This is an optimization exercise on Yosys and OpenROAD, whose aim is small area and a short achievable clock period, not a production implementation.
Not every run is shown, and edits may drop behaviour that the tests do not exercise.
No run shown here included a check of the RTL's function; only the layout flow was run.

==> run_1/io_placement.png <==
Pins as bars across the die edge, other pins in grey.
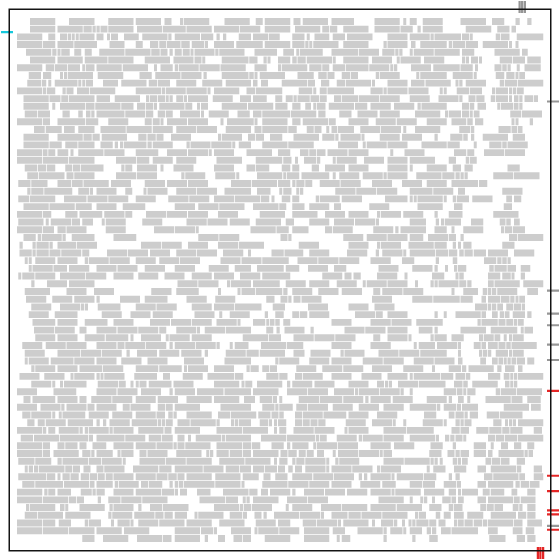
==> run_1/congestion.png <==
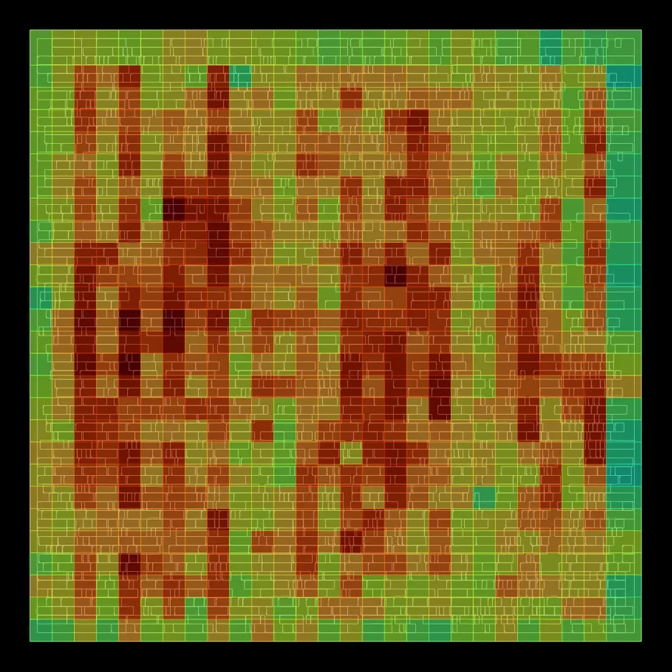
==> run_1/cell_density.png <==
Bar = 50 um. The die is cut into 19 by 19 equal tiles; black is low, pale yellow is high, 0 to 100% covered.
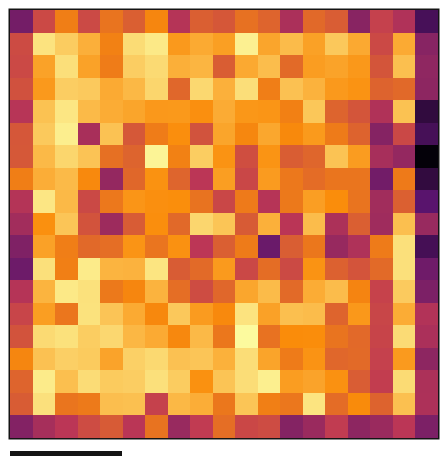
`flow/design.v`:
```
`timescale 1ns/1ps
module fir(
	input			clk_100k,
	input			rst_n,
	input 	signed [8:0]	samp_in,
	output 	signed [8:0]	fir_out
);
reg [8:0] x0, x1, x2, x3, x4, x5, x6, x7, x8, x9, x10, x11, x12, x13, x14, x15, x16, x17;
reg rq2_0_0, rq2_0_1, rq2_1_0, rq2_2_0, rq2_2_1, rq2_3_0, rq2_4_0, rq2_5_0, rq2_6_0, rq2_7_0, rq2_7_1, rq2_8_0, rq2_8_1, rq2_9_0, rq2_10_0, rq2_10_1, rq2_11_0, rq2_11_1, rq2_12_0, rq2_12_1, rq2_13_0, rq2_13_1, rq2_14_0, rq2_14_1, rq2_15_0, rq2_16_0, rq2_16_1, rq2_17_0, rq2_17_1, rq2_18_0, rq2_18_1, rq2_19_0, rq2_20_0, rq2_20_1, rq2_21_0, rq2_21_1, rq2_22_0, rq2_22_1, rq2_23_0, rq2_23_1, rq2_24_0, rq2_24_1, rq1_0_0, rq1_1_0, rq1_2_0, rq1_3_0, rq1_3_1, rq1_4_0, rq1_5_0, rq1_5_1, rq1_6_0, rq1_6_1, rq1_7_0, rq1_7_1, rq1_8_0, rq1_9_0, rq1_9_1, rq1_10_0, rq1_11_0, rq1_12_0, rq1_12_1, rq1_13_0, rq1_13_1, rq1_14_0, rq1_14_1, rq1_15_0, rq1_15_1, rq1_16_0, rq1_16_1, rq1_17_0, rq1_17_1, rq1_18_0, rq1_19_0, rq1_19_1, rq1_20_0, rq1_20_1, rq1_21_0, rq1_21_1, rq1_22_0, rq1_22_1, rq1_23_0, rq1_23_1, rq1_24_0;
wire [9:0] u2_6 = {x3[8],x3} + {x11[8],x11};
wire [9:0] u2_7 = {x4[8],x4} + {x10[8],x10};
wire [9:0] u2_8 = {x5[8],x5} + {x9[8],x9};
wire [9:0] u2_9 = {x6[8],x6} + {x8[8],x8};
wire [9:0] u1_2 = {x0[8],x0} + {x16[8],x16};
wire [9:0] u1_3 = {x1[8],x1} + {x15[8],x15};
wire [9:0] u1_4 = {x2[8],x2} + {x14[8],x14};
wire [9:0] u1_5 = {x3[8],x3} + {x13[8],x13};
wire h2_1_s, h2_1_c;
assign {h2_1_c, h2_1_s} = 1'b1 + x7[0] + u2_7[0];
wire h2_2_s, h2_2_c;
fir_ha h2_2_ha ({~u2_6[0]}, u2_8[0], h2_2_s, h2_2_c);
wire h2_3_s, h2_3_c;
assign {h2_3_c, h2_3_s} = 1'b1 + x7[1] + x17[0];
wire h2_4_s, h2_4_c;
fir_fa h2_4_fa (u2_7[1], u2_8[1], h2_3_s, h2_4_s, h2_4_c);
wire h2_5_s, h2_5_c;
fir_fa h2_5_fa (u2_9[0], u2_6[1], {~h2_2_c}, h2_5_s, h2_5_c);
wire h2_6_s, h2_6_c;
fir_fa h2_6_fa (h2_1_c, h2_4_s, {~h2_5_s}, h2_6_s, h2_6_c);
wire h2_7_s, h2_7_c;
fir_fa h2_7_fa (x7[2], x17[1], h2_3_c, h2_7_s, h2_7_c);
wire h2_8_s, h2_8_c;
fir_fa h2_8_fa (u2_9[1], u2_6[2], {~u2_7[2]}, h2_8_s, h2_8_c);
wire h2_9_s, h2_9_c;
fir_fa h2_9_fa (u2_8[2], h2_4_c, h2_7_s, h2_9_s, h2_9_c);
wire h2_10_s, h2_10_c;
fir_fa h2_10_fa (h2_5_c, h2_8_s, {~h2_9_s}, h2_10_s, h2_10_c);
wire h2_11_s, h2_11_c;
fir_fa h2_11_fa (x7[3], x7[0], x17[2], h2_11_s, h2_11_c);
wire h2_12_s, h2_12_c;
fir_fa h2_12_fa (x16[0], u2_7[0], u2_8[0], h2_12_s, h2_12_c);
wire h2_13_s, h2_13_c;
fir_fa h2_13_fa (h2_11_s, u2_7[3], u2_8[3], h2_13_s, h2_13_c);
wire h2_14_s, h2_14_c;
fir_fa h2_14_fa (u2_9[0], u2_9[2], u2_6[3], h2_14_s, h2_14_c);
wire h2_15_s, h2_15_c;
fir_fa h2_15_fa (h2_12_s, {~h2_7_c}, h2_8_c, h2_15_s, h2_15_c);
wire h2_16_s, h2_16_c;
fir_fa h2_16_fa (h2_13_s, {~h2_14_s}, h2_9_c, h2_16_s, h2_16_c);
wire h2_17_s, h2_17_c;
fir_fa h2_17_fa (h2_15_s, h2_10_c, {~h2_16_s}, h2_17_s, h2_17_c);
wire h2_18_s, h2_18_c;
fir_fa h2_18_fa (x7[4], x7[1], x17[3], h2_18_s, h2_18_c);
wire h2_19_s, h2_19_c;
fir_fa h2_19_fa (x16[1], u2_7[1], u2_8[1], h2_19_s, h2_19_c);
wire h2_20_s, h2_20_c;
fir_fa h2_20_fa (x17[0], h2_11_c, h2_18_s, h2_20_s, h2_20_c);
wire h2_21_s, h2_21_c;
fir_fa h2_21_fa (u2_9[1], u2_9[3], h2_12_c, h2_21_s, h2_21_c);
wire h2_22_s, h2_22_c;
fir_fa h2_22_fa ({~u2_6[4]}, u2_7[4], u2_8[4], h2_22_s, h2_22_c);
wire h2_23_s, h2_23_c;
fir_fa h2_23_fa (h2_19_s, h2_14_c, h2_21_s, h2_23_s, h2_23_c);
wire h2_24_s, h2_24_c;
fir_fa h2_24_fa (h2_20_s, h2_13_c, h2_22_s, h2_24_s, h2_24_c);
wire h2_25_s, h2_25_c;
fir_fa h2_25_fa (h2_15_c, h2_23_s, {~h2_16_c}, h2_25_s, h2_25_c);
wire h2_26_s, h2_26_c;
fir_fa h2_26_fa ({~h2_24_s}, h2_17_c, h2_25_s, h2_26_s, h2_26_c);
wire h2_27_s, h2_27_c;
fir_fa h2_27_fa (x7[5], x7[2], x17[4], h2_27_s, h2_27_c);
wire h2_28_s, h2_28_c;
fir_fa h2_28_fa (x7[0], x16[2], {~x17[1]}, h2_28_s, h2_28_c);
wire h2_29_s, h2_29_c;
fir_fa h2_29_fa (u2_6[0], h2_18_c, h2_27_s, h2_29_s, h2_29_c);
wire h2_30_s, h2_30_c;
fir_fa h2_30_fa (h2_28_s, u2_7[2], u2_8[2], h2_30_s, h2_30_c);
wire h2_31_s, h2_31_c;
fir_fa h2_31_fa (u2_9[2], u2_9[4], h2_19_c, h2_31_s, h2_31_c);
wire h2_32_s, h2_32_c;
fir_fa h2_32_fa (h2_20_c, u2_7[5], u2_8[5], h2_32_s, h2_32_c);
wire h2_33_s, h2_33_c;
fir_fa h2_33_fa (u2_6[5], h2_30_s, h2_21_c, h2_33_s, h2_33_c);
wire h2_34_s, h2_34_c;
fir_fa h2_34_fa (h2_29_s, h2_22_c, h2_32_s, h2_34_s, h2_34_c);
wire h2_35_s, h2_35_c;
fir_fa h2_35_fa (h2_31_s, h2_33_s, h2_23_c, h2_35_s, h2_35_c);
wire h2_36_s, h2_36_c;
fir_fa h2_36_fa (h2_24_c, h2_34_s, {~h2_35_s}, h2_36_s, h2_36_c);
wire h2_37_s, h2_37_c;
fir_fa h2_37_fa (h2_25_c, {~h2_36_s}, h2_26_c, h2_37_s, h2_37_c);
wire h2_38_s, h2_38_c;
assign {h2_38_c, h2_38_s} = 1'b1 + x7[6] + x7[3];
wire h2_39_s, h2_39_c;
fir_fa h2_39_fa (x7[1], x16[3], {~x17[5]}, h2_39_s, h2_39_c);
wire h2_40_s, h2_40_c;
fir_fa h2_40_fa (x17[2], u2_8[0], h2_27_c, h2_40_s, h2_40_c);
wire h2_41_s, h2_41_c;
fir_fa h2_41_fa ({~h2_28_c}, u2_6[1], h2_38_s, h2_41_s, h2_41_c);
wire h2_42_s, h2_42_c;
fir_fa h2_42_fa (h2_39_s, u2_7[3], u2_8[3], h2_42_s, h2_42_c);
wire h2_43_s, h2_43_c;
fir_fa h2_43_fa (h2_29_c, h2_40_s, h2_41_s, h2_43_s, h2_43_c);
wire h2_44_s, h2_44_c;
fir_fa h2_44_fa (u2_9[3], u2_9[5], h2_30_c, h2_44_s, h2_44_c);
wire h2_45_s, h2_45_c;
fir_fa h2_45_fa ({~u2_6[6]}, u2_7[6], u2_8[6], h2_45_s, h2_45_c);
wire h2_46_s, h2_46_c;
fir_fa h2_46_fa (h2_42_s, h2_31_c, h2_44_s, h2_46_s, h2_46_c);
wire h2_47_s, h2_47_c;
fir_fa h2_47_fa (h2_32_c, h2_43_s, h2_45_s, h2_47_s, h2_47_c);
wire h2_48_s, h2_48_c;
fir_fa h2_48_fa (h2_33_c, h2_46_s, h2_35_c, h2_48_s, h2_48_c);
wire h2_49_s, h2_49_c;
fir_fa h2_49_fa (h2_34_c, h2_47_s, h2_36_c, h2_49_s, h2_49_c);
wire h2_50_s, h2_50_c;
fir_fa h2_50_fa (h2_48_s, {~h2_49_s}, h2_37_c, h2_50_s, h2_50_c);
wire h2_51_s, h2_51_c;
assign {h2_51_c, h2_51_s} = 1'b1 + x7[7] + x7[4];
wire h2_52_s, h2_52_c;
fir_fa h2_52_fa (x7[2], x16[4], {~x17[6]}, h2_52_s, h2_52_c);
wire h2_53_s, h2_53_c;
fir_fa h2_53_fa (x17[3], h2_38_c, u2_8[1], h2_53_s, h2_53_c);
wire h2_54_s, h2_54_c;
fir_fa h2_54_fa (u2_6[0], h2_39_c, h2_52_s, h2_54_s, h2_54_c);
wire h2_55_s, h2_55_c;
fir_fa h2_55_fa (h2_51_s, u2_6[2], h2_40_c, h2_55_s, h2_55_c);
wire h2_56_s, h2_56_c;
fir_fa h2_56_fa (u2_7[4], u2_8[4], u2_9[4], h2_56_s, h2_56_c);
wire h2_57_s, h2_57_c;
fir_fa h2_57_fa (h2_41_c, h2_53_s, {~h2_54_s}, h2_57_s, h2_57_c);
wire h2_58_s, h2_58_c;
fir_fa h2_58_fa (u2_9[6], h2_42_c, u2_6[7], h2_58_s, h2_58_c);
wire h2_59_s, h2_59_c;
fir_fa h2_59_fa (u2_7[7], u2_8[7], h2_55_s, h2_59_s, h2_59_c);
wire h2_60_s, h2_60_c;
fir_fa h2_60_fa (h2_43_c, h2_57_s, h2_45_c, h2_60_s, h2_60_c);
wire h2_61_s, h2_61_c;
fir_fa h2_61_fa (h2_56_s, h2_44_c, h2_58_s, h2_61_s, h2_61_c);
wire h2_62_s, h2_62_c;
fir_fa h2_62_fa (h2_59_s, h2_47_c, h2_60_s, h2_62_s, h2_62_c);
wire h2_63_s, h2_63_c;
fir_fa h2_63_fa (h2_46_c, h2_61_s, h2_48_c, h2_63_s, h2_63_c);
wire h2_64_s, h2_64_c;
fir_fa h2_64_fa (h2_62_s, h2_49_c, {~h2_63_s}, h2_64_s, h2_64_c);
wire h2_65_s, h2_65_c;
fir_fa h2_65_fa (x7[5], x7[0], x17[7], h2_65_s, h2_65_c);
wire h2_66_s, h2_66_c;
fir_fa h2_66_fa (x7[8], x7[3], x16[5], h2_66_s, h2_66_c);
wire h2_67_s, h2_67_c;
fir_fa h2_67_fa (x17[4], u2_7[0], u2_8[0], h2_67_s, h2_67_c);
wire h2_68_s, h2_68_c;
fir_fa h2_68_fa (x17[0], h2_52_c, u2_6[1], h2_68_s, h2_68_c);
wire h2_69_s, h2_69_c;
fir_fa h2_69_fa (h2_51_c, h2_65_s, u2_8[2], h2_69_s, h2_69_c);
wire h2_70_s, h2_70_c;
fir_fa h2_70_fa (u2_6[3], h2_67_s, h2_53_c, h2_70_s, h2_70_c);
wire h2_71_s, h2_71_c;
fir_fa h2_71_fa (h2_66_s, h2_54_c, h2_68_s, h2_71_s, h2_71_c);
wire h2_72_s, h2_72_c;
fir_fa h2_72_fa (u2_7[5], u2_8[5], u2_9[5], h2_72_s, h2_72_c);
wire h2_73_s, h2_73_c;
fir_fa h2_73_fa (h2_69_s, h2_55_c, h2_70_s, h2_73_s, h2_73_c);
wire h2_74_s, h2_74_c;
fir_fa h2_74_fa (u2_9[7], h2_56_c, u2_6[8], h2_74_s, h2_74_c);
wire h2_75_s, h2_75_c;
fir_fa h2_75_fa (u2_7[8], u2_8[8], h2_57_c, h2_75_s, h2_75_c);
wire h2_76_s, h2_76_c;
fir_fa h2_76_fa (h2_71_s, h2_72_s, h2_58_c, h2_76_s, h2_76_c);
wire h2_77_s, h2_77_c;
fir_fa h2_77_fa (h2_59_c, h2_73_s, h2_75_s, h2_77_s, h2_77_c);
wire h2_78_s, h2_78_c;
fir_fa h2_78_fa (h2_74_s, h2_61_c, h2_76_s, h2_78_s, h2_78_c);
wire h2_79_s, h2_79_c;
fir_fa h2_79_fa (h2_60_c, h2_77_s, h2_62_c, h2_79_s, h2_79_c);
wire h2_80_s, h2_80_c;
fir_fa h2_80_fa (h2_78_s, h2_63_c, {~h2_79_s}, h2_80_s, h2_80_c);
wire h2_81_s, h2_81_c;
fir_fa h2_81_fa (x7[6], x7[1], x17[5], h2_81_s, h2_81_c);
wire h2_82_s, h2_82_c;
fir_fa h2_82_fa (x7[4], x16[6], x17[8], h2_82_s, h2_82_c);
wire h2_83_s, h2_83_c;
fir_fa h2_83_fa (h2_65_c, u2_7[1], u2_8[1], h2_83_s, h2_83_c);
wire h2_84_s, h2_84_c;
fir_fa h2_84_fa (x17[1], h2_66_c, h2_82_s, h2_84_s, h2_84_c);
wire h2_85_s, h2_85_c;
fir_fa h2_85_fa (h2_81_s, u2_8[3], h2_67_c, h2_85_s, h2_85_c);
wire h2_86_s, h2_86_c;
fir_fa h2_86_fa (u2_6[2], h2_68_c, h2_84_s, h2_86_s, h2_86_c);
wire h2_87_s, h2_87_c;
fir_fa h2_87_fa (u2_6[4], h2_83_s, h2_69_c, h2_87_s, h2_87_c);
wire h2_88_s, h2_88_c;
fir_fa h2_88_fa (u2_7[6], u2_8[6], u2_9[6], h2_88_s, h2_88_c);
wire h2_89_s, h2_89_c;
fir_fa h2_89_fa (h2_71_c, u2_9[8], h2_72_c, h2_89_s, h2_89_c);
wire h2_90_s, h2_90_c;
fir_fa h2_90_fa (h2_85_s, h2_70_c, h2_87_s, h2_90_s, h2_90_c);
wire h2_91_s, h2_91_c;
fir_fa h2_91_fa (h2_86_s, u2_7[9], u2_8[9], h2_91_s, h2_91_c);
wire h2_92_s, h2_92_c;
fir_fa h2_92_fa (u2_6[9], h2_73_c, h2_75_c, h2_92_s, h2_92_c);
wire h2_93_s, h2_93_c;
fir_fa h2_93_fa (h2_88_s, h2_74_c, h2_89_s, h2_93_s, h2_93_c);
wire h2_94_s, h2_94_c;
fir_fa h2_94_fa ({~h2_90_s}, h2_91_s, h2_76_c, h2_94_s, h2_94_c);
wire h2_95_s, h2_95_c;
fir_fa h2_95_fa (h2_77_c, h2_92_s, {~h2_93_s}, h2_95_s, h2_95_c);
wire h2_96_s, h2_96_c;
fir_fa h2_96_fa (h2_78_c, h2_94_s, {~h2_79_c}, h2_96_s, h2_96_c);
wire h2_97_s, h2_97_c;
fir_fa h2_97_fa ({~h2_95_s}, h2_80_c, h2_96_s, h2_97_s, h2_97_c);
wire h2_98_s, h2_98_c;
fir_fa h2_98_fa (x7[7], x7[2], x16[0], h2_98_s, h2_98_c);
wire h2_99_s, h2_99_c;
fir_fa h2_99_fa (x7[5], x16[7], x17[2], h2_99_s, h2_99_c);
wire h2_100_s, h2_100_c;
fir_fa h2_100_fa (x17[6], x17[0], u2_8[0], h2_100_s, h2_100_c);
wire h2_101_s, h2_101_c;
fir_fa h2_101_fa (u2_6[0], h2_82_c, h2_99_s, h2_101_s, h2_101_c);
wire h2_102_s, h2_102_c;
fir_fa h2_102_fa (h2_81_c, h2_98_s, u2_7[2], h2_102_s, h2_102_c);
wire h2_103_s, h2_103_c;
fir_fa h2_103_fa (u2_8[2], h2_100_s, u2_8[4], h2_103_s, h2_103_c);
wire h2_104_s, h2_104_c;
fir_fa h2_104_fa (u2_6[3], h2_84_c, h2_101_s, h2_104_s, h2_104_c);
wire h2_105_s, h2_105_c;
fir_fa h2_105_fa (h2_83_c, u2_6[5], h2_102_s, h2_105_s, h2_105_c);
wire h2_106_s, h2_106_c;
fir_fa h2_106_fa (u2_7[7], u2_8[7], u2_9[7], h2_106_s, h2_106_c);
wire h2_107_s, h2_107_c;
fir_fa h2_107_fa (h2_85_c, h2_103_s, h2_87_c, h2_107_s, h2_107_c);
wire h2_108_s, h2_108_c;
fir_fa h2_108_fa (h2_86_c, h2_104_s, h2_88_c, h2_108_s, h2_108_c);
wire h2_109_s, h2_109_c;
fir_fa h2_109_fa (u2_9[9], h2_105_s, {~h2_106_s}, h2_109_s, h2_109_c);
wire h2_110_s, h2_110_c;
fir_fa h2_110_fa (h2_89_c, h2_91_c, h2_108_s, h2_110_s, h2_110_c);
wire h2_111_s, h2_111_c;
fir_fa h2_111_fa (h2_90_c, h2_107_s, h2_92_c, h2_111_s, h2_111_c);
wire h2_112_s, h2_112_c;
fir_fa h2_112_fa (h2_93_c, h2_94_c, h2_110_s, h2_112_s, h2_112_c);
wire h2_113_s, h2_113_c;
fir_fa h2_113_fa (h2_109_s, h2_111_s, h2_95_c, h2_113_s, h2_113_c);
wire h2_114_s, h2_114_c;
fir_fa h2_114_fa (h2_112_s, h2_96_c, {~h2_113_s}, h2_114_s, h2_114_c);
wire h2_115_s, h2_115_c;
assign {h2_115_c, h2_115_s} = 1'b1 + x7[3] + x7[0];
wire h2_116_s, h2_116_c;
fir_fa h2_116_fa (x16[8], x16[1], x17[7], h2_116_s, h2_116_c);
wire h2_117_s, h2_117_c;
fir_fa h2_117_fa (x7[8], x7[6], x17[3], h2_117_s, h2_117_c);
wire h2_118_s, h2_118_c;
fir_fa h2_118_fa (x17[1], u2_9[0], h2_98_c, h2_118_s, h2_118_c);
wire h2_119_s, h2_119_c;
fir_fa h2_119_fa (u2_8[1], h2_115_s, h2_116_s, h2_119_s, h2_119_c);
wire h2_120_s, h2_120_c;
fir_fa h2_120_fa (h2_99_c, u2_6[1], h2_117_s, h2_120_s, h2_120_c);
wire h2_121_s, h2_121_c;
fir_fa h2_121_fa (u2_7[3], u2_8[3], h2_100_c, h2_121_s, h2_121_c);
wire h2_122_s, h2_122_c;
fir_fa h2_122_fa (h2_118_s, u2_8[5], h2_119_s, h2_122_s, h2_122_c);
wire h2_123_s, h2_123_c;
fir_fa h2_123_fa (u2_6[4], h2_101_c, h2_120_s, h2_123_s, h2_123_c);
wire h2_124_s, h2_124_c;
fir_fa h2_124_fa (h2_102_c, u2_6[6], h2_121_s, h2_124_s, h2_124_c);
wire h2_125_s, h2_125_c;
fir_fa h2_125_fa (u2_7[8], u2_8[8], u2_9[8], h2_125_s, h2_125_c);
wire h2_126_s, h2_126_c;
fir_fa h2_126_fa (h2_103_c, h2_122_s, h2_105_c, h2_126_s, h2_126_c);
wire h2_127_s, h2_127_c;
fir_fa h2_127_fa (h2_104_c, h2_123_s, h2_106_c, h2_127_s, h2_127_c);
wire h2_128_s, h2_128_c;
fir_fa h2_128_fa (h2_124_s, h2_107_c, h2_126_s, h2_128_s, h2_128_c);
wire h2_129_s, h2_129_c;
fir_fa h2_129_fa (h2_125_s, h2_108_c, h2_127_s, h2_129_s, h2_129_c);
wire h2_130_s, h2_130_c;
fir_fa h2_130_fa (h2_109_c, {~h2_110_c}, h2_128_s, h2_130_s, h2_130_c);
wire h2_131_s, h2_131_c;
fir_fa h2_131_fa ({~h2_111_c}, h2_129_s, h2_112_c, h2_131_s, h2_131_c);
wire h2_132_s, h2_132_c;
fir_fa h2_132_fa (h2_130_s, h2_113_c, {~h2_131_s}, h2_132_s, h2_132_c);
wire h2_133_s, h2_133_c;
fir_fa h2_133_fa (x7[4], x7[1], x16[2], h2_133_s, h2_133_c);
wire h2_134_s, h2_134_c;
fir_fa h2_134_fa (x7[7], x17[8], x17[4], h2_134_s, h2_134_c);
wire h2_135_s, h2_135_c;
fir_fa h2_135_fa (x17[2], h2_115_c, h2_116_c, h2_135_s, h2_135_c);
wire h2_136_s, h2_136_c;
fir_fa h2_136_fa (u2_9[1], h2_133_s, u2_8[2], h2_136_s, h2_136_c);
wire h2_137_s, h2_137_c;
fir_fa h2_137_fa (h2_117_c, h2_134_s, u2_6[2], h2_137_s, h2_137_c);
wire h2_138_s, h2_138_c;
fir_fa h2_138_fa (h2_118_c, u2_7[4], u2_8[4], h2_138_s, h2_138_c);
wire h2_139_s, h2_139_c;
fir_fa h2_139_fa (h2_119_c, {~h2_120_c}, h2_135_s, h2_139_s, h2_139_c);
wire h2_140_s, h2_140_c;
fir_fa h2_140_fa (h2_136_s, u2_8[6], h2_121_c, h2_140_s, h2_140_c);
wire h2_141_s, h2_141_c;
fir_fa h2_141_fa (u2_6[5], h2_137_s, {~u2_6[7]}, h2_141_s, h2_141_c);
wire h2_142_s, h2_142_c;
fir_fa h2_142_fa (h2_138_s, h2_139_s, h2_122_c, h2_142_s, h2_142_c);
wire h2_143_s, h2_143_c;
fir_fa h2_143_fa (u2_7[9], u2_8[9], u2_9[9], h2_143_s, h2_143_c);
wire h2_144_s, h2_144_c;
fir_fa h2_144_fa ({~h2_123_c}, h2_140_s, h2_124_c, h2_144_s, h2_144_c);
wire h2_145_s, h2_145_c;
fir_fa h2_145_fa (h2_142_s, h2_126_c, h2_143_s, h2_145_s, h2_145_c);
wire h2_146_s, h2_146_c;
fir_fa h2_146_fa (h2_141_s, h2_125_c, h2_127_c, h2_146_s, h2_146_c);
wire h2_147_s, h2_147_c;
fir_fa h2_147_fa (h2_144_s, h2_128_c, h2_145_s, h2_147_s, h2_147_c);
wire h2_148_s, h2_148_c;
fir_fa h2_148_fa (h2_129_c, h2_146_s, {~h2_130_c}, h2_148_s, h2_148_c);
wire h2_149_s, h2_149_c;
fir_fa h2_149_fa ({~h2_147_s}, h2_131_c, h2_148_s, h2_149_s, h2_149_c);
wire h2_150_s, h2_150_c;
fir_fa h2_150_fa (x7[8], x7[5], x7[2], h2_150_s, h2_150_c);
wire h2_151_s, h2_151_c;
fir_fa h2_151_fa (x7[0], x16[3], x17[3], h2_151_s, h2_151_c);
wire h2_152_s, h2_152_c;
fir_fa h2_152_fa (u2_6[0], u2_7[0], u2_8[0], h2_152_s, h2_152_c);
wire h2_153_s, h2_153_c;
fir_fa h2_153_fa (u2_9[0], h2_133_c, h2_150_s, h2_153_s, h2_153_c);
wire h2_154_s, h2_154_c;
fir_fa h2_154_fa (x17[5], h2_134_c, {~h2_151_s}, h2_154_s, h2_154_c);
wire h2_155_s, h2_155_c;
fir_fa h2_155_fa (u2_9[2], u2_8[3], h2_152_s, h2_155_s, h2_155_c);
wire h2_156_s, h2_156_c;
fir_fa h2_156_fa (h2_135_c, u2_7[5], u2_8[5], h2_156_s, h2_156_c);
wire h2_157_s, h2_157_c;
fir_fa h2_157_fa (u2_6[3], h2_154_s, h2_137_c, h2_157_s, h2_157_c);
wire h2_158_s, h2_158_c;
fir_fa h2_158_fa (h2_153_s, h2_136_c, u2_8[7], h2_158_s, h2_158_c);
wire h2_159_s, h2_159_c;
fir_fa h2_159_fa (h2_138_c, h2_155_s, h2_139_c, h2_159_s, h2_159_c);
wire h2_160_s, h2_160_c;
fir_fa h2_160_fa (u2_6[8], h2_156_s, h2_140_c, h2_160_s, h2_160_c);
wire h2_161_s, h2_161_c;
fir_fa h2_161_fa (u2_6[6], h2_157_s, h2_141_c, h2_161_s, h2_161_c);
wire h2_162_s, h2_162_c;
fir_fa h2_162_fa (h2_158_s, h2_142_c, h2_159_s, h2_162_s, h2_162_c);
wire h2_163_s, h2_163_c;
fir_fa h2_163_fa (h2_143_c, h2_144_c, h2_160_s, h2_163_s, h2_163_c);
wire h2_164_s, h2_164_c;
fir_fa h2_164_fa ({~h2_161_s}, h2_162_s, h2_145_c, h2_164_s, h2_164_c);
wire h2_165_s, h2_165_c;
fir_fa h2_165_fa (h2_163_s, h2_147_c, h2_164_s, h2_165_s, h2_165_c);
wire h2_166_s, h2_166_c;
fir_fa h2_166_fa (h2_146_c, h2_148_c, {~h2_165_s}, h2_166_s, h2_166_c);
wire h2_167_s, h2_167_c;
assign {h2_167_c, h2_167_s} = 1'b1 + x7[6] + x7[3];
wire h2_168_s, h2_168_c;
fir_fa h2_168_fa (x7[1], x16[4], x17[4], h2_168_s, h2_168_c);
wire h2_169_s, h2_169_c;
fir_fa h2_169_fa (h2_150_c, h2_151_c, u2_6[1], h2_169_s, h2_169_c);
wire h2_170_s, h2_170_c;
fir_fa h2_170_fa (u2_7[1], u2_8[1], u2_9[1], h2_170_s, h2_170_c);
wire h2_171_s, h2_171_c;
fir_fa h2_171_fa ({~x17[6]}, h2_167_s, h2_168_s, h2_171_s, h2_171_c);
wire h2_172_s, h2_172_c;
fir_fa h2_172_fa (u2_9[3], h2_152_c, u2_8[4], h2_172_s, h2_172_c);
wire h2_173_s, h2_173_c;
fir_fa h2_173_fa (h2_153_c, h2_169_s, h2_170_s, h2_173_s, h2_173_c);
wire h2_174_s, h2_174_c;
fir_fa h2_174_fa (h2_171_s, u2_7[6], u2_8[6], h2_174_s, h2_174_c);
wire h2_175_s, h2_175_c;
fir_fa h2_175_fa (u2_6[4], h2_154_c, u2_6[7], h2_175_s, h2_175_c);
wire h2_176_s, h2_176_c;
fir_fa h2_176_fa (h2_155_c, h2_172_s, u2_8[8], h2_176_s, h2_176_c);
wire h2_177_s, h2_177_c;
fir_fa h2_177_fa (h2_156_c, {~h2_157_c}, h2_173_s, h2_177_s, h2_177_c);
wire h2_178_s, h2_178_c;
fir_fa h2_178_fa (h2_174_s, h2_158_c, h2_159_c, h2_178_s, h2_178_c);
wire h2_179_s, h2_179_c;
fir_fa h2_179_fa (h2_176_s, h2_177_s, h2_160_c, h2_179_s, h2_179_c);
wire h2_180_s, h2_180_c;
fir_fa h2_180_fa (u2_6[9], h2_175_s, h2_161_c, h2_180_s, h2_180_c);
wire h2_181_s, h2_181_c;
fir_fa h2_181_fa (h2_162_c, h2_178_s, h2_163_c, h2_181_s, h2_181_c);
wire h2_182_s, h2_182_c;
fir_fa h2_182_fa (h2_179_s, {~h2_180_s}, h2_164_c, h2_182_s, h2_182_c);
wire h2_183_s, h2_183_c;
fir_fa h2_183_fa (h2_181_s, h2_165_c, h2_182_s, h2_183_s, h2_183_c);
wire h2_184_s, h2_184_c;
assign {h2_184_c, h2_184_s} = 1'b1 + x7[7] + x7[4];
wire h2_185_s, h2_185_c;
fir_fa h2_185_fa (x7[2], x16[5], x17[5], h2_185_s, h2_185_c);
wire h2_186_s, h2_186_c;
fir_fa h2_186_fa (h2_167_c, h2_168_c, h2_184_s, h2_186_s, h2_186_c);
wire h2_187_s, h2_187_c;
fir_fa h2_187_fa (h2_185_s, u2_6[2], u2_7[2], h2_187_s, h2_187_c);
wire h2_188_s, h2_188_c;
fir_fa h2_188_fa ({~x17[7]}, u2_8[2], u2_9[2], h2_188_s, h2_188_c);
wire h2_189_s, h2_189_c;
fir_fa h2_189_fa (u2_9[4], h2_169_c, h2_170_c, h2_189_s, h2_189_c);
wire h2_190_s, h2_190_c;
fir_fa h2_190_fa (h2_171_c, u2_8[5], h2_186_s, h2_190_s, h2_190_c);
wire h2_191_s, h2_191_c;
fir_fa h2_191_fa ({~u2_6[5]}, h2_187_s, h2_188_s, h2_191_s, h2_191_c);
wire h2_192_s, h2_192_c;
fir_fa h2_192_fa (u2_7[7], u2_8[7], h2_172_c, h2_192_s, h2_192_c);
wire h2_193_s, h2_193_c;
fir_fa h2_193_fa (h2_173_c, h2_189_s, h2_190_s, h2_193_s, h2_193_c);
wire h2_194_s, h2_194_c;
fir_fa h2_194_fa (u2_6[8], u2_8[9], h2_175_c, h2_194_s, h2_194_c);
wire h2_195_s, h2_195_c;
fir_fa h2_195_fa (h2_174_c, h2_191_s, h2_192_s, h2_195_s, h2_195_c);
wire h2_196_s, h2_196_c;
fir_fa h2_196_fa (h2_176_c, h2_177_c, h2_193_s, h2_196_s, h2_196_c);
wire h2_197_s, h2_197_c;
fir_fa h2_197_fa (h2_178_c, {~h2_194_s}, h2_195_s, h2_197_s, h2_197_c);
wire h2_198_s, h2_198_c;
fir_fa h2_198_fa (h2_179_c, h2_196_s, {~h2_180_c}, h2_198_s, h2_198_c);
wire h2_199_s, h2_199_c;
fir_fa h2_199_fa (h2_197_s, h2_181_c, h2_198_s, h2_199_s, h2_199_c);
wire h2_200_s, h2_200_c;
fir_fa h2_200_fa (h2_182_c, h2_199_s, h2_183_c, h2_200_s, h2_200_c);
wire h2_201_s, h2_201_c;
assign {h2_201_c, h2_201_s} = 1'b1 + x7[5] + x7[3];
wire h2_202_s, h2_202_c;
fir_fa h2_202_fa (x16[6], x17[8], x17[6], h2_202_s, h2_202_c);
wire h2_203_s, h2_203_c;
fir_fa h2_203_fa (h2_184_c, h2_185_c, h2_201_s, h2_203_s, h2_203_c);
wire h2_204_s, h2_204_c;
fir_fa h2_204_fa (h2_202_s, u2_6[3], u2_7[3], h2_204_s, h2_204_c);
wire h2_205_s, h2_205_c;
fir_fa h2_205_fa ({~x7[8]}, u2_8[3], u2_9[3], h2_205_s, h2_205_c);
wire h2_206_s, h2_206_c;
fir_fa h2_206_fa (h2_186_c, u2_9[5], h2_203_s, h2_206_s, h2_206_c);
wire h2_207_s, h2_207_c;
fir_fa h2_207_fa (h2_187_c, h2_188_c, u2_8[6], h2_207_s, h2_207_c);
wire h2_208_s, h2_208_c;
fir_fa h2_208_fa (h2_204_s, h2_205_s, h2_189_c, h2_208_s, h2_208_c);
wire h2_209_s, h2_209_c;
fir_fa h2_209_fa (u2_7[8], u2_8[8], h2_190_c, h2_209_s, h2_209_c);
wire h2_210_s, h2_210_c;
fir_fa h2_210_fa (h2_206_s, h2_191_c, u2_6[9], h2_210_s, h2_210_c);
wire h2_211_s, h2_211_c;
fir_fa h2_211_fa (h2_207_s, h2_192_c, h2_208_s, h2_211_s, h2_211_c);
wire h2_212_s, h2_212_c;
fir_fa h2_212_fa (h2_193_c, h2_209_s, h2_210_s, h2_212_s, h2_212_c);
wire h2_213_s, h2_213_c;
fir_fa h2_213_fa (u2_6[6], h2_194_c, {~h2_195_c}, h2_213_s, h2_213_c);
wire h2_214_s, h2_214_c;
fir_fa h2_214_fa (h2_211_s, h2_196_c, h2_212_s, h2_214_s, h2_214_c);
wire h2_215_s, h2_215_c;
fir_fa h2_215_fa (h2_197_c, h2_198_c, h2_214_s, h2_215_s, h2_215_c);
wire h2_216_s, h2_216_c;
fir_fa h2_216_fa ({~h2_213_s}, h2_199_c, h2_215_s, h2_216_s, h2_216_c);
wire h2_217_s, h2_217_c;
assign {h2_217_c, h2_217_s} = 1'b1 + x7[6] + x7[4];
wire h2_218_s, h2_218_c;
fir_fa h2_218_fa (x16[7], x17[7], h2_201_c, h2_218_s, h2_218_c);
wire h2_219_s, h2_219_c;
fir_fa h2_219_fa (h2_202_c, h2_217_s, u2_6[4], h2_219_s, h2_219_c);
wire h2_220_s, h2_220_c;
fir_fa h2_220_fa (u2_7[4], u2_8[4], u2_9[4], h2_220_s, h2_220_c);
wire h2_221_s, h2_221_c;
fir_fa h2_221_fa (h2_203_c, h2_218_s, u2_9[6], h2_221_s, h2_221_c);
wire h2_222_s, h2_222_c;
fir_fa h2_222_fa (h2_204_c, h2_205_c, u2_8[7], h2_222_s, h2_222_c);
wire h2_223_s, h2_223_c;
fir_fa h2_223_fa (h2_219_s, h2_220_s, h2_206_c, h2_223_s, h2_223_c);
wire h2_224_s, h2_224_c;
fir_fa h2_224_fa (u2_6[7], u2_7[9], u2_8[9], h2_224_s, h2_224_c);
wire h2_225_s, h2_225_c;
fir_fa h2_225_fa (h2_207_c, h2_221_s, h2_208_c, h2_225_s, h2_225_c);
wire h2_226_s, h2_226_c;
fir_fa h2_226_fa (h2_222_s, h2_209_c, h2_223_s, h2_226_s, h2_226_c);
wire h2_227_s, h2_227_c;
fir_fa h2_227_fa (h2_210_c, h2_211_c, h2_225_s, h2_227_s, h2_227_c);
wire h2_228_s, h2_228_c;
fir_fa h2_228_fa ({~h2_224_s}, h2_226_s, h2_212_c, h2_228_s, h2_228_c);
wire h2_229_s, h2_229_c;
fir_fa h2_229_fa (h2_227_s, h2_214_c, h2_228_s, h2_229_s, h2_229_c);
wire h2_230_s, h2_230_c;
fir_fa h2_230_fa ({~h2_213_c}, h2_215_c, h2_229_s, h2_230_s, h2_230_c);
wire h2_231_s, h2_231_c;
assign {h2_231_c, h2_231_s} = 1'b1 + x7[7] + x7[5];
wire h2_232_s, h2_232_c;
fir_fa h2_232_fa (x16[8], x17[8], {~h2_217_c}, h2_232_s, h2_232_c);
wire h2_233_s, h2_233_c;
fir_fa h2_233_fa (h2_231_s, h2_218_c, u2_6[5], h2_233_s, h2_233_c);
wire h2_234_s, h2_234_c;
fir_fa h2_234_fa (u2_7[5], u2_8[5], u2_9[5], h2_234_s, h2_234_c);
wire h2_235_s, h2_235_c;
fir_fa h2_235_fa (u2_9[7], h2_219_c, h2_220_c, h2_235_s, h2_235_c);
wire h2_236_s, h2_236_c;
fir_fa h2_236_fa (u2_8[8], h2_233_s, h2_234_s, h2_236_s, h2_236_c);
wire h2_237_s, h2_237_c;
fir_fa h2_237_fa (h2_232_s, u2_6[8], {~h2_221_c}, h2_237_s, h2_237_c);
wire h2_238_s, h2_238_c;
fir_fa h2_238_fa (h2_222_c, h2_235_s, h2_223_c, h2_238_s, h2_238_c);
wire h2_239_s, h2_239_c;
fir_fa h2_239_fa (h2_224_c, {~h2_236_s}, h2_237_s, h2_239_s, h2_239_c);
wire h2_240_s, h2_240_c;
fir_fa h2_240_fa (h2_225_c, h2_226_c, h2_238_s, h2_240_s, h2_240_c);
wire h2_241_s, h2_241_c;
fir_fa h2_241_fa (h2_227_c, h2_240_s, h2_228_c, h2_241_s, h2_241_c);
wire h2_242_s, h2_242_c;
fir_fa h2_242_fa ({~h2_239_s}, h2_229_c, h2_241_s, h2_242_s, h2_242_c);
wire h2_243_s, h2_243_c;
fir_fa h2_243_fa ({~x7[8]}, x7[6], h2_231_c, h2_243_s, h2_243_c);
wire h2_244_s, h2_244_c;
fir_fa h2_244_fa (h2_243_s, u2_6[6], u2_7[6], h2_244_s, h2_244_c);
wire h2_245_s, h2_245_c;
fir_fa h2_245_fa ({~h2_232_c}, u2_8[6], u2_9[6], h2_245_s, h2_245_c);
wire h2_246_s, h2_246_c;
fir_fa h2_246_fa (u2_9[8], h2_233_c, h2_234_c, h2_246_s, h2_246_c);
wire h2_247_s, h2_247_c;
fir_fa h2_247_fa (u2_6[9], h2_244_s, h2_245_s, h2_247_s, h2_247_c);
wire h2_248_s, h2_248_c;
fir_fa h2_248_fa (h2_235_c, h2_236_c, h2_246_s, h2_248_s, h2_248_c);
wire h2_249_s, h2_249_c;
fir_fa h2_249_fa (u2_8[9], h2_237_c, {~h2_247_s}, h2_249_s, h2_249_c);
wire h2_250_s, h2_250_c;
fir_fa h2_250_fa (h2_238_c, h2_248_s, {~h2_239_c}, h2_250_s, h2_250_c);
wire h2_251_s, h2_251_c;
fir_fa h2_251_fa ({~h2_249_s}, h2_240_c, h2_250_s, h2_251_s, h2_251_c);
wire h2_252_s, h2_252_c;
fir_fa h2_252_fa (h2_241_c, h2_251_s, h2_242_c, h2_252_s, h2_252_c);
wire h2_253_s, h2_253_c;
fir_fa h2_253_fa (x7[7], h2_243_c, u2_6[7], h2_253_s, h2_253_c);
wire h2_254_s, h2_254_c;
fir_fa h2_254_fa (u2_7[7], u2_8[7], u2_9[7], h2_254_s, h2_254_c);
wire h2_255_s, h2_255_c;
fir_fa h2_255_fa ({~u2_9[9]}, h2_244_c, h2_245_c, h2_255_s, h2_255_c);
wire h2_256_s, h2_256_c;
fir_fa h2_256_fa (h2_253_s, h2_254_s, h2_246_c, h2_256_s, h2_256_c);
wire h2_257_s, h2_257_c;
fir_fa h2_257_fa (h2_247_c, h2_255_s, h2_248_c, h2_257_s, h2_257_c);
wire h2_258_s, h2_258_c;
fir_fa h2_258_fa (h2_256_s, h2_257_s, h2_250_c, h2_258_s, h2_258_c);
wire h2_259_s, h2_259_c;
fir_fa h2_259_fa ({~h2_249_c}, h2_251_c, h2_258_s, h2_259_s, h2_259_c);
wire h2_260_s, h2_260_c;
assign {h2_260_c, h2_260_s} = 1'b1 + u2_6[8] + u2_7[8];
wire h2_261_s, h2_261_c;
fir_fa h2_261_fa ({~x7[8]}, u2_8[8], u2_9[8], h2_261_s, h2_261_c);
wire h2_262_s, h2_262_c;
fir_fa h2_262_fa (h2_253_c, h2_254_c, h2_260_s, h2_262_s, h2_262_c);
wire h2_263_s, h2_263_c;
fir_fa h2_263_fa (h2_261_s, h2_255_c, h2_256_c, h2_263_s, h2_263_c);
wire h2_264_s, h2_264_c;
fir_fa h2_264_fa (h2_262_s, h2_257_c, h2_263_s, h2_264_s, h2_264_c);
wire h2_265_s, h2_265_c;
fir_ha h2_265_ha (h2_264_s, h2_258_c, h2_265_s, h2_265_c);
wire h2_266_s, h2_266_c;
fir_fa h2_266_fa (u2_6[9], u2_7[9], u2_8[9], h2_266_s, h2_266_c);
wire h2_267_s, h2_267_c;
fir_fa h2_267_fa ({~u2_9[9]}, h2_260_c, h2_261_c, h2_267_s, h2_267_c);
wire h2_268_s, h2_268_c;
fir_fa h2_268_fa ({~h2_266_s}, h2_262_c, h2_267_s, h2_268_s, h2_268_c);
wire h2_269_s, h2_269_c;
fir_fa h2_269_fa (h2_263_c, h2_268_s, h2_264_c, h2_269_s, h2_269_c);
wire h2_270_s, h2_270_c;
assign {h2_270_c, h2_270_s} = 1'b1 + {~h2_266_c} + h2_267_c;
wire h2_271_s, h2_271_c;
fir_ha h2_271_ha (h2_268_c, h2_270_s, h2_271_s, h2_271_c);
wire h1_1_s, h1_1_c;
fir_fa h1_1_fa (rq2_0_0, rq2_0_1, u1_3[0], h1_1_s, h1_1_c);
wire h1_2_s, h1_2_c;
assign {h1_2_c, h1_2_s} = 1'b1 + rq2_1_0 + u1_3[1];
wire h1_3_s, h1_3_c;
fir_fa h1_3_fa ({~u1_4[0]}, h1_1_c, h1_2_s, h1_3_s, h1_3_c);
wire h1_4_s, h1_4_c;
fir_fa h1_4_fa (rq2_2_1, u1_3[0], u1_5[0], h1_4_s, h1_4_c);
wire h1_5_s, h1_5_c;
fir_fa h1_5_fa (rq2_2_0, u1_2[0], u1_3[2], h1_5_s, h1_5_c);
wire h1_6_s, h1_6_c;
fir_fa h1_6_fa (u1_4[1], h1_4_s, {~h1_2_c}, h1_6_s, h1_6_c);
wire h1_7_s, h1_7_c;
fir_fa h1_7_fa (h1_5_s, h1_3_c, {~h1_6_s}, h1_7_s, h1_7_c);
wire h1_8_s, h1_8_c;
assign {h1_8_c, h1_8_s} = 1'b1 + u1_4[0] + u1_2[1];
wire h1_9_s, h1_9_c;
fir_fa h1_9_fa (rq2_3_0, u1_3[1], u1_5[1], h1_9_s, h1_9_c);
wire h1_10_s, h1_10_c;
fir_fa h1_10_fa (u1_4[2], {~u1_3[3]}, h1_4_c, h1_10_s, h1_10_c);
wire h1_11_s, h1_11_c;
fir_fa h1_11_fa (h1_8_s, {~h1_9_s}, h1_5_c, h1_11_s, h1_11_c);
wire h1_12_s, h1_12_c;
fir_fa h1_12_fa (h1_10_s, h1_6_c, {~h1_11_s}, h1_12_s, h1_12_c);
wire h1_13_s, h1_13_c;
assign {h1_13_c, h1_13_s} = 1'b0 + rq2_4_0 + u1_3[0];
wire h1_14_s, h1_14_c;
fir_fa h1_14_fa (u1_2[0], u1_4[1], u1_2[2], h1_14_s, h1_14_c);
wire h1_15_s, h1_15_c;
fir_fa h1_15_fa (u1_3[2], u1_5[2], u1_4[3], h1_15_s, h1_15_c);
wire h1_16_s, h1_16_c;
fir_fa h1_16_fa ({~h1_13_s}, u1_3[4], h1_8_c, h1_16_s, h1_16_c);
wire h1_17_s, h1_17_c;
fir_fa h1_17_fa (h1_9_c, h1_10_c, h1_15_s, h1_17_s, h1_17_c);
wire h1_18_s, h1_18_c;
fir_fa h1_18_fa (h1_14_s, h1_16_s, h1_11_c, h1_18_s, h1_18_c);
wire h1_19_s, h1_19_c;
fir_fa h1_19_fa (h1_17_s, h1_12_c, {~h1_18_s}, h1_19_s, h1_19_c);
wire h1_20_s, h1_20_c;
assign {h1_20_c, h1_20_s} = 1'b0 + rq2_5_0 + u1_4[0];
wire h1_21_s, h1_21_c;
fir_fa h1_21_fa (u1_2[1], u1_4[2], u1_2[3], h1_21_s, h1_21_c);
wire h1_22_s, h1_22_c;
fir_fa h1_22_fa (u1_3[1], u1_3[3], u1_5[3], h1_22_s, h1_22_c);
wire h1_23_s, h1_23_c;
fir_fa h1_23_fa (h1_13_c, h1_20_s, u1_4[4], h1_23_s, h1_23_c);
wire h1_24_s, h1_24_c;
fir_fa h1_24_fa (u1_3[5], h1_14_c, h1_21_s, h1_24_s, h1_24_c);
wire h1_25_s, h1_25_c;
fir_fa h1_25_fa (h1_15_c, h1_22_s, h1_23_s, h1_25_s, h1_25_c);
wire h1_26_s, h1_26_c;
fir_fa h1_26_fa (h1_16_c, h1_24_s, h1_18_c, h1_26_s, h1_26_c);
wire h1_27_s, h1_27_c;
fir_fa h1_27_fa (h1_17_c, h1_25_s, h1_19_c, h1_27_s, h1_27_c);
wire h1_28_s, h1_28_c;
fir_fa h1_28_fa (rq2_6_0, u1_3[0], u1_5[0], h1_28_s, h1_28_c);
wire h1_29_s, h1_29_c;
fir_fa h1_29_fa (u1_4[1], {~u1_2[2]}, u1_3[2], h1_29_s, h1_29_c);
wire h1_30_s, h1_30_c;
fir_fa h1_30_fa (h1_20_c, h1_28_s, u1_3[4], h1_30_s, h1_30_c);
wire h1_31_s, h1_31_c;
fir_fa h1_31_fa (u1_4[3], u1_2[4], {~u1_5[4]}, h1_31_s, h1_31_c);
wire h1_32_s, h1_32_c;
fir_fa h1_32_fa (u1_4[5], h1_29_s, h1_22_c, h1_32_s, h1_32_c);
wire h1_33_s, h1_33_c;
fir_fa h1_33_fa (u1_3[6], h1_21_c, h1_31_s, h1_33_s, h1_33_c);
wire h1_34_s, h1_34_c;
fir_fa h1_34_fa (h1_23_c, h1_30_s, h1_32_s, h1_34_s, h1_34_c);
wire h1_35_s, h1_35_c;
fir_fa h1_35_fa (h1_24_c, {~h1_25_c}, h1_33_s, h1_35_s, h1_35_c);
wire h1_36_s, h1_36_c;
fir_fa h1_36_fa ({~h1_34_s}, h1_26_c, h1_35_s, h1_36_s, h1_36_c);
wire h1_37_s, h1_37_c;
assign {h1_37_c, h1_37_s} = 1'b1 + rq2_7_0 + {~rq2_7_1};
wire h1_38_s, h1_38_c;
fir_fa h1_38_fa (u1_3[1], u1_5[1], u1_4[2], h1_38_s, h1_38_c);
wire h1_39_s, h1_39_c;
fir_fa h1_39_fa (u1_2[0], h1_37_s, u1_2[3], h1_39_s, h1_39_c);
wire h1_40_s, h1_40_c;
fir_fa h1_40_fa (u1_3[3], h1_28_c, u1_3[5], h1_40_s, h1_40_c);
wire h1_41_s, h1_41_c;
fir_fa h1_41_fa (u1_5[5], h1_29_c, h1_38_s, h1_41_s, h1_41_c);
wire h1_42_s, h1_42_c;
fir_fa h1_42_fa (u1_4[4], u1_2[5], h1_39_s, h1_42_s, h1_42_c);
wire h1_43_s, h1_43_c;
fir_fa h1_43_fa (u1_4[6], {~u1_3[7]}, h1_30_c, h1_43_s, h1_43_c);
wire h1_44_s, h1_44_c;
fir_fa h1_44_fa (h1_40_s, h1_32_c, h1_41_s, h1_44_s, h1_44_c);
wire h1_45_s, h1_45_c;
fir_fa h1_45_fa (h1_31_c, h1_42_s, h1_33_c, h1_45_s, h1_45_c);
wire h1_46_s, h1_46_c;
fir_fa h1_46_fa (h1_43_s, h1_34_c, h1_44_s, h1_46_s, h1_46_c);
wire h1_47_s, h1_47_c;
fir_fa h1_47_fa (h1_35_c, h1_45_s, {~h1_46_s}, h1_47_s, h1_47_c);
wire h1_48_s, h1_48_c;
assign {h1_48_c, h1_48_s} = 1'b1 + rq2_8_0 + {~rq2_8_1};
wire h1_49_s, h1_49_c;
fir_fa h1_49_fa (h1_37_c, u1_2[1], h1_48_s, h1_49_s, h1_49_c);
wire h1_50_s, h1_50_c;
fir_fa h1_50_fa (u1_3[0], u1_3[2], u1_5[2], h1_50_s, h1_50_c);
wire h1_51_s, h1_51_c;
fir_fa h1_51_fa (u1_4[3], {~u1_2[4]}, u1_3[4], h1_51_s, h1_51_c);
wire h1_52_s, h1_52_c;
fir_fa h1_52_fa (u1_4[5], h1_49_s, u1_2[6], h1_52_s, h1_52_c);
wire h1_53_s, h1_53_c;
fir_fa h1_53_fa (h1_38_c, h1_50_s, u1_3[6], h1_53_s, h1_53_c);
wire h1_54_s, h1_54_c;
fir_fa h1_54_fa (u1_5[6], u1_4[7], h1_51_s, h1_54_s, h1_54_c);
wire h1_55_s, h1_55_c;
fir_fa h1_55_fa (h1_39_c, u1_3[8], {~h1_40_c}, h1_55_s, h1_55_c);
wire h1_56_s, h1_56_c;
fir_fa h1_56_fa (h1_41_c, h1_53_s, h1_43_c, h1_56_s, h1_56_c);
wire h1_57_s, h1_57_c;
fir_fa h1_57_fa (h1_52_s, h1_42_c, h1_55_s, h1_57_s, h1_57_c);
wire h1_58_s, h1_58_c;
fir_fa h1_58_fa (h1_54_s, h1_44_c, h1_56_s, h1_58_s, h1_58_c);
wire h1_59_s, h1_59_c;
fir_fa h1_59_fa (h1_45_c, h1_57_s, {~h1_46_c}, h1_59_s, h1_59_c);
wire h1_60_s, h1_60_c;
fir_fa h1_60_fa ({~h1_58_s}, h1_47_c, h1_59_s, h1_60_s, h1_60_c);
wire h1_61_s, h1_61_c;
assign {h1_61_c, h1_61_s} = 1'b0 + rq2_9_0 + u1_2[0];
wire h1_62_s, h1_62_c;
fir_fa h1_62_fa (u1_5[0], {~h1_48_c}, u1_3[1], h1_62_s, h1_62_c);
wire h1_63_s, h1_63_c;
fir_fa h1_63_fa (u1_3[3], u1_5[3], h1_61_s, h1_63_s, h1_63_c);
wire h1_64_s, h1_64_c;
fir_fa h1_64_fa (u1_2[2], h1_49_c, u1_2[5], h1_64_s, h1_64_c);
wire h1_65_s, h1_65_c;
fir_fa h1_65_fa (u1_4[4], h1_62_s, u1_3[5], h1_65_s, h1_65_c);
wire h1_66_s, h1_66_c;
fir_fa h1_66_fa (h1_50_c, u1_3[7], u1_5[7], h1_66_s, h1_66_c);
wire h1_67_s, h1_67_c;
fir_fa h1_67_fa (h1_51_c, h1_63_s, u1_4[8], h1_67_s, h1_67_c);
wire h1_68_s, h1_68_c;
fir_fa h1_68_fa (u1_4[6], u1_2[7], h1_64_s, h1_68_s, h1_68_c);
wire h1_69_s, h1_69_c;
fir_fa h1_69_fa (h1_65_s, u1_3[9], h1_53_c, h1_69_s, h1_69_c);
wire h1_70_s, h1_70_c;
fir_fa h1_70_fa (h1_66_s, h1_54_c, h1_67_s, h1_70_s, h1_70_c);
wire h1_71_s, h1_71_c;
fir_fa h1_71_fa (h1_52_c, h1_55_c, h1_68_s, h1_71_s, h1_71_c);
wire h1_72_s, h1_72_c;
fir_fa h1_72_fa (h1_69_s, h1_56_c, h1_70_s, h1_72_s, h1_72_c);
wire h1_73_s, h1_73_c;
fir_fa h1_73_fa (h1_57_c, h1_71_s, {~h1_58_c}, h1_73_s, h1_73_c);
wire h1_74_s, h1_74_c;
fir_fa h1_74_fa ({~h1_72_s}, h1_59_c, h1_73_s, h1_74_s, h1_74_c);
wire h1_75_s, h1_75_c;
fir_fa h1_75_fa (rq2_10_0, rq2_10_1, u1_3[0], h1_75_s, h1_75_c);
wire h1_76_s, h1_76_c;
fir_fa h1_76_fa (u1_2[1], u1_5[1], u1_3[2], h1_76_s, h1_76_c);
wire h1_77_s, h1_77_c;
fir_fa h1_77_fa (h1_61_c, h1_75_s, u1_3[4], h1_77_s, h1_77_c);
wire h1_78_s, h1_78_c;
fir_fa h1_78_fa (u1_5[4], h1_62_c, u1_4[5], h1_78_s, h1_78_c);
wire h1_79_s, h1_79_c;
fir_fa h1_79_fa (h1_76_s, u1_3[6], h1_63_c, h1_79_s, h1_79_c);
wire h1_80_s, h1_80_c;
fir_fa h1_80_fa (u1_2[3], u1_2[6], u1_4[7], h1_80_s, h1_80_c);
wire h1_81_s, h1_81_c;
fir_fa h1_81_fa (h1_77_s, u1_3[8], u1_5[8], h1_81_s, h1_81_c);
wire h1_82_s, h1_82_c;
fir_fa h1_82_fa (u1_2[8], h1_64_c, u1_4[9], h1_82_s, h1_82_c);
wire h1_83_s, h1_83_c;
fir_fa h1_83_fa (h1_65_c, h1_78_s, h1_66_c, h1_83_s, h1_83_c);
wire h1_84_s, h1_84_c;
fir_fa h1_84_fa (h1_79_s, h1_67_c, h1_81_s, h1_84_s, h1_84_c);
wire h1_85_s, h1_85_c;
fir_fa h1_85_fa (h1_80_s, h1_68_c, h1_82_s, h1_85_s, h1_85_c);
wire h1_86_s, h1_86_c;
fir_fa h1_86_fa (h1_69_c, h1_83_s, h1_70_c, h1_86_s, h1_86_c);
wire h1_87_s, h1_87_c;
fir_fa h1_87_fa ({~h1_84_s}, h1_71_c, h1_85_s, h1_87_s, h1_87_c);
wire h1_88_s, h1_88_c;
fir_fa h1_88_fa (h1_72_c, h1_86_s, {~h1_87_s}, h1_88_s, h1_88_c);
wire h1_89_s, h1_89_c;
fir_fa h1_89_fa (h1_73_c, {~h1_88_s}, h1_74_c, h1_89_s, h1_89_c);
wire h1_90_s, h1_90_c;
fir_fa h1_90_fa (rq2_11_0, u1_5[0], u1_3[1], h1_90_s, h1_90_c);
wire h1_91_s, h1_91_c;
fir_fa h1_91_fa (u1_2[2], u1_5[2], u1_3[3], h1_91_s, h1_91_c);
wire h1_92_s, h1_92_c;
fir_fa h1_92_fa (rq2_11_1, u1_2[0], u1_2[4], h1_92_s, h1_92_c);
wire h1_93_s, h1_93_c;
fir_fa h1_93_fa (h1_75_c, h1_90_s, u1_3[5], h1_93_s, h1_93_c);
wire h1_94_s, h1_94_c;
fir_fa h1_94_fa (u1_5[5], h1_76_c, u1_4[6], h1_94_s, h1_94_c);
wire h1_95_s, h1_95_c;
fir_fa h1_95_fa (h1_91_s, u1_3[7], h1_77_c, h1_95_s, h1_95_c);
wire h1_96_s, h1_96_c;
fir_fa h1_96_fa (u1_2[7], h1_92_s, u1_4[8], h1_96_s, h1_96_c);
wire h1_97_s, h1_97_c;
fir_fa h1_97_fa (h1_78_c, h1_93_s, u1_2[9], h1_97_s, h1_97_c);
wire h1_98_s, h1_98_c;
fir_fa h1_98_fa (u1_3[9], u1_5[9], h1_80_c, h1_98_s, h1_98_c);
wire h1_99_s, h1_99_c;
fir_fa h1_99_fa (h1_94_s, h1_79_c, h1_95_s, h1_99_s, h1_99_c);
wire h1_100_s, h1_100_c;
fir_fa h1_100_fa ({~h1_81_c}, h1_96_s, h1_82_c, h1_100_s, h1_100_c);
wire h1_101_s, h1_101_c;
fir_fa h1_101_fa (h1_97_s, h1_83_c, h1_99_s, h1_101_s, h1_101_c);
wire h1_102_s, h1_102_c;
fir_fa h1_102_fa (h1_98_s, h1_85_c, h1_100_s, h1_102_s, h1_102_c);
wire h1_103_s, h1_103_c;
fir_fa h1_103_fa (h1_84_c, h1_86_c, h1_101_s, h1_103_s, h1_103_c);
wire h1_104_s, h1_104_c;
fir_fa h1_104_fa (h1_87_c, h1_102_s, {~h1_103_s}, h1_104_s, h1_104_c);
wire h1_105_s, h1_105_c;
fir_fa h1_105_fa ({~h1_88_c}, h1_104_s, h1_89_c, h1_105_s, h1_105_c);
wire h1_106_s, h1_106_c;
fir_fa h1_106_fa (rq2_12_0, u1_3[0], u1_4[0], h1_106_s, h1_106_c);
wire h1_107_s, h1_107_c;
fir_fa h1_107_fa (rq2_12_1, u1_5[1], u1_3[2], h1_107_s, h1_107_c);
wire h1_108_s, h1_108_c;
fir_fa h1_108_fa (u1_2[3], u1_5[3], u1_3[4], h1_108_s, h1_108_c);
wire h1_109_s, h1_109_c;
fir_fa h1_109_fa (u1_2[1], h1_106_s, u1_2[5], h1_109_s, h1_109_c);
wire h1_110_s, h1_110_c;
fir_fa h1_110_fa (h1_90_c, h1_107_s, u1_3[6], h1_110_s, h1_110_c);
wire h1_111_s, h1_111_c;
fir_fa h1_111_fa (u1_5[6], h1_91_c, u1_4[7], h1_111_s, h1_111_c);
wire h1_112_s, h1_112_c;
fir_fa h1_112_fa (h1_108_s, u1_3[8], h1_93_c, h1_112_s, h1_112_c);
wire h1_113_s, h1_113_c;
fir_fa h1_113_fa (h1_92_c, u1_2[8], h1_109_s, h1_113_s, h1_113_c);
wire h1_114_s, h1_114_c;
fir_fa h1_114_fa (u1_4[9], h1_94_c, h1_110_s, h1_114_s, h1_114_c);
wire h1_115_s, h1_115_c;
fir_fa h1_115_fa (h1_95_c, h1_111_s, h1_112_s, h1_115_s, h1_115_c);
wire h1_116_s, h1_116_c;
fir_fa h1_116_fa (h1_96_c, h1_113_s, h1_98_c, h1_116_s, h1_116_c);
wire h1_117_s, h1_117_c;
fir_fa h1_117_fa (h1_97_c, h1_114_s, h1_99_c, h1_117_s, h1_117_c);
wire h1_118_s, h1_118_c;
fir_fa h1_118_fa (h1_115_s, h1_101_c, h1_117_s, h1_118_s, h1_118_c);
wire h1_119_s, h1_119_c;
fir_fa h1_119_fa (h1_100_c, h1_116_s, h1_102_c, h1_119_s, h1_119_c);
wire h1_120_s, h1_120_c;
fir_fa h1_120_fa (h1_103_c, h1_118_s, {~h1_119_s}, h1_120_s, h1_120_c);
wire h1_121_s, h1_121_c;
fir_ha h1_121_ha (h1_104_c, {~h1_120_s}, h1_121_s, h1_121_c);
wire h1_122_s, h1_122_c;
assign {h1_122_c, h1_122_s} = 1'b0 + rq2_13_0 + rq2_13_1;
wire h1_123_s, h1_123_c;
fir_fa h1_123_fa (u1_5[0], u1_3[1], u1_4[1], h1_123_s, h1_123_c);
wire h1_124_s, h1_124_c;
fir_fa h1_124_fa (h1_122_s, u1_5[2], u1_3[3], h1_124_s, h1_124_c);
wire h1_125_s, h1_125_c;
fir_fa h1_125_fa (u1_2[2], h1_106_c, h1_123_s, h1_125_s, h1_125_c);
wire h1_126_s, h1_126_c;
fir_fa h1_126_fa (u1_2[4], u1_5[4], u1_3[5], h1_126_s, h1_126_c);
wire h1_127_s, h1_127_c;
fir_fa h1_127_fa (h1_107_c, h1_124_s, u1_3[7], h1_127_s, h1_127_c);
wire h1_128_s, h1_128_c;
fir_fa h1_128_fa (u1_5[7], h1_108_c, u1_4[8], h1_128_s, h1_128_c);
wire h1_129_s, h1_129_c;
fir_fa h1_129_fa (u1_2[6], h1_109_c, h1_125_s, h1_129_s, h1_129_c);
wire h1_130_s, h1_130_c;
fir_fa h1_130_fa (h1_126_s, u1_2[9], h1_110_c, h1_130_s, h1_130_c);
wire h1_131_s, h1_131_c;
fir_fa h1_131_fa (h1_111_c, h1_127_s, h1_112_c, h1_131_s, h1_131_c);
wire h1_132_s, h1_132_c;
fir_fa h1_132_fa (u1_3[9], h1_113_c, h1_129_s, h1_132_s, h1_132_c);
wire h1_133_s, h1_133_c;
fir_fa h1_133_fa (h1_128_s, h1_114_c, h1_130_s, h1_133_s, h1_133_c);
wire h1_134_s, h1_134_c;
fir_fa h1_134_fa (h1_115_c, h1_131_s, h1_133_s, h1_134_s, h1_134_c);
wire h1_135_s, h1_135_c;
fir_fa h1_135_fa (h1_132_s, h1_116_c, {~h1_117_c}, h1_135_s, h1_135_c);
wire h1_136_s, h1_136_c;
fir_fa h1_136_fa (h1_134_s, h1_118_c, {~h1_135_s}, h1_136_s, h1_136_c);
wire h1_137_s, h1_137_c;
fir_fa h1_137_fa ({~h1_119_c}, h1_136_s, h1_120_c, h1_137_s, h1_137_c);
wire h1_138_s, h1_138_c;
assign {h1_138_c, h1_138_s} = 1'b1 + {~rq2_14_0} + rq2_14_1;
wire h1_139_s, h1_139_c;
fir_fa h1_139_fa (u1_5[1], h1_138_s, u1_3[2], h1_139_s, h1_139_c);
wire h1_140_s, h1_140_c;
fir_fa h1_140_fa (h1_122_c, u1_5[3], u1_3[4], h1_140_s, h1_140_c);
wire h1_141_s, h1_141_c;
fir_fa h1_141_fa (u1_4[2], u1_2[3], h1_123_c, h1_141_s, h1_141_c);
wire h1_142_s, h1_142_c;
fir_fa h1_142_fa (u1_2[5], u1_5[5], u1_3[6], h1_142_s, h1_142_c);
wire h1_143_s, h1_143_c;
fir_fa h1_143_fa (h1_139_s, u1_2[7], h1_125_c, h1_143_s, h1_143_c);
wire h1_144_s, h1_144_c;
fir_fa h1_144_fa (h1_124_c, h1_140_s, u1_3[8], h1_144_s, h1_144_c);
wire h1_145_s, h1_145_c;
fir_fa h1_145_fa ({~h1_141_s}, u1_5[8], h1_126_c, h1_145_s, h1_145_c);
wire h1_146_s, h1_146_c;
fir_fa h1_146_fa (h1_142_s, h1_127_c, h1_128_c, h1_146_s, h1_146_c);
wire h1_147_s, h1_147_c;
fir_fa h1_147_fa (u1_4[9], h1_129_c, h1_143_s, h1_147_s, h1_147_c);
wire h1_148_s, h1_148_c;
fir_fa h1_148_fa (h1_144_s, h1_145_s, h1_130_c, h1_148_s, h1_148_c);
wire h1_149_s, h1_149_c;
fir_fa h1_149_fa (h1_131_c, h1_146_s, h1_133_c, h1_149_s, h1_149_c);
wire h1_150_s, h1_150_c;
fir_fa h1_150_fa (h1_132_c, h1_147_s, {~h1_148_s}, h1_150_s, h1_150_c);
wire h1_151_s, h1_151_c;
fir_fa h1_151_fa (h1_134_c, h1_149_s, {~h1_150_s}, h1_151_s, h1_151_c);
wire h1_152_s, h1_152_c;
fir_fa h1_152_fa ({~h1_135_c}, h1_151_s, h1_136_c, h1_152_s, h1_152_c);
wire h1_153_s, h1_153_c;
fir_fa h1_153_fa (rq2_15_0, h1_138_c, u1_5[2], h1_153_s, h1_153_c);
wire h1_154_s, h1_154_c;
fir_fa h1_154_fa (u1_3[3], u1_4[3], u1_2[4], h1_154_s, h1_154_c);
wire h1_155_s, h1_155_c;
fir_fa h1_155_fa (u1_5[4], u1_3[5], u1_2[6], h1_155_s, h1_155_c);
wire h1_156_s, h1_156_c;
fir_fa h1_156_fa (h1_139_c, h1_153_s, {~u1_5[6]}, h1_156_s, h1_156_c);
wire h1_157_s, h1_157_c;
fir_fa h1_157_fa (h1_141_c, h1_154_s, u1_2[8], h1_157_s, h1_157_c);
wire h1_158_s, h1_158_c;
fir_fa h1_158_fa (u1_3[7], h1_140_c, h1_142_c, h1_158_s, h1_158_c);
wire h1_159_s, h1_159_c;
fir_fa h1_159_fa (u1_3[9], u1_5[9], h1_156_s, h1_159_s, h1_159_c);
wire h1_160_s, h1_160_c;
fir_fa h1_160_fa (h1_155_s, h1_144_c, h1_145_c, h1_160_s, h1_160_c);
wire h1_161_s, h1_161_c;
fir_fa h1_161_fa (h1_143_c, h1_157_s, h1_159_s, h1_161_s, h1_161_c);
wire h1_162_s, h1_162_c;
fir_fa h1_162_fa (h1_158_s, h1_146_c, h1_160_s, h1_162_s, h1_162_c);
wire h1_163_s, h1_163_c;
fir_fa h1_163_fa (h1_147_c, {~h1_148_c}, h1_161_s, h1_163_s, h1_163_c);
wire h1_164_s, h1_164_c;
fir_fa h1_164_fa (h1_162_s, h1_149_c, {~h1_150_c}, h1_164_s, h1_164_c);
wire h1_165_s, h1_165_c;
fir_fa h1_165_fa ({~h1_163_s}, h1_151_c, h1_164_s, h1_165_s, h1_165_c);
wire h1_166_s, h1_166_c;
assign {h1_166_c, h1_166_s} = 1'b1 + rq2_16_0 + rq2_16_1;
wire h1_167_s, h1_167_c;
fir_fa h1_167_fa (h1_166_s, u1_5[3], u1_3[4], h1_167_s, h1_167_c);
wire h1_168_s, h1_168_c;
fir_fa h1_168_fa (u1_4[4], u1_2[5], h1_153_c, h1_168_s, h1_168_c);
wire h1_169_s, h1_169_c;
fir_fa h1_169_fa (u1_5[5], u1_3[6], u1_2[7], h1_169_s, h1_169_c);
wire h1_170_s, h1_170_c;
fir_fa h1_170_fa ({~u1_5[7]}, h1_154_c, h1_167_s, h1_170_s, h1_170_c);
wire h1_171_s, h1_171_c;
fir_fa h1_171_fa (u1_3[8], u1_2[9], h1_155_c, h1_171_s, h1_171_c);
wire h1_172_s, h1_172_c;
fir_fa h1_172_fa (h1_168_s, h1_156_c, h1_157_c, h1_172_s, h1_172_c);
wire h1_173_s, h1_173_c;
fir_fa h1_173_fa (h1_169_s, h1_158_c, h1_171_s, h1_173_s, h1_173_c);
wire h1_174_s, h1_174_c;
fir_fa h1_174_fa (h1_170_s, h1_159_c, h1_172_s, h1_174_s, h1_174_c);
wire h1_175_s, h1_175_c;
fir_fa h1_175_fa (h1_160_c, {~h1_161_c}, h1_173_s, h1_175_s, h1_175_c);
wire h1_176_s, h1_176_c;
fir_fa h1_176_fa ({~h1_162_c}, h1_174_s, h1_163_c, h1_176_s, h1_176_c);
wire h1_177_s, h1_177_c;
fir_fa h1_177_fa (h1_175_s, h1_164_c, {~h1_176_s}, h1_177_s, h1_177_c);
wire h1_178_s, h1_178_c;
assign {h1_178_c, h1_178_s} = 1'b1 + rq2_17_0 + rq2_17_1;
wire h1_179_s, h1_179_c;
fir_fa h1_179_fa (h1_166_c, h1_178_s, u1_5[4], h1_179_s, h1_179_c);
wire h1_180_s, h1_180_c;
fir_fa h1_180_fa (u1_3[5], u1_4[5], u1_2[6], h1_180_s, h1_180_c);
wire h1_181_s, h1_181_c;
fir_fa h1_181_fa (u1_5[6], u1_3[7], u1_2[8], h1_181_s, h1_181_c);
wire h1_182_s, h1_182_c;
fir_fa h1_182_fa (h1_167_c, h1_179_s, h1_168_c, h1_182_s, h1_182_c);
wire h1_183_s, h1_183_c;
fir_fa h1_183_fa ({~u1_5[8]}, u1_3[9], h1_180_s, h1_183_s, h1_183_c);
wire h1_184_s, h1_184_c;
fir_fa h1_184_fa (h1_169_c, h1_181_s, h1_171_c, h1_184_s, h1_184_c);
wire h1_185_s, h1_185_c;
fir_fa h1_185_fa (h1_170_c, h1_182_s, h1_183_s, h1_185_s, h1_185_c);
wire h1_186_s, h1_186_c;
fir_fa h1_186_fa ({~h1_172_c}, h1_173_c, h1_184_s, h1_186_s, h1_186_c);
wire h1_187_s, h1_187_c;
fir_fa h1_187_fa (h1_185_s, h1_174_c, {~h1_175_c}, h1_187_s, h1_187_c);
wire h1_188_s, h1_188_c;
fir_fa h1_188_fa ({~h1_186_s}, h1_176_c, h1_187_s, h1_188_s, h1_188_c);
wire h1_189_s, h1_189_c;
fir_fa h1_189_fa (rq2_18_0, rq2_18_1, h1_178_c, h1_189_s, h1_189_c);
wire h1_190_s, h1_190_c;
fir_fa h1_190_fa (h1_189_s, u1_5[5], u1_3[6], h1_190_s, h1_190_c);
wire h1_191_s, h1_191_c;
fir_fa h1_191_fa (u1_4[6], u1_2[7], h1_179_c, h1_191_s, h1_191_c);
wire h1_192_s, h1_192_c;
fir_fa h1_192_fa (u1_2[9], u1_5[9], h1_180_c, h1_192_s, h1_192_c);
wire h1_193_s, h1_193_c;
fir_fa h1_193_fa (u1_5[7], u1_3[8], {~h1_190_s}, h1_193_s, h1_193_c);
wire h1_194_s, h1_194_c;
fir_fa h1_194_fa (h1_191_s, {~h1_181_c}, h1_182_c, h1_194_s, h1_194_c);
wire h1_195_s, h1_195_c;
fir_fa h1_195_fa (h1_183_c, h1_192_s, {~h1_193_s}, h1_195_s, h1_195_c);
wire h1_196_s, h1_196_c;
fir_fa h1_196_fa (h1_194_s, h1_185_c, h1_195_s, h1_196_s, h1_196_c);
wire h1_197_s, h1_197_c;
fir_fa h1_197_fa (h1_184_c, h1_186_c, {~h1_196_s}, h1_197_s, h1_197_c);
wire h1_198_s, h1_198_c;
fir_fa h1_198_fa (h1_187_c, {~h1_197_s}, h1_188_c, h1_198_s, h1_198_c);
wire h1_199_s, h1_199_c;
assign {h1_199_c, h1_199_s} = 1'b1 + rq2_19_0 + h1_189_c;
wire h1_200_s, h1_200_c;
fir_fa h1_200_fa (u1_5[6], u1_3[7], u1_4[7], h1_200_s, h1_200_c);
wire h1_201_s, h1_201_c;
fir_fa h1_201_fa (h1_199_s, u1_2[8], {~u1_5[8]}, h1_201_s, h1_201_c);
wire h1_202_s, h1_202_c;
fir_fa h1_202_fa (u1_3[9], h1_190_c, h1_191_c, h1_202_s, h1_202_c);
wire h1_203_s, h1_203_c;
fir_fa h1_203_fa (h1_200_s, h1_201_s, h1_192_c, h1_203_s, h1_203_c);
wire h1_204_s, h1_204_c;
fir_fa h1_204_fa ({~h1_193_c}, h1_202_s, h1_194_c, h1_204_s, h1_204_c);
wire h1_205_s, h1_205_c;
fir_fa h1_205_fa (h1_203_s, h1_195_c, h1_204_s, h1_205_s, h1_205_c);
wire h1_206_s, h1_206_c;
fir_fa h1_206_fa (h1_196_c, h1_205_s, {~h1_197_c}, h1_206_s, h1_206_c);
wire h1_207_s, h1_207_c;
fir_fa h1_207_fa (rq2_20_0, rq2_20_1, u1_5[7], h1_207_s, h1_207_c);
wire h1_208_s, h1_208_c;
fir_fa h1_208_fa (h1_199_c, u1_3[8], u1_4[8], h1_208_s, h1_208_c);
wire h1_209_s, h1_209_c;
fir_fa h1_209_fa (u1_5[9], h1_200_c, h1_207_s, h1_209_s, h1_209_c);
wire h1_210_s, h1_210_c;
fir_fa h1_210_fa ({~u1_2[9]}, h1_201_c, h1_208_s, h1_210_s, h1_210_c);
wire h1_211_s, h1_211_c;
fir_fa h1_211_fa (h1_202_c, h1_209_s, h1_203_c, h1_211_s, h1_211_c);
wire h1_212_s, h1_212_c;
fir_fa h1_212_fa (h1_210_s, h1_204_c, h1_211_s, h1_212_s, h1_212_c);
wire h1_213_s, h1_213_c;
fir_ha h1_213_ha (h1_205_c, h1_212_s, h1_213_s, h1_213_c);
wire h1_214_s, h1_214_c;
fir_fa h1_214_fa (rq2_21_0, rq2_21_1, u1_5[8], h1_214_s, h1_214_c);
wire h1_215_s, h1_215_c;
fir_fa h1_215_fa (u1_3[9], u1_4[9], {~h1_207_c}, h1_215_s, h1_215_c);
wire h1_216_s, h1_216_c;
fir_fa h1_216_fa (h1_208_c, h1_214_s, h1_209_c, h1_216_s, h1_216_c);
wire h1_217_s, h1_217_c;
fir_fa h1_217_fa (h1_210_c, h1_216_s, h1_211_c, h1_217_s, h1_217_c);
wire h1_218_s, h1_218_c;
fir_fa h1_218_fa ({~h1_215_s}, h1_212_c, h1_217_s, h1_218_s, h1_218_c);
wire h1_219_s, h1_219_c;
assign {h1_219_c, h1_219_s} = 1'b1 + rq2_22_0 + rq2_22_1;
wire h1_220_s, h1_220_c;
fir_fa h1_220_fa (h1_219_s, {~u1_5[9]}, h1_214_c, h1_220_s, h1_220_c);
wire h1_221_s, h1_221_c;
fir_fa h1_221_fa ({~h1_215_c}, h1_220_s, h1_216_c, h1_221_s, h1_221_c);
wire h1_222_s, h1_222_c;
fir_ha h1_222_ha (h1_221_s, h1_217_c, h1_222_s, h1_222_c);
wire h1_223_s, h1_223_c;
fir_fa h1_223_fa (rq2_23_0, rq2_23_1, h1_219_c, h1_223_s, h1_223_c);
wire h1_224_s, h1_224_c;
fir_fa h1_224_fa (h1_223_s, h1_220_c, h1_221_c, h1_224_s, h1_224_c);
wire h1_225_s = 1'b1 ^ rq2_24_0 ^ rq2_24_1;
wire h1_226_s = h1_225_s ^ h1_223_c ^ h1_224_c;
wire h0_1_s, h0_1_c;
assign {h0_1_c, h0_1_s} = 1'b0 + x0[0] + rq1_3_1;
wire h0_2_s, h0_2_c;
fir_ha h0_2_ha ({~x0[1]}, {~rq1_4_0}, h0_2_s, h0_2_c);
wire h0_3_s, h0_3_c;
fir_fa h0_3_fa (x0[2], {~rq1_5_0}, rq1_5_1, h0_3_s, h0_3_c);
wire h0_4_s, h0_4_c;
fir_fa h0_4_fa (x0[3], rq1_6_0, {~rq1_6_1}, h0_4_s, h0_4_c);
wire h0_5_s, h0_5_c;
fir_fa h0_5_fa ({~x0[4]}, rq1_7_0, rq1_7_1, h0_5_s, h0_5_c);
wire h0_6_s, h0_6_c;
fir_ha h0_6_ha ({~x0[5]}, rq1_8_0, h0_6_s, h0_6_c);
wire h0_7_s, h0_7_c;
fir_fa h0_7_fa ({~x0[6]}, rq1_9_0, rq1_9_1, h0_7_s, h0_7_c);
wire h0_8_s, h0_8_c;
fir_fa h0_8_fa ({~x0[7]}, x0[0], rq1_10_0, h0_8_s, h0_8_c);
wire h0_9_s, h0_9_c;
assign {h0_9_c, h0_9_s} = 1'b1 + x0[8] + x0[1];
wire h0_10_s, h0_10_c;
fir_fa h0_10_fa (rq1_11_0, h0_8_c, h0_9_s, h0_10_s, h0_10_c);
wire h0_11_s, h0_11_c;
assign {h0_11_c, h0_11_s} = 1'b1 + x0[2] + rq1_12_0;
wire h0_12_s, h0_12_c;
fir_fa h0_12_fa (rq1_12_1, h0_9_c, h0_11_s, h0_12_s, h0_12_c);
wire h0_13_s, h0_13_c;
assign {h0_13_c, h0_13_s} = 1'b1 + x0[3] + rq1_13_0;
wire h0_14_s, h0_14_c;
fir_fa h0_14_fa ({~rq1_13_1}, h0_11_c, h0_13_s, h0_14_s, h0_14_c);
wire h0_15_s, h0_15_c;
assign {h0_15_c, h0_15_s} = 1'b0 + rq1_14_0 + rq1_14_1;
wire h0_16_s, h0_16_c;
fir_fa h0_16_fa (x0[4], h0_13_c, {~h0_15_s}, h0_16_s, h0_16_c);
wire h0_17_s, h0_17_c;
assign {h0_17_c, h0_17_s} = 1'b0 + rq1_15_0 + rq1_15_1;
wire h0_18_s, h0_18_c;
fir_fa h0_18_fa ({~x0[5]}, h0_15_c, h0_17_s, h0_18_s, h0_18_c);
wire h0_19_s, h0_19_c;
assign {h0_19_c, h0_19_s} = 1'b0 + rq1_16_0 + rq1_16_1;
wire h0_20_s, h0_20_c;
fir_fa h0_20_fa ({~x0[6]}, h0_17_c, h0_19_s, h0_20_s, h0_20_c);
wire h0_21_s, h0_21_c;
assign {h0_21_c, h0_21_s} = 1'b1 + x0[7] + rq1_17_1;
wire h0_22_s, h0_22_c;
fir_fa h0_22_fa (rq1_17_0, h0_19_c, {~h0_21_s}, h0_22_s, h0_22_c);
wire h0_23_s, h0_23_c;
assign {h0_23_c, h0_23_s} = 1'b1 + {~x0[8]} + rq1_18_0;
wire h0_24_s, h0_24_c;
fir_ha h0_24_ha (h0_21_c, h0_23_s, h0_24_s, h0_24_c);
wire h0_25_s, h0_25_c;
fir_fa h0_25_fa (rq1_19_0, rq1_19_1, h0_23_c, h0_25_s, h0_25_c);
wire h0_26_s, h0_26_c;
assign {h0_26_c, h0_26_s} = 1'b1 + rq1_20_0 + rq1_20_1;
wire h0_27_s, h0_27_c;
assign {h0_27_c, h0_27_s} = 1'b1 + rq1_21_0 + rq1_21_1;
wire h0_28_s, h0_28_c;
assign {h0_28_c, h0_28_s} = 1'b1 + rq1_22_0 + rq1_22_1;
wire h0_29_s, h0_29_c;
assign {h0_29_c, h0_29_s} = 1'b1 + rq1_23_0 + rq1_23_1;
wire h0_30_s = 1'b1 ^ rq1_24_0 ^ h0_29_c;
wire [24:0] e0 = {h0_30_s, h0_28_c, h0_27_c, h0_26_c, h0_26_s, h0_24_c, h0_24_s, {~h0_20_c}, {~h0_18_c}, h0_16_c, h0_14_c, h0_12_c, h0_10_c, h0_10_s, h0_7_c, h0_6_c, h0_6_s, {~h0_4_c}, {~h0_3_c}, h0_2_c, h0_2_s, rq1_3_0, rq1_2_0, rq1_1_0, rq1_0_0} + {1'b0, h0_29_s, h0_28_s, h0_27_s, h0_25_c, h0_25_s, {~h0_22_c}, {~h0_22_s}, {~h0_20_s}, {~h0_18_s}, h0_16_s, h0_14_s, h0_12_s, 1'b0, h0_8_s, h0_7_s, h0_5_c, h0_5_s, {~h0_4_s}, {~h0_3_s}, {~h0_1_c}, {~h0_1_s}, 1'b0, 1'b0, 1'b0};
reg [13:0] tl;
always @* begin
	case (samp_in[3:0])
	4'd0: tl = 14'd0;
	4'd1: tl = 14'd786;
	4'd2: tl = 14'd1572;
	4'd3: tl = 14'd2358;
	4'd4: tl = 14'd3144;
	4'd5: tl = 14'd3930;
	4'd6: tl = 14'd4716;
	4'd7: tl = 14'd5502;
	4'd8: tl = 14'd6288;
	4'd9: tl = 14'd7074;
	4'd10: tl = 14'd7860;
	4'd11: tl = 14'd8646;
	4'd12: tl = 14'd9432;
	4'd13: tl = 14'd10218;
	4'd14: tl = 14'd11004;
	4'd15: tl = 14'd11790;
	endcase
end
reg [14:0] th;
always @* begin
	case (samp_in[8:4])
	5'd0: th = 15'd16384;
	5'd1: th = 15'd17170;
	5'd2: th = 15'd17956;
	5'd3: th = 15'd18742;
	5'd4: th = 15'd19528;
	5'd5: th = 15'd20314;
	5'd6: th = 15'd21100;
	5'd7: th = 15'd21886;
	5'd8: th = 15'd22672;
	5'd9: th = 15'd23458;
	5'd10: th = 15'd24244;
	5'd11: th = 15'd25030;
	5'd12: th = 15'd25816;
	5'd13: th = 15'd26602;
	5'd14: th = 15'd27388;
	5'd15: th = 15'd28174;
	5'd16: th = 15'd3808;
	5'd17: th = 15'd4594;
	5'd18: th = 15'd5380;
	5'd19: th = 15'd6166;
	5'd20: th = 15'd6952;
	5'd21: th = 15'd7738;
	5'd22: th = 15'd8524;
	5'd23: th = 15'd9310;
	5'd24: th = 15'd10096;
	5'd25: th = 15'd10882;
	5'd26: th = 15'd11668;
	5'd27: th = 15'd12454;
	5'd28: th = 15'd13240;
	5'd29: th = 15'd14026;
	5'd30: th = 15'd14812;
	5'd31: th = 15'd15598;
	endcase
end
wire g_4_s, g_4_c;
fir_fa g_4_fa (e0[4], tl[4], th[0], g_4_s, g_4_c);
wire g_5_s, g_5_c;
fir_fa g_5_fa (e0[5], tl[5], th[1], g_5_s, g_5_c);
wire g_6_s, g_6_c;
fir_fa g_6_fa (e0[6], tl[6], th[2], g_6_s, g_6_c);
wire g_7_s, g_7_c;
fir_fa g_7_fa (e0[7], tl[7], th[3], g_7_s, g_7_c);
wire g_8_s, g_8_c;
fir_fa g_8_fa (e0[8], tl[8], th[4], g_8_s, g_8_c);
wire g_9_s, g_9_c;
fir_fa g_9_fa (e0[9], tl[9], th[5], g_9_s, g_9_c);
wire g_10_s, g_10_c;
fir_fa g_10_fa (e0[10], tl[10], th[6], g_10_s, g_10_c);
wire g_11_s, g_11_c;
fir_fa g_11_fa (e0[11], tl[11], th[7], g_11_s, g_11_c);
wire g_12_s, g_12_c;
fir_fa g_12_fa (e0[12], tl[12], th[8], g_12_s, g_12_c);
wire g_13_s, g_13_c;
fir_fa g_13_fa (e0[13], tl[13], th[9], g_13_s, g_13_c);
wire g_14_s, g_14_c;
fir_ha g_14_ha (e0[14], th[10], g_14_s, g_14_c);
wire g_15_s, g_15_c;
fir_ha g_15_ha (e0[15], th[11], g_15_s, g_15_c);
wire g_16_s, g_16_c;
fir_ha g_16_ha (e0[16], th[12], g_16_s, g_16_c);
wire g_17_s, g_17_c;
fir_ha g_17_ha (e0[17], th[13], g_17_s, g_17_c);
wire g_18_s, g_18_c;
fir_ha g_18_ha (e0[18], th[14], g_18_s, g_18_c);
wire [24:0] fa = {e0[24], e0[23], e0[22], e0[21], e0[20], e0[19], g_18_s, g_17_s, g_16_s, g_15_s, g_14_s, g_13_s, g_12_s, g_11_s, g_10_s, g_9_s, g_8_s, g_7_s, g_6_s, g_5_s, g_4_s, e0[3], e0[2], e0[1], e0[0]};
wire [24:0] fb = {1'b0, 1'b0, 1'b0, 1'b0, 1'b0, g_18_c, g_17_c, g_16_c, g_15_c, g_14_c, g_13_c, g_12_c, g_11_c, g_10_c, g_9_c, g_8_c, g_7_c, g_6_c, g_5_c, g_4_c, 1'b0, tl[3], tl[2], tl[1], tl[0]};
wire [16:0] lo = {1'b0, fa[15:0]} + {1'b0, fb[15:0]};
wire [8:0] hs = fa[24:16] + fb[24:16];
reg [8:0] oh;
reg oc;
always @(posedge clk_100k or negedge rst_n) begin
	if (!rst_n) begin
		x0 <= 9'd0; x1 <= 9'd0; x2 <= 9'd0; x3 <= 9'd0; x4 <= 9'd0; x5 <= 9'd0; x6 <= 9'd0; x7 <= 9'd0; x8 <= 9'd0; x9 <= 9'd0; x10 <= 9'd0; x11 <= 9'd0; x12 <= 9'd0; x13 <= 9'd0; x14 <= 9'd0; x15 <= 9'd0; x16 <= 9'd0; x17 <= 9'd0;
		rq2_0_0 <= 1'b0;
		rq2_0_1 <= 1'b0;
		rq2_1_0 <= 1'b0;
		rq2_2_0 <= 1'b0;
		rq2_2_1 <= 1'b1;
		rq2_3_0 <= 1'b1;
		rq2_4_0 <= 1'b1;
		rq2_5_0 <= 1'b1;
		rq2_6_0 <= 1'b1;
		rq2_7_0 <= 1'b0;
		rq2_7_1 <= 1'b1;
		rq2_8_0 <= 1'b0;
		rq2_8_1 <= 1'b1;
		rq2_9_0 <= 1'b1;
		rq2_10_0 <= 1'b1;
		rq2_10_1 <= 1'b1;
		rq2_11_0 <= 1'b1;
		rq2_11_1 <= 1'b0;
		rq2_12_0 <= 1'b0;
		rq2_12_1 <= 1'b1;
		rq2_13_0 <= 1'b1;
		rq2_13_1 <= 1'b1;
		rq2_14_0 <= 1'b1;
		rq2_14_1 <= 1'b0;
		rq2_15_0 <= 1'b0;
		rq2_16_0 <= 1'b0;
		rq2_16_1 <= 1'b0;
		rq2_17_0 <= 1'b0;
		rq2_17_1 <= 1'b0;
		rq2_18_0 <= 1'b0;
		rq2_18_1 <= 1'b0;
		rq2_19_0 <= 1'b0;
		rq2_20_0 <= 1'b0;
		rq2_20_1 <= 1'b0;
		rq2_21_0 <= 1'b0;
		rq2_21_1 <= 1'b0;
		rq2_22_0 <= 1'b0;
		rq2_22_1 <= 1'b0;
		rq2_23_0 <= 1'b0;
		rq2_23_1 <= 1'b0;
		rq2_24_0 <= 1'b0;
		rq2_24_1 <= 1'b0;
		rq1_0_0 <= 1'b0;
		rq1_1_0 <= 1'b0;
		rq1_2_0 <= 1'b0;
		rq1_3_0 <= 1'b0;
		rq1_3_1 <= 1'b1;
		rq1_4_0 <= 1'b1;
		rq1_5_0 <= 1'b0;
		rq1_5_1 <= 1'b1;
		rq1_6_0 <= 1'b1;
		rq1_6_1 <= 1'b0;
		rq1_7_0 <= 1'b0;
		rq1_7_1 <= 1'b0;
		rq1_8_0 <= 1'b0;
		rq1_9_0 <= 1'b0;
		rq1_9_1 <= 1'b0;
		rq1_10_0 <= 1'b0;
		rq1_11_0 <= 1'b0;
		rq1_12_0 <= 1'b0;
		rq1_12_1 <= 1'b0;
		rq1_13_0 <= 1'b0;
		rq1_13_1 <= 1'b1;
		rq1_14_0 <= 1'b1;
		rq1_14_1 <= 1'b1;
		rq1_15_0 <= 1'b1;
		rq1_15_1 <= 1'b1;
		rq1_16_0 <= 1'b1;
		rq1_16_1 <= 1'b1;
		rq1_17_0 <= 1'b1;
		rq1_17_1 <= 1'b0;
		rq1_18_0 <= 1'b0;
		rq1_19_0 <= 1'b0;
		rq1_19_1 <= 1'b0;
		rq1_20_0 <= 1'b0;
		rq1_20_1 <= 1'b0;
		rq1_21_0 <= 1'b0;
		rq1_21_1 <= 1'b0;
		rq1_22_0 <= 1'b0;
		rq1_22_1 <= 1'b0;
		rq1_23_0 <= 1'b0;
		rq1_23_1 <= 1'b0;
		rq1_24_0 <= 1'b0;
		oh <= 9'd0; oc <= 1'b0;
	end else begin
		x0 <= samp_in; x1 <= x0; x2 <= x1; x3 <= x2; x4 <= x3; x5 <= x4; x6 <= x5; x7 <= x6; x8 <= x7; x9 <= x8; x10 <= x9; x11 <= x10; x12 <= x11; x13 <= x12; x14 <= x13; x15 <= x14; x16 <= x15; x17 <= x16;
		rq2_0_0 <= h2_2_s;
		rq2_0_1 <= h2_1_s;
		rq2_1_0 <= h2_6_s;
		rq2_2_0 <= h2_6_c;
		rq2_2_1 <= h2_10_s;
		rq2_3_0 <= h2_17_s;
		rq2_4_0 <= h2_26_s;
		rq2_5_0 <= h2_37_s;
		rq2_6_0 <= h2_50_s;
		rq2_7_0 <= h2_64_s;
		rq2_7_1 <= h2_50_c;
		rq2_8_0 <= h2_64_c;
		rq2_8_1 <= h2_80_s;
		rq2_9_0 <= h2_97_s;
		rq2_10_0 <= h2_97_c;
		rq2_10_1 <= h2_114_s;
		rq2_11_0 <= h2_114_c;
		rq2_11_1 <= h2_132_s;
		rq2_12_0 <= h2_132_c;
		rq2_12_1 <= h2_149_s;
		rq2_13_0 <= h2_149_c;
		rq2_13_1 <= h2_166_s;
		rq2_14_0 <= h2_166_c;
		rq2_14_1 <= h2_183_s;
		rq2_15_0 <= h2_200_s;
		rq2_16_0 <= h2_216_s;
		rq2_16_1 <= h2_200_c;
		rq2_17_0 <= h2_216_c;
		rq2_17_1 <= h2_230_s;
		rq2_18_0 <= h2_230_c;
		rq2_18_1 <= h2_242_s;
		rq2_19_0 <= h2_252_s;
		rq2_20_0 <= h2_259_s;
		rq2_20_1 <= h2_252_c;
		rq2_21_0 <= h2_265_s;
		rq2_21_1 <= h2_259_c;
		rq2_22_0 <= h2_265_c;
		rq2_22_1 <= h2_269_s;
		rq2_23_0 <= h2_271_s;
		rq2_23_1 <= h2_269_c;
		rq2_24_0 <= h2_270_c;
		rq2_24_1 <= h2_271_c;
		rq1_0_0 <= h1_1_s;
		rq1_1_0 <= h1_3_s;
		rq1_2_0 <= h1_7_s;
		rq1_3_0 <= h1_7_c;
		rq1_3_1 <= h1_12_s;
		rq1_4_0 <= h1_19_s;
		rq1_5_0 <= h1_26_s;
		rq1_5_1 <= h1_27_s;
		rq1_6_0 <= h1_27_c;
		rq1_6_1 <= h1_36_s;
		rq1_7_0 <= h1_36_c;
		rq1_7_1 <= h1_47_s;
		rq1_8_0 <= h1_60_s;
		rq1_9_0 <= h1_60_c;
		rq1_9_1 <= h1_74_s;
		rq1_10_0 <= h1_89_s;
		rq1_11_0 <= h1_105_s;
		rq1_12_0 <= h1_121_s;
		rq1_12_1 <= h1_105_c;
		rq1_13_0 <= h1_121_c;
		rq1_13_1 <= h1_137_s;
		rq1_14_0 <= h1_152_s;
		rq1_14_1 <= h1_137_c;
		rq1_15_0 <= h1_165_s;
		rq1_15_1 <= h1_152_c;
		rq1_16_0 <= h1_165_c;
		rq1_16_1 <= h1_177_s;
		rq1_17_0 <= h1_177_c;
		rq1_17_1 <= h1_188_s;
		rq1_18_0 <= h1_198_s;
		rq1_19_0 <= h1_206_s;
		rq1_19_1 <= h1_198_c;
		rq1_20_0 <= h1_213_s;
		rq1_20_1 <= h1_206_c;
		rq1_21_0 <= h1_213_c;
		rq1_21_1 <= h1_218_s;
		rq1_22_0 <= h1_222_s;
		rq1_22_1 <= h1_218_c;
		rq1_23_0 <= h1_222_c;
		rq1_23_1 <= h1_224_s;
		rq1_24_0 <= h1_226_s;
		oh <= hs; oc <= lo[16];
	end
end
wire [8:0] s = oh + {{8{1'b0}}, oc};
assign fir_out = s[8:0];
endmodule
module fir_fa(input a, input b, input c, output s, output co);
assign {co, s} = a + b + c;
endmodule
module fir_ha(input a, input b, output s, output co);
assign {co, s} = a + b;
endmodule
```
`flow/flow/run.sh`:
```
#!/bin/bash
# The standard layout (standard.sh), with repair_timing asked to keep a setup margin:
# the constraints are unchanged, the margin only makes the timing repair work harder.
set -euo pipefail
MARGIN=${MARGIN:-11}
sed "s|\"\${@:-finish}\"|SETUP_SLACK_MARGIN=$MARGIN \"\${@:-finish}\"|" standard.sh > margin.sh
grep -q "SETUP_SLACK_MARGIN=$MARGIN" margin.sh
bash margin.sh > layout.log 2>&1
```
`flow/standard.sh`:
```
#!/bin/bash
# synth_recipe.tcl (not shown) runs the flow's synth.tcl, then flattens the netlist and writes it again
# the make line also repeats each setting of config.mk as NAME=value (left out here)
make -C /OpenROAD-flow-scripts/flow DESIGN_CONFIG=/design/flow/config.mk WORK_HOME=/design/flow/orfs CLKGATE_MAP_FILE= SYNTH_SCRIPT=/design/flow/synth_recipe.tcl "${@:-finish}"
```
`flow/config.mk`:
```
export PLATFORM = sky130hd
export DESIGN_NAME = fir
export DESIGN_NICKNAME = fir
export VERILOG_FILES = /design/flow/design.v
export SDC_FILE = /design/flow/constraint.sdc
export NUM_CORES = 4
export LEC_CHECK = 0
export CAP_MARGIN = 20
export CORE_MARGIN = 2
export CORE_UTILIZATION = 65
export CTS_BUF_LIST = sky130_fd_sc_hd__clkbuf_8
export CTS_CLUSTER_DIAMETER = 60
export CTS_CLUSTER_SIZE = 20
export SLEW_MARGIN = 20
export SYNTH_HIERARCHICAL = 1
export SYNTH_MINIMUM_KEEP_SIZE = 0
export TNS_END_PERCENT = 10
```
`flow/constraint.sdc`:
```
create_clock -name core_clock -period 16.0 [get_ports {clk_100k}]
set_input_delay 3.2000 -clock core_clock [delete_from_list [all_inputs] [get_ports {clk_100k}]]
set_output_delay 3.2000 -clock core_clock [all_outputs]
set_load 0.01 [all_outputs]
```
==> impl_metrics.toml, run 1 <==
[grt]
grt_remaining_overflow = 0
grt_max_degree = 80
antenna_found_initial = 2
grtUsageTotal = 0.325
grt_pass1_vias = 15000
grt_first_pass_wirelength_mm = 84.6

[layout]
antennaDiodeCount = 0
postLayoutCellArea_um2 = 25800
nets = 2518
area_growth_pct = 14.4
fillers = 2138
instances_no_fill = 2308
seq_area_um2 = 6390
multi_input_area_um2 = 15800
drive_above_1_share = 0.211

[cts]
cts_tree = "yes"
htree_num_levels = 1
cts_max_path_buffers = 3
cts.clk_slew.worst_paths_ps = 100
insertion_delay_ps = 650
cts-root-buf = "clkbuf_8"
clock_sinks = 254
cts_buffers = 27
holdBufCountCts = 0

[sta]
clock_skew_ps = 65.6
max_freq_mhz = 188
worst_hold_slack_ps = 361
final_hold_viol_count = 0
period_share = 0.333
fin_crit_ps = 5330
grt_setup_unrepaired = "yes"
relSlewSlack = 0.335
setup_violations = 0
fin_setup_tns_ps = 0
drv_slew = 0
tightest_slew_ps = 991

[detailed_routing]
ant_nets = 0
drc = 0
wl_mm = 54.7
dr_total_vias = 13000
first_pass_iters = 5
vias_per_cell = 5.63
drtIter0Drc = 720

[critical_path]
required_ps = 16480
cp_max_fo = 5
critPathLaunchType = "register"
arrival_ps = 5810
end_kind = "register"
crit_type = "register to register"

[worst_hold_path]
min_path_type = "register to register"

[synth]
synth-edff-count = 0
synth_cells = 1672
syn-mean-instance-area_um2 = 13.5
yosysWarnings = 7
synth.most_common_cell = "fa_1"
ys.flop_type = "dfrtp_1"
yosys.cell_types.count = 59
synthTopCellsByCount = "497 x fa_1, 316 x inv_1, 227 x dfrtp_1, 178 x ha_1, 79 x a21oi_1"
netlist.area_leader.share = 0.441
async_flop_share = 1.00
yosys.area.top_type = "fa_1"
synth-seq-cells = 254
ys_seq_area_frac = 0.283
syn_area_um2 = 22600
ys_top_cells_by_area = "fa_1 44%, dfrtp_1 25%, ha_1 9.9%"

[floorplanning]
io-pin-count = 20
rows = 68
die_area_um2 = 36200

[place]
globalplace.congestion = 0.957
placedCellCount = 2176
hpwlAfterDp_mm = 43.4
placed_cell_area_um2 = 23600

[run_status]
status = "timing/DRC/antenna clean"

[job]
max_cap_viol_count = 0
## Picture notes: io_placement.png
port	colour	pins	direction	edge
clk_100k	cyan	1	input	left
fir_out	red	9	output	6 right, 3 bottom
all pins by edge	13 right, 3 bottom, 3 top, 1 left
buffers added on ports: 19
Die W: 190 um
die height: 190 um

## Picture notes: congestion.png
drt wl/cell: 23.7 um
GRT met2 Usage: 0.574
routing usage on met1: 0.387
post-layout util: 0.751

## Picture notes: cell_density.png
mean over tiles	70%
tiles over 75% full	47%
fullest tile	99%
nearly empty tiles	0.30%
CORE AREA: 34400 um^2
initial core utilization: 0.657

## run 1: per-layer routing
layer | vias up | GRT usage | share of wire
met4 | 2 | 0.172 | 0.063
met5 | - | 0 | 0.00029
met1 | 6893 | 0.387 | 0.36
met2 | 408 | 0.574 | 0.53
met3 | 183 | 0.0497 | 0.049
li1 | 5513 | - | -
## run 1: Yosys stat by module, one instance, submodules excluded
module  flops+latches  cells  area [um^2]  copies in the design
fir               254   1171        12600                     1
fir_fa              0      1         20.0                   487
fir_ha              0      1         12.5                    14
## run 1: final cells by class
class / instances / share of cell area
repair buffers: 140 / 0.0436
clock buffers: 27 / 0.0144
flip-flops and latches: 254 / 0.248
well taps: 455 / 0.0221
inverters: 316 / 0.0466
clock inverters: 23 / 0.0120
multi-input cells: 1093 / 0.614
## run 1: worst paths after layout
kind                         from       end  slack (ps)  depth (start not counted)
min                        x12[6]    x13[6]         360                          0
min in group asynchronous   rst_n   rq1_7_1        2460                          1
max                         x0[0]  rq1_18_0       10670                         17
max in group asynchronous   rst_n    x11[5]       11570                          3
max reg2reg                 x0[0]  rq1_18_0       10670                         17
min reg2reg                x12[6]    x13[6]         360                          0
## run 1: layout by cell type (no fill, tap or decap), drive strengths merged, types with 5 or more instances in the layout
| cell | instances |
|---|---|
| a21o | 21 |
| a21oi | 80 |
| buf | 128 |
| clkbuf | 30 |
| clkinv | 6 |
| clkinvlp | 7 |
| dfrtp | 227 |
| dfstp | 27 |
| dlygate4sd2 | 5 |
| fa | 497 |
| ha | 178 |
| inv | 324 |
| nand2 | 34 |
| nand2b | 6 |
| nand3 | 7 |
| nand4 | 6 |
| nor2 | 30 |
| nor2b | 5 |
| o211ai | 9 |
| o21ai | 41 |
| o21bai | 35 |
| xnor2 | 72 |
| xor2 | 26 |
## run 1: cells by family (layout without fill, tap and decap cells)
family	after synthesis	count (layout)	synth area share
AOI/OAI and AO/OA	213	213	0.0611
xor gates and xnor gates	98	98	0.0387
adders and majority gates	675	675	0.539
buffers and inverters	325	506	0.0541
DFF	254	254	0.283
muxes	5	5	0.00233
other	1	1	0.000166
and+or+nand+nor	101	101	0.0210
## run 1: critical path, cell delays in order (launching register included)
cell	delay [ps]
dfrtp_2	460
ha_4	180
fa_2	370
a21oi_2	150
nor2_1	60
nor2_2	210
o21bai_1	150
a21oi_2	220
buf_4	170
xnor2_4	120
fa_2	390
fa_1	510
fa_1	440
fa_1	370
inv_1	70
fa_1	420
fa_1	390
fa_1	440
## run 1: timing repair
action	CTS	global route
gates resized for setup	190	63
pin swaps	75	44
hold endpoints to repair	0	0
endpoints found under the setup margin	72	58
buffers inserted	67	15
## run 1: per-stage QoR
stage	utilization	worst slack, ps
final	0.751	10670
after global routing	0.751	10530
after CTS	0.741	10650
after detailed placement	0.688	9020
after global placement	0.688	9130
after floorplan	-	10430
--- run 2 (diff from run 1) ---
--- a/flow/design.v
+++ b/flow/design.v
@@ -1018,145 +1018,109 @@
 wire h0_5_s, h0_5_c;
 fir_fa h0_5_fa ({~x0[4]}, rq1_7_0, rq1_7_1, h0_5_s, h0_5_c);
 wire h0_6_s, h0_6_c;
-fir_ha h0_6_ha ({~x0[5]}, rq1_8_0, h0_6_s, h0_6_c);
+assign {h0_6_c, h0_6_s} = 1'b1 + {~x0[5]} + rq1_8_0;
 wire h0_7_s, h0_7_c;
-fir_fa h0_7_fa ({~x0[6]}, rq1_9_0, rq1_9_1, h0_7_s, h0_7_c);
+assign {h0_7_c, h0_7_s} = 1'b1 + rq1_9_0 + rq1_9_1;
 wire h0_8_s, h0_8_c;
-fir_fa h0_8_fa ({~x0[7]}, x0[0], rq1_10_0, h0_8_s, h0_8_c);
+fir_fa h0_8_fa ({~x0[6]}, h0_6_c, h0_7_s, h0_8_s, h0_8_c);
 wire h0_9_s, h0_9_c;
-assign {h0_9_c, h0_9_s} = 1'b1 + x0[8] + x0[1];
+assign {h0_9_c, h0_9_s} = 1'b1 + x0[0] + rq1_10_0;
 wire h0_10_s, h0_10_c;
-fir_fa h0_10_fa (rq1_11_0, h0_8_c, h0_9_s, h0_10_s, h0_10_c);
+fir_fa h0_10_fa ({~x0[7]}, h0_7_c, h0_9_s, h0_10_s, h0_10_c);
 wire h0_11_s, h0_11_c;
-assign {h0_11_c, h0_11_s} = 1'b1 + x0[2] + rq1_12_0;
+fir_fa h0_11_fa (x0[8], x0[1], rq1_11_0, h0_11_s, h0_11_c);
 wire h0_12_s, h0_12_c;
-fir_fa h0_12_fa (rq1_12_1, h0_9_c, h0_11_s, h0_12_s, h0_12_c);
+fir_ha h0_12_ha (h0_9_c, h0_11_s, h0_12_s, h0_12_c);
 wire h0_13_s, h0_13_c;
-assign {h0_13_c, h0_13_s} = 1'b1 + x0[3] + rq1_13_0;
+fir_fa h0_13_fa (x0[2], rq1_12_0, rq1_12_1, h0_13_s, h0_13_c);
 wire h0_14_s, h0_14_c;
-fir_fa h0_14_fa ({~rq1_13_1}, h0_11_c, h0_13_s, h0_14_s, h0_14_c);
+fir_fa h0_14_fa (h0_11_c, h0_13_s, h0_12_c, h0_14_s, h0_14_c);
 wire h0_15_s, h0_15_c;
-assign {h0_15_c, h0_15_s} = 1'b0 + rq1_14_0 + rq1_14_1;
+assign {h0_15_c, h0_15_s} = 1'b1 + x0[3] + rq1_13_0;
 wire h0_16_s, h0_16_c;
-fir_fa h0_16_fa (x0[4], h0_13_c, {~h0_15_s}, h0_16_s, h0_16_c);
+fir_fa h0_16_fa ({~rq1_13_1}, h0_13_c, h0_15_s, h0_16_s, h0_16_c);
 wire h0_17_s, h0_17_c;
-assign {h0_17_c, h0_17_s} = 1'b0 + rq1_15_0 + rq1_15_1;
+assign {h0_17_c, h0_17_s} = 1'b0 + rq1_14_0 + rq1_14_1;
 wire h0_18_s, h0_18_c;
-fir_fa h0_18_fa ({~x0[5]}, h0_15_c, h0_17_s, h0_18_s, h0_18_c);
+fir_fa h0_18_fa (x0[4], h0_15_c, {~h0_17_s}, h0_18_s, h0_18_c);
 wire h0_19_s, h0_19_c;
-assign {h0_19_c, h0_19_s} = 1'b0 + rq1_16_0 + rq1_16_1;
+assign {h0_19_c, h0_19_s} = 1'b0 + rq1_15_0 + rq1_15_1;
 wire h0_20_s, h0_20_c;
-fir_fa h0_20_fa ({~x0[6]}, h0_17_c, h0_19_s, h0_20_s, h0_20_c);
+fir_fa h0_20_fa ({~x0[5]}, h0_17_c, h0_19_s, h0_20_s, h0_20_c);
 wire h0_21_s, h0_21_c;
-assign {h0_21_c, h0_21_s} = 1'b1 + x0[7] + rq1_17_1;
+fir_fa h0_21_fa ({~x0[6]}, rq1_16_0, rq1_16_1, h0_21_s, h0_21_c);
 wire h0_22_s, h0_22_c;
-fir_fa h0_22_fa (rq1_17_0, h0_19_c, {~h0_21_s}, h0_22_s, h0_22_c);
+fir_ha h0_22_ha ({~h0_19_c}, {~h0_21_s}, h0_22_s, h0_22_c);
 wire h0_23_s, h0_23_c;
-assign {h0_23_c, h0_23_s} = 1'b1 + {~x0[8]} + rq1_18_0;
+assign {h0_23_c, h0_23_s} = 1'b1 + x0[7] + rq1_17_1;
 wire h0_24_s, h0_24_c;
-fir_ha h0_24_ha (h0_21_c, h0_23_s, h0_24_s, h0_24_c);
+fir_fa h0_24_fa (rq1_17_0, h0_21_c, {~h0_23_s}, h0_24_s, h0_24_c);
 wire h0_25_s, h0_25_c;
-fir_fa h0_25_fa (rq1_19_0, rq1_19_1, h0_23_c, h0_25_s, h0_25_c);
+assign {h0_25_c, h0_25_s} = 1'b1 + {~x0[8]} + rq1_18_0;
 wire h0_26_s, h0_26_c;
-assign {h0_26_c, h0_26_s} = 1'b1 + rq1_20_0 + rq1_20_1;
+fir_ha h0_26_ha (h0_23_c, h0_25_s, h0_26_s, h0_26_c);
 wire h0_27_s, h0_27_c;
-assign {h0_27_c, h0_27_s} = 1'b1 + rq1_21_0 + rq1_21_1;
+fir_fa h0_27_fa (rq1_19_0, rq1_19_1, h0_25_c, h0_27_s, h0_27_c);
 wire h0_28_s, h0_28_c;
-assign {h0_28_c, h0_28_s} = 1'b1 + rq1_22_0 + rq1_22_1;
+assign {h0_28_c, h0_28_s} = 1'b1 + rq1_20_0 + rq1_20_1;
 wire h0_29_s, h0_29_c;
-assign {h0_29_c, h0_29_s} = 1'b1 + rq1_23_0 + rq1_23_1;
-wire h0_30_s = 1'b1 ^ rq1_24_0 ^ h0_29_c;
-wire [24:0] e0 = {h0_30_s, h0_28_c, h0_27_c, h0_26_c, h0_26_s, h0_24_c, h0_24_s, {~h0_20_c}, {~h0_18_c}, h0_16_c, h0_14_c, h0_12_c, h0_10_c, h0_10_s, h0_7_c, h0_6_c, h0_6_s, {~h0_4_c}, {~h0_3_c}, h0_2_c, h0_2_s, rq1_3_0, rq1_2_0, rq1_1_0, rq1_0_0} + {1'b0, h0_29_s, h0_28_s, h0_27_s, h0_25_c, h0_25_s, {~h0_22_c}, {~h0_22_s}, {~h0_20_s}, {~h0_18_s}, h0_16_s, h0_14_s, h0_12_s, 1'b0, h0_8_s, h0_7_s, h0_5_c, h0_5_s, {~h0_4_s}, {~h0_3_s}, {~h0_1_c}, {~h0_1_s}, 1'b0, 1'b0, 1'b0};
-reg [13:0] tl;
-always @* begin
-	case (samp_in[3:0])
-	4'd0: tl = 14'd0;
-	4'd1: tl = 14'd786;
-	4'd2: tl = 14'd1572;
-	4'd3: tl = 14'd2358;
-	4'd4: tl = 14'd3144;
-	4'd5: tl = 14'd3930;
-	4'd6: tl = 14'd4716;
-	4'd7: tl = 14'd5502;
-	4'd8: tl = 14'd6288;
-	4'd9: tl = 14'd7074;
-	4'd10: tl = 14'd7860;
-	4'd11: tl = 14'd8646;
-	4'd12: tl = 14'd9432;
-	4'd13: tl = 14'd10218;
-	4'd14: tl = 14'd11004;
-	4'd15: tl = 14'd11790;
-	endcase
-end
-reg [14:0] th;
-always @* begin
-	case (samp_in[8:4])
-	5'd0: th = 15'd16384;
-	5'd1: th = 15'd17170;
-	5'd2: th = 15'd17956;
-	5'd3: th = 15'd18742;
-	5'd4: th = 15'd19528;
-	5'd5: th = 15'd20314;
-	5'd6: th = 15'd21100;
-	5'd7: th = 15'd21886;
-	5'd8: th = 15'd22672;
-	5'd9: th = 15'd23458;
-	5'd10: th = 15'd24244;
-	5'd11: th = 15'd25030;
-	5'd12: th = 15'd25816;
-	5'd13: th = 15'd26602;
-	5'd14: th = 15'd27388;
-	5'd15: th = 15'd28174;
-	5'd16: th = 15'd3808;
-	5'd17: th = 15'd4594;
-	5'd18: th = 15'd5380;
-	5'd19: th = 15'd6166;
-	5'd20: th = 15'd6952;
-	5'd21: th = 15'd7738;
-	5'd22: th = 15'd8524;
-	5'd23: th = 15'd9310;
-	5'd24: th = 15'd10096;
-	5'd25: th = 15'd10882;
-	5'd26: th = 15'd11668;
-	5'd27: th = 15'd12454;
-	5'd28: th = 15'd13240;
-	5'd29: th = 15'd14026;
-	5'd30: th = 15'd14812;
-	5'd31: th = 15'd15598;
-	endcase
-end
+assign {h0_29_c, h0_29_s} = 1'b1 + rq1_21_0 + rq1_21_1;
+wire h0_30_s, h0_30_c;
+assign {h0_30_c, h0_30_s} = 1'b1 + rq1_22_0 + rq1_22_1;
+wire h0_31_s, h0_31_c;
+assign {h0_31_c, h0_31_s} = 1'b1 + rq1_23_0 + rq1_23_1;
+wire h0_32_s = 1'b1 ^ rq1_24_0 ^ h0_31_c;
+wire [24:0] e0 = {h0_32_s, h0_30_c, h0_29_c, h0_28_c, h0_28_s, h0_26_c, h0_26_s, h0_22_c, h0_22_s, h0_18_c, h0_16_c, h0_16_s, h0_14_s, h0_12_s, h0_8_c, h0_8_s, h0_5_c, {~h0_4_c}, {~h0_3_c}, h0_2_c, h0_2_s, rq1_3_0, rq1_2_0, rq1_1_0, rq1_0_0} + {1'b0, h0_31_s, h0_30_s, h0_29_s, h0_27_c, h0_27_s, {~h0_24_c}, {~h0_24_s}, {~h0_20_c}, {~h0_20_s}, h0_18_s, h0_14_c, 1'b0, h0_10_c, h0_10_s, 1'b0, h0_6_s, h0_5_s, {~h0_4_s}, {~h0_3_s}, {~h0_1_c}, {~h0_1_s}, 1'b0, 1'b0, 1'b0};
+wire g_1_s, g_1_c;
+fir_fa g_1_fa (e0[4], samp_in[3], samp_in[0], g_1_s, g_1_c);
+wire g_2_s, g_2_c;
+fir_fa g_2_fa (e0[5], samp_in[4], samp_in[1], g_2_s, g_2_c);
+wire g_3_s, g_3_c;
+fir_fa g_3_fa (e0[6], samp_in[5], samp_in[2], g_3_s, g_3_c);
 wire g_4_s, g_4_c;
-fir_fa g_4_fa (e0[4], tl[4], th[0], g_4_s, g_4_c);
+fir_fa g_4_fa (e0[7], samp_in[6], samp_in[3], g_4_s, g_4_c);
 wire g_5_s, g_5_c;
-fir_fa g_5_fa (e0[5], tl[5], th[1], g_5_s, g_5_c);
+fir_fa g_5_fa (e0[8], samp_in[7], samp_in[4], g_5_s, g_5_c);
 wire g_6_s, g_6_c;
-fir_fa g_6_fa (e0[6], tl[6], th[2], g_6_s, g_6_c);
+fir_fa g_6_fa ({~samp_in[0]}, g_4_c, g_5_s, g_6_s, g_6_c);
 wire g_7_s, g_7_c;
-fir_fa g_7_fa (e0[7], tl[7], th[3], g_7_s, g_7_c);
+fir_fa g_7_fa (e0[9], {~samp_in[8]}, samp_in[5], g_7_s, g_7_c);
 wire g_8_s, g_8_c;
-fir_fa g_8_fa (e0[8], tl[8], th[4], g_8_s, g_8_c);
+fir_fa g_8_fa ({~samp_in[1]}, g_5_c, g_7_s, g_8_s, g_8_c);
 wire g_9_s, g_9_c;
-fir_fa g_9_fa (e0[9], tl[9], th[5], g_9_s, g_9_c);
+fir_fa g_9_fa (e0[10], samp_in[6], samp_in[0], g_9_s, g_9_c);
 wire g_10_s, g_10_c;
-fir_fa g_10_fa (e0[10], tl[10], th[6], g_10_s, g_10_c);
+fir_fa g_10_fa ({~samp_in[2]}, g_7_c, g_9_s, g_10_s, g_10_c);
 wire g_11_s, g_11_c;
-fir_fa g_11_fa (e0[11], tl[11], th[7], g_11_s, g_11_c);
+fir_fa g_11_fa (e0[11], samp_in[7], samp_in[1], g_11_s, g_11_c);
 wire g_12_s, g_12_c;
-fir_fa g_12_fa (e0[12], tl[12], th[8], g_12_s, g_12_c);
+fir_fa g_12_fa ({~samp_in[3]}, g_9_c, g_11_s, g_12_s, g_12_c);
 wire g_13_s, g_13_c;
-fir_fa g_13_fa (e0[13], tl[13], th[9], g_13_s, g_13_c);
+fir_fa g_13_fa ({~e0[12]}, samp_in[8], samp_in[4], g_13_s, g_13_c);
 wire g_14_s, g_14_c;
-fir_ha g_14_ha (e0[14], th[10], g_14_s, g_14_c);
+fir_fa g_14_fa (samp_in[2], g_11_c, {~g_13_s}, g_14_s, g_14_c);
 wire g_15_s, g_15_c;
-fir_ha g_15_ha (e0[15], th[11], g_15_s, g_15_c);
+fir_fa g_15_fa (e0[13], {~samp_in[5]}, samp_in[3], g_15_s, g_15_c);
 wire g_16_s, g_16_c;
-fir_ha g_16_ha (e0[16], th[12], g_16_s, g_16_c);
+fir_ha g_16_ha ({~g_13_c}, g_15_s, g_16_s, g_16_c);
 wire g_17_s, g_17_c;
-fir_ha g_17_ha (e0[17], th[13], g_17_s, g_17_c);
+fir_fa g_17_fa (e0[14], {~samp_in[6]}, samp_in[4], g_17_s, g_17_c);
 wire g_18_s, g_18_c;
-fir_ha g_18_ha (e0[18], th[14], g_18_s, g_18_c);
-wire [24:0] fa = {e0[24], e0[23], e0[22], e0[21], e0[20], e0[19], g_18_s, g_17_s, g_16_s, g_15_s, g_14_s, g_13_s, g_12_s, g_11_s, g_10_s, g_9_s, g_8_s, g_7_s, g_6_s, g_5_s, g_4_s, e0[3], e0[2], e0[1], e0[0]};
-wire [24:0] fb = {1'b0, 1'b0, 1'b0, 1'b0, 1'b0, g_18_c, g_17_c, g_16_c, g_15_c, g_14_c, g_13_c, g_12_c, g_11_c, g_10_c, g_9_c, g_8_c, g_7_c, g_6_c, g_5_c, g_4_c, 1'b0, tl[3], tl[2], tl[1], tl[0]};
+fir_fa g_18_fa (g_15_c, g_17_s, g_16_c, g_18_s, g_18_c);
+wire g_19_s, g_19_c;
+fir_fa g_19_fa (e0[15], {~samp_in[7]}, samp_in[5], g_19_s, g_19_c);
+wire g_20_s, g_20_c;
+fir_ha g_20_ha (g_17_c, g_19_s, g_20_s, g_20_c);
+wire g_21_s, g_21_c;
+fir_fa g_21_fa (e0[16], samp_in[8], samp_in[6], g_21_s, g_21_c);
+wire g_22_s, g_22_c;
+fir_fa g_22_fa (g_19_c, g_21_s, g_20_c, g_22_s, g_22_c);
+wire g_23_s, g_23_c;
+fir_fa g_23_fa (e0[17], samp_in[7], g_21_c, g_23_s, g_23_c);
+wire g_24_s, g_24_c;
+fir_ha g_24_ha (e0[18], {~samp_in[8]}, g_24_s, g_24_c);
+wire [24:0] fa = {e0[24], e0[23], e0[22], e0[21], e0[20], e0[19], g_24_s, g_23_s, g_22_s, g_20_s, g_18_s, g_16_s, g_12_c, g_10_c, g_8_c, g_6_c, g_6_s, g_3_c, g_2_c, g_1_c, g_1_s, e0[3], e0[2], e0[1], e0[0]};
+wire [24:0] fb = {1'b0, 1'b0, 1'b0, 1'b0, 1'b0, g_24_c, g_23_c, g_22_c, 1'b0, g_18_c, 1'b0, g_14_c, g_14_s, g_12_s, g_10_s, g_8_s, 1'b0, g_4_s, g_3_s, g_2_s, 1'b0, samp_in[2], samp_in[1], samp_in[0], 1'b0};
 wire [16:0] lo = {1'b0, fa[15:0]} + {1'b0, fb[15:0]};
 wire [8:0] hs = fa[24:16] + fb[24:16];
 reg [8:0] oh;
--- a/flow/config.mk
+++ b/flow/config.mk
@@ -10,7 +10,7 @@
 export CORE_UTILIZATION = 65
 export CTS_BUF_LIST = sky130_fd_sc_hd__clkbuf_8
 export CTS_CLUSTER_DIAMETER = 60
-export CTS_CLUSTER_SIZE = 20
+export CTS_CLUSTER_SIZE = 16
 export SLEW_MARGIN = 20
 export SYNTH_HIERARCHICAL = 1
 export SYNTH_MINIMUM_KEEP_SIZE = 0
==> run_2/layer_met2.png <==
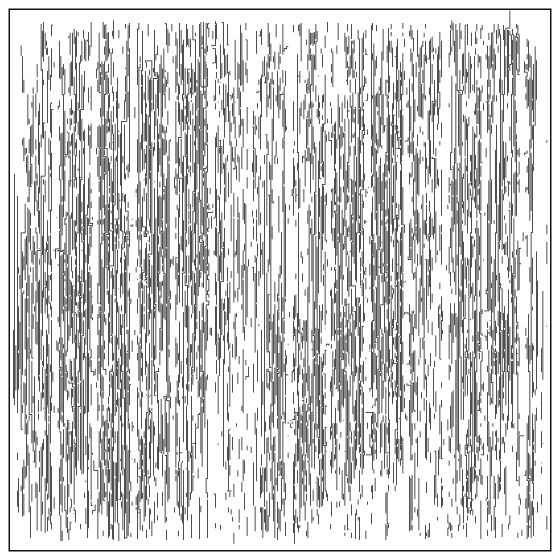
main direction	vertical
nets with wire on the layer	2159
GRT met2 Usage: 0.599
Vias: 12.4k

==> run_2/congestion.png <==
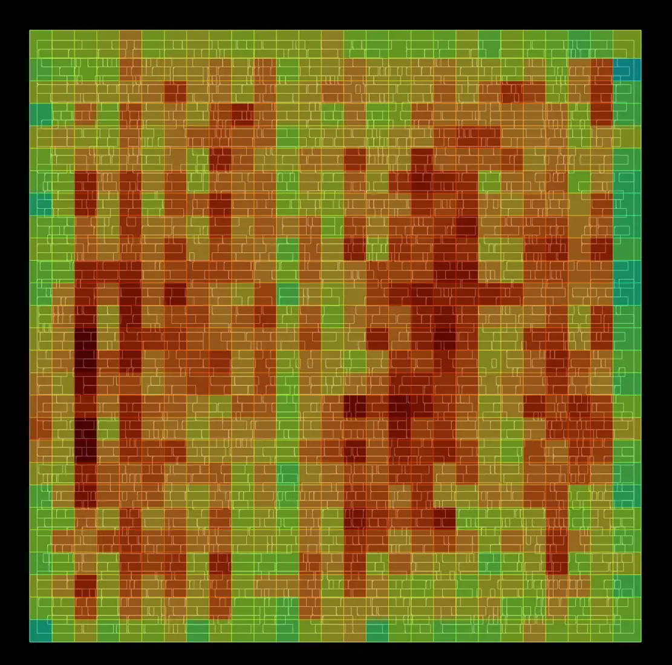
total track usage: 0.331
GR Util met3: 0.0429
drt wl/cell: 24.7 um
routing usage on met1: 0.407
post-layout util: 0.758

==> run_2/io_placement.png <==
Pins as bars across the die edge, other pins in grey.
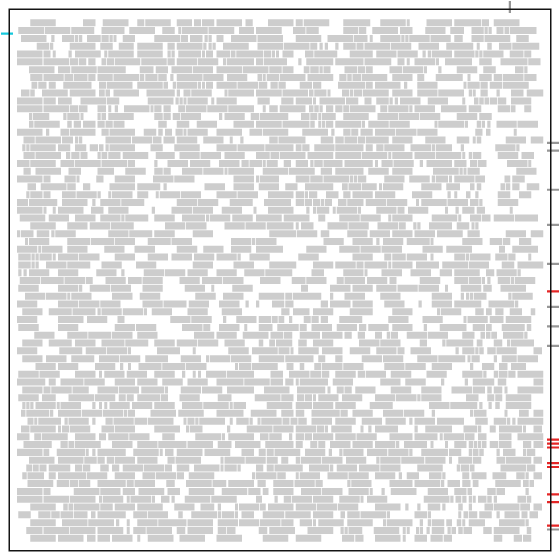
port	colour	pins	direction	edge
clk_100k	cyan	1	input	left
fir_out	red	9	output	right
all pins by edge	18 right, 1 left, 1 top

==> impl_metrics.toml, run 2 <==
[synth]
synth_xor_area_frac = 0.0361
yosysWarnings = 7
yosys.area.top_type = "fa_1"
yosys.cell_types.count = 48
syn_area_um2 = 22000
synthMuxAreaShare = 0
syn-mean-instance-area_um2 = 14.1
netlist.area_leader.share = 0.463
synth-compound-area-share = 0.0478
ys_top_cells_by_area = "fa_1 46%, dfrtp_1 26%, ha_1 8.9%"
synth_cells = 1566
async_flop_share = 1.00
synth-seq-cells = 254
synth-edff-count = 0
synth_top_family_by_area = "adder cells"
ys_seq_area_frac = 0.290
synthTopCellsByCount = "509 x fa_1, 301 x inv_1, 227 x dfrtp_1, 157 x ha_1, 66 x xnor2_1"
ys.flop_type = "dfrtp_1"
synthAdderAreaFrac = 0.552
synth.most_common_cell = "fa_1"
synthSimpleGateAreaFrac = 0.0222

[sta]
drv_slew = 0
period_share = 0.327
clock_skew_ps = 32.3
final_hold_viol_count = 0
fin_setup_tns_ps = 0
max_freq_mhz = 191
grt_setup_unrepaired = "yes"
relSlewSlack = 0.390
setup_violations = 0
tightest_slew_ps = 911
fin_crit_ps = 5230

[critical_path]
crit_type = "register to register"
critPathTopFamily = "adder cells"
critPathSlowestCell = "fa_1"
cp_cell_sequence = "ha_4 > fa_2 > a21oi_2 > nor2_1 > nor2_2 > buf_4 > xnor2_4 > inv_1 > fa_1 > fa_2 > fa_1 > inv_2 > fa_1 > inv_1 > fa_1 > inv_1 > fa_2 > fa_2"
end_kind = "register"
cp_max_fo = 2
critPathLaunchType = "register"
max_stage_delay_ps = 530
crit_buf_inv = 5
required_ps = 16530
arrival_ps = 5760
r2r_slack_ps = 10770

[floorplanning]
die_w_um = 188
rows = 67
coreArea_um2 = 33400
die_area_um2 = 35400
io-pin-count = 20
initial_core_util = 0.658
die_h_um = 188

[grt]
grt_remaining_overflow = 0
grt_first_pass_wirelength_mm = 84.5
grt_max_degree = 114
antenna_found_initial = 0
grt_pass1_vias = 14700

[cts]
clock_sinks = 254
cts_buffers = 25
insertion_delay_ps = 620
cts.clk_slew.worst_paths_ps = 90
cts_max_path_buffers = 3
cts_tree = "yes"
cts-root-buf = "clkbuf_8"
htree_num_levels = 1
holdBufCountCts = 0

[layout]
area_growth_pct = 15.2
postLayoutCellArea_um2 = 25400
multi_input_area_um2 = 15600
final_cell_mix = "454 x fa_1, 289 x inv_1, 220 x dfrtp_1"
fillers = 2055
drive_above_1_share = 0.222
final_common_cell = "fa_1"
nets = 2405
seq_area_um2 = 6400
antennaDiodeCount = 0

[detailed_routing]
vias_per_cell = 5.64
ant_nets = 0
wl_mm = 54.2
first_pass_iters = 5
drtIter0Drc = 547
drc = 0

[place]
globalplace.congestion = 0.954
hpwlAfterDp_mm = 42.9
placed_cell_area_um2 = 23100
io_buffer_count = 19

[job]
max_cap_viol_count = 0

[worst_hold_path]
min_path_type = "register to register"

[run_status]
status = "timing/DRC/antenna clean"
## run 2: cell count changes after synthesis, moves of 9 or more
| cell | before | now |
|---|---|---|
| a21oi_1 | 79 | 53 |
| fa_1 | 497 | 509 |
| ha_1 | 178 | 157 |
| inv_1 | 316 | 301 |
| nand2_1 | 34 | 19 |
| o211ai_1 | 9 | 0 |
| o21ai_0 | 37 | 23 |
| o21bai_1 | 35 | 25 |
## run 2: final timing paths
path / startpoint / to / cells past startpoint
worst max-delay path: x0[0] / rq1_11_0 / 18
worst min-delay path: x12[7] / x13[7] / 0
worst max register to register: x0[0] / rq1_11_0 / 18
worst min register to register: x12[7] / x13[7] / 0
max in group asynchronous: rst_n / x3[1] / 3
min in group asynchronous: rst_n / oh[6] / 1
## run 2: logic make-up after synthesis
logic type	after synthesis
flip-flops	254
AO/OA/AOI/OAI	162
buffers and inverters	302
adder cells (fa/ha/maj)	666
XOR/XNOR	90
AND/OR/NAND/NOR	92
## run 2: worst reg2reg max path: stages (launching register included)
cell	delay, ps
dfrtp_2	460
ha_4	190
fa_2	450
a21oi_2	150
nor2_1	60
nor2_2	120
buf_4	160
xnor2_4	130
inv_1	80
fa_1	430
fa_2	400
fa_1	520
inv_2	40
fa_1	530
inv_1	50
fa_1	480
inv_1	60
fa_2	350
fa_2	520
## run 2: layout make-up
class / instances / share of cell area
multi-input cells: 1010 / 0.614
clock buffers: 30 / 0.0163
well taps: 448 / 0.0221
clock inverters: 15 / 0.00528
repair buffers: 136 / 0.0447
inverters: 301 / 0.0451
flip-flops and latches: 254 / 0.252
## run 2: layer usage
layer / GRT usage / wire [um]
met5: 0 / 0
met1: 0.407 / 20000
met3: 0.0429 / 2330
met2: 0.599 / 29200
met4: 0.132 / 2680
## run 2: Yosys stat by module, one instance, submodules excluded
module,times used,cells inside
fir,1,1054
fir_fa,499,1
fir_ha,13,1
## run 2: through the flow
step / utilization / instances / setup slack [ps] / hold slack, ps
after CTS: 0.750 / 2173 / 10710 / 356
after floorplan: - / 1566 / 10900 / 331
final: 0.758 / 2194 / 10770 / 356
after detailed placement: 0.691 / 2052 / 10010 / 335
after global placement: 0.691 / 2052 / 10090 / 333
after global routing: 0.758 / 2194 / 10620 / 365
## run 2: timing repair
item                       in CTS  in global routing
resized for setup             177                 38
cloned                          0                  0
setup buffers                  76                 21
setup endpoints to repair     146                 58
pin swaps                      83                 23
--- run 3 (diff from run 2) ---
==> flow/flow/run.sh (replaced) <==
#!/bin/bash
# The standard layout (standard.sh), with repair_timing asked to keep a setup margin:
# the constraints are unchanged, the margin only makes the timing repair work harder.
set -euo pipefail
MARGIN=${MARGIN:-11.3}
sed "s|\"\${@:-finish}\"|SETUP_SLACK_MARGIN=$MARGIN \"\${@:-finish}\"|" standard.sh > margin.sh
grep -q "SETUP_SLACK_MARGIN=$MARGIN" margin.sh
bash margin.sh > layout.log 2>&1
==> run_3/wires.png <==
Bar = 50 um.
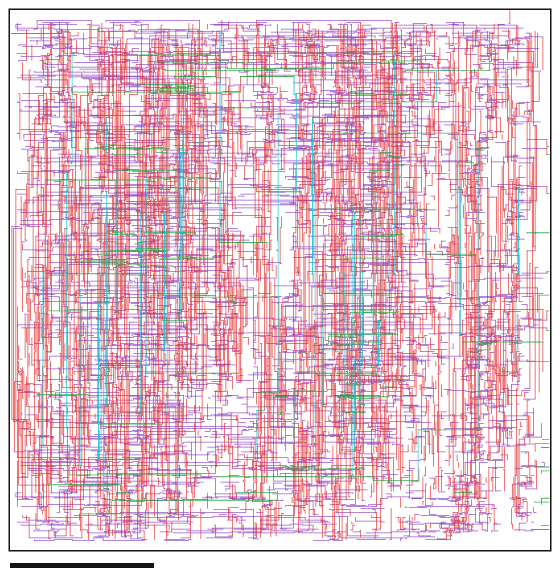
layer	colour	wire length
metal 2	red	28.6 mm
metal 4	cyan	3010 um
metal 1	purple	20.2 mm
metal 3	green	2470 um

==> run_3/layer_met2.png <==
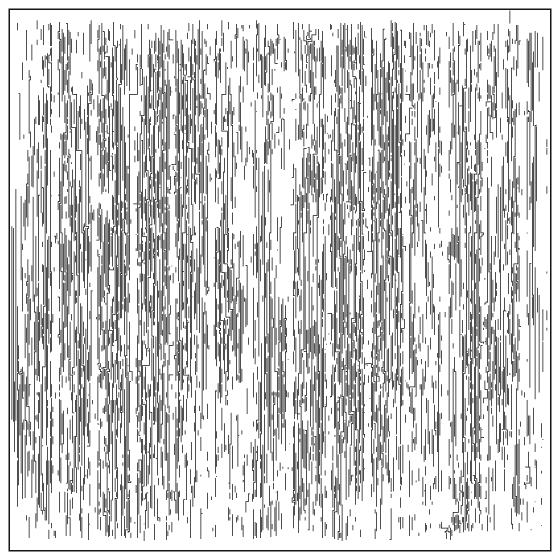
longest straight run	86.4 um
share of all routed wire	53%
nets with wire on the layer	2162
wire length on this layer	28.6 mm

==> run_3/cell_density.png <==
Bar = 50 um. The die is cut into 19 by 19 equal tiles; black is low, pale yellow is high, 0 to 100% covered.
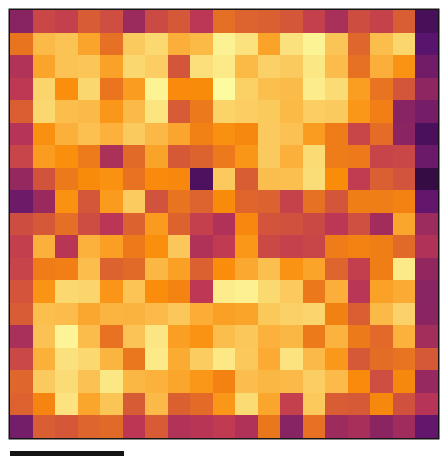
mean over tiles	71%
tiles over 75% full	48%
fullest tile	99%

==> impl_metrics.toml, run 3 <==
[run_status]
status = "timing/DRC/antenna clean"

[cts]
clock_sinks = 254
cts_max_path_buffers = 3
cts-root-buf = "clkbuf_8"
cts_buffers = 26
cts_tree = "yes"
insertion_delay_ps = 620
cts.clk_slew.worst_paths_ps = 100
htree_num_levels = 1
holdBufCountCts = 0

[synth]
yosys.cell_types.count = 48
syn_area_um2 = 22000
ys_top_cells_by_area = "fa_1 46%, dfrtp_1 26%, ha_1 8.9%"
yosysWarnings = 7
synth-seq-cells = 254
ys.flop_type = "dfrtp_1"
synthTopCellsByCount = "509 x fa_1, 301 x inv_1, 227 x dfrtp_1, 157 x ha_1, 66 x xnor2_1"
synth-edff-count = 0
async_flop_share = 1.00
synth_cells = 1566
syn-mean-instance-area_um2 = 14.1
yosys.area.top_type = "fa_1"
ys_seq_area_frac = 0.290
synth.most_common_cell = "fa_1"
netlist.area_leader.share = 0.463

[sta]
final_hold_viol_count = 0
worst_hold_slack_ps = 357
max_freq_mhz = 191
period_share = 0.327
drv_slew = 0
fin_crit_ps = 5230
grt_setup_unrepaired = "yes"
setup_violations = 0
clock_skew_ps = 40.1
relSlewSlack = 0.381
layout_setup_ws_ps = 10770
fin_setup_tns_ps = 0
tightest_slew_ps = 925

[layout]
final_util = 0.764
area_growth_pct = 16.1
final_common_cell = "fa_1"
fillers = 2037
final_cell_mix = "458 x fa_1, 297 x inv_1, 220 x dfrtp_1"
postLayoutCellArea_um2 = 25600
antennaDiodeCount = 0
nets = 2422
drive_above_1_share = 0.223

[critical_path]
max_stage_delay_ps = 580
critPathLaunchType = "register"
end_kind = "register"
crit_start = "x2[0]"
critPathSlowestCell = "fa_1"
crit_top_cell = "fa_1"
required_ps = 16480
arrival_ps = 5710
cp_cell_sequence = "ha_2 > inv_1 > fa_2 > nor2b_1 > o21ai_1 > a21boi_1 > o21ai_1 > nand2b_1 > buf_12 > buf_12 > xor2_4 > fa_1 > fa_1 > fa_1 > fa_1 > inv_1 > fa_1 > fa_1"
crit_type = "register to register"
cp_max_fo = 3
r2r-start = "x2[0]"

[detailed_routing]
dr_total_vias = 12500
vias_per_cell = 5.64
wl_per_cell_um = 24.5
wl_mm = 54.2
first_pass_iters = 5
ant_nets = 0
drtIter0Drc = 703
drc = 0

[grt]
grt_remaining_overflow = 0
grt_first_pass_wirelength_mm = 84.0
grtUsageTotal = 0.330
grt_max_degree = 144
antenna_found_initial = 1
grt_pass1_vias = 14500

[worst_hold_path]
hp-start = "x12[8]"
min_path_type = "register to register"

[place]
globalplace.congestion = 0.996
place_ws_ps = 10030
io_buffer_count = 19
placed_cell_area_um2 = 23200
hpwlAfterDp_mm = 42.7

[floorplanning]
die_w_um = 188
coreArea_um2 = 33400
io-pin-count = 20
rows = 67
die_h_um = 188
initial_core_util = 0.658
die_area_um2 = 35400

[job]
max_cap_viol_count = 0
[run 3: cell count changes in the layout (fill, tap and decap cells not counted), sizes merged, moves of 3 or more]
cell,delta
buf,+15
inv,+15
clkinv,-7
clkbuf,-6
dlymetal6s2s,-6
dlygate4sd2,+5
clkdlybuf4s50,+4
clkinvlp,-3
[run 3: area by class of cell]
cell class              instances  area (um^2)  area share
clock buffers                  26          358      0.0140
multi-input cells            1010        15600       0.610
flip-flops and latches        254         6400       0.250
repair buffers                152         1300      0.0509
clock inverters                21          200     0.00783
inverters                     301         1140      0.0448
well taps                     448          561      0.0219
[run 3: repair_timing]
action                                  in CTS  in global routing
setup buffers                               93                 20
pin swaps                                   93                 36
endpoints found under the setup margin      78                 70
resized for setup                          182                 26
[run 3: metrics by stage]
| stage | std cells |
|---|---|
| 2_1_floorplan | 1566 |
| 3_3_place_gp | 2052 |
| 3_5_place_dp | 2052 |
| 4_1_cts | 2192 |
| 5_1_grt | 2212 |
| 6_report | 2212 |
[run 3: modules after synthesis (local to each module, per instance)]
module | cells inside | flip-flops and latches
fir | 1054 | 254
fir_fa | 1 | 0
fir_ha | 1 | 0
[run 3: path summary, 6_finish.rpt]
check / slack (ps) / cells after the start / end
min in group asynchronous: 2590 / 1 / oh[8]
worst min-delay path: 360 / 0 / x13[8]
max in group asynchronous: 12090 / 2 / x4[5]
worst min register to register: 360 / 0 / x13[8]
worst max-delay path: 10770 / 18 / rq1_11_0
worst max register to register: 10770 / 18 / rq1_11_0
[run 3: worst max-delay path: cells and delay by family (launching register included)]
family,cells,cell delay [ps]
compound gates,3,430
xor+xnor,1,250
fa+ha+maj,8,3470
buf+inv,4,340
flops,1,380
simple gates,2,240
[run 3: per-layer routing]
metal	vias up	routed length, um	track usage
li1	5204	-	-
met5	-	0	0
met1	6723	20200	0.416
met3	149	2470	0.0341
met4	0	3000	0.159
met2	398	28600	0.578
[run 3: cell families (layout without fill, tap and decap cells)]
family / Yosys count / in the layout / share of synthesized area
AOI/OAI and AO/OA: 162 / 162 / 0.0478
xor gates and xnor gates: 90 / 90 / 0.0361
adders and majority gates: 666 / 666 / 0.552
buffers and inverters: 302 / 500 / 0.0518
DFF: 254 / 254 / 0.290
and+or+nand+nor: 92 / 92 / 0.0222
--- run 4 (diff from run 3) ---
--- a/flow/design.v
+++ b/flow/design.v
@@ -1123,7 +1123,8 @@
 wire [24:0] fb = {1'b0, 1'b0, 1'b0, 1'b0, 1'b0, g_24_c, g_23_c, g_22_c, 1'b0, g_18_c, 1'b0, g_14_c, g_14_s, g_12_s, g_10_s, g_8_s, 1'b0, g_4_s, g_3_s, g_2_s, 1'b0, samp_in[2], samp_in[1], samp_in[0], 1'b0};
 wire [16:0] lo = {1'b0, fa[15:0]} + {1'b0, fb[15:0]};
 wire [8:0] hs = fa[24:16] + fb[24:16];
-reg [8:0] oh;
+wire [8:0] hs1 = fa[24:16] + fb[24:16] + 9'd1;
+reg [8:0] oh, oh1;
 reg oc;
 always @(posedge clk_100k or negedge rst_n) begin
 	if (!rst_n) begin
@@ -1211,7 +1212,7 @@
 		rq1_23_0 <= 1'b0;
 		rq1_23_1 <= 1'b0;
 		rq1_24_0 <= 1'b0;
-		oh <= 9'd0; oc <= 1'b0;
+		oh <= 9'd0; oh1 <= 9'd0; oc <= 1'b0;
 	end else begin
 		x0 <= samp_in; x1 <= x0; x2 <= x1; x3 <= x2; x4 <= x3; x5 <= x4; x6 <= x5; x7 <= x6; x8 <= x7; x9 <= x8; x10 <= x9; x11 <= x10; x12 <= x11; x13 <= x12; x14 <= x13; x15 <= x14; x16 <= x15; x17 <= x16;
 		rq2_0_0 <= h2_2_s;
@@ -1297,10 +1298,10 @@
 		rq1_23_0 <= h1_222_c;
 		rq1_23_1 <= h1_224_s;
 		rq1_24_0 <= h1_226_s;
-		oh <= hs; oc <= lo[16];
+		oh <= hs; oh1 <= hs1; oc <= lo[16];
 	end
 end
-wire [8:0] s = oh + {{8{1'b0}}, oc};
+wire [8:0] s = oc ? oh1 : oh;
 assign fir_out = s[8:0];
 endmodule
 module fir_fa(input a, input b, input c, output s, output co);
==> flow/flow/run.sh (replaced) <==
#!/bin/bash
# The standard layout (standard.sh), with repair_timing asked to keep a setup margin:
# the constraints are unchanged, the margin only makes the timing repair work harder.
set -euo pipefail
MARGIN=${MARGIN:-11}
sed "s|\"\${@:-finish}\"|SETUP_SLACK_MARGIN=$MARGIN \"\${@:-finish}\"|" standard.sh > margin.sh
grep -q "SETUP_SLACK_MARGIN=$MARGIN" margin.sh
bash margin.sh > layout.log 2>&1
==> run_4/io_placement.png <==
Pins as bars across the die edge, other pins in grey.
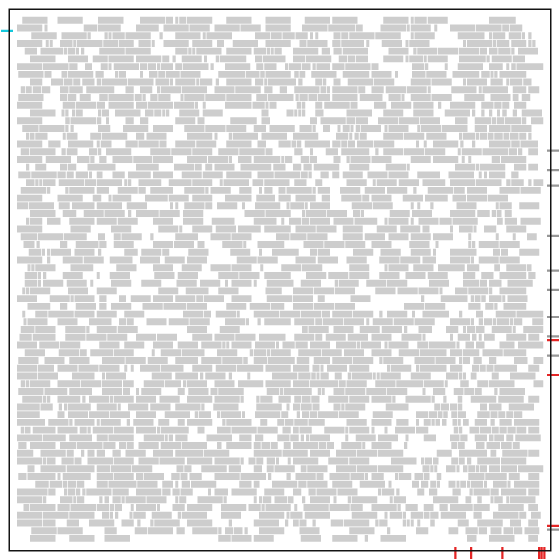
port	colour	pins	direction	edge
clk_100k	cyan	1	input	left
fir_out	red	9	output	6 bottom, 3 right
all pins by edge	13 right, 6 bottom, 1 left

==> run_4/cell_density.png <==
Bar = 50 um. The die is cut into 19 by 19 equal tiles; black is low, pale yellow is high, 0 to 100% covered.
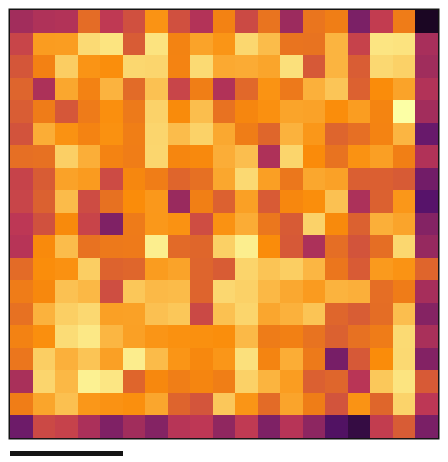
fullest tile	100%
mean over tiles	71%
tiles over 75% full	45%

==> run_4/wires.png <==
Bar = 50 um.
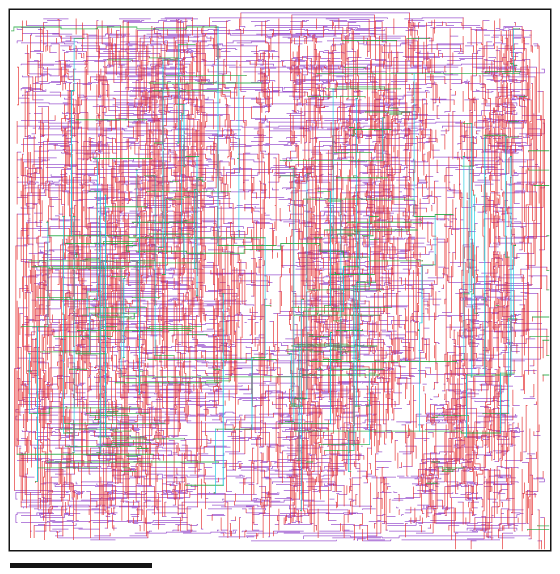
layer	colour	wire length
metal 3	green	2690 um
metal 2	red	28.2 mm
metal 1	purple	20.7 mm
metal 4	cyan	2890 um
drt wl/cell: 24.1 um
final WL: 54.4 mm
total track usage: 0.322

==> impl_metrics.toml, run 4 <==
[sta]
clock_skew_ps = 44.2
fin_crit_ps = 5390
grt_setup_unrepaired = "yes"
period_share = 0.337
setup_violations = 0
drv_slew = 0
fin_setup_tns_ps = 0
max_freq_mhz = 185
tightest_slew_ps = 1050
relSlewSlack = 0.295
final_hold_viol_count = 0
worst_hold_slack_ps = 356

[detailed_routing]
drc = 0
dr_total_vias = 12700
vias_per_cell = 5.61
first_pass_iters = 4
ant_nets = 0
drtIter0Drc = 538

[critical_path]
critPathLaunchType = "primary input"
r2r-start = "x1[0]"
max_stage_delay_ps = 470
cp_max_fo = 5
crit_type = "primary input to register"
end_kind = "register"
rr_worst_depth = 18
required_ps = 16540
arrival_ps = 5930
r2r_slack_ps = 10640
critPathSlowestCell = "fa_1"
cp_cell_sequence = "buf_12 > inv_8 > fa_1 > ha_2 > fa_2 > ha_4 > fa_2 > a21oi_2 > nor3_2 > xnor2_2 > buf_6 > nor4_4 > xor2_1"
crit_top_cell = "fa_2"
r2r-end = "rq1_11_0"

[floorplanning]
coreArea_um2 = 34300
die_area_um2 = 36100
die_h_um = 190
die_w_um = 190
io-pin-count = 20
initial_core_util = 0.655
rows = 68

[layout]
final_common_cell = "fa_1"
seq_area_um2 = 6620
nets = 2460
area_growth_pct = 15.7
fillers = 2119
drive_above_1_share = 0.232
multi_input_area_um2 = 15700
final_cell_mix = "455 x fa_1, 299 x inv_1, 229 x dfrtp_1"
final_util = 0.758

[grt]
grt_remaining_overflow = 0
antenna_found_initial = 1
grt_pass1_vias = 14700
grt_max_degree = 155
grt_first_pass_wirelength_mm = 83.3

[cts]
htree_num_levels = 1
cts-root-buf = "clkbuf_8"
cts_max_path_buffers = 3
clock_sinks = 263
holdBufCountCts = 0
cts_buffers = 27
cts.clk_slew.worst_paths_ps = 100
insertion_delay_ps = 640
cts_tree = "yes"

[synth]
synth_cells = 1610
synth-edff-count = 0
ys.flop_type = "dfrtp_1"
synthTopCellsByCount = "509 x fa_1, 308 x inv_1, 236 x dfrtp_1, 156 x ha_1, 66 x xnor2_1"
yosys.cell_types.count = 54
synth-seq-cells = 263
syn-mean-instance-area_um2 = 14.0
syn_area_um2 = 22500
yosys.area.top_type = "fa_1"
async_flop_share = 1.00
ys_top_cells_by_area = "fa_1 45%, dfrtp_1 26%, ha_1 8.7%"
yosysWarnings = 7
ys_seq_area_frac = 0.294
netlist.area_leader.share = 0.454
synth.most_common_cell = "fa_1"

[place]
globalplace.congestion = 0.979
io_buffer_count = 19
hpwlAfterDp_mm = 42.9

[worst_hold_path]
hold_path_depth = 0
hp-start = "x12[7]"
min_path_type = "register to register"
min_to = "x13[7]"

[run_status]
status = "timing/DRC/antenna clean"

[job]
max_cap_viol_count = 0
==> run 4: kinds of logic (layout without fill, tap and decap cells) <==
family / after synthesis / count (layout) / synth area share
AND/OR/NAND/NOR: 100 / 100 / 0.0228
other: 0 / 1 / 0
adder cells (fa/ha/maj): 665 / 665 / 0.540
buffers and inverters: 313 / 508 / 0.0529
XOR/XNOR: 88 / 88 / 0.0349
AO/OA/AOI/OAI: 172 / 172 / 0.0500
flip-flops: 263 / 263 / 0.294
multiplexers: 9 / 9 / 0.00451
==> run 4: layout make-up <==
class	count	share of cell area
Clock buffer	30	0.0159
Antenna cell	1	0.0000963
Sequential cell	263	0.255
Tap cell	455	0.0219
Multi-Input combinational cell	1034	0.605
Clock inverter	20	0.00857
Timing Repair Buffer	150	0.0487
Inverter	308	0.0451
==> run 4: worst max-delay path by stage <==
stage / to / depth (start not counted) / from
2_1_floorplan: oh1[7] / 10 / samp_in[7]
3_3_place_gp: oh1[7] / 11 / samp_in[7]
3_5_place_dp: oh1[7] / 11 / samp_in[7]
4_1_cts: oh1[7] / 21 / x0[0]
5_1_grt: rq1_11_0 / 18 / x1[1]
6_report: oh1[7] / 13 / samp_in[7]
==> run 4: timing repair <==
action,in CTS,in global routing
resized for setup,160,104
buffers inserted,45,51
pin swaps,49,82
endpoints found under the setup margin,76,68
==> run 4: Yosys stat by module, one instance, submodules excluded <==
module	area, um^2	times used	cells
fir_ha	12.5	13	1
fir_fa	20.0	499	1
fir	12300	1	1098
==> run 4: worst max-delay path: cells and delay by family <==
family / cells / cell delay, ps
compound gates: 1 / 160
xor+xnor: 2 / 310
fa+ha+maj: 5 / 1630
buf+inv: 3 / 280
simple gates: 2 / 350
==> run 4: through the flow <==
step	instance area (um^2)	std cells	setup slack [ps]
floorplan	22500	1610	10310
finish	26000	2261	10610
CTS	25200	2209	10660
global placement	23500	2114	9420
detailed placement	23500	2114	9320
global route	26000	2260	10510
==> run 4: metal layers <==
metal  up-vias  wire length, um  GRT usage
li1       5343                -          -
met1      6795            20700      0.402
met2       400            28200      0.561
met3       142             2690     0.0535
met4         0             2890      0.143
met5         -                0          0
--- run 5 (changed files replaced; the others as in run 4) ---
removed: flow/flow/run.sh
removed: flow/standard.sh
==> flow/design.v <==
`timescale 1ns/1ps
module fir(
	input			clk_100k,
	input			rst_n,
	input 	signed [8:0]	samp_in,
	output 	signed [8:0]	fir_out	
);
wire	signed [15:0]	b[0:20];
reg	signed [8:0]	samp[0:20]; 
wire signed [24:0]	mult[0:20];
wire signed [33:0]	sum;
assign b[0] = 16'h0312;
assign b[1] = 16'h03F8;
assign b[2] = 16'h0694;
assign b[3] = 16'h0AAD;
assign b[4] = 16'h0FE6;
assign b[5] = 16'h15BC;
assign b[6] = 16'h1B9F;
assign b[7] = 16'h20F9;
assign b[8] = 16'h2539;
assign b[9] = 16'h27F6;
assign b[10] = 16'h28E9;
assign b[11] = 16'h27F6;
assign b[12] = 16'h2539;
assign b[13] = 16'h20F9;
assign b[14] = 16'h1B9F;
assign b[15] = 16'h15BC;
assign b[16] = 16'h0FE6;
assign b[17] = 16'h0AAD;
assign b[18] = 16'h0694;
assign b[19] = 16'h03F8;
assign b[20] = 16'h0312;
integer i;
always @(posedge clk_100k or negedge rst_n) begin
	if(!rst_n) begin
		for(i=20;i>=0;i=i-1)begin
			samp[i] <= 0;
		end
	end
	else begin  
		for(i=20;i>0;i=i-1)begin
			samp[i] <= samp[i-1];
		end
		samp[0] <= samp_in;
	end
end
genvar j;
for(j=0;j<=20;j=j+1)begin
	assign mult[j] = $signed(samp[j])*$signed(b[j]);
end
assign sum = mult[0]+mult[1]+mult[2]+mult[3]+mult[4]+mult[5]+mult[6]+mult[7]+mult[8]+mult[9]+mult[10]+mult[11]+mult[12]+mult[13]+mult[14]+mult[15]+mult[16]+mult[17]+mult[18]+mult[19]+mult[20];
assign fir_out = sum[24:16];
endmodule
==> flow/run.sh <==
#!/bin/bash
# synth_recipe.tcl (not shown) runs the flow's synth.tcl, then flattens the netlist and writes it again
# the make line also repeats each setting of config.mk as NAME=value (left out here)
make -C /OpenROAD-flow-scripts/flow DESIGN_CONFIG=/design/flow/config.mk WORK_HOME=/design/flow/orfs CLKGATE_MAP_FILE= SYNTH_SCRIPT=/design/flow/synth_recipe.tcl finish
==> flow/config.mk <==
export PLATFORM = sky130hd
export DESIGN_NAME = fir
export DESIGN_NICKNAME = fir
export VERILOG_FILES = /design/flow/design.v
export SDC_FILE = /design/flow/constraint.sdc
export NUM_CORES = 4
export LEC_CHECK = 0
export CAP_MARGIN = 20
export CORE_MARGIN = 2
export CORE_UTILIZATION = 40
export SLEW_MARGIN = 20
==> run_5/wires.png <==
Bar = 100 um.
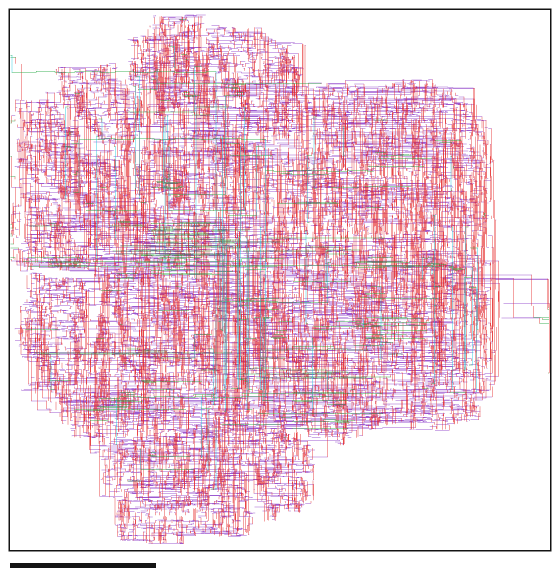
layer	colour	wire length
metal 4	cyan	3830 um
metal 1	purple	62.0 mm
metal 2	red	65.9 mm
metal 3	green	5960 um
total track usage: 0.212
drt wl/cell: 20.0 um

==> run_5/congestion.png <==
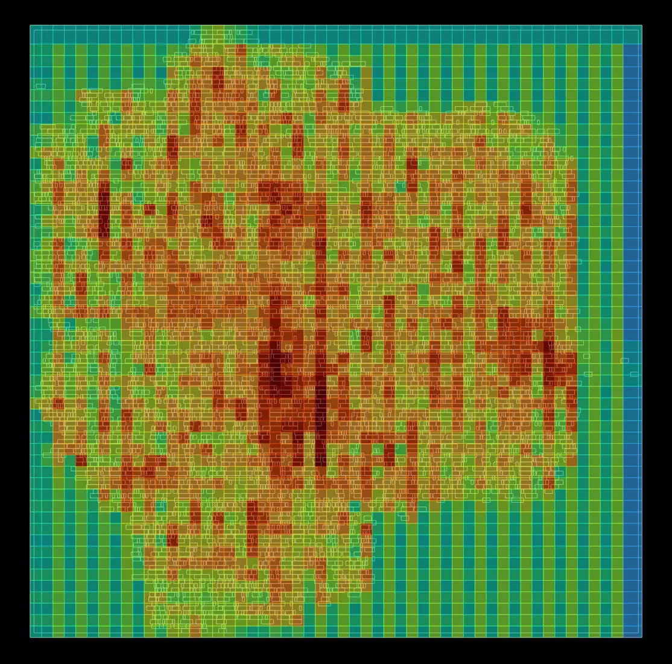
Top Usage Layer GRT: met2
post-layout util: 0.434
GRT met2 Usage: 0.355
routing usage on met1: 0.291

==> run_5/layer_met2.png <==
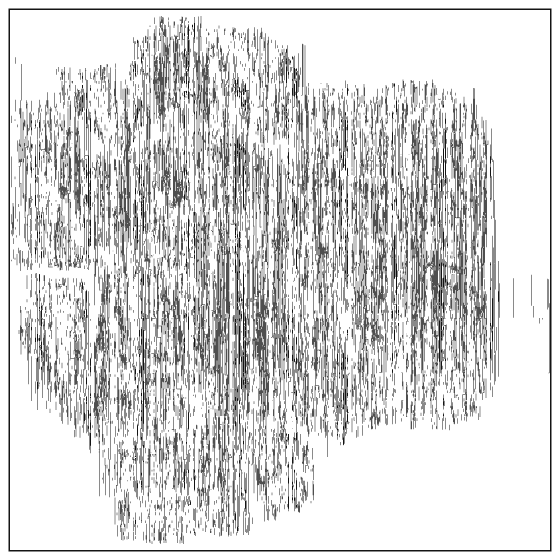
wire length on this layer	65.9 mm
nets with wire on the layer	6123
main direction	vertical
longest straight run	119 um
share of all routed wire	48%
final WL: 138 mm
Vias: 33.1k

==> impl_metrics.toml, run 5 <==
[cts]
cts_buffers = 17
cts.clk_slew.worst_paths_ps = 90
cts_tree = "yes"
clock_sinks = 189
insertion_delay_ps = 530
htree_num_levels = 4
cts-root-buf = "clkbuf_16"
cts_max_path_buffers = 2

[critical_path]
end_kind = "primary output"
cp_max_fo = 4
crit_top_cell = "fa_1"
max_stage_delay_ps = 650
critPathSlowestCell = "fa_2"
required_ps = 12800
arrival_ps = 12480
crit_type = "register to primary output"
critPathLaunchType = "register"

[synth]
ys_seq_area_frac = 0.0882
synth.most_common_cell = "inv_1"
syn-mean-instance-area_um2 = 10.8
yosys.cell_types.count = 71
synth_cells = 4978
async_flop_share = 1.00
yosys.area.top_type = "fa_1"
synthTopCellsByCount = "1579 x inv_1, 1175 x ha_1, 1108 x fa_1, 189 x dfrtp_1, 127 x a21oi_1"
yosysWarnings = 2
synth-edff-count = 0
ys.flop_type = "dfrtp_1"
ys_top_cells_by_area = "fa_1 41%, ha_1 27%, inv_1 11%"
syn_area_um2 = 53600
netlist.area_leader.share = 0.414
synth-seq-cells = 189

[place]
place_ws_ps = 3.39
hpwlAfterDp_mm = 125
io_buffer_count = 19
placedCellCount = 6805
globalplace.congestion = 0.931

[layout]
instances_no_fill = 6878
nets = 7393
reg_top3 = "samp (189)"
largest_register_ffs = 189
area_growth_pct = 7.95
fillers = 12700
drive_above_1_share = 0.0587
antennaDiodeCount = 0
final_cell_mix = "1569 x inv_1, 1151 x ha_1, 1081 x fa_1"
final_common_cell = "inv_1"
top_register = "samp"

[sta]
relSlewSlack = 0.409
clock_skew_ps = 21.3
period_share = 0.980
fin_crit_ps = 15680
drv_slew = 0
max_freq_mhz = 63.8
tightest_slew_ps = 887
grt_setup_unrepaired = "yes"
final_hold_viol_count = 0
setup_violations = 0
layout_setup_ws_ps = 319

[detailed_routing]
drtIter0Drc = 1718
drc = 0
vias_per_cell = 4.81
ant_nets = 0
first_pass_iters = 5

[floorplanning]
io-pin-count = 20
rows = 134
die_h_um = 370
die_area_um2 = 137000
die_w_um = 370
coreArea_um2 = 133000
initial_core_util = 0.402

[grt]
antenna_found_initial = 6
grt_pass1_vias = 36600
grt_remaining_overflow = 0
grt_first_pass_wirelength_mm = 216
grt_max_degree = 77

[job]
max_cap_viol_count = 0

[worst_hold_path]
min_path_type = "register to register"

[run_status]
status = "timing/DRC/antenna clean"
run 5: repair_timing:
item	4_1_cts	5_1_grt
endpoints found under the setup margin	8	9
gates cloned	0	0
hold endpoints to repair	0	0
hold buffers	0	0
buffers inserted	5	38
pin swaps	6	71
gates resized for setup	20	144
run 5: cell type report:
class                   instances  area, um^2  area share
multi-input cells            3204       43600       0.752
inverters                    1579        5940       0.103
flip-flops and latches        189        4760      0.0821
well taps                    1768        2210      0.0382
repair buffers                108         873      0.0151
clock buffers                  17         425     0.00735
clock inverters                13         134     0.00231
run 5: worst paths after layout:
path                                   from     endpoint  slack, ps  cells past startpoint
worst max-delay path             samp[9][0]   fir_out[8]        320                     40
worst min-delay path            samp[15][5]  samp[16][5]        440                      0
worst max register to register  samp[10][1]  samp[11][1]      14890                      0
worst min register to register  samp[15][5]  samp[16][5]        440                      0
max in group asynchronous             rst_n  samp[11][3]      11240                      3
min in group asynchronous             rst_n   samp[0][6]       2610                      1
run 5: cells by family (layout without fill, tap and decap cells):
family / count (synthesis) / count (layout) / share of synthesized area
adder cells (fa/ha/maj): 2284 / 2284 / 0.688
buffers and inverters: 1585 / 1717 / 0.111
AO/OA/AOI/OAI: 392 / 392 / 0.0482
AND/OR/NAND/NOR: 316 / 316 / 0.0297
XOR/XNOR: 205 / 205 / 0.0335
flip-flops: 189 / 189 / 0.0882
multiplexers: 7 / 7 / 0.00133
run 5: through the flow:
step                TNS (ps)  hold slack [ps]  cell area, um^2
global route            -249              448            57900
CTS                    -68.0              514            57000
global placement           0              488            56300
floorplan                  0              403            53600
detailed placement         0              493            56300
finish                     0              438            57900
run 5: layer usage:
layer  vias to the layer above  part of all wire  global-route usage
li1                      15400                 -                   -
met4                         0             0.028              0.0526
met3                       134             0.043              0.0268
met1                     16900              0.45               0.291
met5                         -                 0                   0
met2                       638              0.48               0.355
run 5: worst max-delay path: cells and delay by family (launching register included):
family,cells,cell delay [ps]
AND/OR/NAND/NOR,1,100
buffers and inverters,10,860
XOR/XNOR,2,260
AO/OA/AOI/OAI,9,1800
flip-flops,1,410
adder cells (fa/ha/maj),18,8500
==> run 6: too many edits to list; what changed since run 5 <==
flow/design.v: 53 -> 1350 lines; modules unchanged: 0
  fir: edited, 52 -> 1343 lines
  fir_fa: new, 3 lines
  fir_ha: new, 3 lines
==> module fir_fa as of run 6 <==
module fir_fa(input a, input b, input c, output s, output co);
assign {co, s} = a + b + c;
endmodule
==> module fir_ha as of run 6 <==
module fir_ha(input a, input b, output s, output co);
assign {co, s} = a + b;
endmodule
==> flow/flow/run.sh (new file) <==
#!/bin/bash
# The standard layout (standard.sh), with repair_timing asked to keep a setup margin:
# the constraints are unchanged, the margin only makes the timing repair work harder.
set -euo pipefail
MARGIN=${MARGIN:-11.3}
sed "s|\"\${@:-finish}\"|SETUP_SLACK_MARGIN=$MARGIN \"\${@:-finish}\"|" standard.sh > margin.sh
grep -q "SETUP_SLACK_MARGIN=$MARGIN" margin.sh
bash margin.sh > layout.log 2>&1
==> flow/standard.sh (new file) <==
#!/bin/bash
# synth_recipe.tcl (not shown) runs the flow's synth.tcl, then flattens the netlist and writes it again
# the make line also repeats each setting of config.mk as NAME=value (left out here)
make -C /OpenROAD-flow-scripts/flow DESIGN_CONFIG=/design/flow/config.mk WORK_HOME=/design/flow/orfs CLKGATE_MAP_FILE= SYNTH_SCRIPT=/design/flow/synth_recipe.tcl "${@:-finish}"
--- a/flow/config.mk
+++ b/flow/config.mk
@@ -8,4 +8,10 @@
 export CAP_MARGIN = 20
 export CORE_MARGIN = 2
-export CORE_UTILIZATION = 40
+export CORE_UTILIZATION = 65
+export CTS_BUF_LIST = sky130_fd_sc_hd__clkbuf_8
+export CTS_CLUSTER_DIAMETER = 60
+export CTS_CLUSTER_SIZE = 16
 export SLEW_MARGIN = 20
+export SYNTH_HIERARCHICAL = 1
+export SYNTH_MINIMUM_KEEP_SIZE = 0
+export TNS_END_PERCENT = 10
removed: flow/run.sh
==> run_6/congestion.png <==
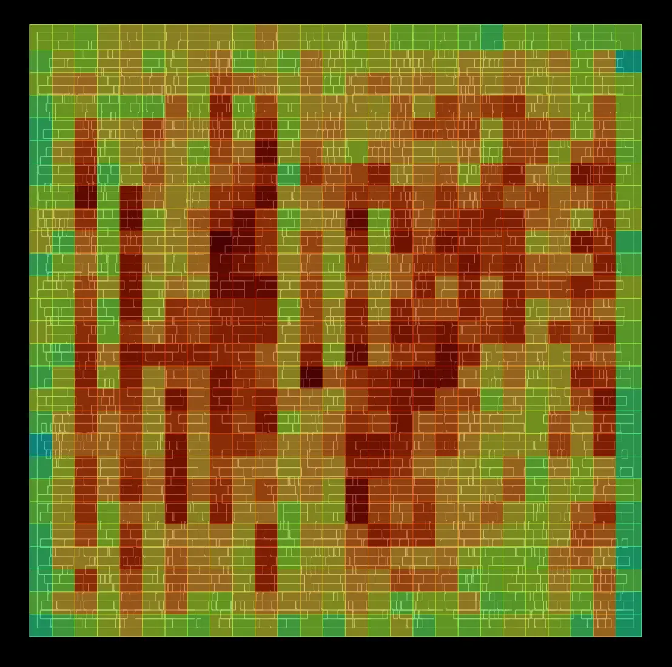
post-layout util: 0.740
routing usage on met1: 0.406
GRT met2 Usage: 0.582
drt wl/cell: 25.4 um

==> run_6/io_placement.png <==
Pins as bars across the die edge, other pins in grey.
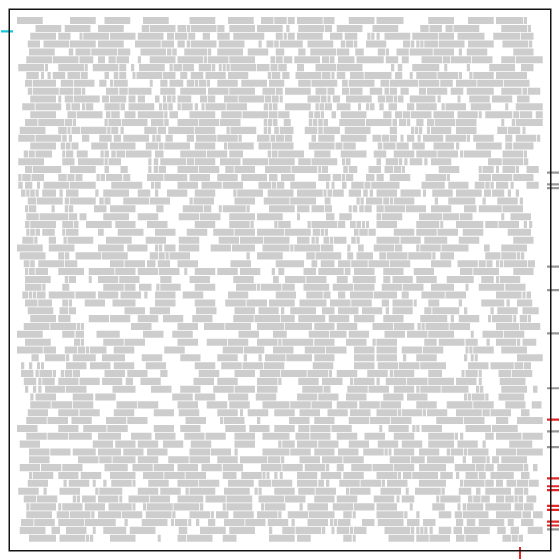
port	colour	pins	direction	edge
fir_out	red	9	output	8 right, 1 bottom
clk_100k	cyan	1	input	left
all pins by edge	18 right, 1 left, 1 bottom

==> run_6/layer_met2.png <==
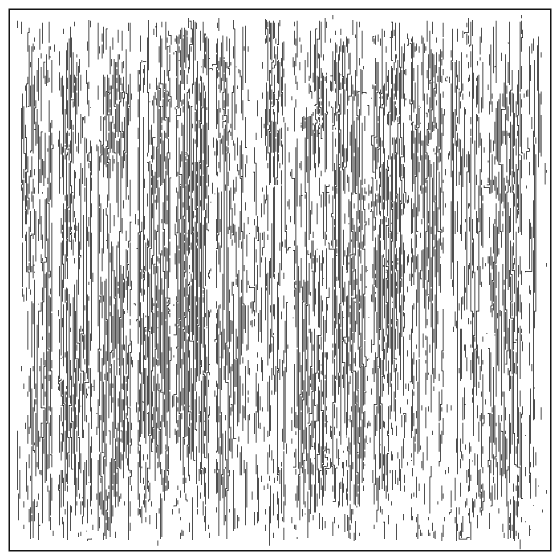
share of all routed wire	52%
wire length on this layer	28.1 mm
longest straight run	74.5 um
nets with wire on the layer	2105
main direction	vertical
Vias: 12.2k
final WL: 54.2 mm

==> impl_metrics.toml, run 6 <==
[place]
placed_cell_area_um2 = 22900
globalplace.congestion = 0.968
io_buffer_count = 19
hpwlAfterDp_mm = 43.9

[sta]
drv_slew = 0
relSlewSlack = 0.348
period_share = 0.337
setup_violations = 0
tightest_slew_ps = 978
clock_skew_ps = 38.8
fin_crit_ps = 5390
final_hold_viol_count = 0
fin_setup_tns_ps = 0
max_freq_mhz = 186
grt_setup_unrepaired = "yes"
worst_hold_slack_ps = 355

[layout]
antennaDiodeCount = 0
final_cell_mix = "479 x fa_1, 250 x inv_1, 219 x dfrtp_1"
postLayoutCellArea_um2 = 24600
area_growth_pct = 12.9
drive_above_1_share = 0.182
final_common_cell = "fa_1"
fillers = 2193
nets = 2344

[worst_hold_path]
hold_path_depth = 0
min_path_type = "register to register"
min_to = "x13[1]"
hp-start = "x12[1]"

[critical_path]
max_stage_delay_ps = 460
critPathSlowestCell = "fa_1"
r2r_slack_ps = 10620
critPathLaunchType = "primary input"
critPathTopFamily = "adder cells"
arrival_ps = 5960
cp_max_fo = 2
end_kind = "register"
r2r-end = "rq2_15_0"
cp_cell_sequence = "buf_8 > fa_1 > fa_2 > fa_2 > ha_4 > fa_2 > a31o_1 > a21o_1 > a21o_1 > a31oi_2 > xnor2_1"
crit_type = "primary input to register"
crit_buf_inv = 1
crit_top_cell = "fa_2"
r2r-start = "x3[0]"
rr_worst_depth = 15
required_ps = 16570

[synth]
yosys.cell_types.count = 38
async_flop_share = 1.00
ys.flop_type = "dfrtp_1"
synthTopCellsByCount = "524 x fa_1, 261 x inv_1, 227 x dfrtp_1, 142 x ha_1, 58 x xnor2_1"
syn_area_um2 = 21800
netlist.area_leader.share = 0.481
synth-seq-cells = 255
yosys.area.top_type = "fa_1"
syn-mean-instance-area_um2 = 14.3
synth.most_common_cell = "fa_1"
yosysWarnings = 7
synth_cells = 1523
synth-edff-count = 0
ys_seq_area_frac = 0.294
ys_top_cells_by_area = "fa_1 48%, dfrtp_1 26%, ha_1 8.1%"

[detailed_routing]
vias_per_cell = 5.70
drtIter0Drc = 691
first_pass_iters = 7
drc = 0
ant_nets = 0

[floorplanning]
die_w_um = 187
initial_core_util = 0.656
coreArea_um2 = 33300
io-pin-count = 20
die_area_um2 = 35100
die_h_um = 187
rows = 67

[cts]
htree_num_levels = 1
cts_tree = "yes"
holdBufCountCts = 0
insertion_delay_ps = 650
cts-root-buf = "clkbuf_8"
cts.clk_slew.worst_paths_ps = 100
clock_sinks = 255
cts_buffers = 27
cts_max_path_buffers = 3

[grt]
grt_remaining_overflow = 0
grt_pass1_vias = 14400
grt_first_pass_wirelength_mm = 83.9
grtUsageTotal = 0.335
grt_max_degree = 112
antenna_found_initial = 0

[job]
max_cap_viol_count = 0

[run_status]
status = "timing/DRC/antenna clean"
run 6: cell count changes after synthesis, sizes merged, moves of 44 or more:
cell,previous run,this run
inv,1579,261
ha,1175,142
fa,1108,524
a21oi,131,35
xor2,87,14
xnor2,118,58
a21o,58,14
run 6: what timing repair did:
action | 4_1_cts | 5_1_grt
pin swaps | 38 | 32
setup endpoints to repair | 78 | 74
buffers inserted | 48 | 6
hold endpoints to repair | 0 | 0
resized for setup | 122 | 61
run 6: how the worst max path moves through the flow:
stage	start	to	slack, ps	cells after the start
global route	samp_in[5]	oh[8]	10540	11
finish	samp_in[5]	oh[8]	10610	11
detailed placement	samp_in[5]	oh[8]	9390	11
global placement	samp_in[5]	oh[8]	9410	11
floorplan	samp_in[5]	oh[8]	10120	10
CTS	samp_in[5]	oh[8]	10470	11
run 6: layout make-up:
| cell class | instances | area, um^2 | share of cell area |
|---|---|---|---|
| Clock inverter | 22 | 312 | 0.0126 |
| Sequential cell | 255 | 6430 | 0.261 |
| Tap cell | 448 | 561 | 0.0227 |
| Inverter | 261 | 1010 | 0.0410 |
| Multi-Input combinational cell | 1007 | 15000 | 0.607 |
| Timing Repair Buffer | 115 | 983 | 0.0399 |
| Clock buffer | 28 | 385 | 0.0156 |
run 6: metrics by stage:
stage | cells | setup slack (ps)
after floorplan | 1523 | 10120
after global placement | 2032 | 9410
after detailed placement | 2032 | 9390
after CTS | 2130 | 10470
after global routing | 2136 | 10540
final | 2136 | 10610
run 6: routing by layer:
| layer | vias up | GRT usage | wire length, um |
|---|---|---|---|
| li1 | 5027 | - | - |
| met1 | 6588 | 0.406 | 19800 |
| met2 | 401 | 0.582 | 28100 |
| met3 | 162 | 0.0593 | 3010 |
| met4 | 0 | 0.177 | 3250 |
| met5 | - | 0 | 0 |
run 6: worst register-to-register path, stage by stage (launching register included):
cell and delay (ps):
dfrtp_2 450, buf_12 130, ha_4 120, inv_1 50, fa_2 400, nor2b_4 140, o2111ai_2 110, nand3_1 150
o41ai_2 110, xnor2_1 740, fa_1 560, fa_1 470, fa_1 410, fa_1 510, fa_1 420, fa_1 480
run 6: cells by family after synthesis:
group | count (synthesis) | share of synthesized area
compound gates | 134 | 0.0416
xor+xnor | 72 | 0.0289
fa+ha+maj | 666 | 0.562
buf+inv | 261 | 0.0449
flops | 255 | 0.294
simple gates | 135 | 0.0289
run 6: Yosys stat by module, one instance, submodules excluded:
module	flip-flops and latches	copies in the design	cells	area, um^2
fir_fa	0	515	1	20.0
fir_ha	0	16	1	12.5
fir	255	1	992	11300
==> run 7: too many edits to list; what changed since run 6 <==
flow/design.v: 1350 -> 1410 lines; modules unchanged: 2
  fir: edited, 1343 -> 1403 lines
==> run_7/wires.png <==
Bar = 50 um.
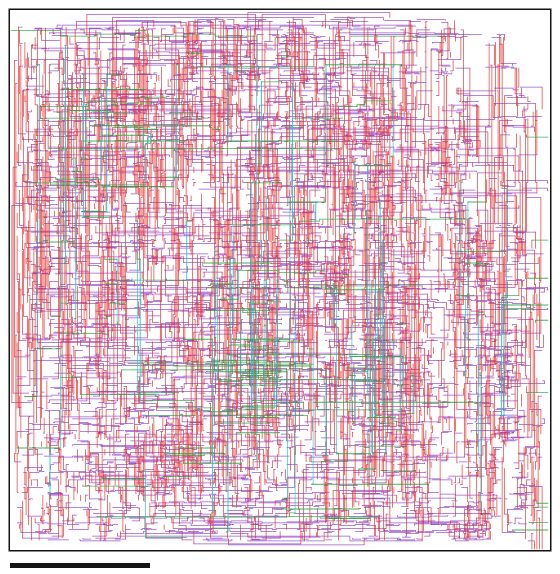
layer	colour	wire length
metal 1	purple	19900 um
metal 3	green	2810 um
metal 4	cyan	3000 um
metal 2	red	28.6 mm

==> run_7/io_placement.png <==
Pins as bars across the die edge, other pins in grey.
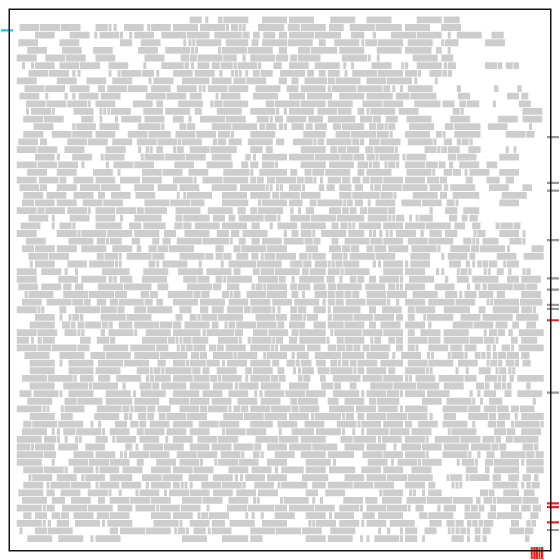
port	colour	pins	direction	edge
clk_100k	cyan	1	input	left
fir_out	red	9	output	5 bottom, 4 right
die height: 193 um
Die W: 193 um

==> run_7/layer_met2.png <==
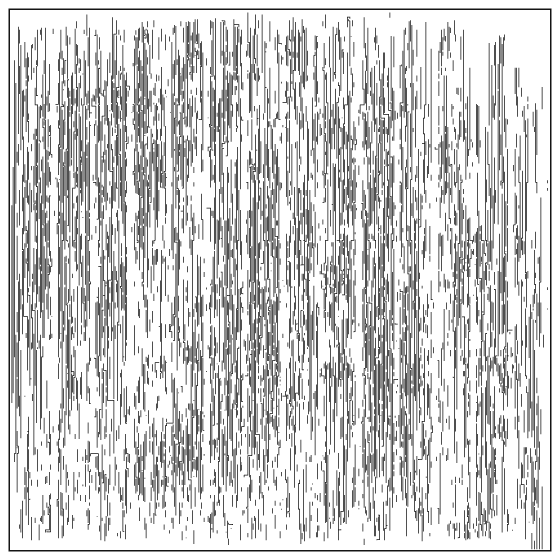
wire length on this layer	28.6 mm
nets with wire on the layer	2283
longest straight run	106 um
GRT met2 Usage: 0.539
Vias: 12.9k
final WL: 54.3 mm

==> impl_metrics.toml, run 7 <==
[synth]
ys_seq_area_frac = 0.309
synthAdderAreaFrac = 0.530
synth-compound-area-share = 0.0449
synth_top_family_by_area = "adder cells"
syn_area_um2 = 23100
ys_top_cells_by_area = "fa_1 44%, dfrtp_1 28%, ha_1 8.9%"
yosys.cell_types.count = 44
synth_xor_area_frac = 0.0375
synth-edff-count = 0
synthTopCellsByCount = "509 x fa_1, 370 x inv_1, 257 x dfrtp_1, 165 x ha_1, 71 x xnor2_1"
ys.flop_type = "dfrtp_1"
synthMuxAreaShare = 0.00184
synthSimpleGateAreaFrac = 0.0165
netlist.area_leader.share = 0.441
syn-mean-instance-area_um2 = 13.8
synth_cells = 1669
async_flop_share = 1.00
synth.most_common_cell = "fa_1"
yosys.area.top_type = "fa_1"
yosysWarnings = 7
synth-seq-cells = 284

[floorplanning]
initial_core_util = 0.655
die_area_um2 = 37100
io-pin-count = 20
coreArea_um2 = 35300
rows = 69

[layout]
final_common_cell = "fa_1"
drive_above_1_share = 0.206
nets = 2540
final_cell_mix = "476 x fa_1, 375 x inv_1, 246 x dfrtp_1"
final_util = 0.748
antennaDiodeCount = 0
area_growth_pct = 14.3

[sta]
clock_skew_ps = 70.4
fin_setup_tns_ps = 0
max_freq_mhz = 193
setup_violations = 0
drv_slew = 0
fin_crit_ps = 5170
period_share = 0.323
final_hold_viol_count = 0
relSlewSlack = 0.335
grt_setup_unrepaired = "yes"
tightest_slew_ps = 991

[grt]
antenna_found_initial = 0
grt_pass1_vias = 14400
grt_first_pass_wirelength_mm = 81.8
grtUsageTotal = 0.312
grt_remaining_overflow = 0
grt_max_degree = 78

[worst_hold_path]
hp-start = "x9[5]"
hold_path_depth = 0
min_to = "x10[5]"
min_path_type = "register to register"

[cts]
cts_buffers = 28
holdBufCountCts = 0
htree_num_levels = 1
cts_max_path_buffers = 3
cts_tree = "yes"
cts.clk_slew.worst_paths_ps = 100
insertion_delay_ps = 650
cts-root-buf = "clkbuf_8"
clock_sinks = 284

[detailed_routing]
drc = 0
vias_per_cell = 5.54
wl_per_cell_um = 23.2
first_pass_iters = 5
drtIter0Drc = 641
ant_nets = 0

[run_status]
status = "timing/DRC/antenna clean"

[critical_path]
cp_cell_sequence = "ha_4 > and3_4 > nand3_4 > or2_4 > xnor2_2 > buf_2"
r2r_slack_ps = 10930
cp_max_fo = 3
arrival_ps = 1970
critPathTopFamily = "simple AND/OR/NAND/NOR gates"
critPathLaunchType = "register"
required_ps = 12800
crit_buf_inv = 1
max_stage_delay_ps = 410
crit_type = "register to primary output"
r2r-end = "rq1_12_0"
rr_worst_depth = 14
end_kind = "primary output"
critPathSlowestCell = "dfrtp_1"
r2r-start = "x0[0]"

[place]
io_buffer_count = 19
globalplace.congestion = 0.945
hpwlAfterDp_mm = 44.2

[job]
max_cap_viol_count = 0
[run 7: cell type report]
cell class | instances | area, um^2
multi-input cells | 1015 | 15400
repair buffers | 156 | 1260
flip-flops and latches | 284 | 7150
well taps | 461 | 577
fillers | 2239 | 8880
clock buffers | 28 | 385
inverters | 370 | 1390
clock inverters | 24 | 211
[run 7: how the worst max path moves through the flow]
| stage | endpoint | slack [ps] | cells after the start | from |
|---|---|---|---|---|
| floorplan | oc | 10790 | 9 | samp_in[0] |
| global placement | oh[8] | 9870 | 11 | samp_in[7] |
| detailed placement | oh[8] | 9800 | 11 | samp_in[7] |
| CTS | rq3_10_0 | 10750 | 15 | x5[0] |
| global route | fir_out[7] | 10740 | 6 | oc |
| finish | fir_out[7] | 10830 | 6 | oc |
[run 7: per-layer routing]
metal	global-route usage	wire length [um]
met1	0.383	19900
met5	0	0
met3	0.0553	2810
met4	0.153	3000
met2	0.539	28600
[run 7: repair_timing]
action                                  CTS  global route
resized for setup                        91           143
pin swaps                                14            61
endpoints found under the setup margin   72            81
buffers inserted                         13            87
[run 7: stage by stage]
stage	setup slack (ps)	std cells	hold slack, ps	instance area, um^2
2_1_floorplan	10790	1669	331	23100
3_3_place_gp	9870	2186	332	24200
3_5_place_dp	9800	2186	335	24200
4_1_cts	10750	2251	339	25100
5_1_grt	10740	2338	349	26400
6_report	10830	2338	341	26400
[run 7: cell families (layout without fill, tap and decap cells)]
kind of cell             count (synthesis)  after routing
adder cells (fa/ha/maj)                674            674
buffers and inverters                  370            578
flip-flops                             284            284
AO/OA/AOI/OAI                          159            159
XOR/XNOR                                98             98
AND/OR/NAND/NOR                         79             79
multiplexers                             4              4
other                                    1              1
[run 7: Yosys stat by module (local to each module, per instance)]
module | flops+latches | cell area [um^2] | times used
fir | 284 | 12900 | 1
fir_ha | 0 | 12.5 | 19
fir_fa | 0 | 20.0 | 499
--- run 8: outline of the changes from run 7 ---
flow/design.v: 1410 -> 1212 lines; modules unchanged: 1
  fir: edited, 1403 -> 1208 lines
  removed: fir_ha
==> flow/run.sh (new file) <==
#!/bin/bash
# synth_recipe.tcl (not shown) runs the flow's synth.tcl, then flattens the netlist and writes it again
# the make line also repeats each setting of config.mk as NAME=value (left out here)
make -C /OpenROAD-flow-scripts/flow DESIGN_CONFIG=/design/flow/config.mk WORK_HOME=/design/flow/orfs CLKGATE_MAP_FILE= SYNTH_SCRIPT=/design/flow/synth_recipe.tcl finish
--- a/flow/config.mk
+++ b/flow/config.mk
@@ -9,9 +9,5 @@
 export CORE_MARGIN = 2
 export CORE_UTILIZATION = 65
-export CTS_BUF_LIST = sky130_fd_sc_hd__clkbuf_8
-export CTS_CLUSTER_DIAMETER = 60
-export CTS_CLUSTER_SIZE = 16
 export SLEW_MARGIN = 20
 export SYNTH_HIERARCHICAL = 1
 export SYNTH_MINIMUM_KEEP_SIZE = 0
-export TNS_END_PERCENT = 10
removed: flow/flow/run.sh
removed: flow/standard.sh
==> run_8/cell_density.png <==
Bar = 50 um. The die is cut into 18 by 18 equal tiles; black is low, pale yellow is high, 0 to 100% covered.
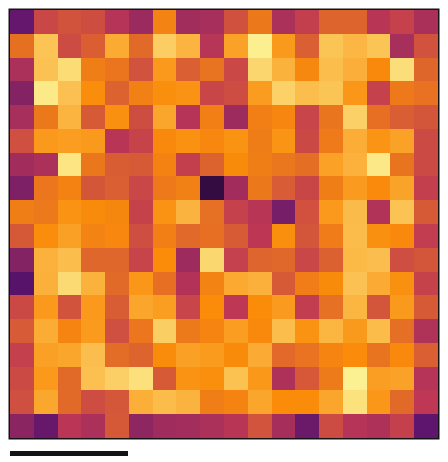
fullest tile	97%
mean over tiles	67%
tiles over 75% full	35%
post-layout util: 0.726
initial core utilization: 0.656
CORE AREA: 31300 um^2

==> run_8/wires.png <==
Bar = 50 um.
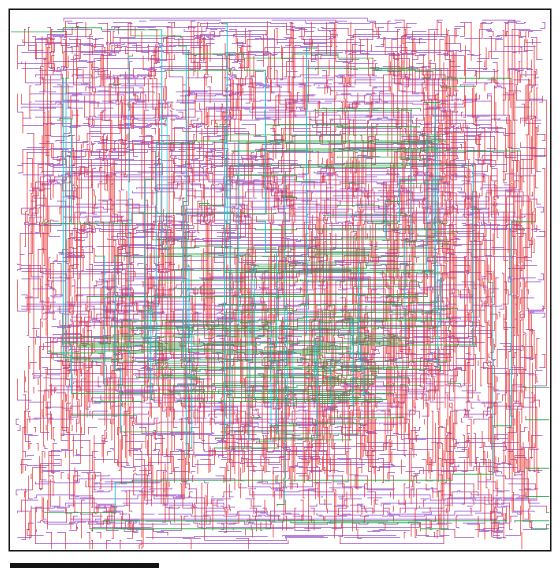
layer	colour	wire length
metal 1	purple	20.5 mm
metal 4	cyan	2540 um
metal 2	red	25.5 mm
metal 3	green	5400 um
Vias: 10.9k
drt wl/cell: 28.8 um
final WL: 53.9 mm

==> run_8/layer_met2.png <==
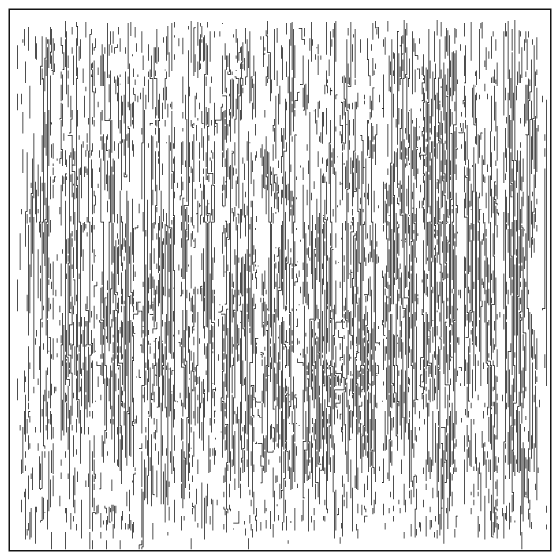
share of all routed wire	47%
longest straight run	96.2 um

==> impl_metrics.toml, run 8 <==
[run_status]
status = "timing/DRC/antenna clean"

[sta]
fin_crit_ps = 7620
max_freq_mhz = 131
period_share = 0.476
clock_skew_ps = 21.1
setup_violations = 0
grt_setup_unrepaired = "no"
relSlewSlack = 0.203
fin_setup_tns_ps = 0
drv_slew = 0
final_hold_viol_count = 0
tightest_slew_ps = 1190

[layout]
drive_above_1_share = 0.106
final_common_cell = "fa_1"
nets = 2099
largest_register_ffs = 17
instances_no_fill = 1872
final_cell_mix = "554 x fa_1, 218 x dfrtp_1, 158 x inv_1"
antennaDiodeCount = 0
area_growth_pct = 10.6
top_register = "oa"

[critical_path]
critPathTopFamily = "adder cells"
required_ps = 16490
arrival_ps = 8110
crit_buf_inv = 4
cp_max_fo = 7
critPathLaunchType = "register"
crit_top_cell = "fa_1"
end_kind = "register"
critPathSlowestCell = "xor2_2"
max_stage_delay_ps = 720
crit_type = "register to register"

[cts]
clock_sinks = 236
cts_tree = "yes"
holdBufCountCts = 0
cts.clk_slew.worst_paths_ps = 70
cts_setup_buffers = 0
cts_buffers = 26
htree_num_levels = 1
cts_max_path_buffers = 3
cts-root-buf = "clkbuf_16"
insertion_delay_ps = 560
postCtsResizedCells = 0

[floorplanning]
die_area_um2 = 33000
rows = 65
io-pin-count = 20
die_w_um = 182
die_h_um = 182

[synth]
synthTopCellsByCount = "554 x fa_1, 218 x dfrtp_1, 158 x inv_1, 83 x ha_1, 64 x nor2_1"
syn_area_um2 = 20500
ys_top_cells_by_area = "fa_1 54%, dfrtp_1 27%, ha_1 5.1%"
synth-seq-cells = 236
synth_cells = 1330
yosys.cell_types.count = 37
yosysWarnings = 7
ys.flop_type = "dfrtp_1"
netlist.area_leader.share = 0.540
ys_seq_area_frac = 0.289
synth-edff-count = 0
synth.most_common_cell = "fa_1"
syn-mean-instance-area_um2 = 15.4
yosys.area.top_type = "fa_1"
async_flop_share = 1.00

[detailed_routing]
vias_per_cell = 5.84
drc = 0
drtIter0Drc = 845
ant_nets = 0
first_pass_iters = 5

[worst_hold_path]
min_path_type = "register to register"

[place]
hpwlAfterDp_mm = 44.1
globalplace.congestion = 1.02
placedCellCount = 1825
io_buffer_count = 19

[grt]
grt_pass1_vias = 12800
antenna_found_initial = 3
grtUsageTotal = 0.358
grt_remaining_overflow = 0
grt_max_degree = 89
grt_first_pass_wirelength_mm = 81.2

[job]
max_cap_viol_count = 0
==> run 8: cell types whose count changed after synthesis, sizes merged, moves of 19 or more <==
cell	previous run	this run
inv	370	158
nor2	25	64
a21oi	66	12
xnor2	71	48
fa	509	554
ha	165	83
nor3	4	23
dfrtp	257	218
o21bai	36	0
==> run 8: worst paths after layout <==
kind,startpoint,endpoint,slack (ps),cells after the start
max,x1[0],rq24_0,8380,26
min,x15[7],x16[7],380,0
max reg2reg,x1[0],rq24_0,8380,26
min reg2reg,x15[7],x16[7],380,0
max in group asynchronous,rst_n,x3[7],11000,3
min in group asynchronous,rst_n,ob[5],2660,1
==> run 8: area by class of cell <==
cell class / count / area, um^2
multi-input cells: 959 / 14300
fillers: 2117 / 8590
flip-flops and latches: 236 / 5930
clock buffers: 31 / 709
inverters: 158 / 593
repair buffers: 70 / 578
well taps: 402 / 503
clock inverters: 16 / 154
==> run 8: layer usage <==
| layer | vias up | global-route usage | part of all wire |
|---|---|---|---|
| li1 | 4371 | - | - |
| met1 | 5957 | 0.484 | 0.38 |
| met2 | 466 | 0.559 | 0.47 |
| met3 | 135 | 0.117 | 0.10 |
| met4 | 0 | 0.125 | 0.047 |
| met5 | - | 0 | 0 |
==> run 8: through the flow <==
stage | hold slack [ps] | utilization | area (um^2) | setup slack, ps
2_1_floorplan | 357 | - | 20600 | 8900
3_3_place_gp | 359 | 0.697 | 21800 | 8260
3_5_place_dp | 366 | 0.697 | 21800 | 8190
4_1_cts | 372 | 0.725 | 22700 | 8200
5_1_grt | 382 | 0.726 | 22700 | 7970
6_report | 377 | 0.726 | 22700 | 8380
==> run 8: kinds of logic after synthesis <==
logic type,synth area share
and+or+nand+nor,0.0303
buffers and inverters,0.0289
DFF,0.289
AOI/OAI and AO/OA,0.0358
adders and majority gates,0.590
other,0.000366
xor gates and xnor gates,0.0256
==> run 8: Yosys stat by module (local to each module, per instance) <==
module | copies in the design | cells inside | flip-flops and latches
fir | 1 | 784 | 236
fir_fa | 546 | 1 | 0
==> run 8: worst reg2reg max path: stages (launching register included) <==
cell      delay (ps)
dfrtp_1          360
ha_1             200
inv_1             70
fa_1             400
nor2b_1          220
o21ai_2           90
a21boi_1         230
o21a_1           170
o41a_1           190
xor2_2           720
fa_1             530
inv_1             80
fa_1             430
fa_1             390
fa_1             400
fa_1             540
fa_1             170
inv_1             50
fa_1             490
fa_1             180
fa_1             160
inv_1             40
fa_1             370
fa_1             380
fa_1             380
xnor2_1          190
xnor2_1          140
--- run 9 (diff from run 8) ---
--- a/flow/config.mk
+++ b/flow/config.mk
@@ -7,7 +7,7 @@
 export LEC_CHECK = 0
 export CAP_MARGIN = 20
 export CORE_MARGIN = 2
-export CORE_UTILIZATION = 65
+export CORE_UTILIZATION = 40
 export SLEW_MARGIN = 20
 export SYNTH_HIERARCHICAL = 1
 export SYNTH_MINIMUM_KEEP_SIZE = 0
==> run_9/wires.png <==
Bar = 50 um.
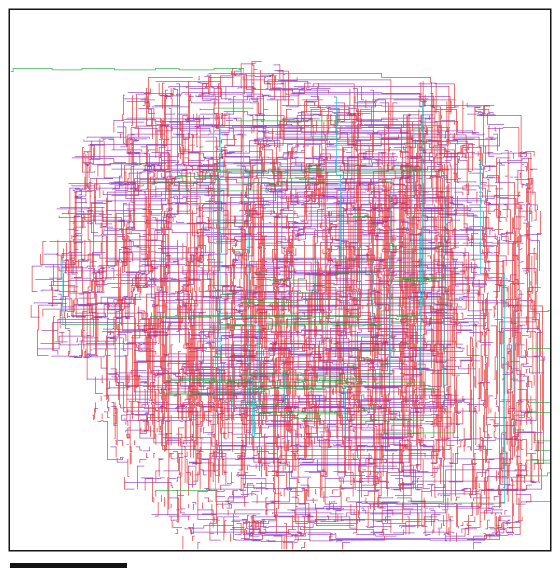
layer	colour	wire length
metal 4	cyan	1900 um
metal 3	green	3140 um
metal 1	purple	24.5 mm
metal 2	red	27.6 mm

==> run_9/congestion.png <==
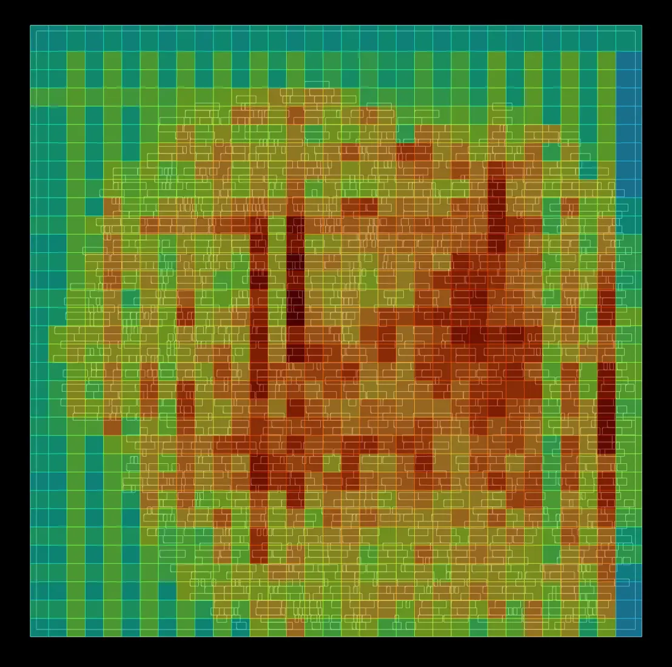
GR Util met3: 0.0431
drt wl/cell: 26.6 um
GRT met2 Usage: 0.367

==> run_9/layer_met2.png <==
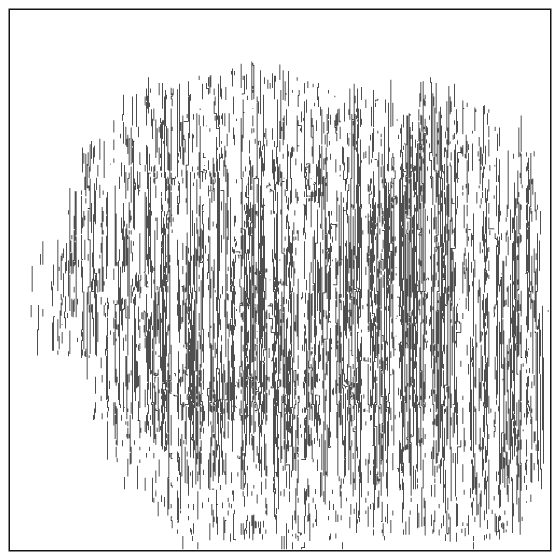
nets with wire on the layer	1875
main direction	vertical
wire length on this layer	27.6 mm
longest straight run	117 um
Vias: 10.9k
final WL: 57.2 mm

==> impl_metrics.toml, run 9 <==
[layout]
postLayoutCellArea_um2 = 23200
largest_register_ffs = 17
nets = 2101
antennaDiodeCount = 0
drive_above_1_share = 0.109
area_growth_pct = 12.9
final_util = 0.455
top_register = "oa"
final_common_cell = "fa_1"

[cts]
cts-root-buf = "clkbuf_16"
cts_max_path_buffers = 3
postCtsResizedCells = 0
cts_buffers = 27
cts.clk_slew.worst_paths_ps = 60
cts_tree = "yes"
cts_setup_buffers = 0
clock_sinks = 236
insertion_delay_ps = 570
htree_num_levels = 1

[critical_path]
crit_buf_inv = 4
required_ps = 16480
end_kind = "register"
crit_top_cell = "fa_1"
critPathTopFamily = "adder cells"
max_stage_delay_ps = 730
arrival_ps = 8150
critPathSlowestCell = "xor2_2"
cp_max_fo = 7

[floorplanning]
initial_core_util = 0.403
io-pin-count = 20
rows = 83
coreArea_um2 = 51000
die_h_um = 231
die_area_um2 = 53200

[synth]
synth_cells = 1330
synth-edff-count = 0
ys_seq_area_frac = 0.289
yosys.cell_types.count = 37
async_flop_share = 1.00
syn_area_um2 = 20500
syn-mean-instance-area_um2 = 15.4
netlist.area_leader.share = 0.540
synthTopCellsByCount = "554 x fa_1, 218 x dfrtp_1, 158 x inv_1, 83 x ha_1, 64 x nor2_1"
synth.most_common_cell = "fa_1"
synth-seq-cells = 236

[place]
placed_cell_area_um2 = 22200
hpwlAfterDp_mm = 47.0
place_ws_ps = 8360
io_buffer_count = 19

[sta]
fin_crit_ps = 7670
relSlewSlack = 0.246
setup_violations = 0
max_freq_mhz = 130
drv_slew = 0
tightest_slew_ps = 1130
clock_skew_ps = 15.0
period_share = 0.479
grt_setup_unrepaired = "no"
fin_setup_tns_ps = 0
final_hold_viol_count = 0

[grt]
grt_max_degree = 102
grt_remaining_overflow = 0
antenna_found_initial = 1
grt_pass1_vias = 12700

[detailed_routing]
drtIter0Drc = 758
drc = 0
vias_per_cell = 5.07
first_pass_iters = 5

[worst_hold_path]
min_path_type = "register to register"

[job]
max_cap_viol_count = 0

[run_status]
status = "timing/DRC/antenna clean"
## run 9: cell counts after synthesis
Identical to the previous run, type by type.
## run 9: kinds of logic after synthesis
family | count (synthesis) | share of synthesized area
adders and majority gates | 637 | 0.590
other | 2 | 0.000366
AOI/OAI and AO/OA | 98 | 0.0358
DFF | 236 | 0.289
xor gates and xnor gates | 60 | 0.0256
buffers and inverters | 158 | 0.0289
and+or+nand+nor | 139 | 0.0303
## run 9: per-module statistics from Yosys (local to each module, per instance)
module | cell area (um^2) | cells inside | flip-flops and latches | copies in the design
fir | 9610 | 784 | 236 | 1
fir_fa | 20.0 | 1 | 0 | 546
## run 9: worst register-to-register path: cells and delay by family (launching register included)
kind	cells	cell delay [ps]
fa+ha+maj	14	5110
xor+xnor	3	1040
buf+inv	4	240
flops	1	350
compound gates	4	680
simple gates	1	170
## run 9: per-stage QoR
stage	hold slack [ps]	cells
6_report	372	2153
5_1_grt	384	2153
4_1_cts	377	2152
3_5_place_dp	365	2103
3_3_place_gp	359	2103
2_1_floorplan	357	1353
## run 9: per-layer routing
| layer | vias to the layer above | part of all wire | global-route usage |
|---|---|---|---|
| met1 | 6159 | 0.43 | 0.321 |
| met4 | 0 | 0.033 | 0.0627 |
| met2 | 310 | 0.48 | 0.367 |
| met3 | 83 | 0.055 | 0.0431 |
| met5 | - | 0 | 0 |
| li1 | 4366 | - | - |
## run 9: layout make-up
type / count / area [um^2]
inverters: 158 / 593
repair buffers: 71 / 597
multi-input cells: 959 / 14300
clock buffers: 38 / 777
flip-flops and latches: 236 / 5930
fillers: 4520 / 27800
well taps: 680 / 851
clock inverters: 11 / 148
## run 9: final timing paths
kind / slack (ps) / from / cells past startpoint / end
max in group asynchronous: 12040 / rst_n / 2 / x4[3]
worst max register to register: 8330 / x1[0] / 26 / rq24_0
worst min-delay path: 370 / x16[4] / 0 / x17[4]
worst max-delay path: 8330 / x1[0] / 26 / rq24_0
min in group asynchronous: 2640 / rst_n / 1 / ob[5]
worst min register to register: 370 / x16[4] / 0 / x17[4]
## Run 10: large edit since run 9, in outline
flow/design.v: 1212 -> 1134 lines; modules unchanged: 0
  fir: edited, 1208 -> 1133 lines
  removed: fir_fa
--- a/flow/config.mk
+++ b/flow/config.mk
@@ -10,4 +10,2 @@
 export CORE_UTILIZATION = 40
 export SLEW_MARGIN = 20
-export SYNTH_HIERARCHICAL = 1
-export SYNTH_MINIMUM_KEEP_SIZE = 0
==> run_10/io_placement.png <==
Pins as bars across the die edge, other pins in grey.
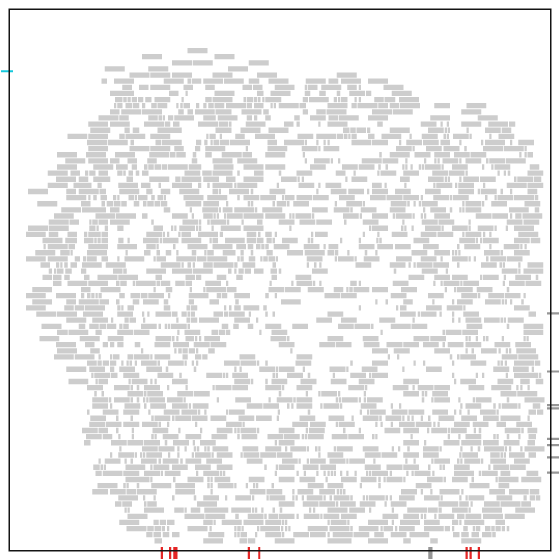
port	colour	pins	direction	edge
clk_100k	cyan	1	input	left
fir_out	red	9	output	bottom

==> run_10/cell_density.png <==
Bar = 50 um. The die is cut into 24 by 24 equal tiles; black is low, pale yellow is high, 0 to 100% covered.
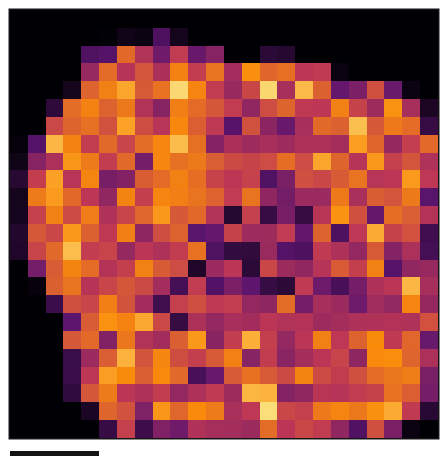
fullest tile	93%
tiles over 75% full	6.2%
nearly empty tiles	18%
mean over tiles	41%

==> run_10/layer_met2.png <==
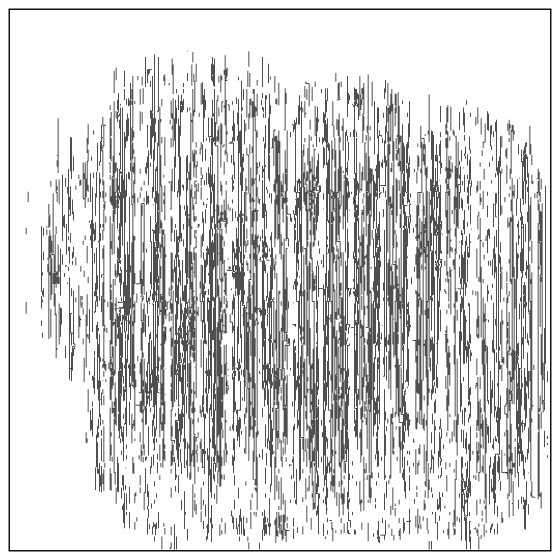
wire length on this layer	31.9 mm
nets with wire on the layer	2182
Vias: 12.4k
GRT met2 Usage: 0.400
final WL: 66.7 mm

==> impl_metrics.toml, run 10 <==
[critical_path]
required_ps = 16440
cp_cell_sequence = "ha_1 > fa_1 > a21o_1 > a21oi_1 > o21bai_1 > a21oi_1 > o21ai_0 > xor2_1 > inv_1 > fa_1 > fa_1 > fa_1 > fa_1 > fa_1 > fa_1 > fa_1 > inv_1 > fa_1 > inv_1 > fa_1 > fa_1 > fa_1 > inv_1 > fa_1"
crit_start = "x6[0]"
arrival_ps = 8750
crit_type = "register to register"
end_kind = "register"
r2r-end = "ra[23]"
endpoint = "ra[23]"
max_stage_delay_ps = 870
r2r_slack_ps = 7690
critPathLaunchType = "register"
critPathTopFamily = "adder cells"
crit_top_cell = "fa_1"
crit_buf_inv = 4
cp_max_fo = 5
cp_num_cells = 24
rr_worst_depth = 24
r2r-start = "x6[0]"
critPathSlowestCell = "xor2_1"

[place]
io_buffer_count = 19
globalplace.congestion = 1.01
place_ws_ps = 7690
placed_cell_area_um2 = 23600
hpwlAfterDp_mm = 58.3

[sta]
drv_slew = 0
final_hold_viol_count = 0
relSlewSlack = 0.202
grt_setup_unrepaired = "no"
clock_skew_ps = 26.5
fin_crit_ps = 8310
period_share = 0.519
fin_setup_tns_ps = 0
max_freq_mhz = 120
layout_setup_ws_ps = 7690
setup_violations = 0
tightest_slew_ps = 1190

[run_status]
status = "timing/DRC/antenna clean"

[synth]
netlist.area_leader.share = 0.469
synth.most_common_cell = "inv_1"
yosys.cell_types.count = 52
yosys.area.top_type = "fa_1"
ys_seq_area_frac = 0.266
synthTopCellsByCount = "646 x inv_1, 520 x fa_1, 236 x dfrtp_1, 118 x ha_1, 51 x xnor2_1"
ys_top_cells_by_area = "fa_1 47%, dfrtp_1 27%, inv_1 11%"
ys.flop_type = "dfrtp_1"
async_flop_share = 1.00
yosysWarnings = 1
synth_cells = 1803
synth-seq-cells = 236
syn_area_um2 = 22200
synth-edff-count = 0
syn-mean-instance-area_um2 = 12.3

[grt]
antenna_found_initial = 1
grt_first_pass_wirelength_mm = 97.0
grt_pass1_vias = 14300
grt_remaining_overflow = 0
grtUsageTotal = 0.246
grt_max_degree = 105

[cts]
postCtsResizedCells = 0
insertion_delay_ps = 590
cts_tree = "yes"
clock_sinks = 236
cts-root-buf = "clkbuf_16"
cts.clk_slew.worst_paths_ps = 60
htree_num_levels = 1
cts_max_path_buffers = 3
holdBufCountCts = 0
cts_buffers = 27
cts_setup_buffers = 0

[floorplanning]
die_area_um2 = 57400
die_h_um = 240
coreArea_um2 = 55000
io-pin-count = 20
die_w_um = 240
initial_core_util = 0.404
rows = 86

[layout]
final_cell_mix = "646 x inv_1, 520 x fa_1, 236 x dfrtp_1"
postLayoutCellArea_um2 = 24600
antennaDiodeCount = 0
drive_above_1_share = 0.0527
multi_input_area_um2 = 13900
nets = 2527
largest_register_ffs = 25
final_common_cell = "inv_1"
area_growth_pct = 10.7
seq_area_um2 = 5910
top_register = "ra"
final_util = 0.447
fillers = 5044
reg_top3 = "ra (25), oa (17), rb (14)"

[job]
max_cap_viol_count = 0

[worst_hold_path]
min_path_type = "register to register"
hp-start = "x17[6]"

[detailed_routing]
first_pass_iters = 5
wl_per_cell_um = 25.2
drc = 0
drtIter0Drc = 865
ant_nets = 0
vias_per_cell = 4.68
-- run 10: how the worst min path moves through the flow --
stage | endpoint | slack, ps | depth (start not counted)
after floorplan | x18[6] | 350 | 0
after global placement | x11[0] | 360 | 0
after detailed placement | x18[6] | 360 | 0
after CTS | x18[6] | 360 | 0
after global routing | x18[6] | 370 | 0
final | x18[6] | 370 | 0
-- run 10: kinds of logic after synthesis --
logic type / count (synthesis) / synth area share
AO/OA/AOI/OAI: 141 / 0.0431
adder cells (fa/ha/maj): 638 / 0.535
multiplexers: 2 / 0.00169
AND/OR/NAND/NOR: 54 / 0.0111
flip-flops: 236 / 0.266
XOR/XNOR: 84 / 0.0338
buffers and inverters: 648 / 0.109
-- run 10: area by class of cell --
class,count,share of cell area
clock buffer,37,0.0306
clock inverter,13,0.0108
timing repair buffer,47,0.0165
sequential,236,0.240
tap,748,0.0380
multi-input combinational,919,0.565
inverter,647,0.0987
-- run 10: through the flow --
stage,std cells,hold slack [ps]
6_report,2647,367
5_1_grt,2647,373
4_1_cts,2647,365
3_5_place_dp,2597,362
3_3_place_gp,2597,360
2_1_floorplan,1803,354
-- run 10: metal layers --
layer / share of wire / global-route usage
met1: 0.41 / 0.322
met2: 0.48 / 0.400
met4: 0.034 / 0.0718
met5: 0 / 0
met3: 0.078 / 0.0697
-- run 10: worst reg2reg max path, stage by stage (launching register included) --
cell and delay (ps):
dfrtp_1 380, ha_1 250, fa_1 420, a21o_1 180
a21oi_1 230, o21bai_1 130, a21oi_1 220, o21ai_0 140
xor2_1 870, inv_1 270, fa_1 560, fa_1 450
fa_1 430, fa_1 430, fa_1 520, fa_1 410
fa_1 380, inv_1 90, fa_1 160, inv_1 40
fa_1 370, fa_1 390, fa_1 380, inv_1 80
fa_1 410

## Gallery

Routing congestion map.
picture 1
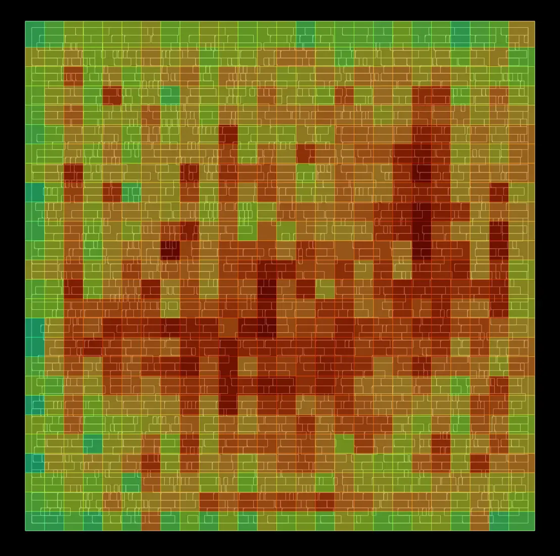
picture 2
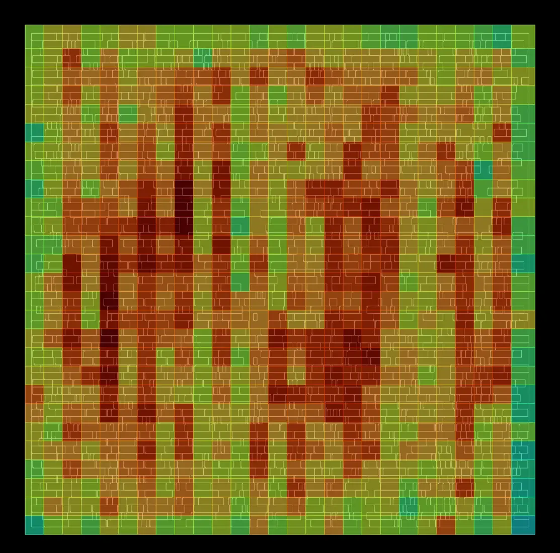
picture 3
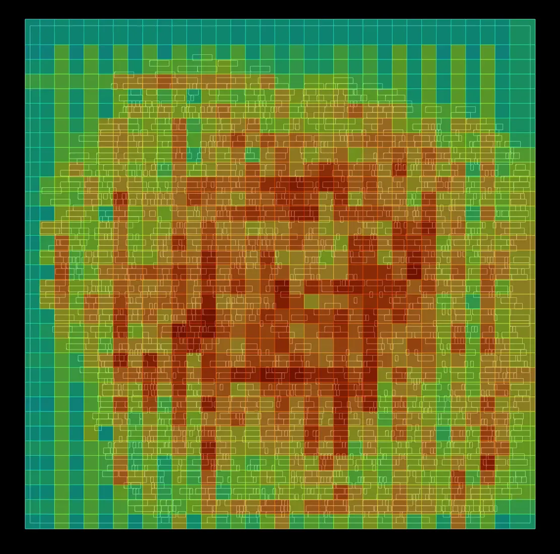
picture 4
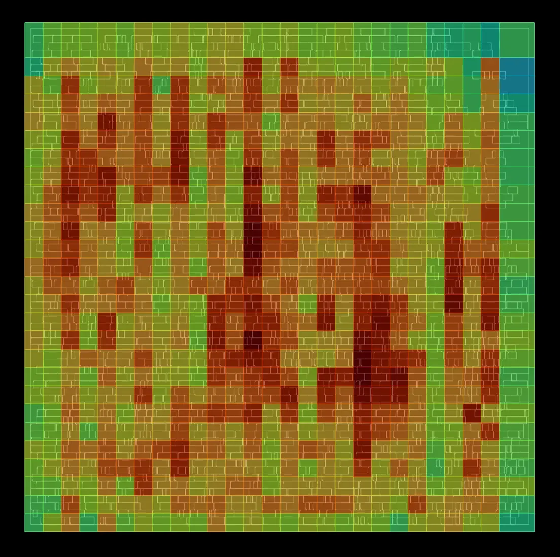
run 3: picture 2
run 10: picture 3
run 8: picture 1
run 7: picture 4
Of these, lowest track usage: picture 3
Of these, lowest utilization: picture 3


==> layout pictures side by side <==
Metal layers overlaid.
Bar = 50 um.
shot_01.png
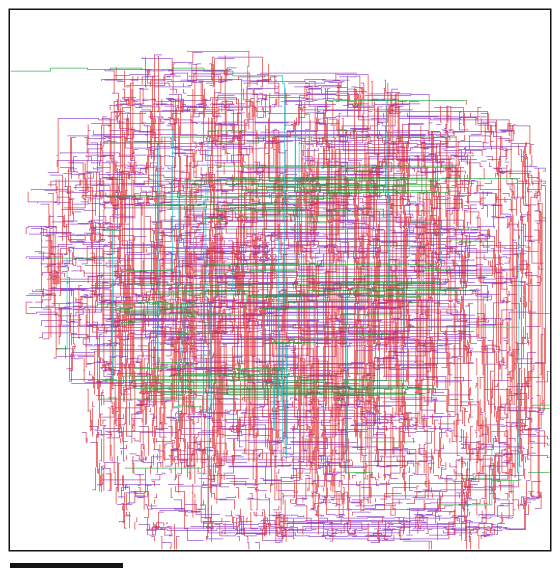
shot_02.png
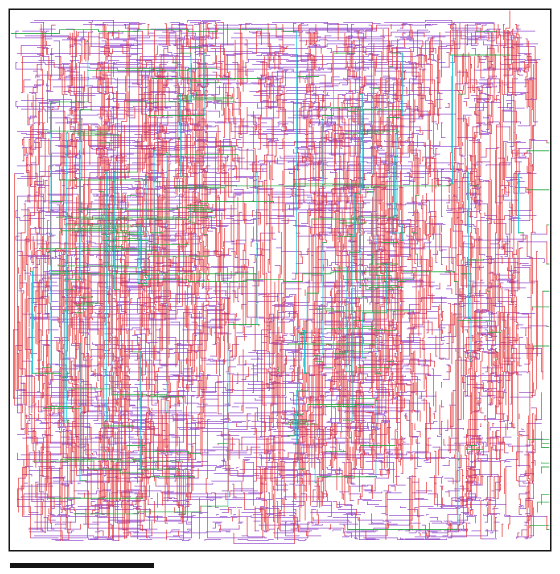
shot_03.png
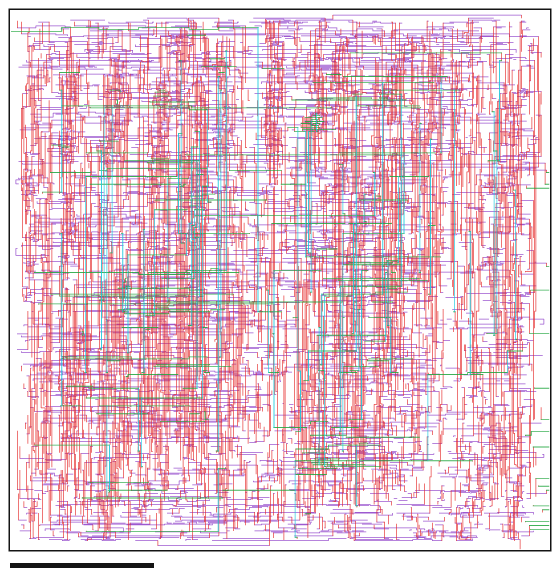
shot_04.png
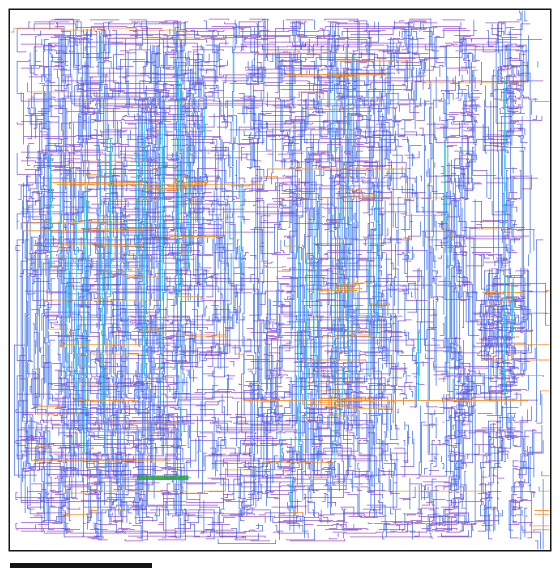
- run 2 = shot_02.png
- run 6 = shot_03.png
- run 1 = shot_04.png
- run 10 = shot_01.png

Key to shot_01.png:
layer	colour	wire length
metal 1	purple	27.3 mm
metal 3	green	5220 um
metal 2	red	31.9 mm
metal 4	cyan	2300 um

-- static timing again, ports no longer ideal --
How much do the figures lean on ideal ports? The routed layouts below were timed once more, with nothing changed but the port constraints.
Step 1: set_driving_cell puts a clkbuf_16 on clk_100k and a buf_2 on each other input, an assumption about the parent block.
Step 2 times the ports against the registers' clock, not the clock port: input delays grow and output delays shrink by t, the midpoint of the rising clock arrivals with the driver on.
a / b / c = no drivers / after step 1 / after step 2; a / b = the first two.
run	t (ns)	slack for setup (ns)	hold WS [ns]	slew at the worst register clock pin (ns)	worst slew at a driven data input, ns
run 1	0.668	10.674 / 10.653 / 10.113	0.361 / 0.361 / 0.361	0.12 / 0.12	0.07
run 2	0.659	10.771 / 10.754 / 10.317	0.356 / 0.356 / 0.356	0.10 / 0.10	0.06
run 3	0.652	10.768 / 10.768 / 10.187	0.357 / 0.357 / 0.357	0.12 / 0.12	0.05
run 4	0.671	10.608 / 10.590 / 9.919	0.356 / 0.356 / 0.356	0.11 / 0.11	0.07
run 5	0.589	0.319 / 0.245 / 0.835	0.438 / 0.438 / 0.438	0.09 / 0.09	0.05
run 6	0.690	10.609 / 10.594 / 9.930	0.355 / 0.355 / 0.355	0.10 / 0.10	0.06
run 7	0.666	10.829 / 10.778 / 10.265	0.341 / 0.341 / 0.341	0.11 / 0.11	0.05
run 8	0.603	8.377 / 8.377 / 8.377	0.377 / 0.377 / 0.377	0.07 / 0.07	0.05
run 9	0.617	8.329 / 8.329 / 8.329	0.372 / 0.372 / 0.372	0.06 / 0.06	0.05
run 10	0.641	7.695 / 7.695 / 7.695	0.367 / 0.367 / 0.367	0.06 / 0.06	0.05
After both steps setup and hold are still met in every run listed. The setup slack of run 4, which loses most, moves by -0.018 ns with the drivers and by -0.689 ns with both steps.
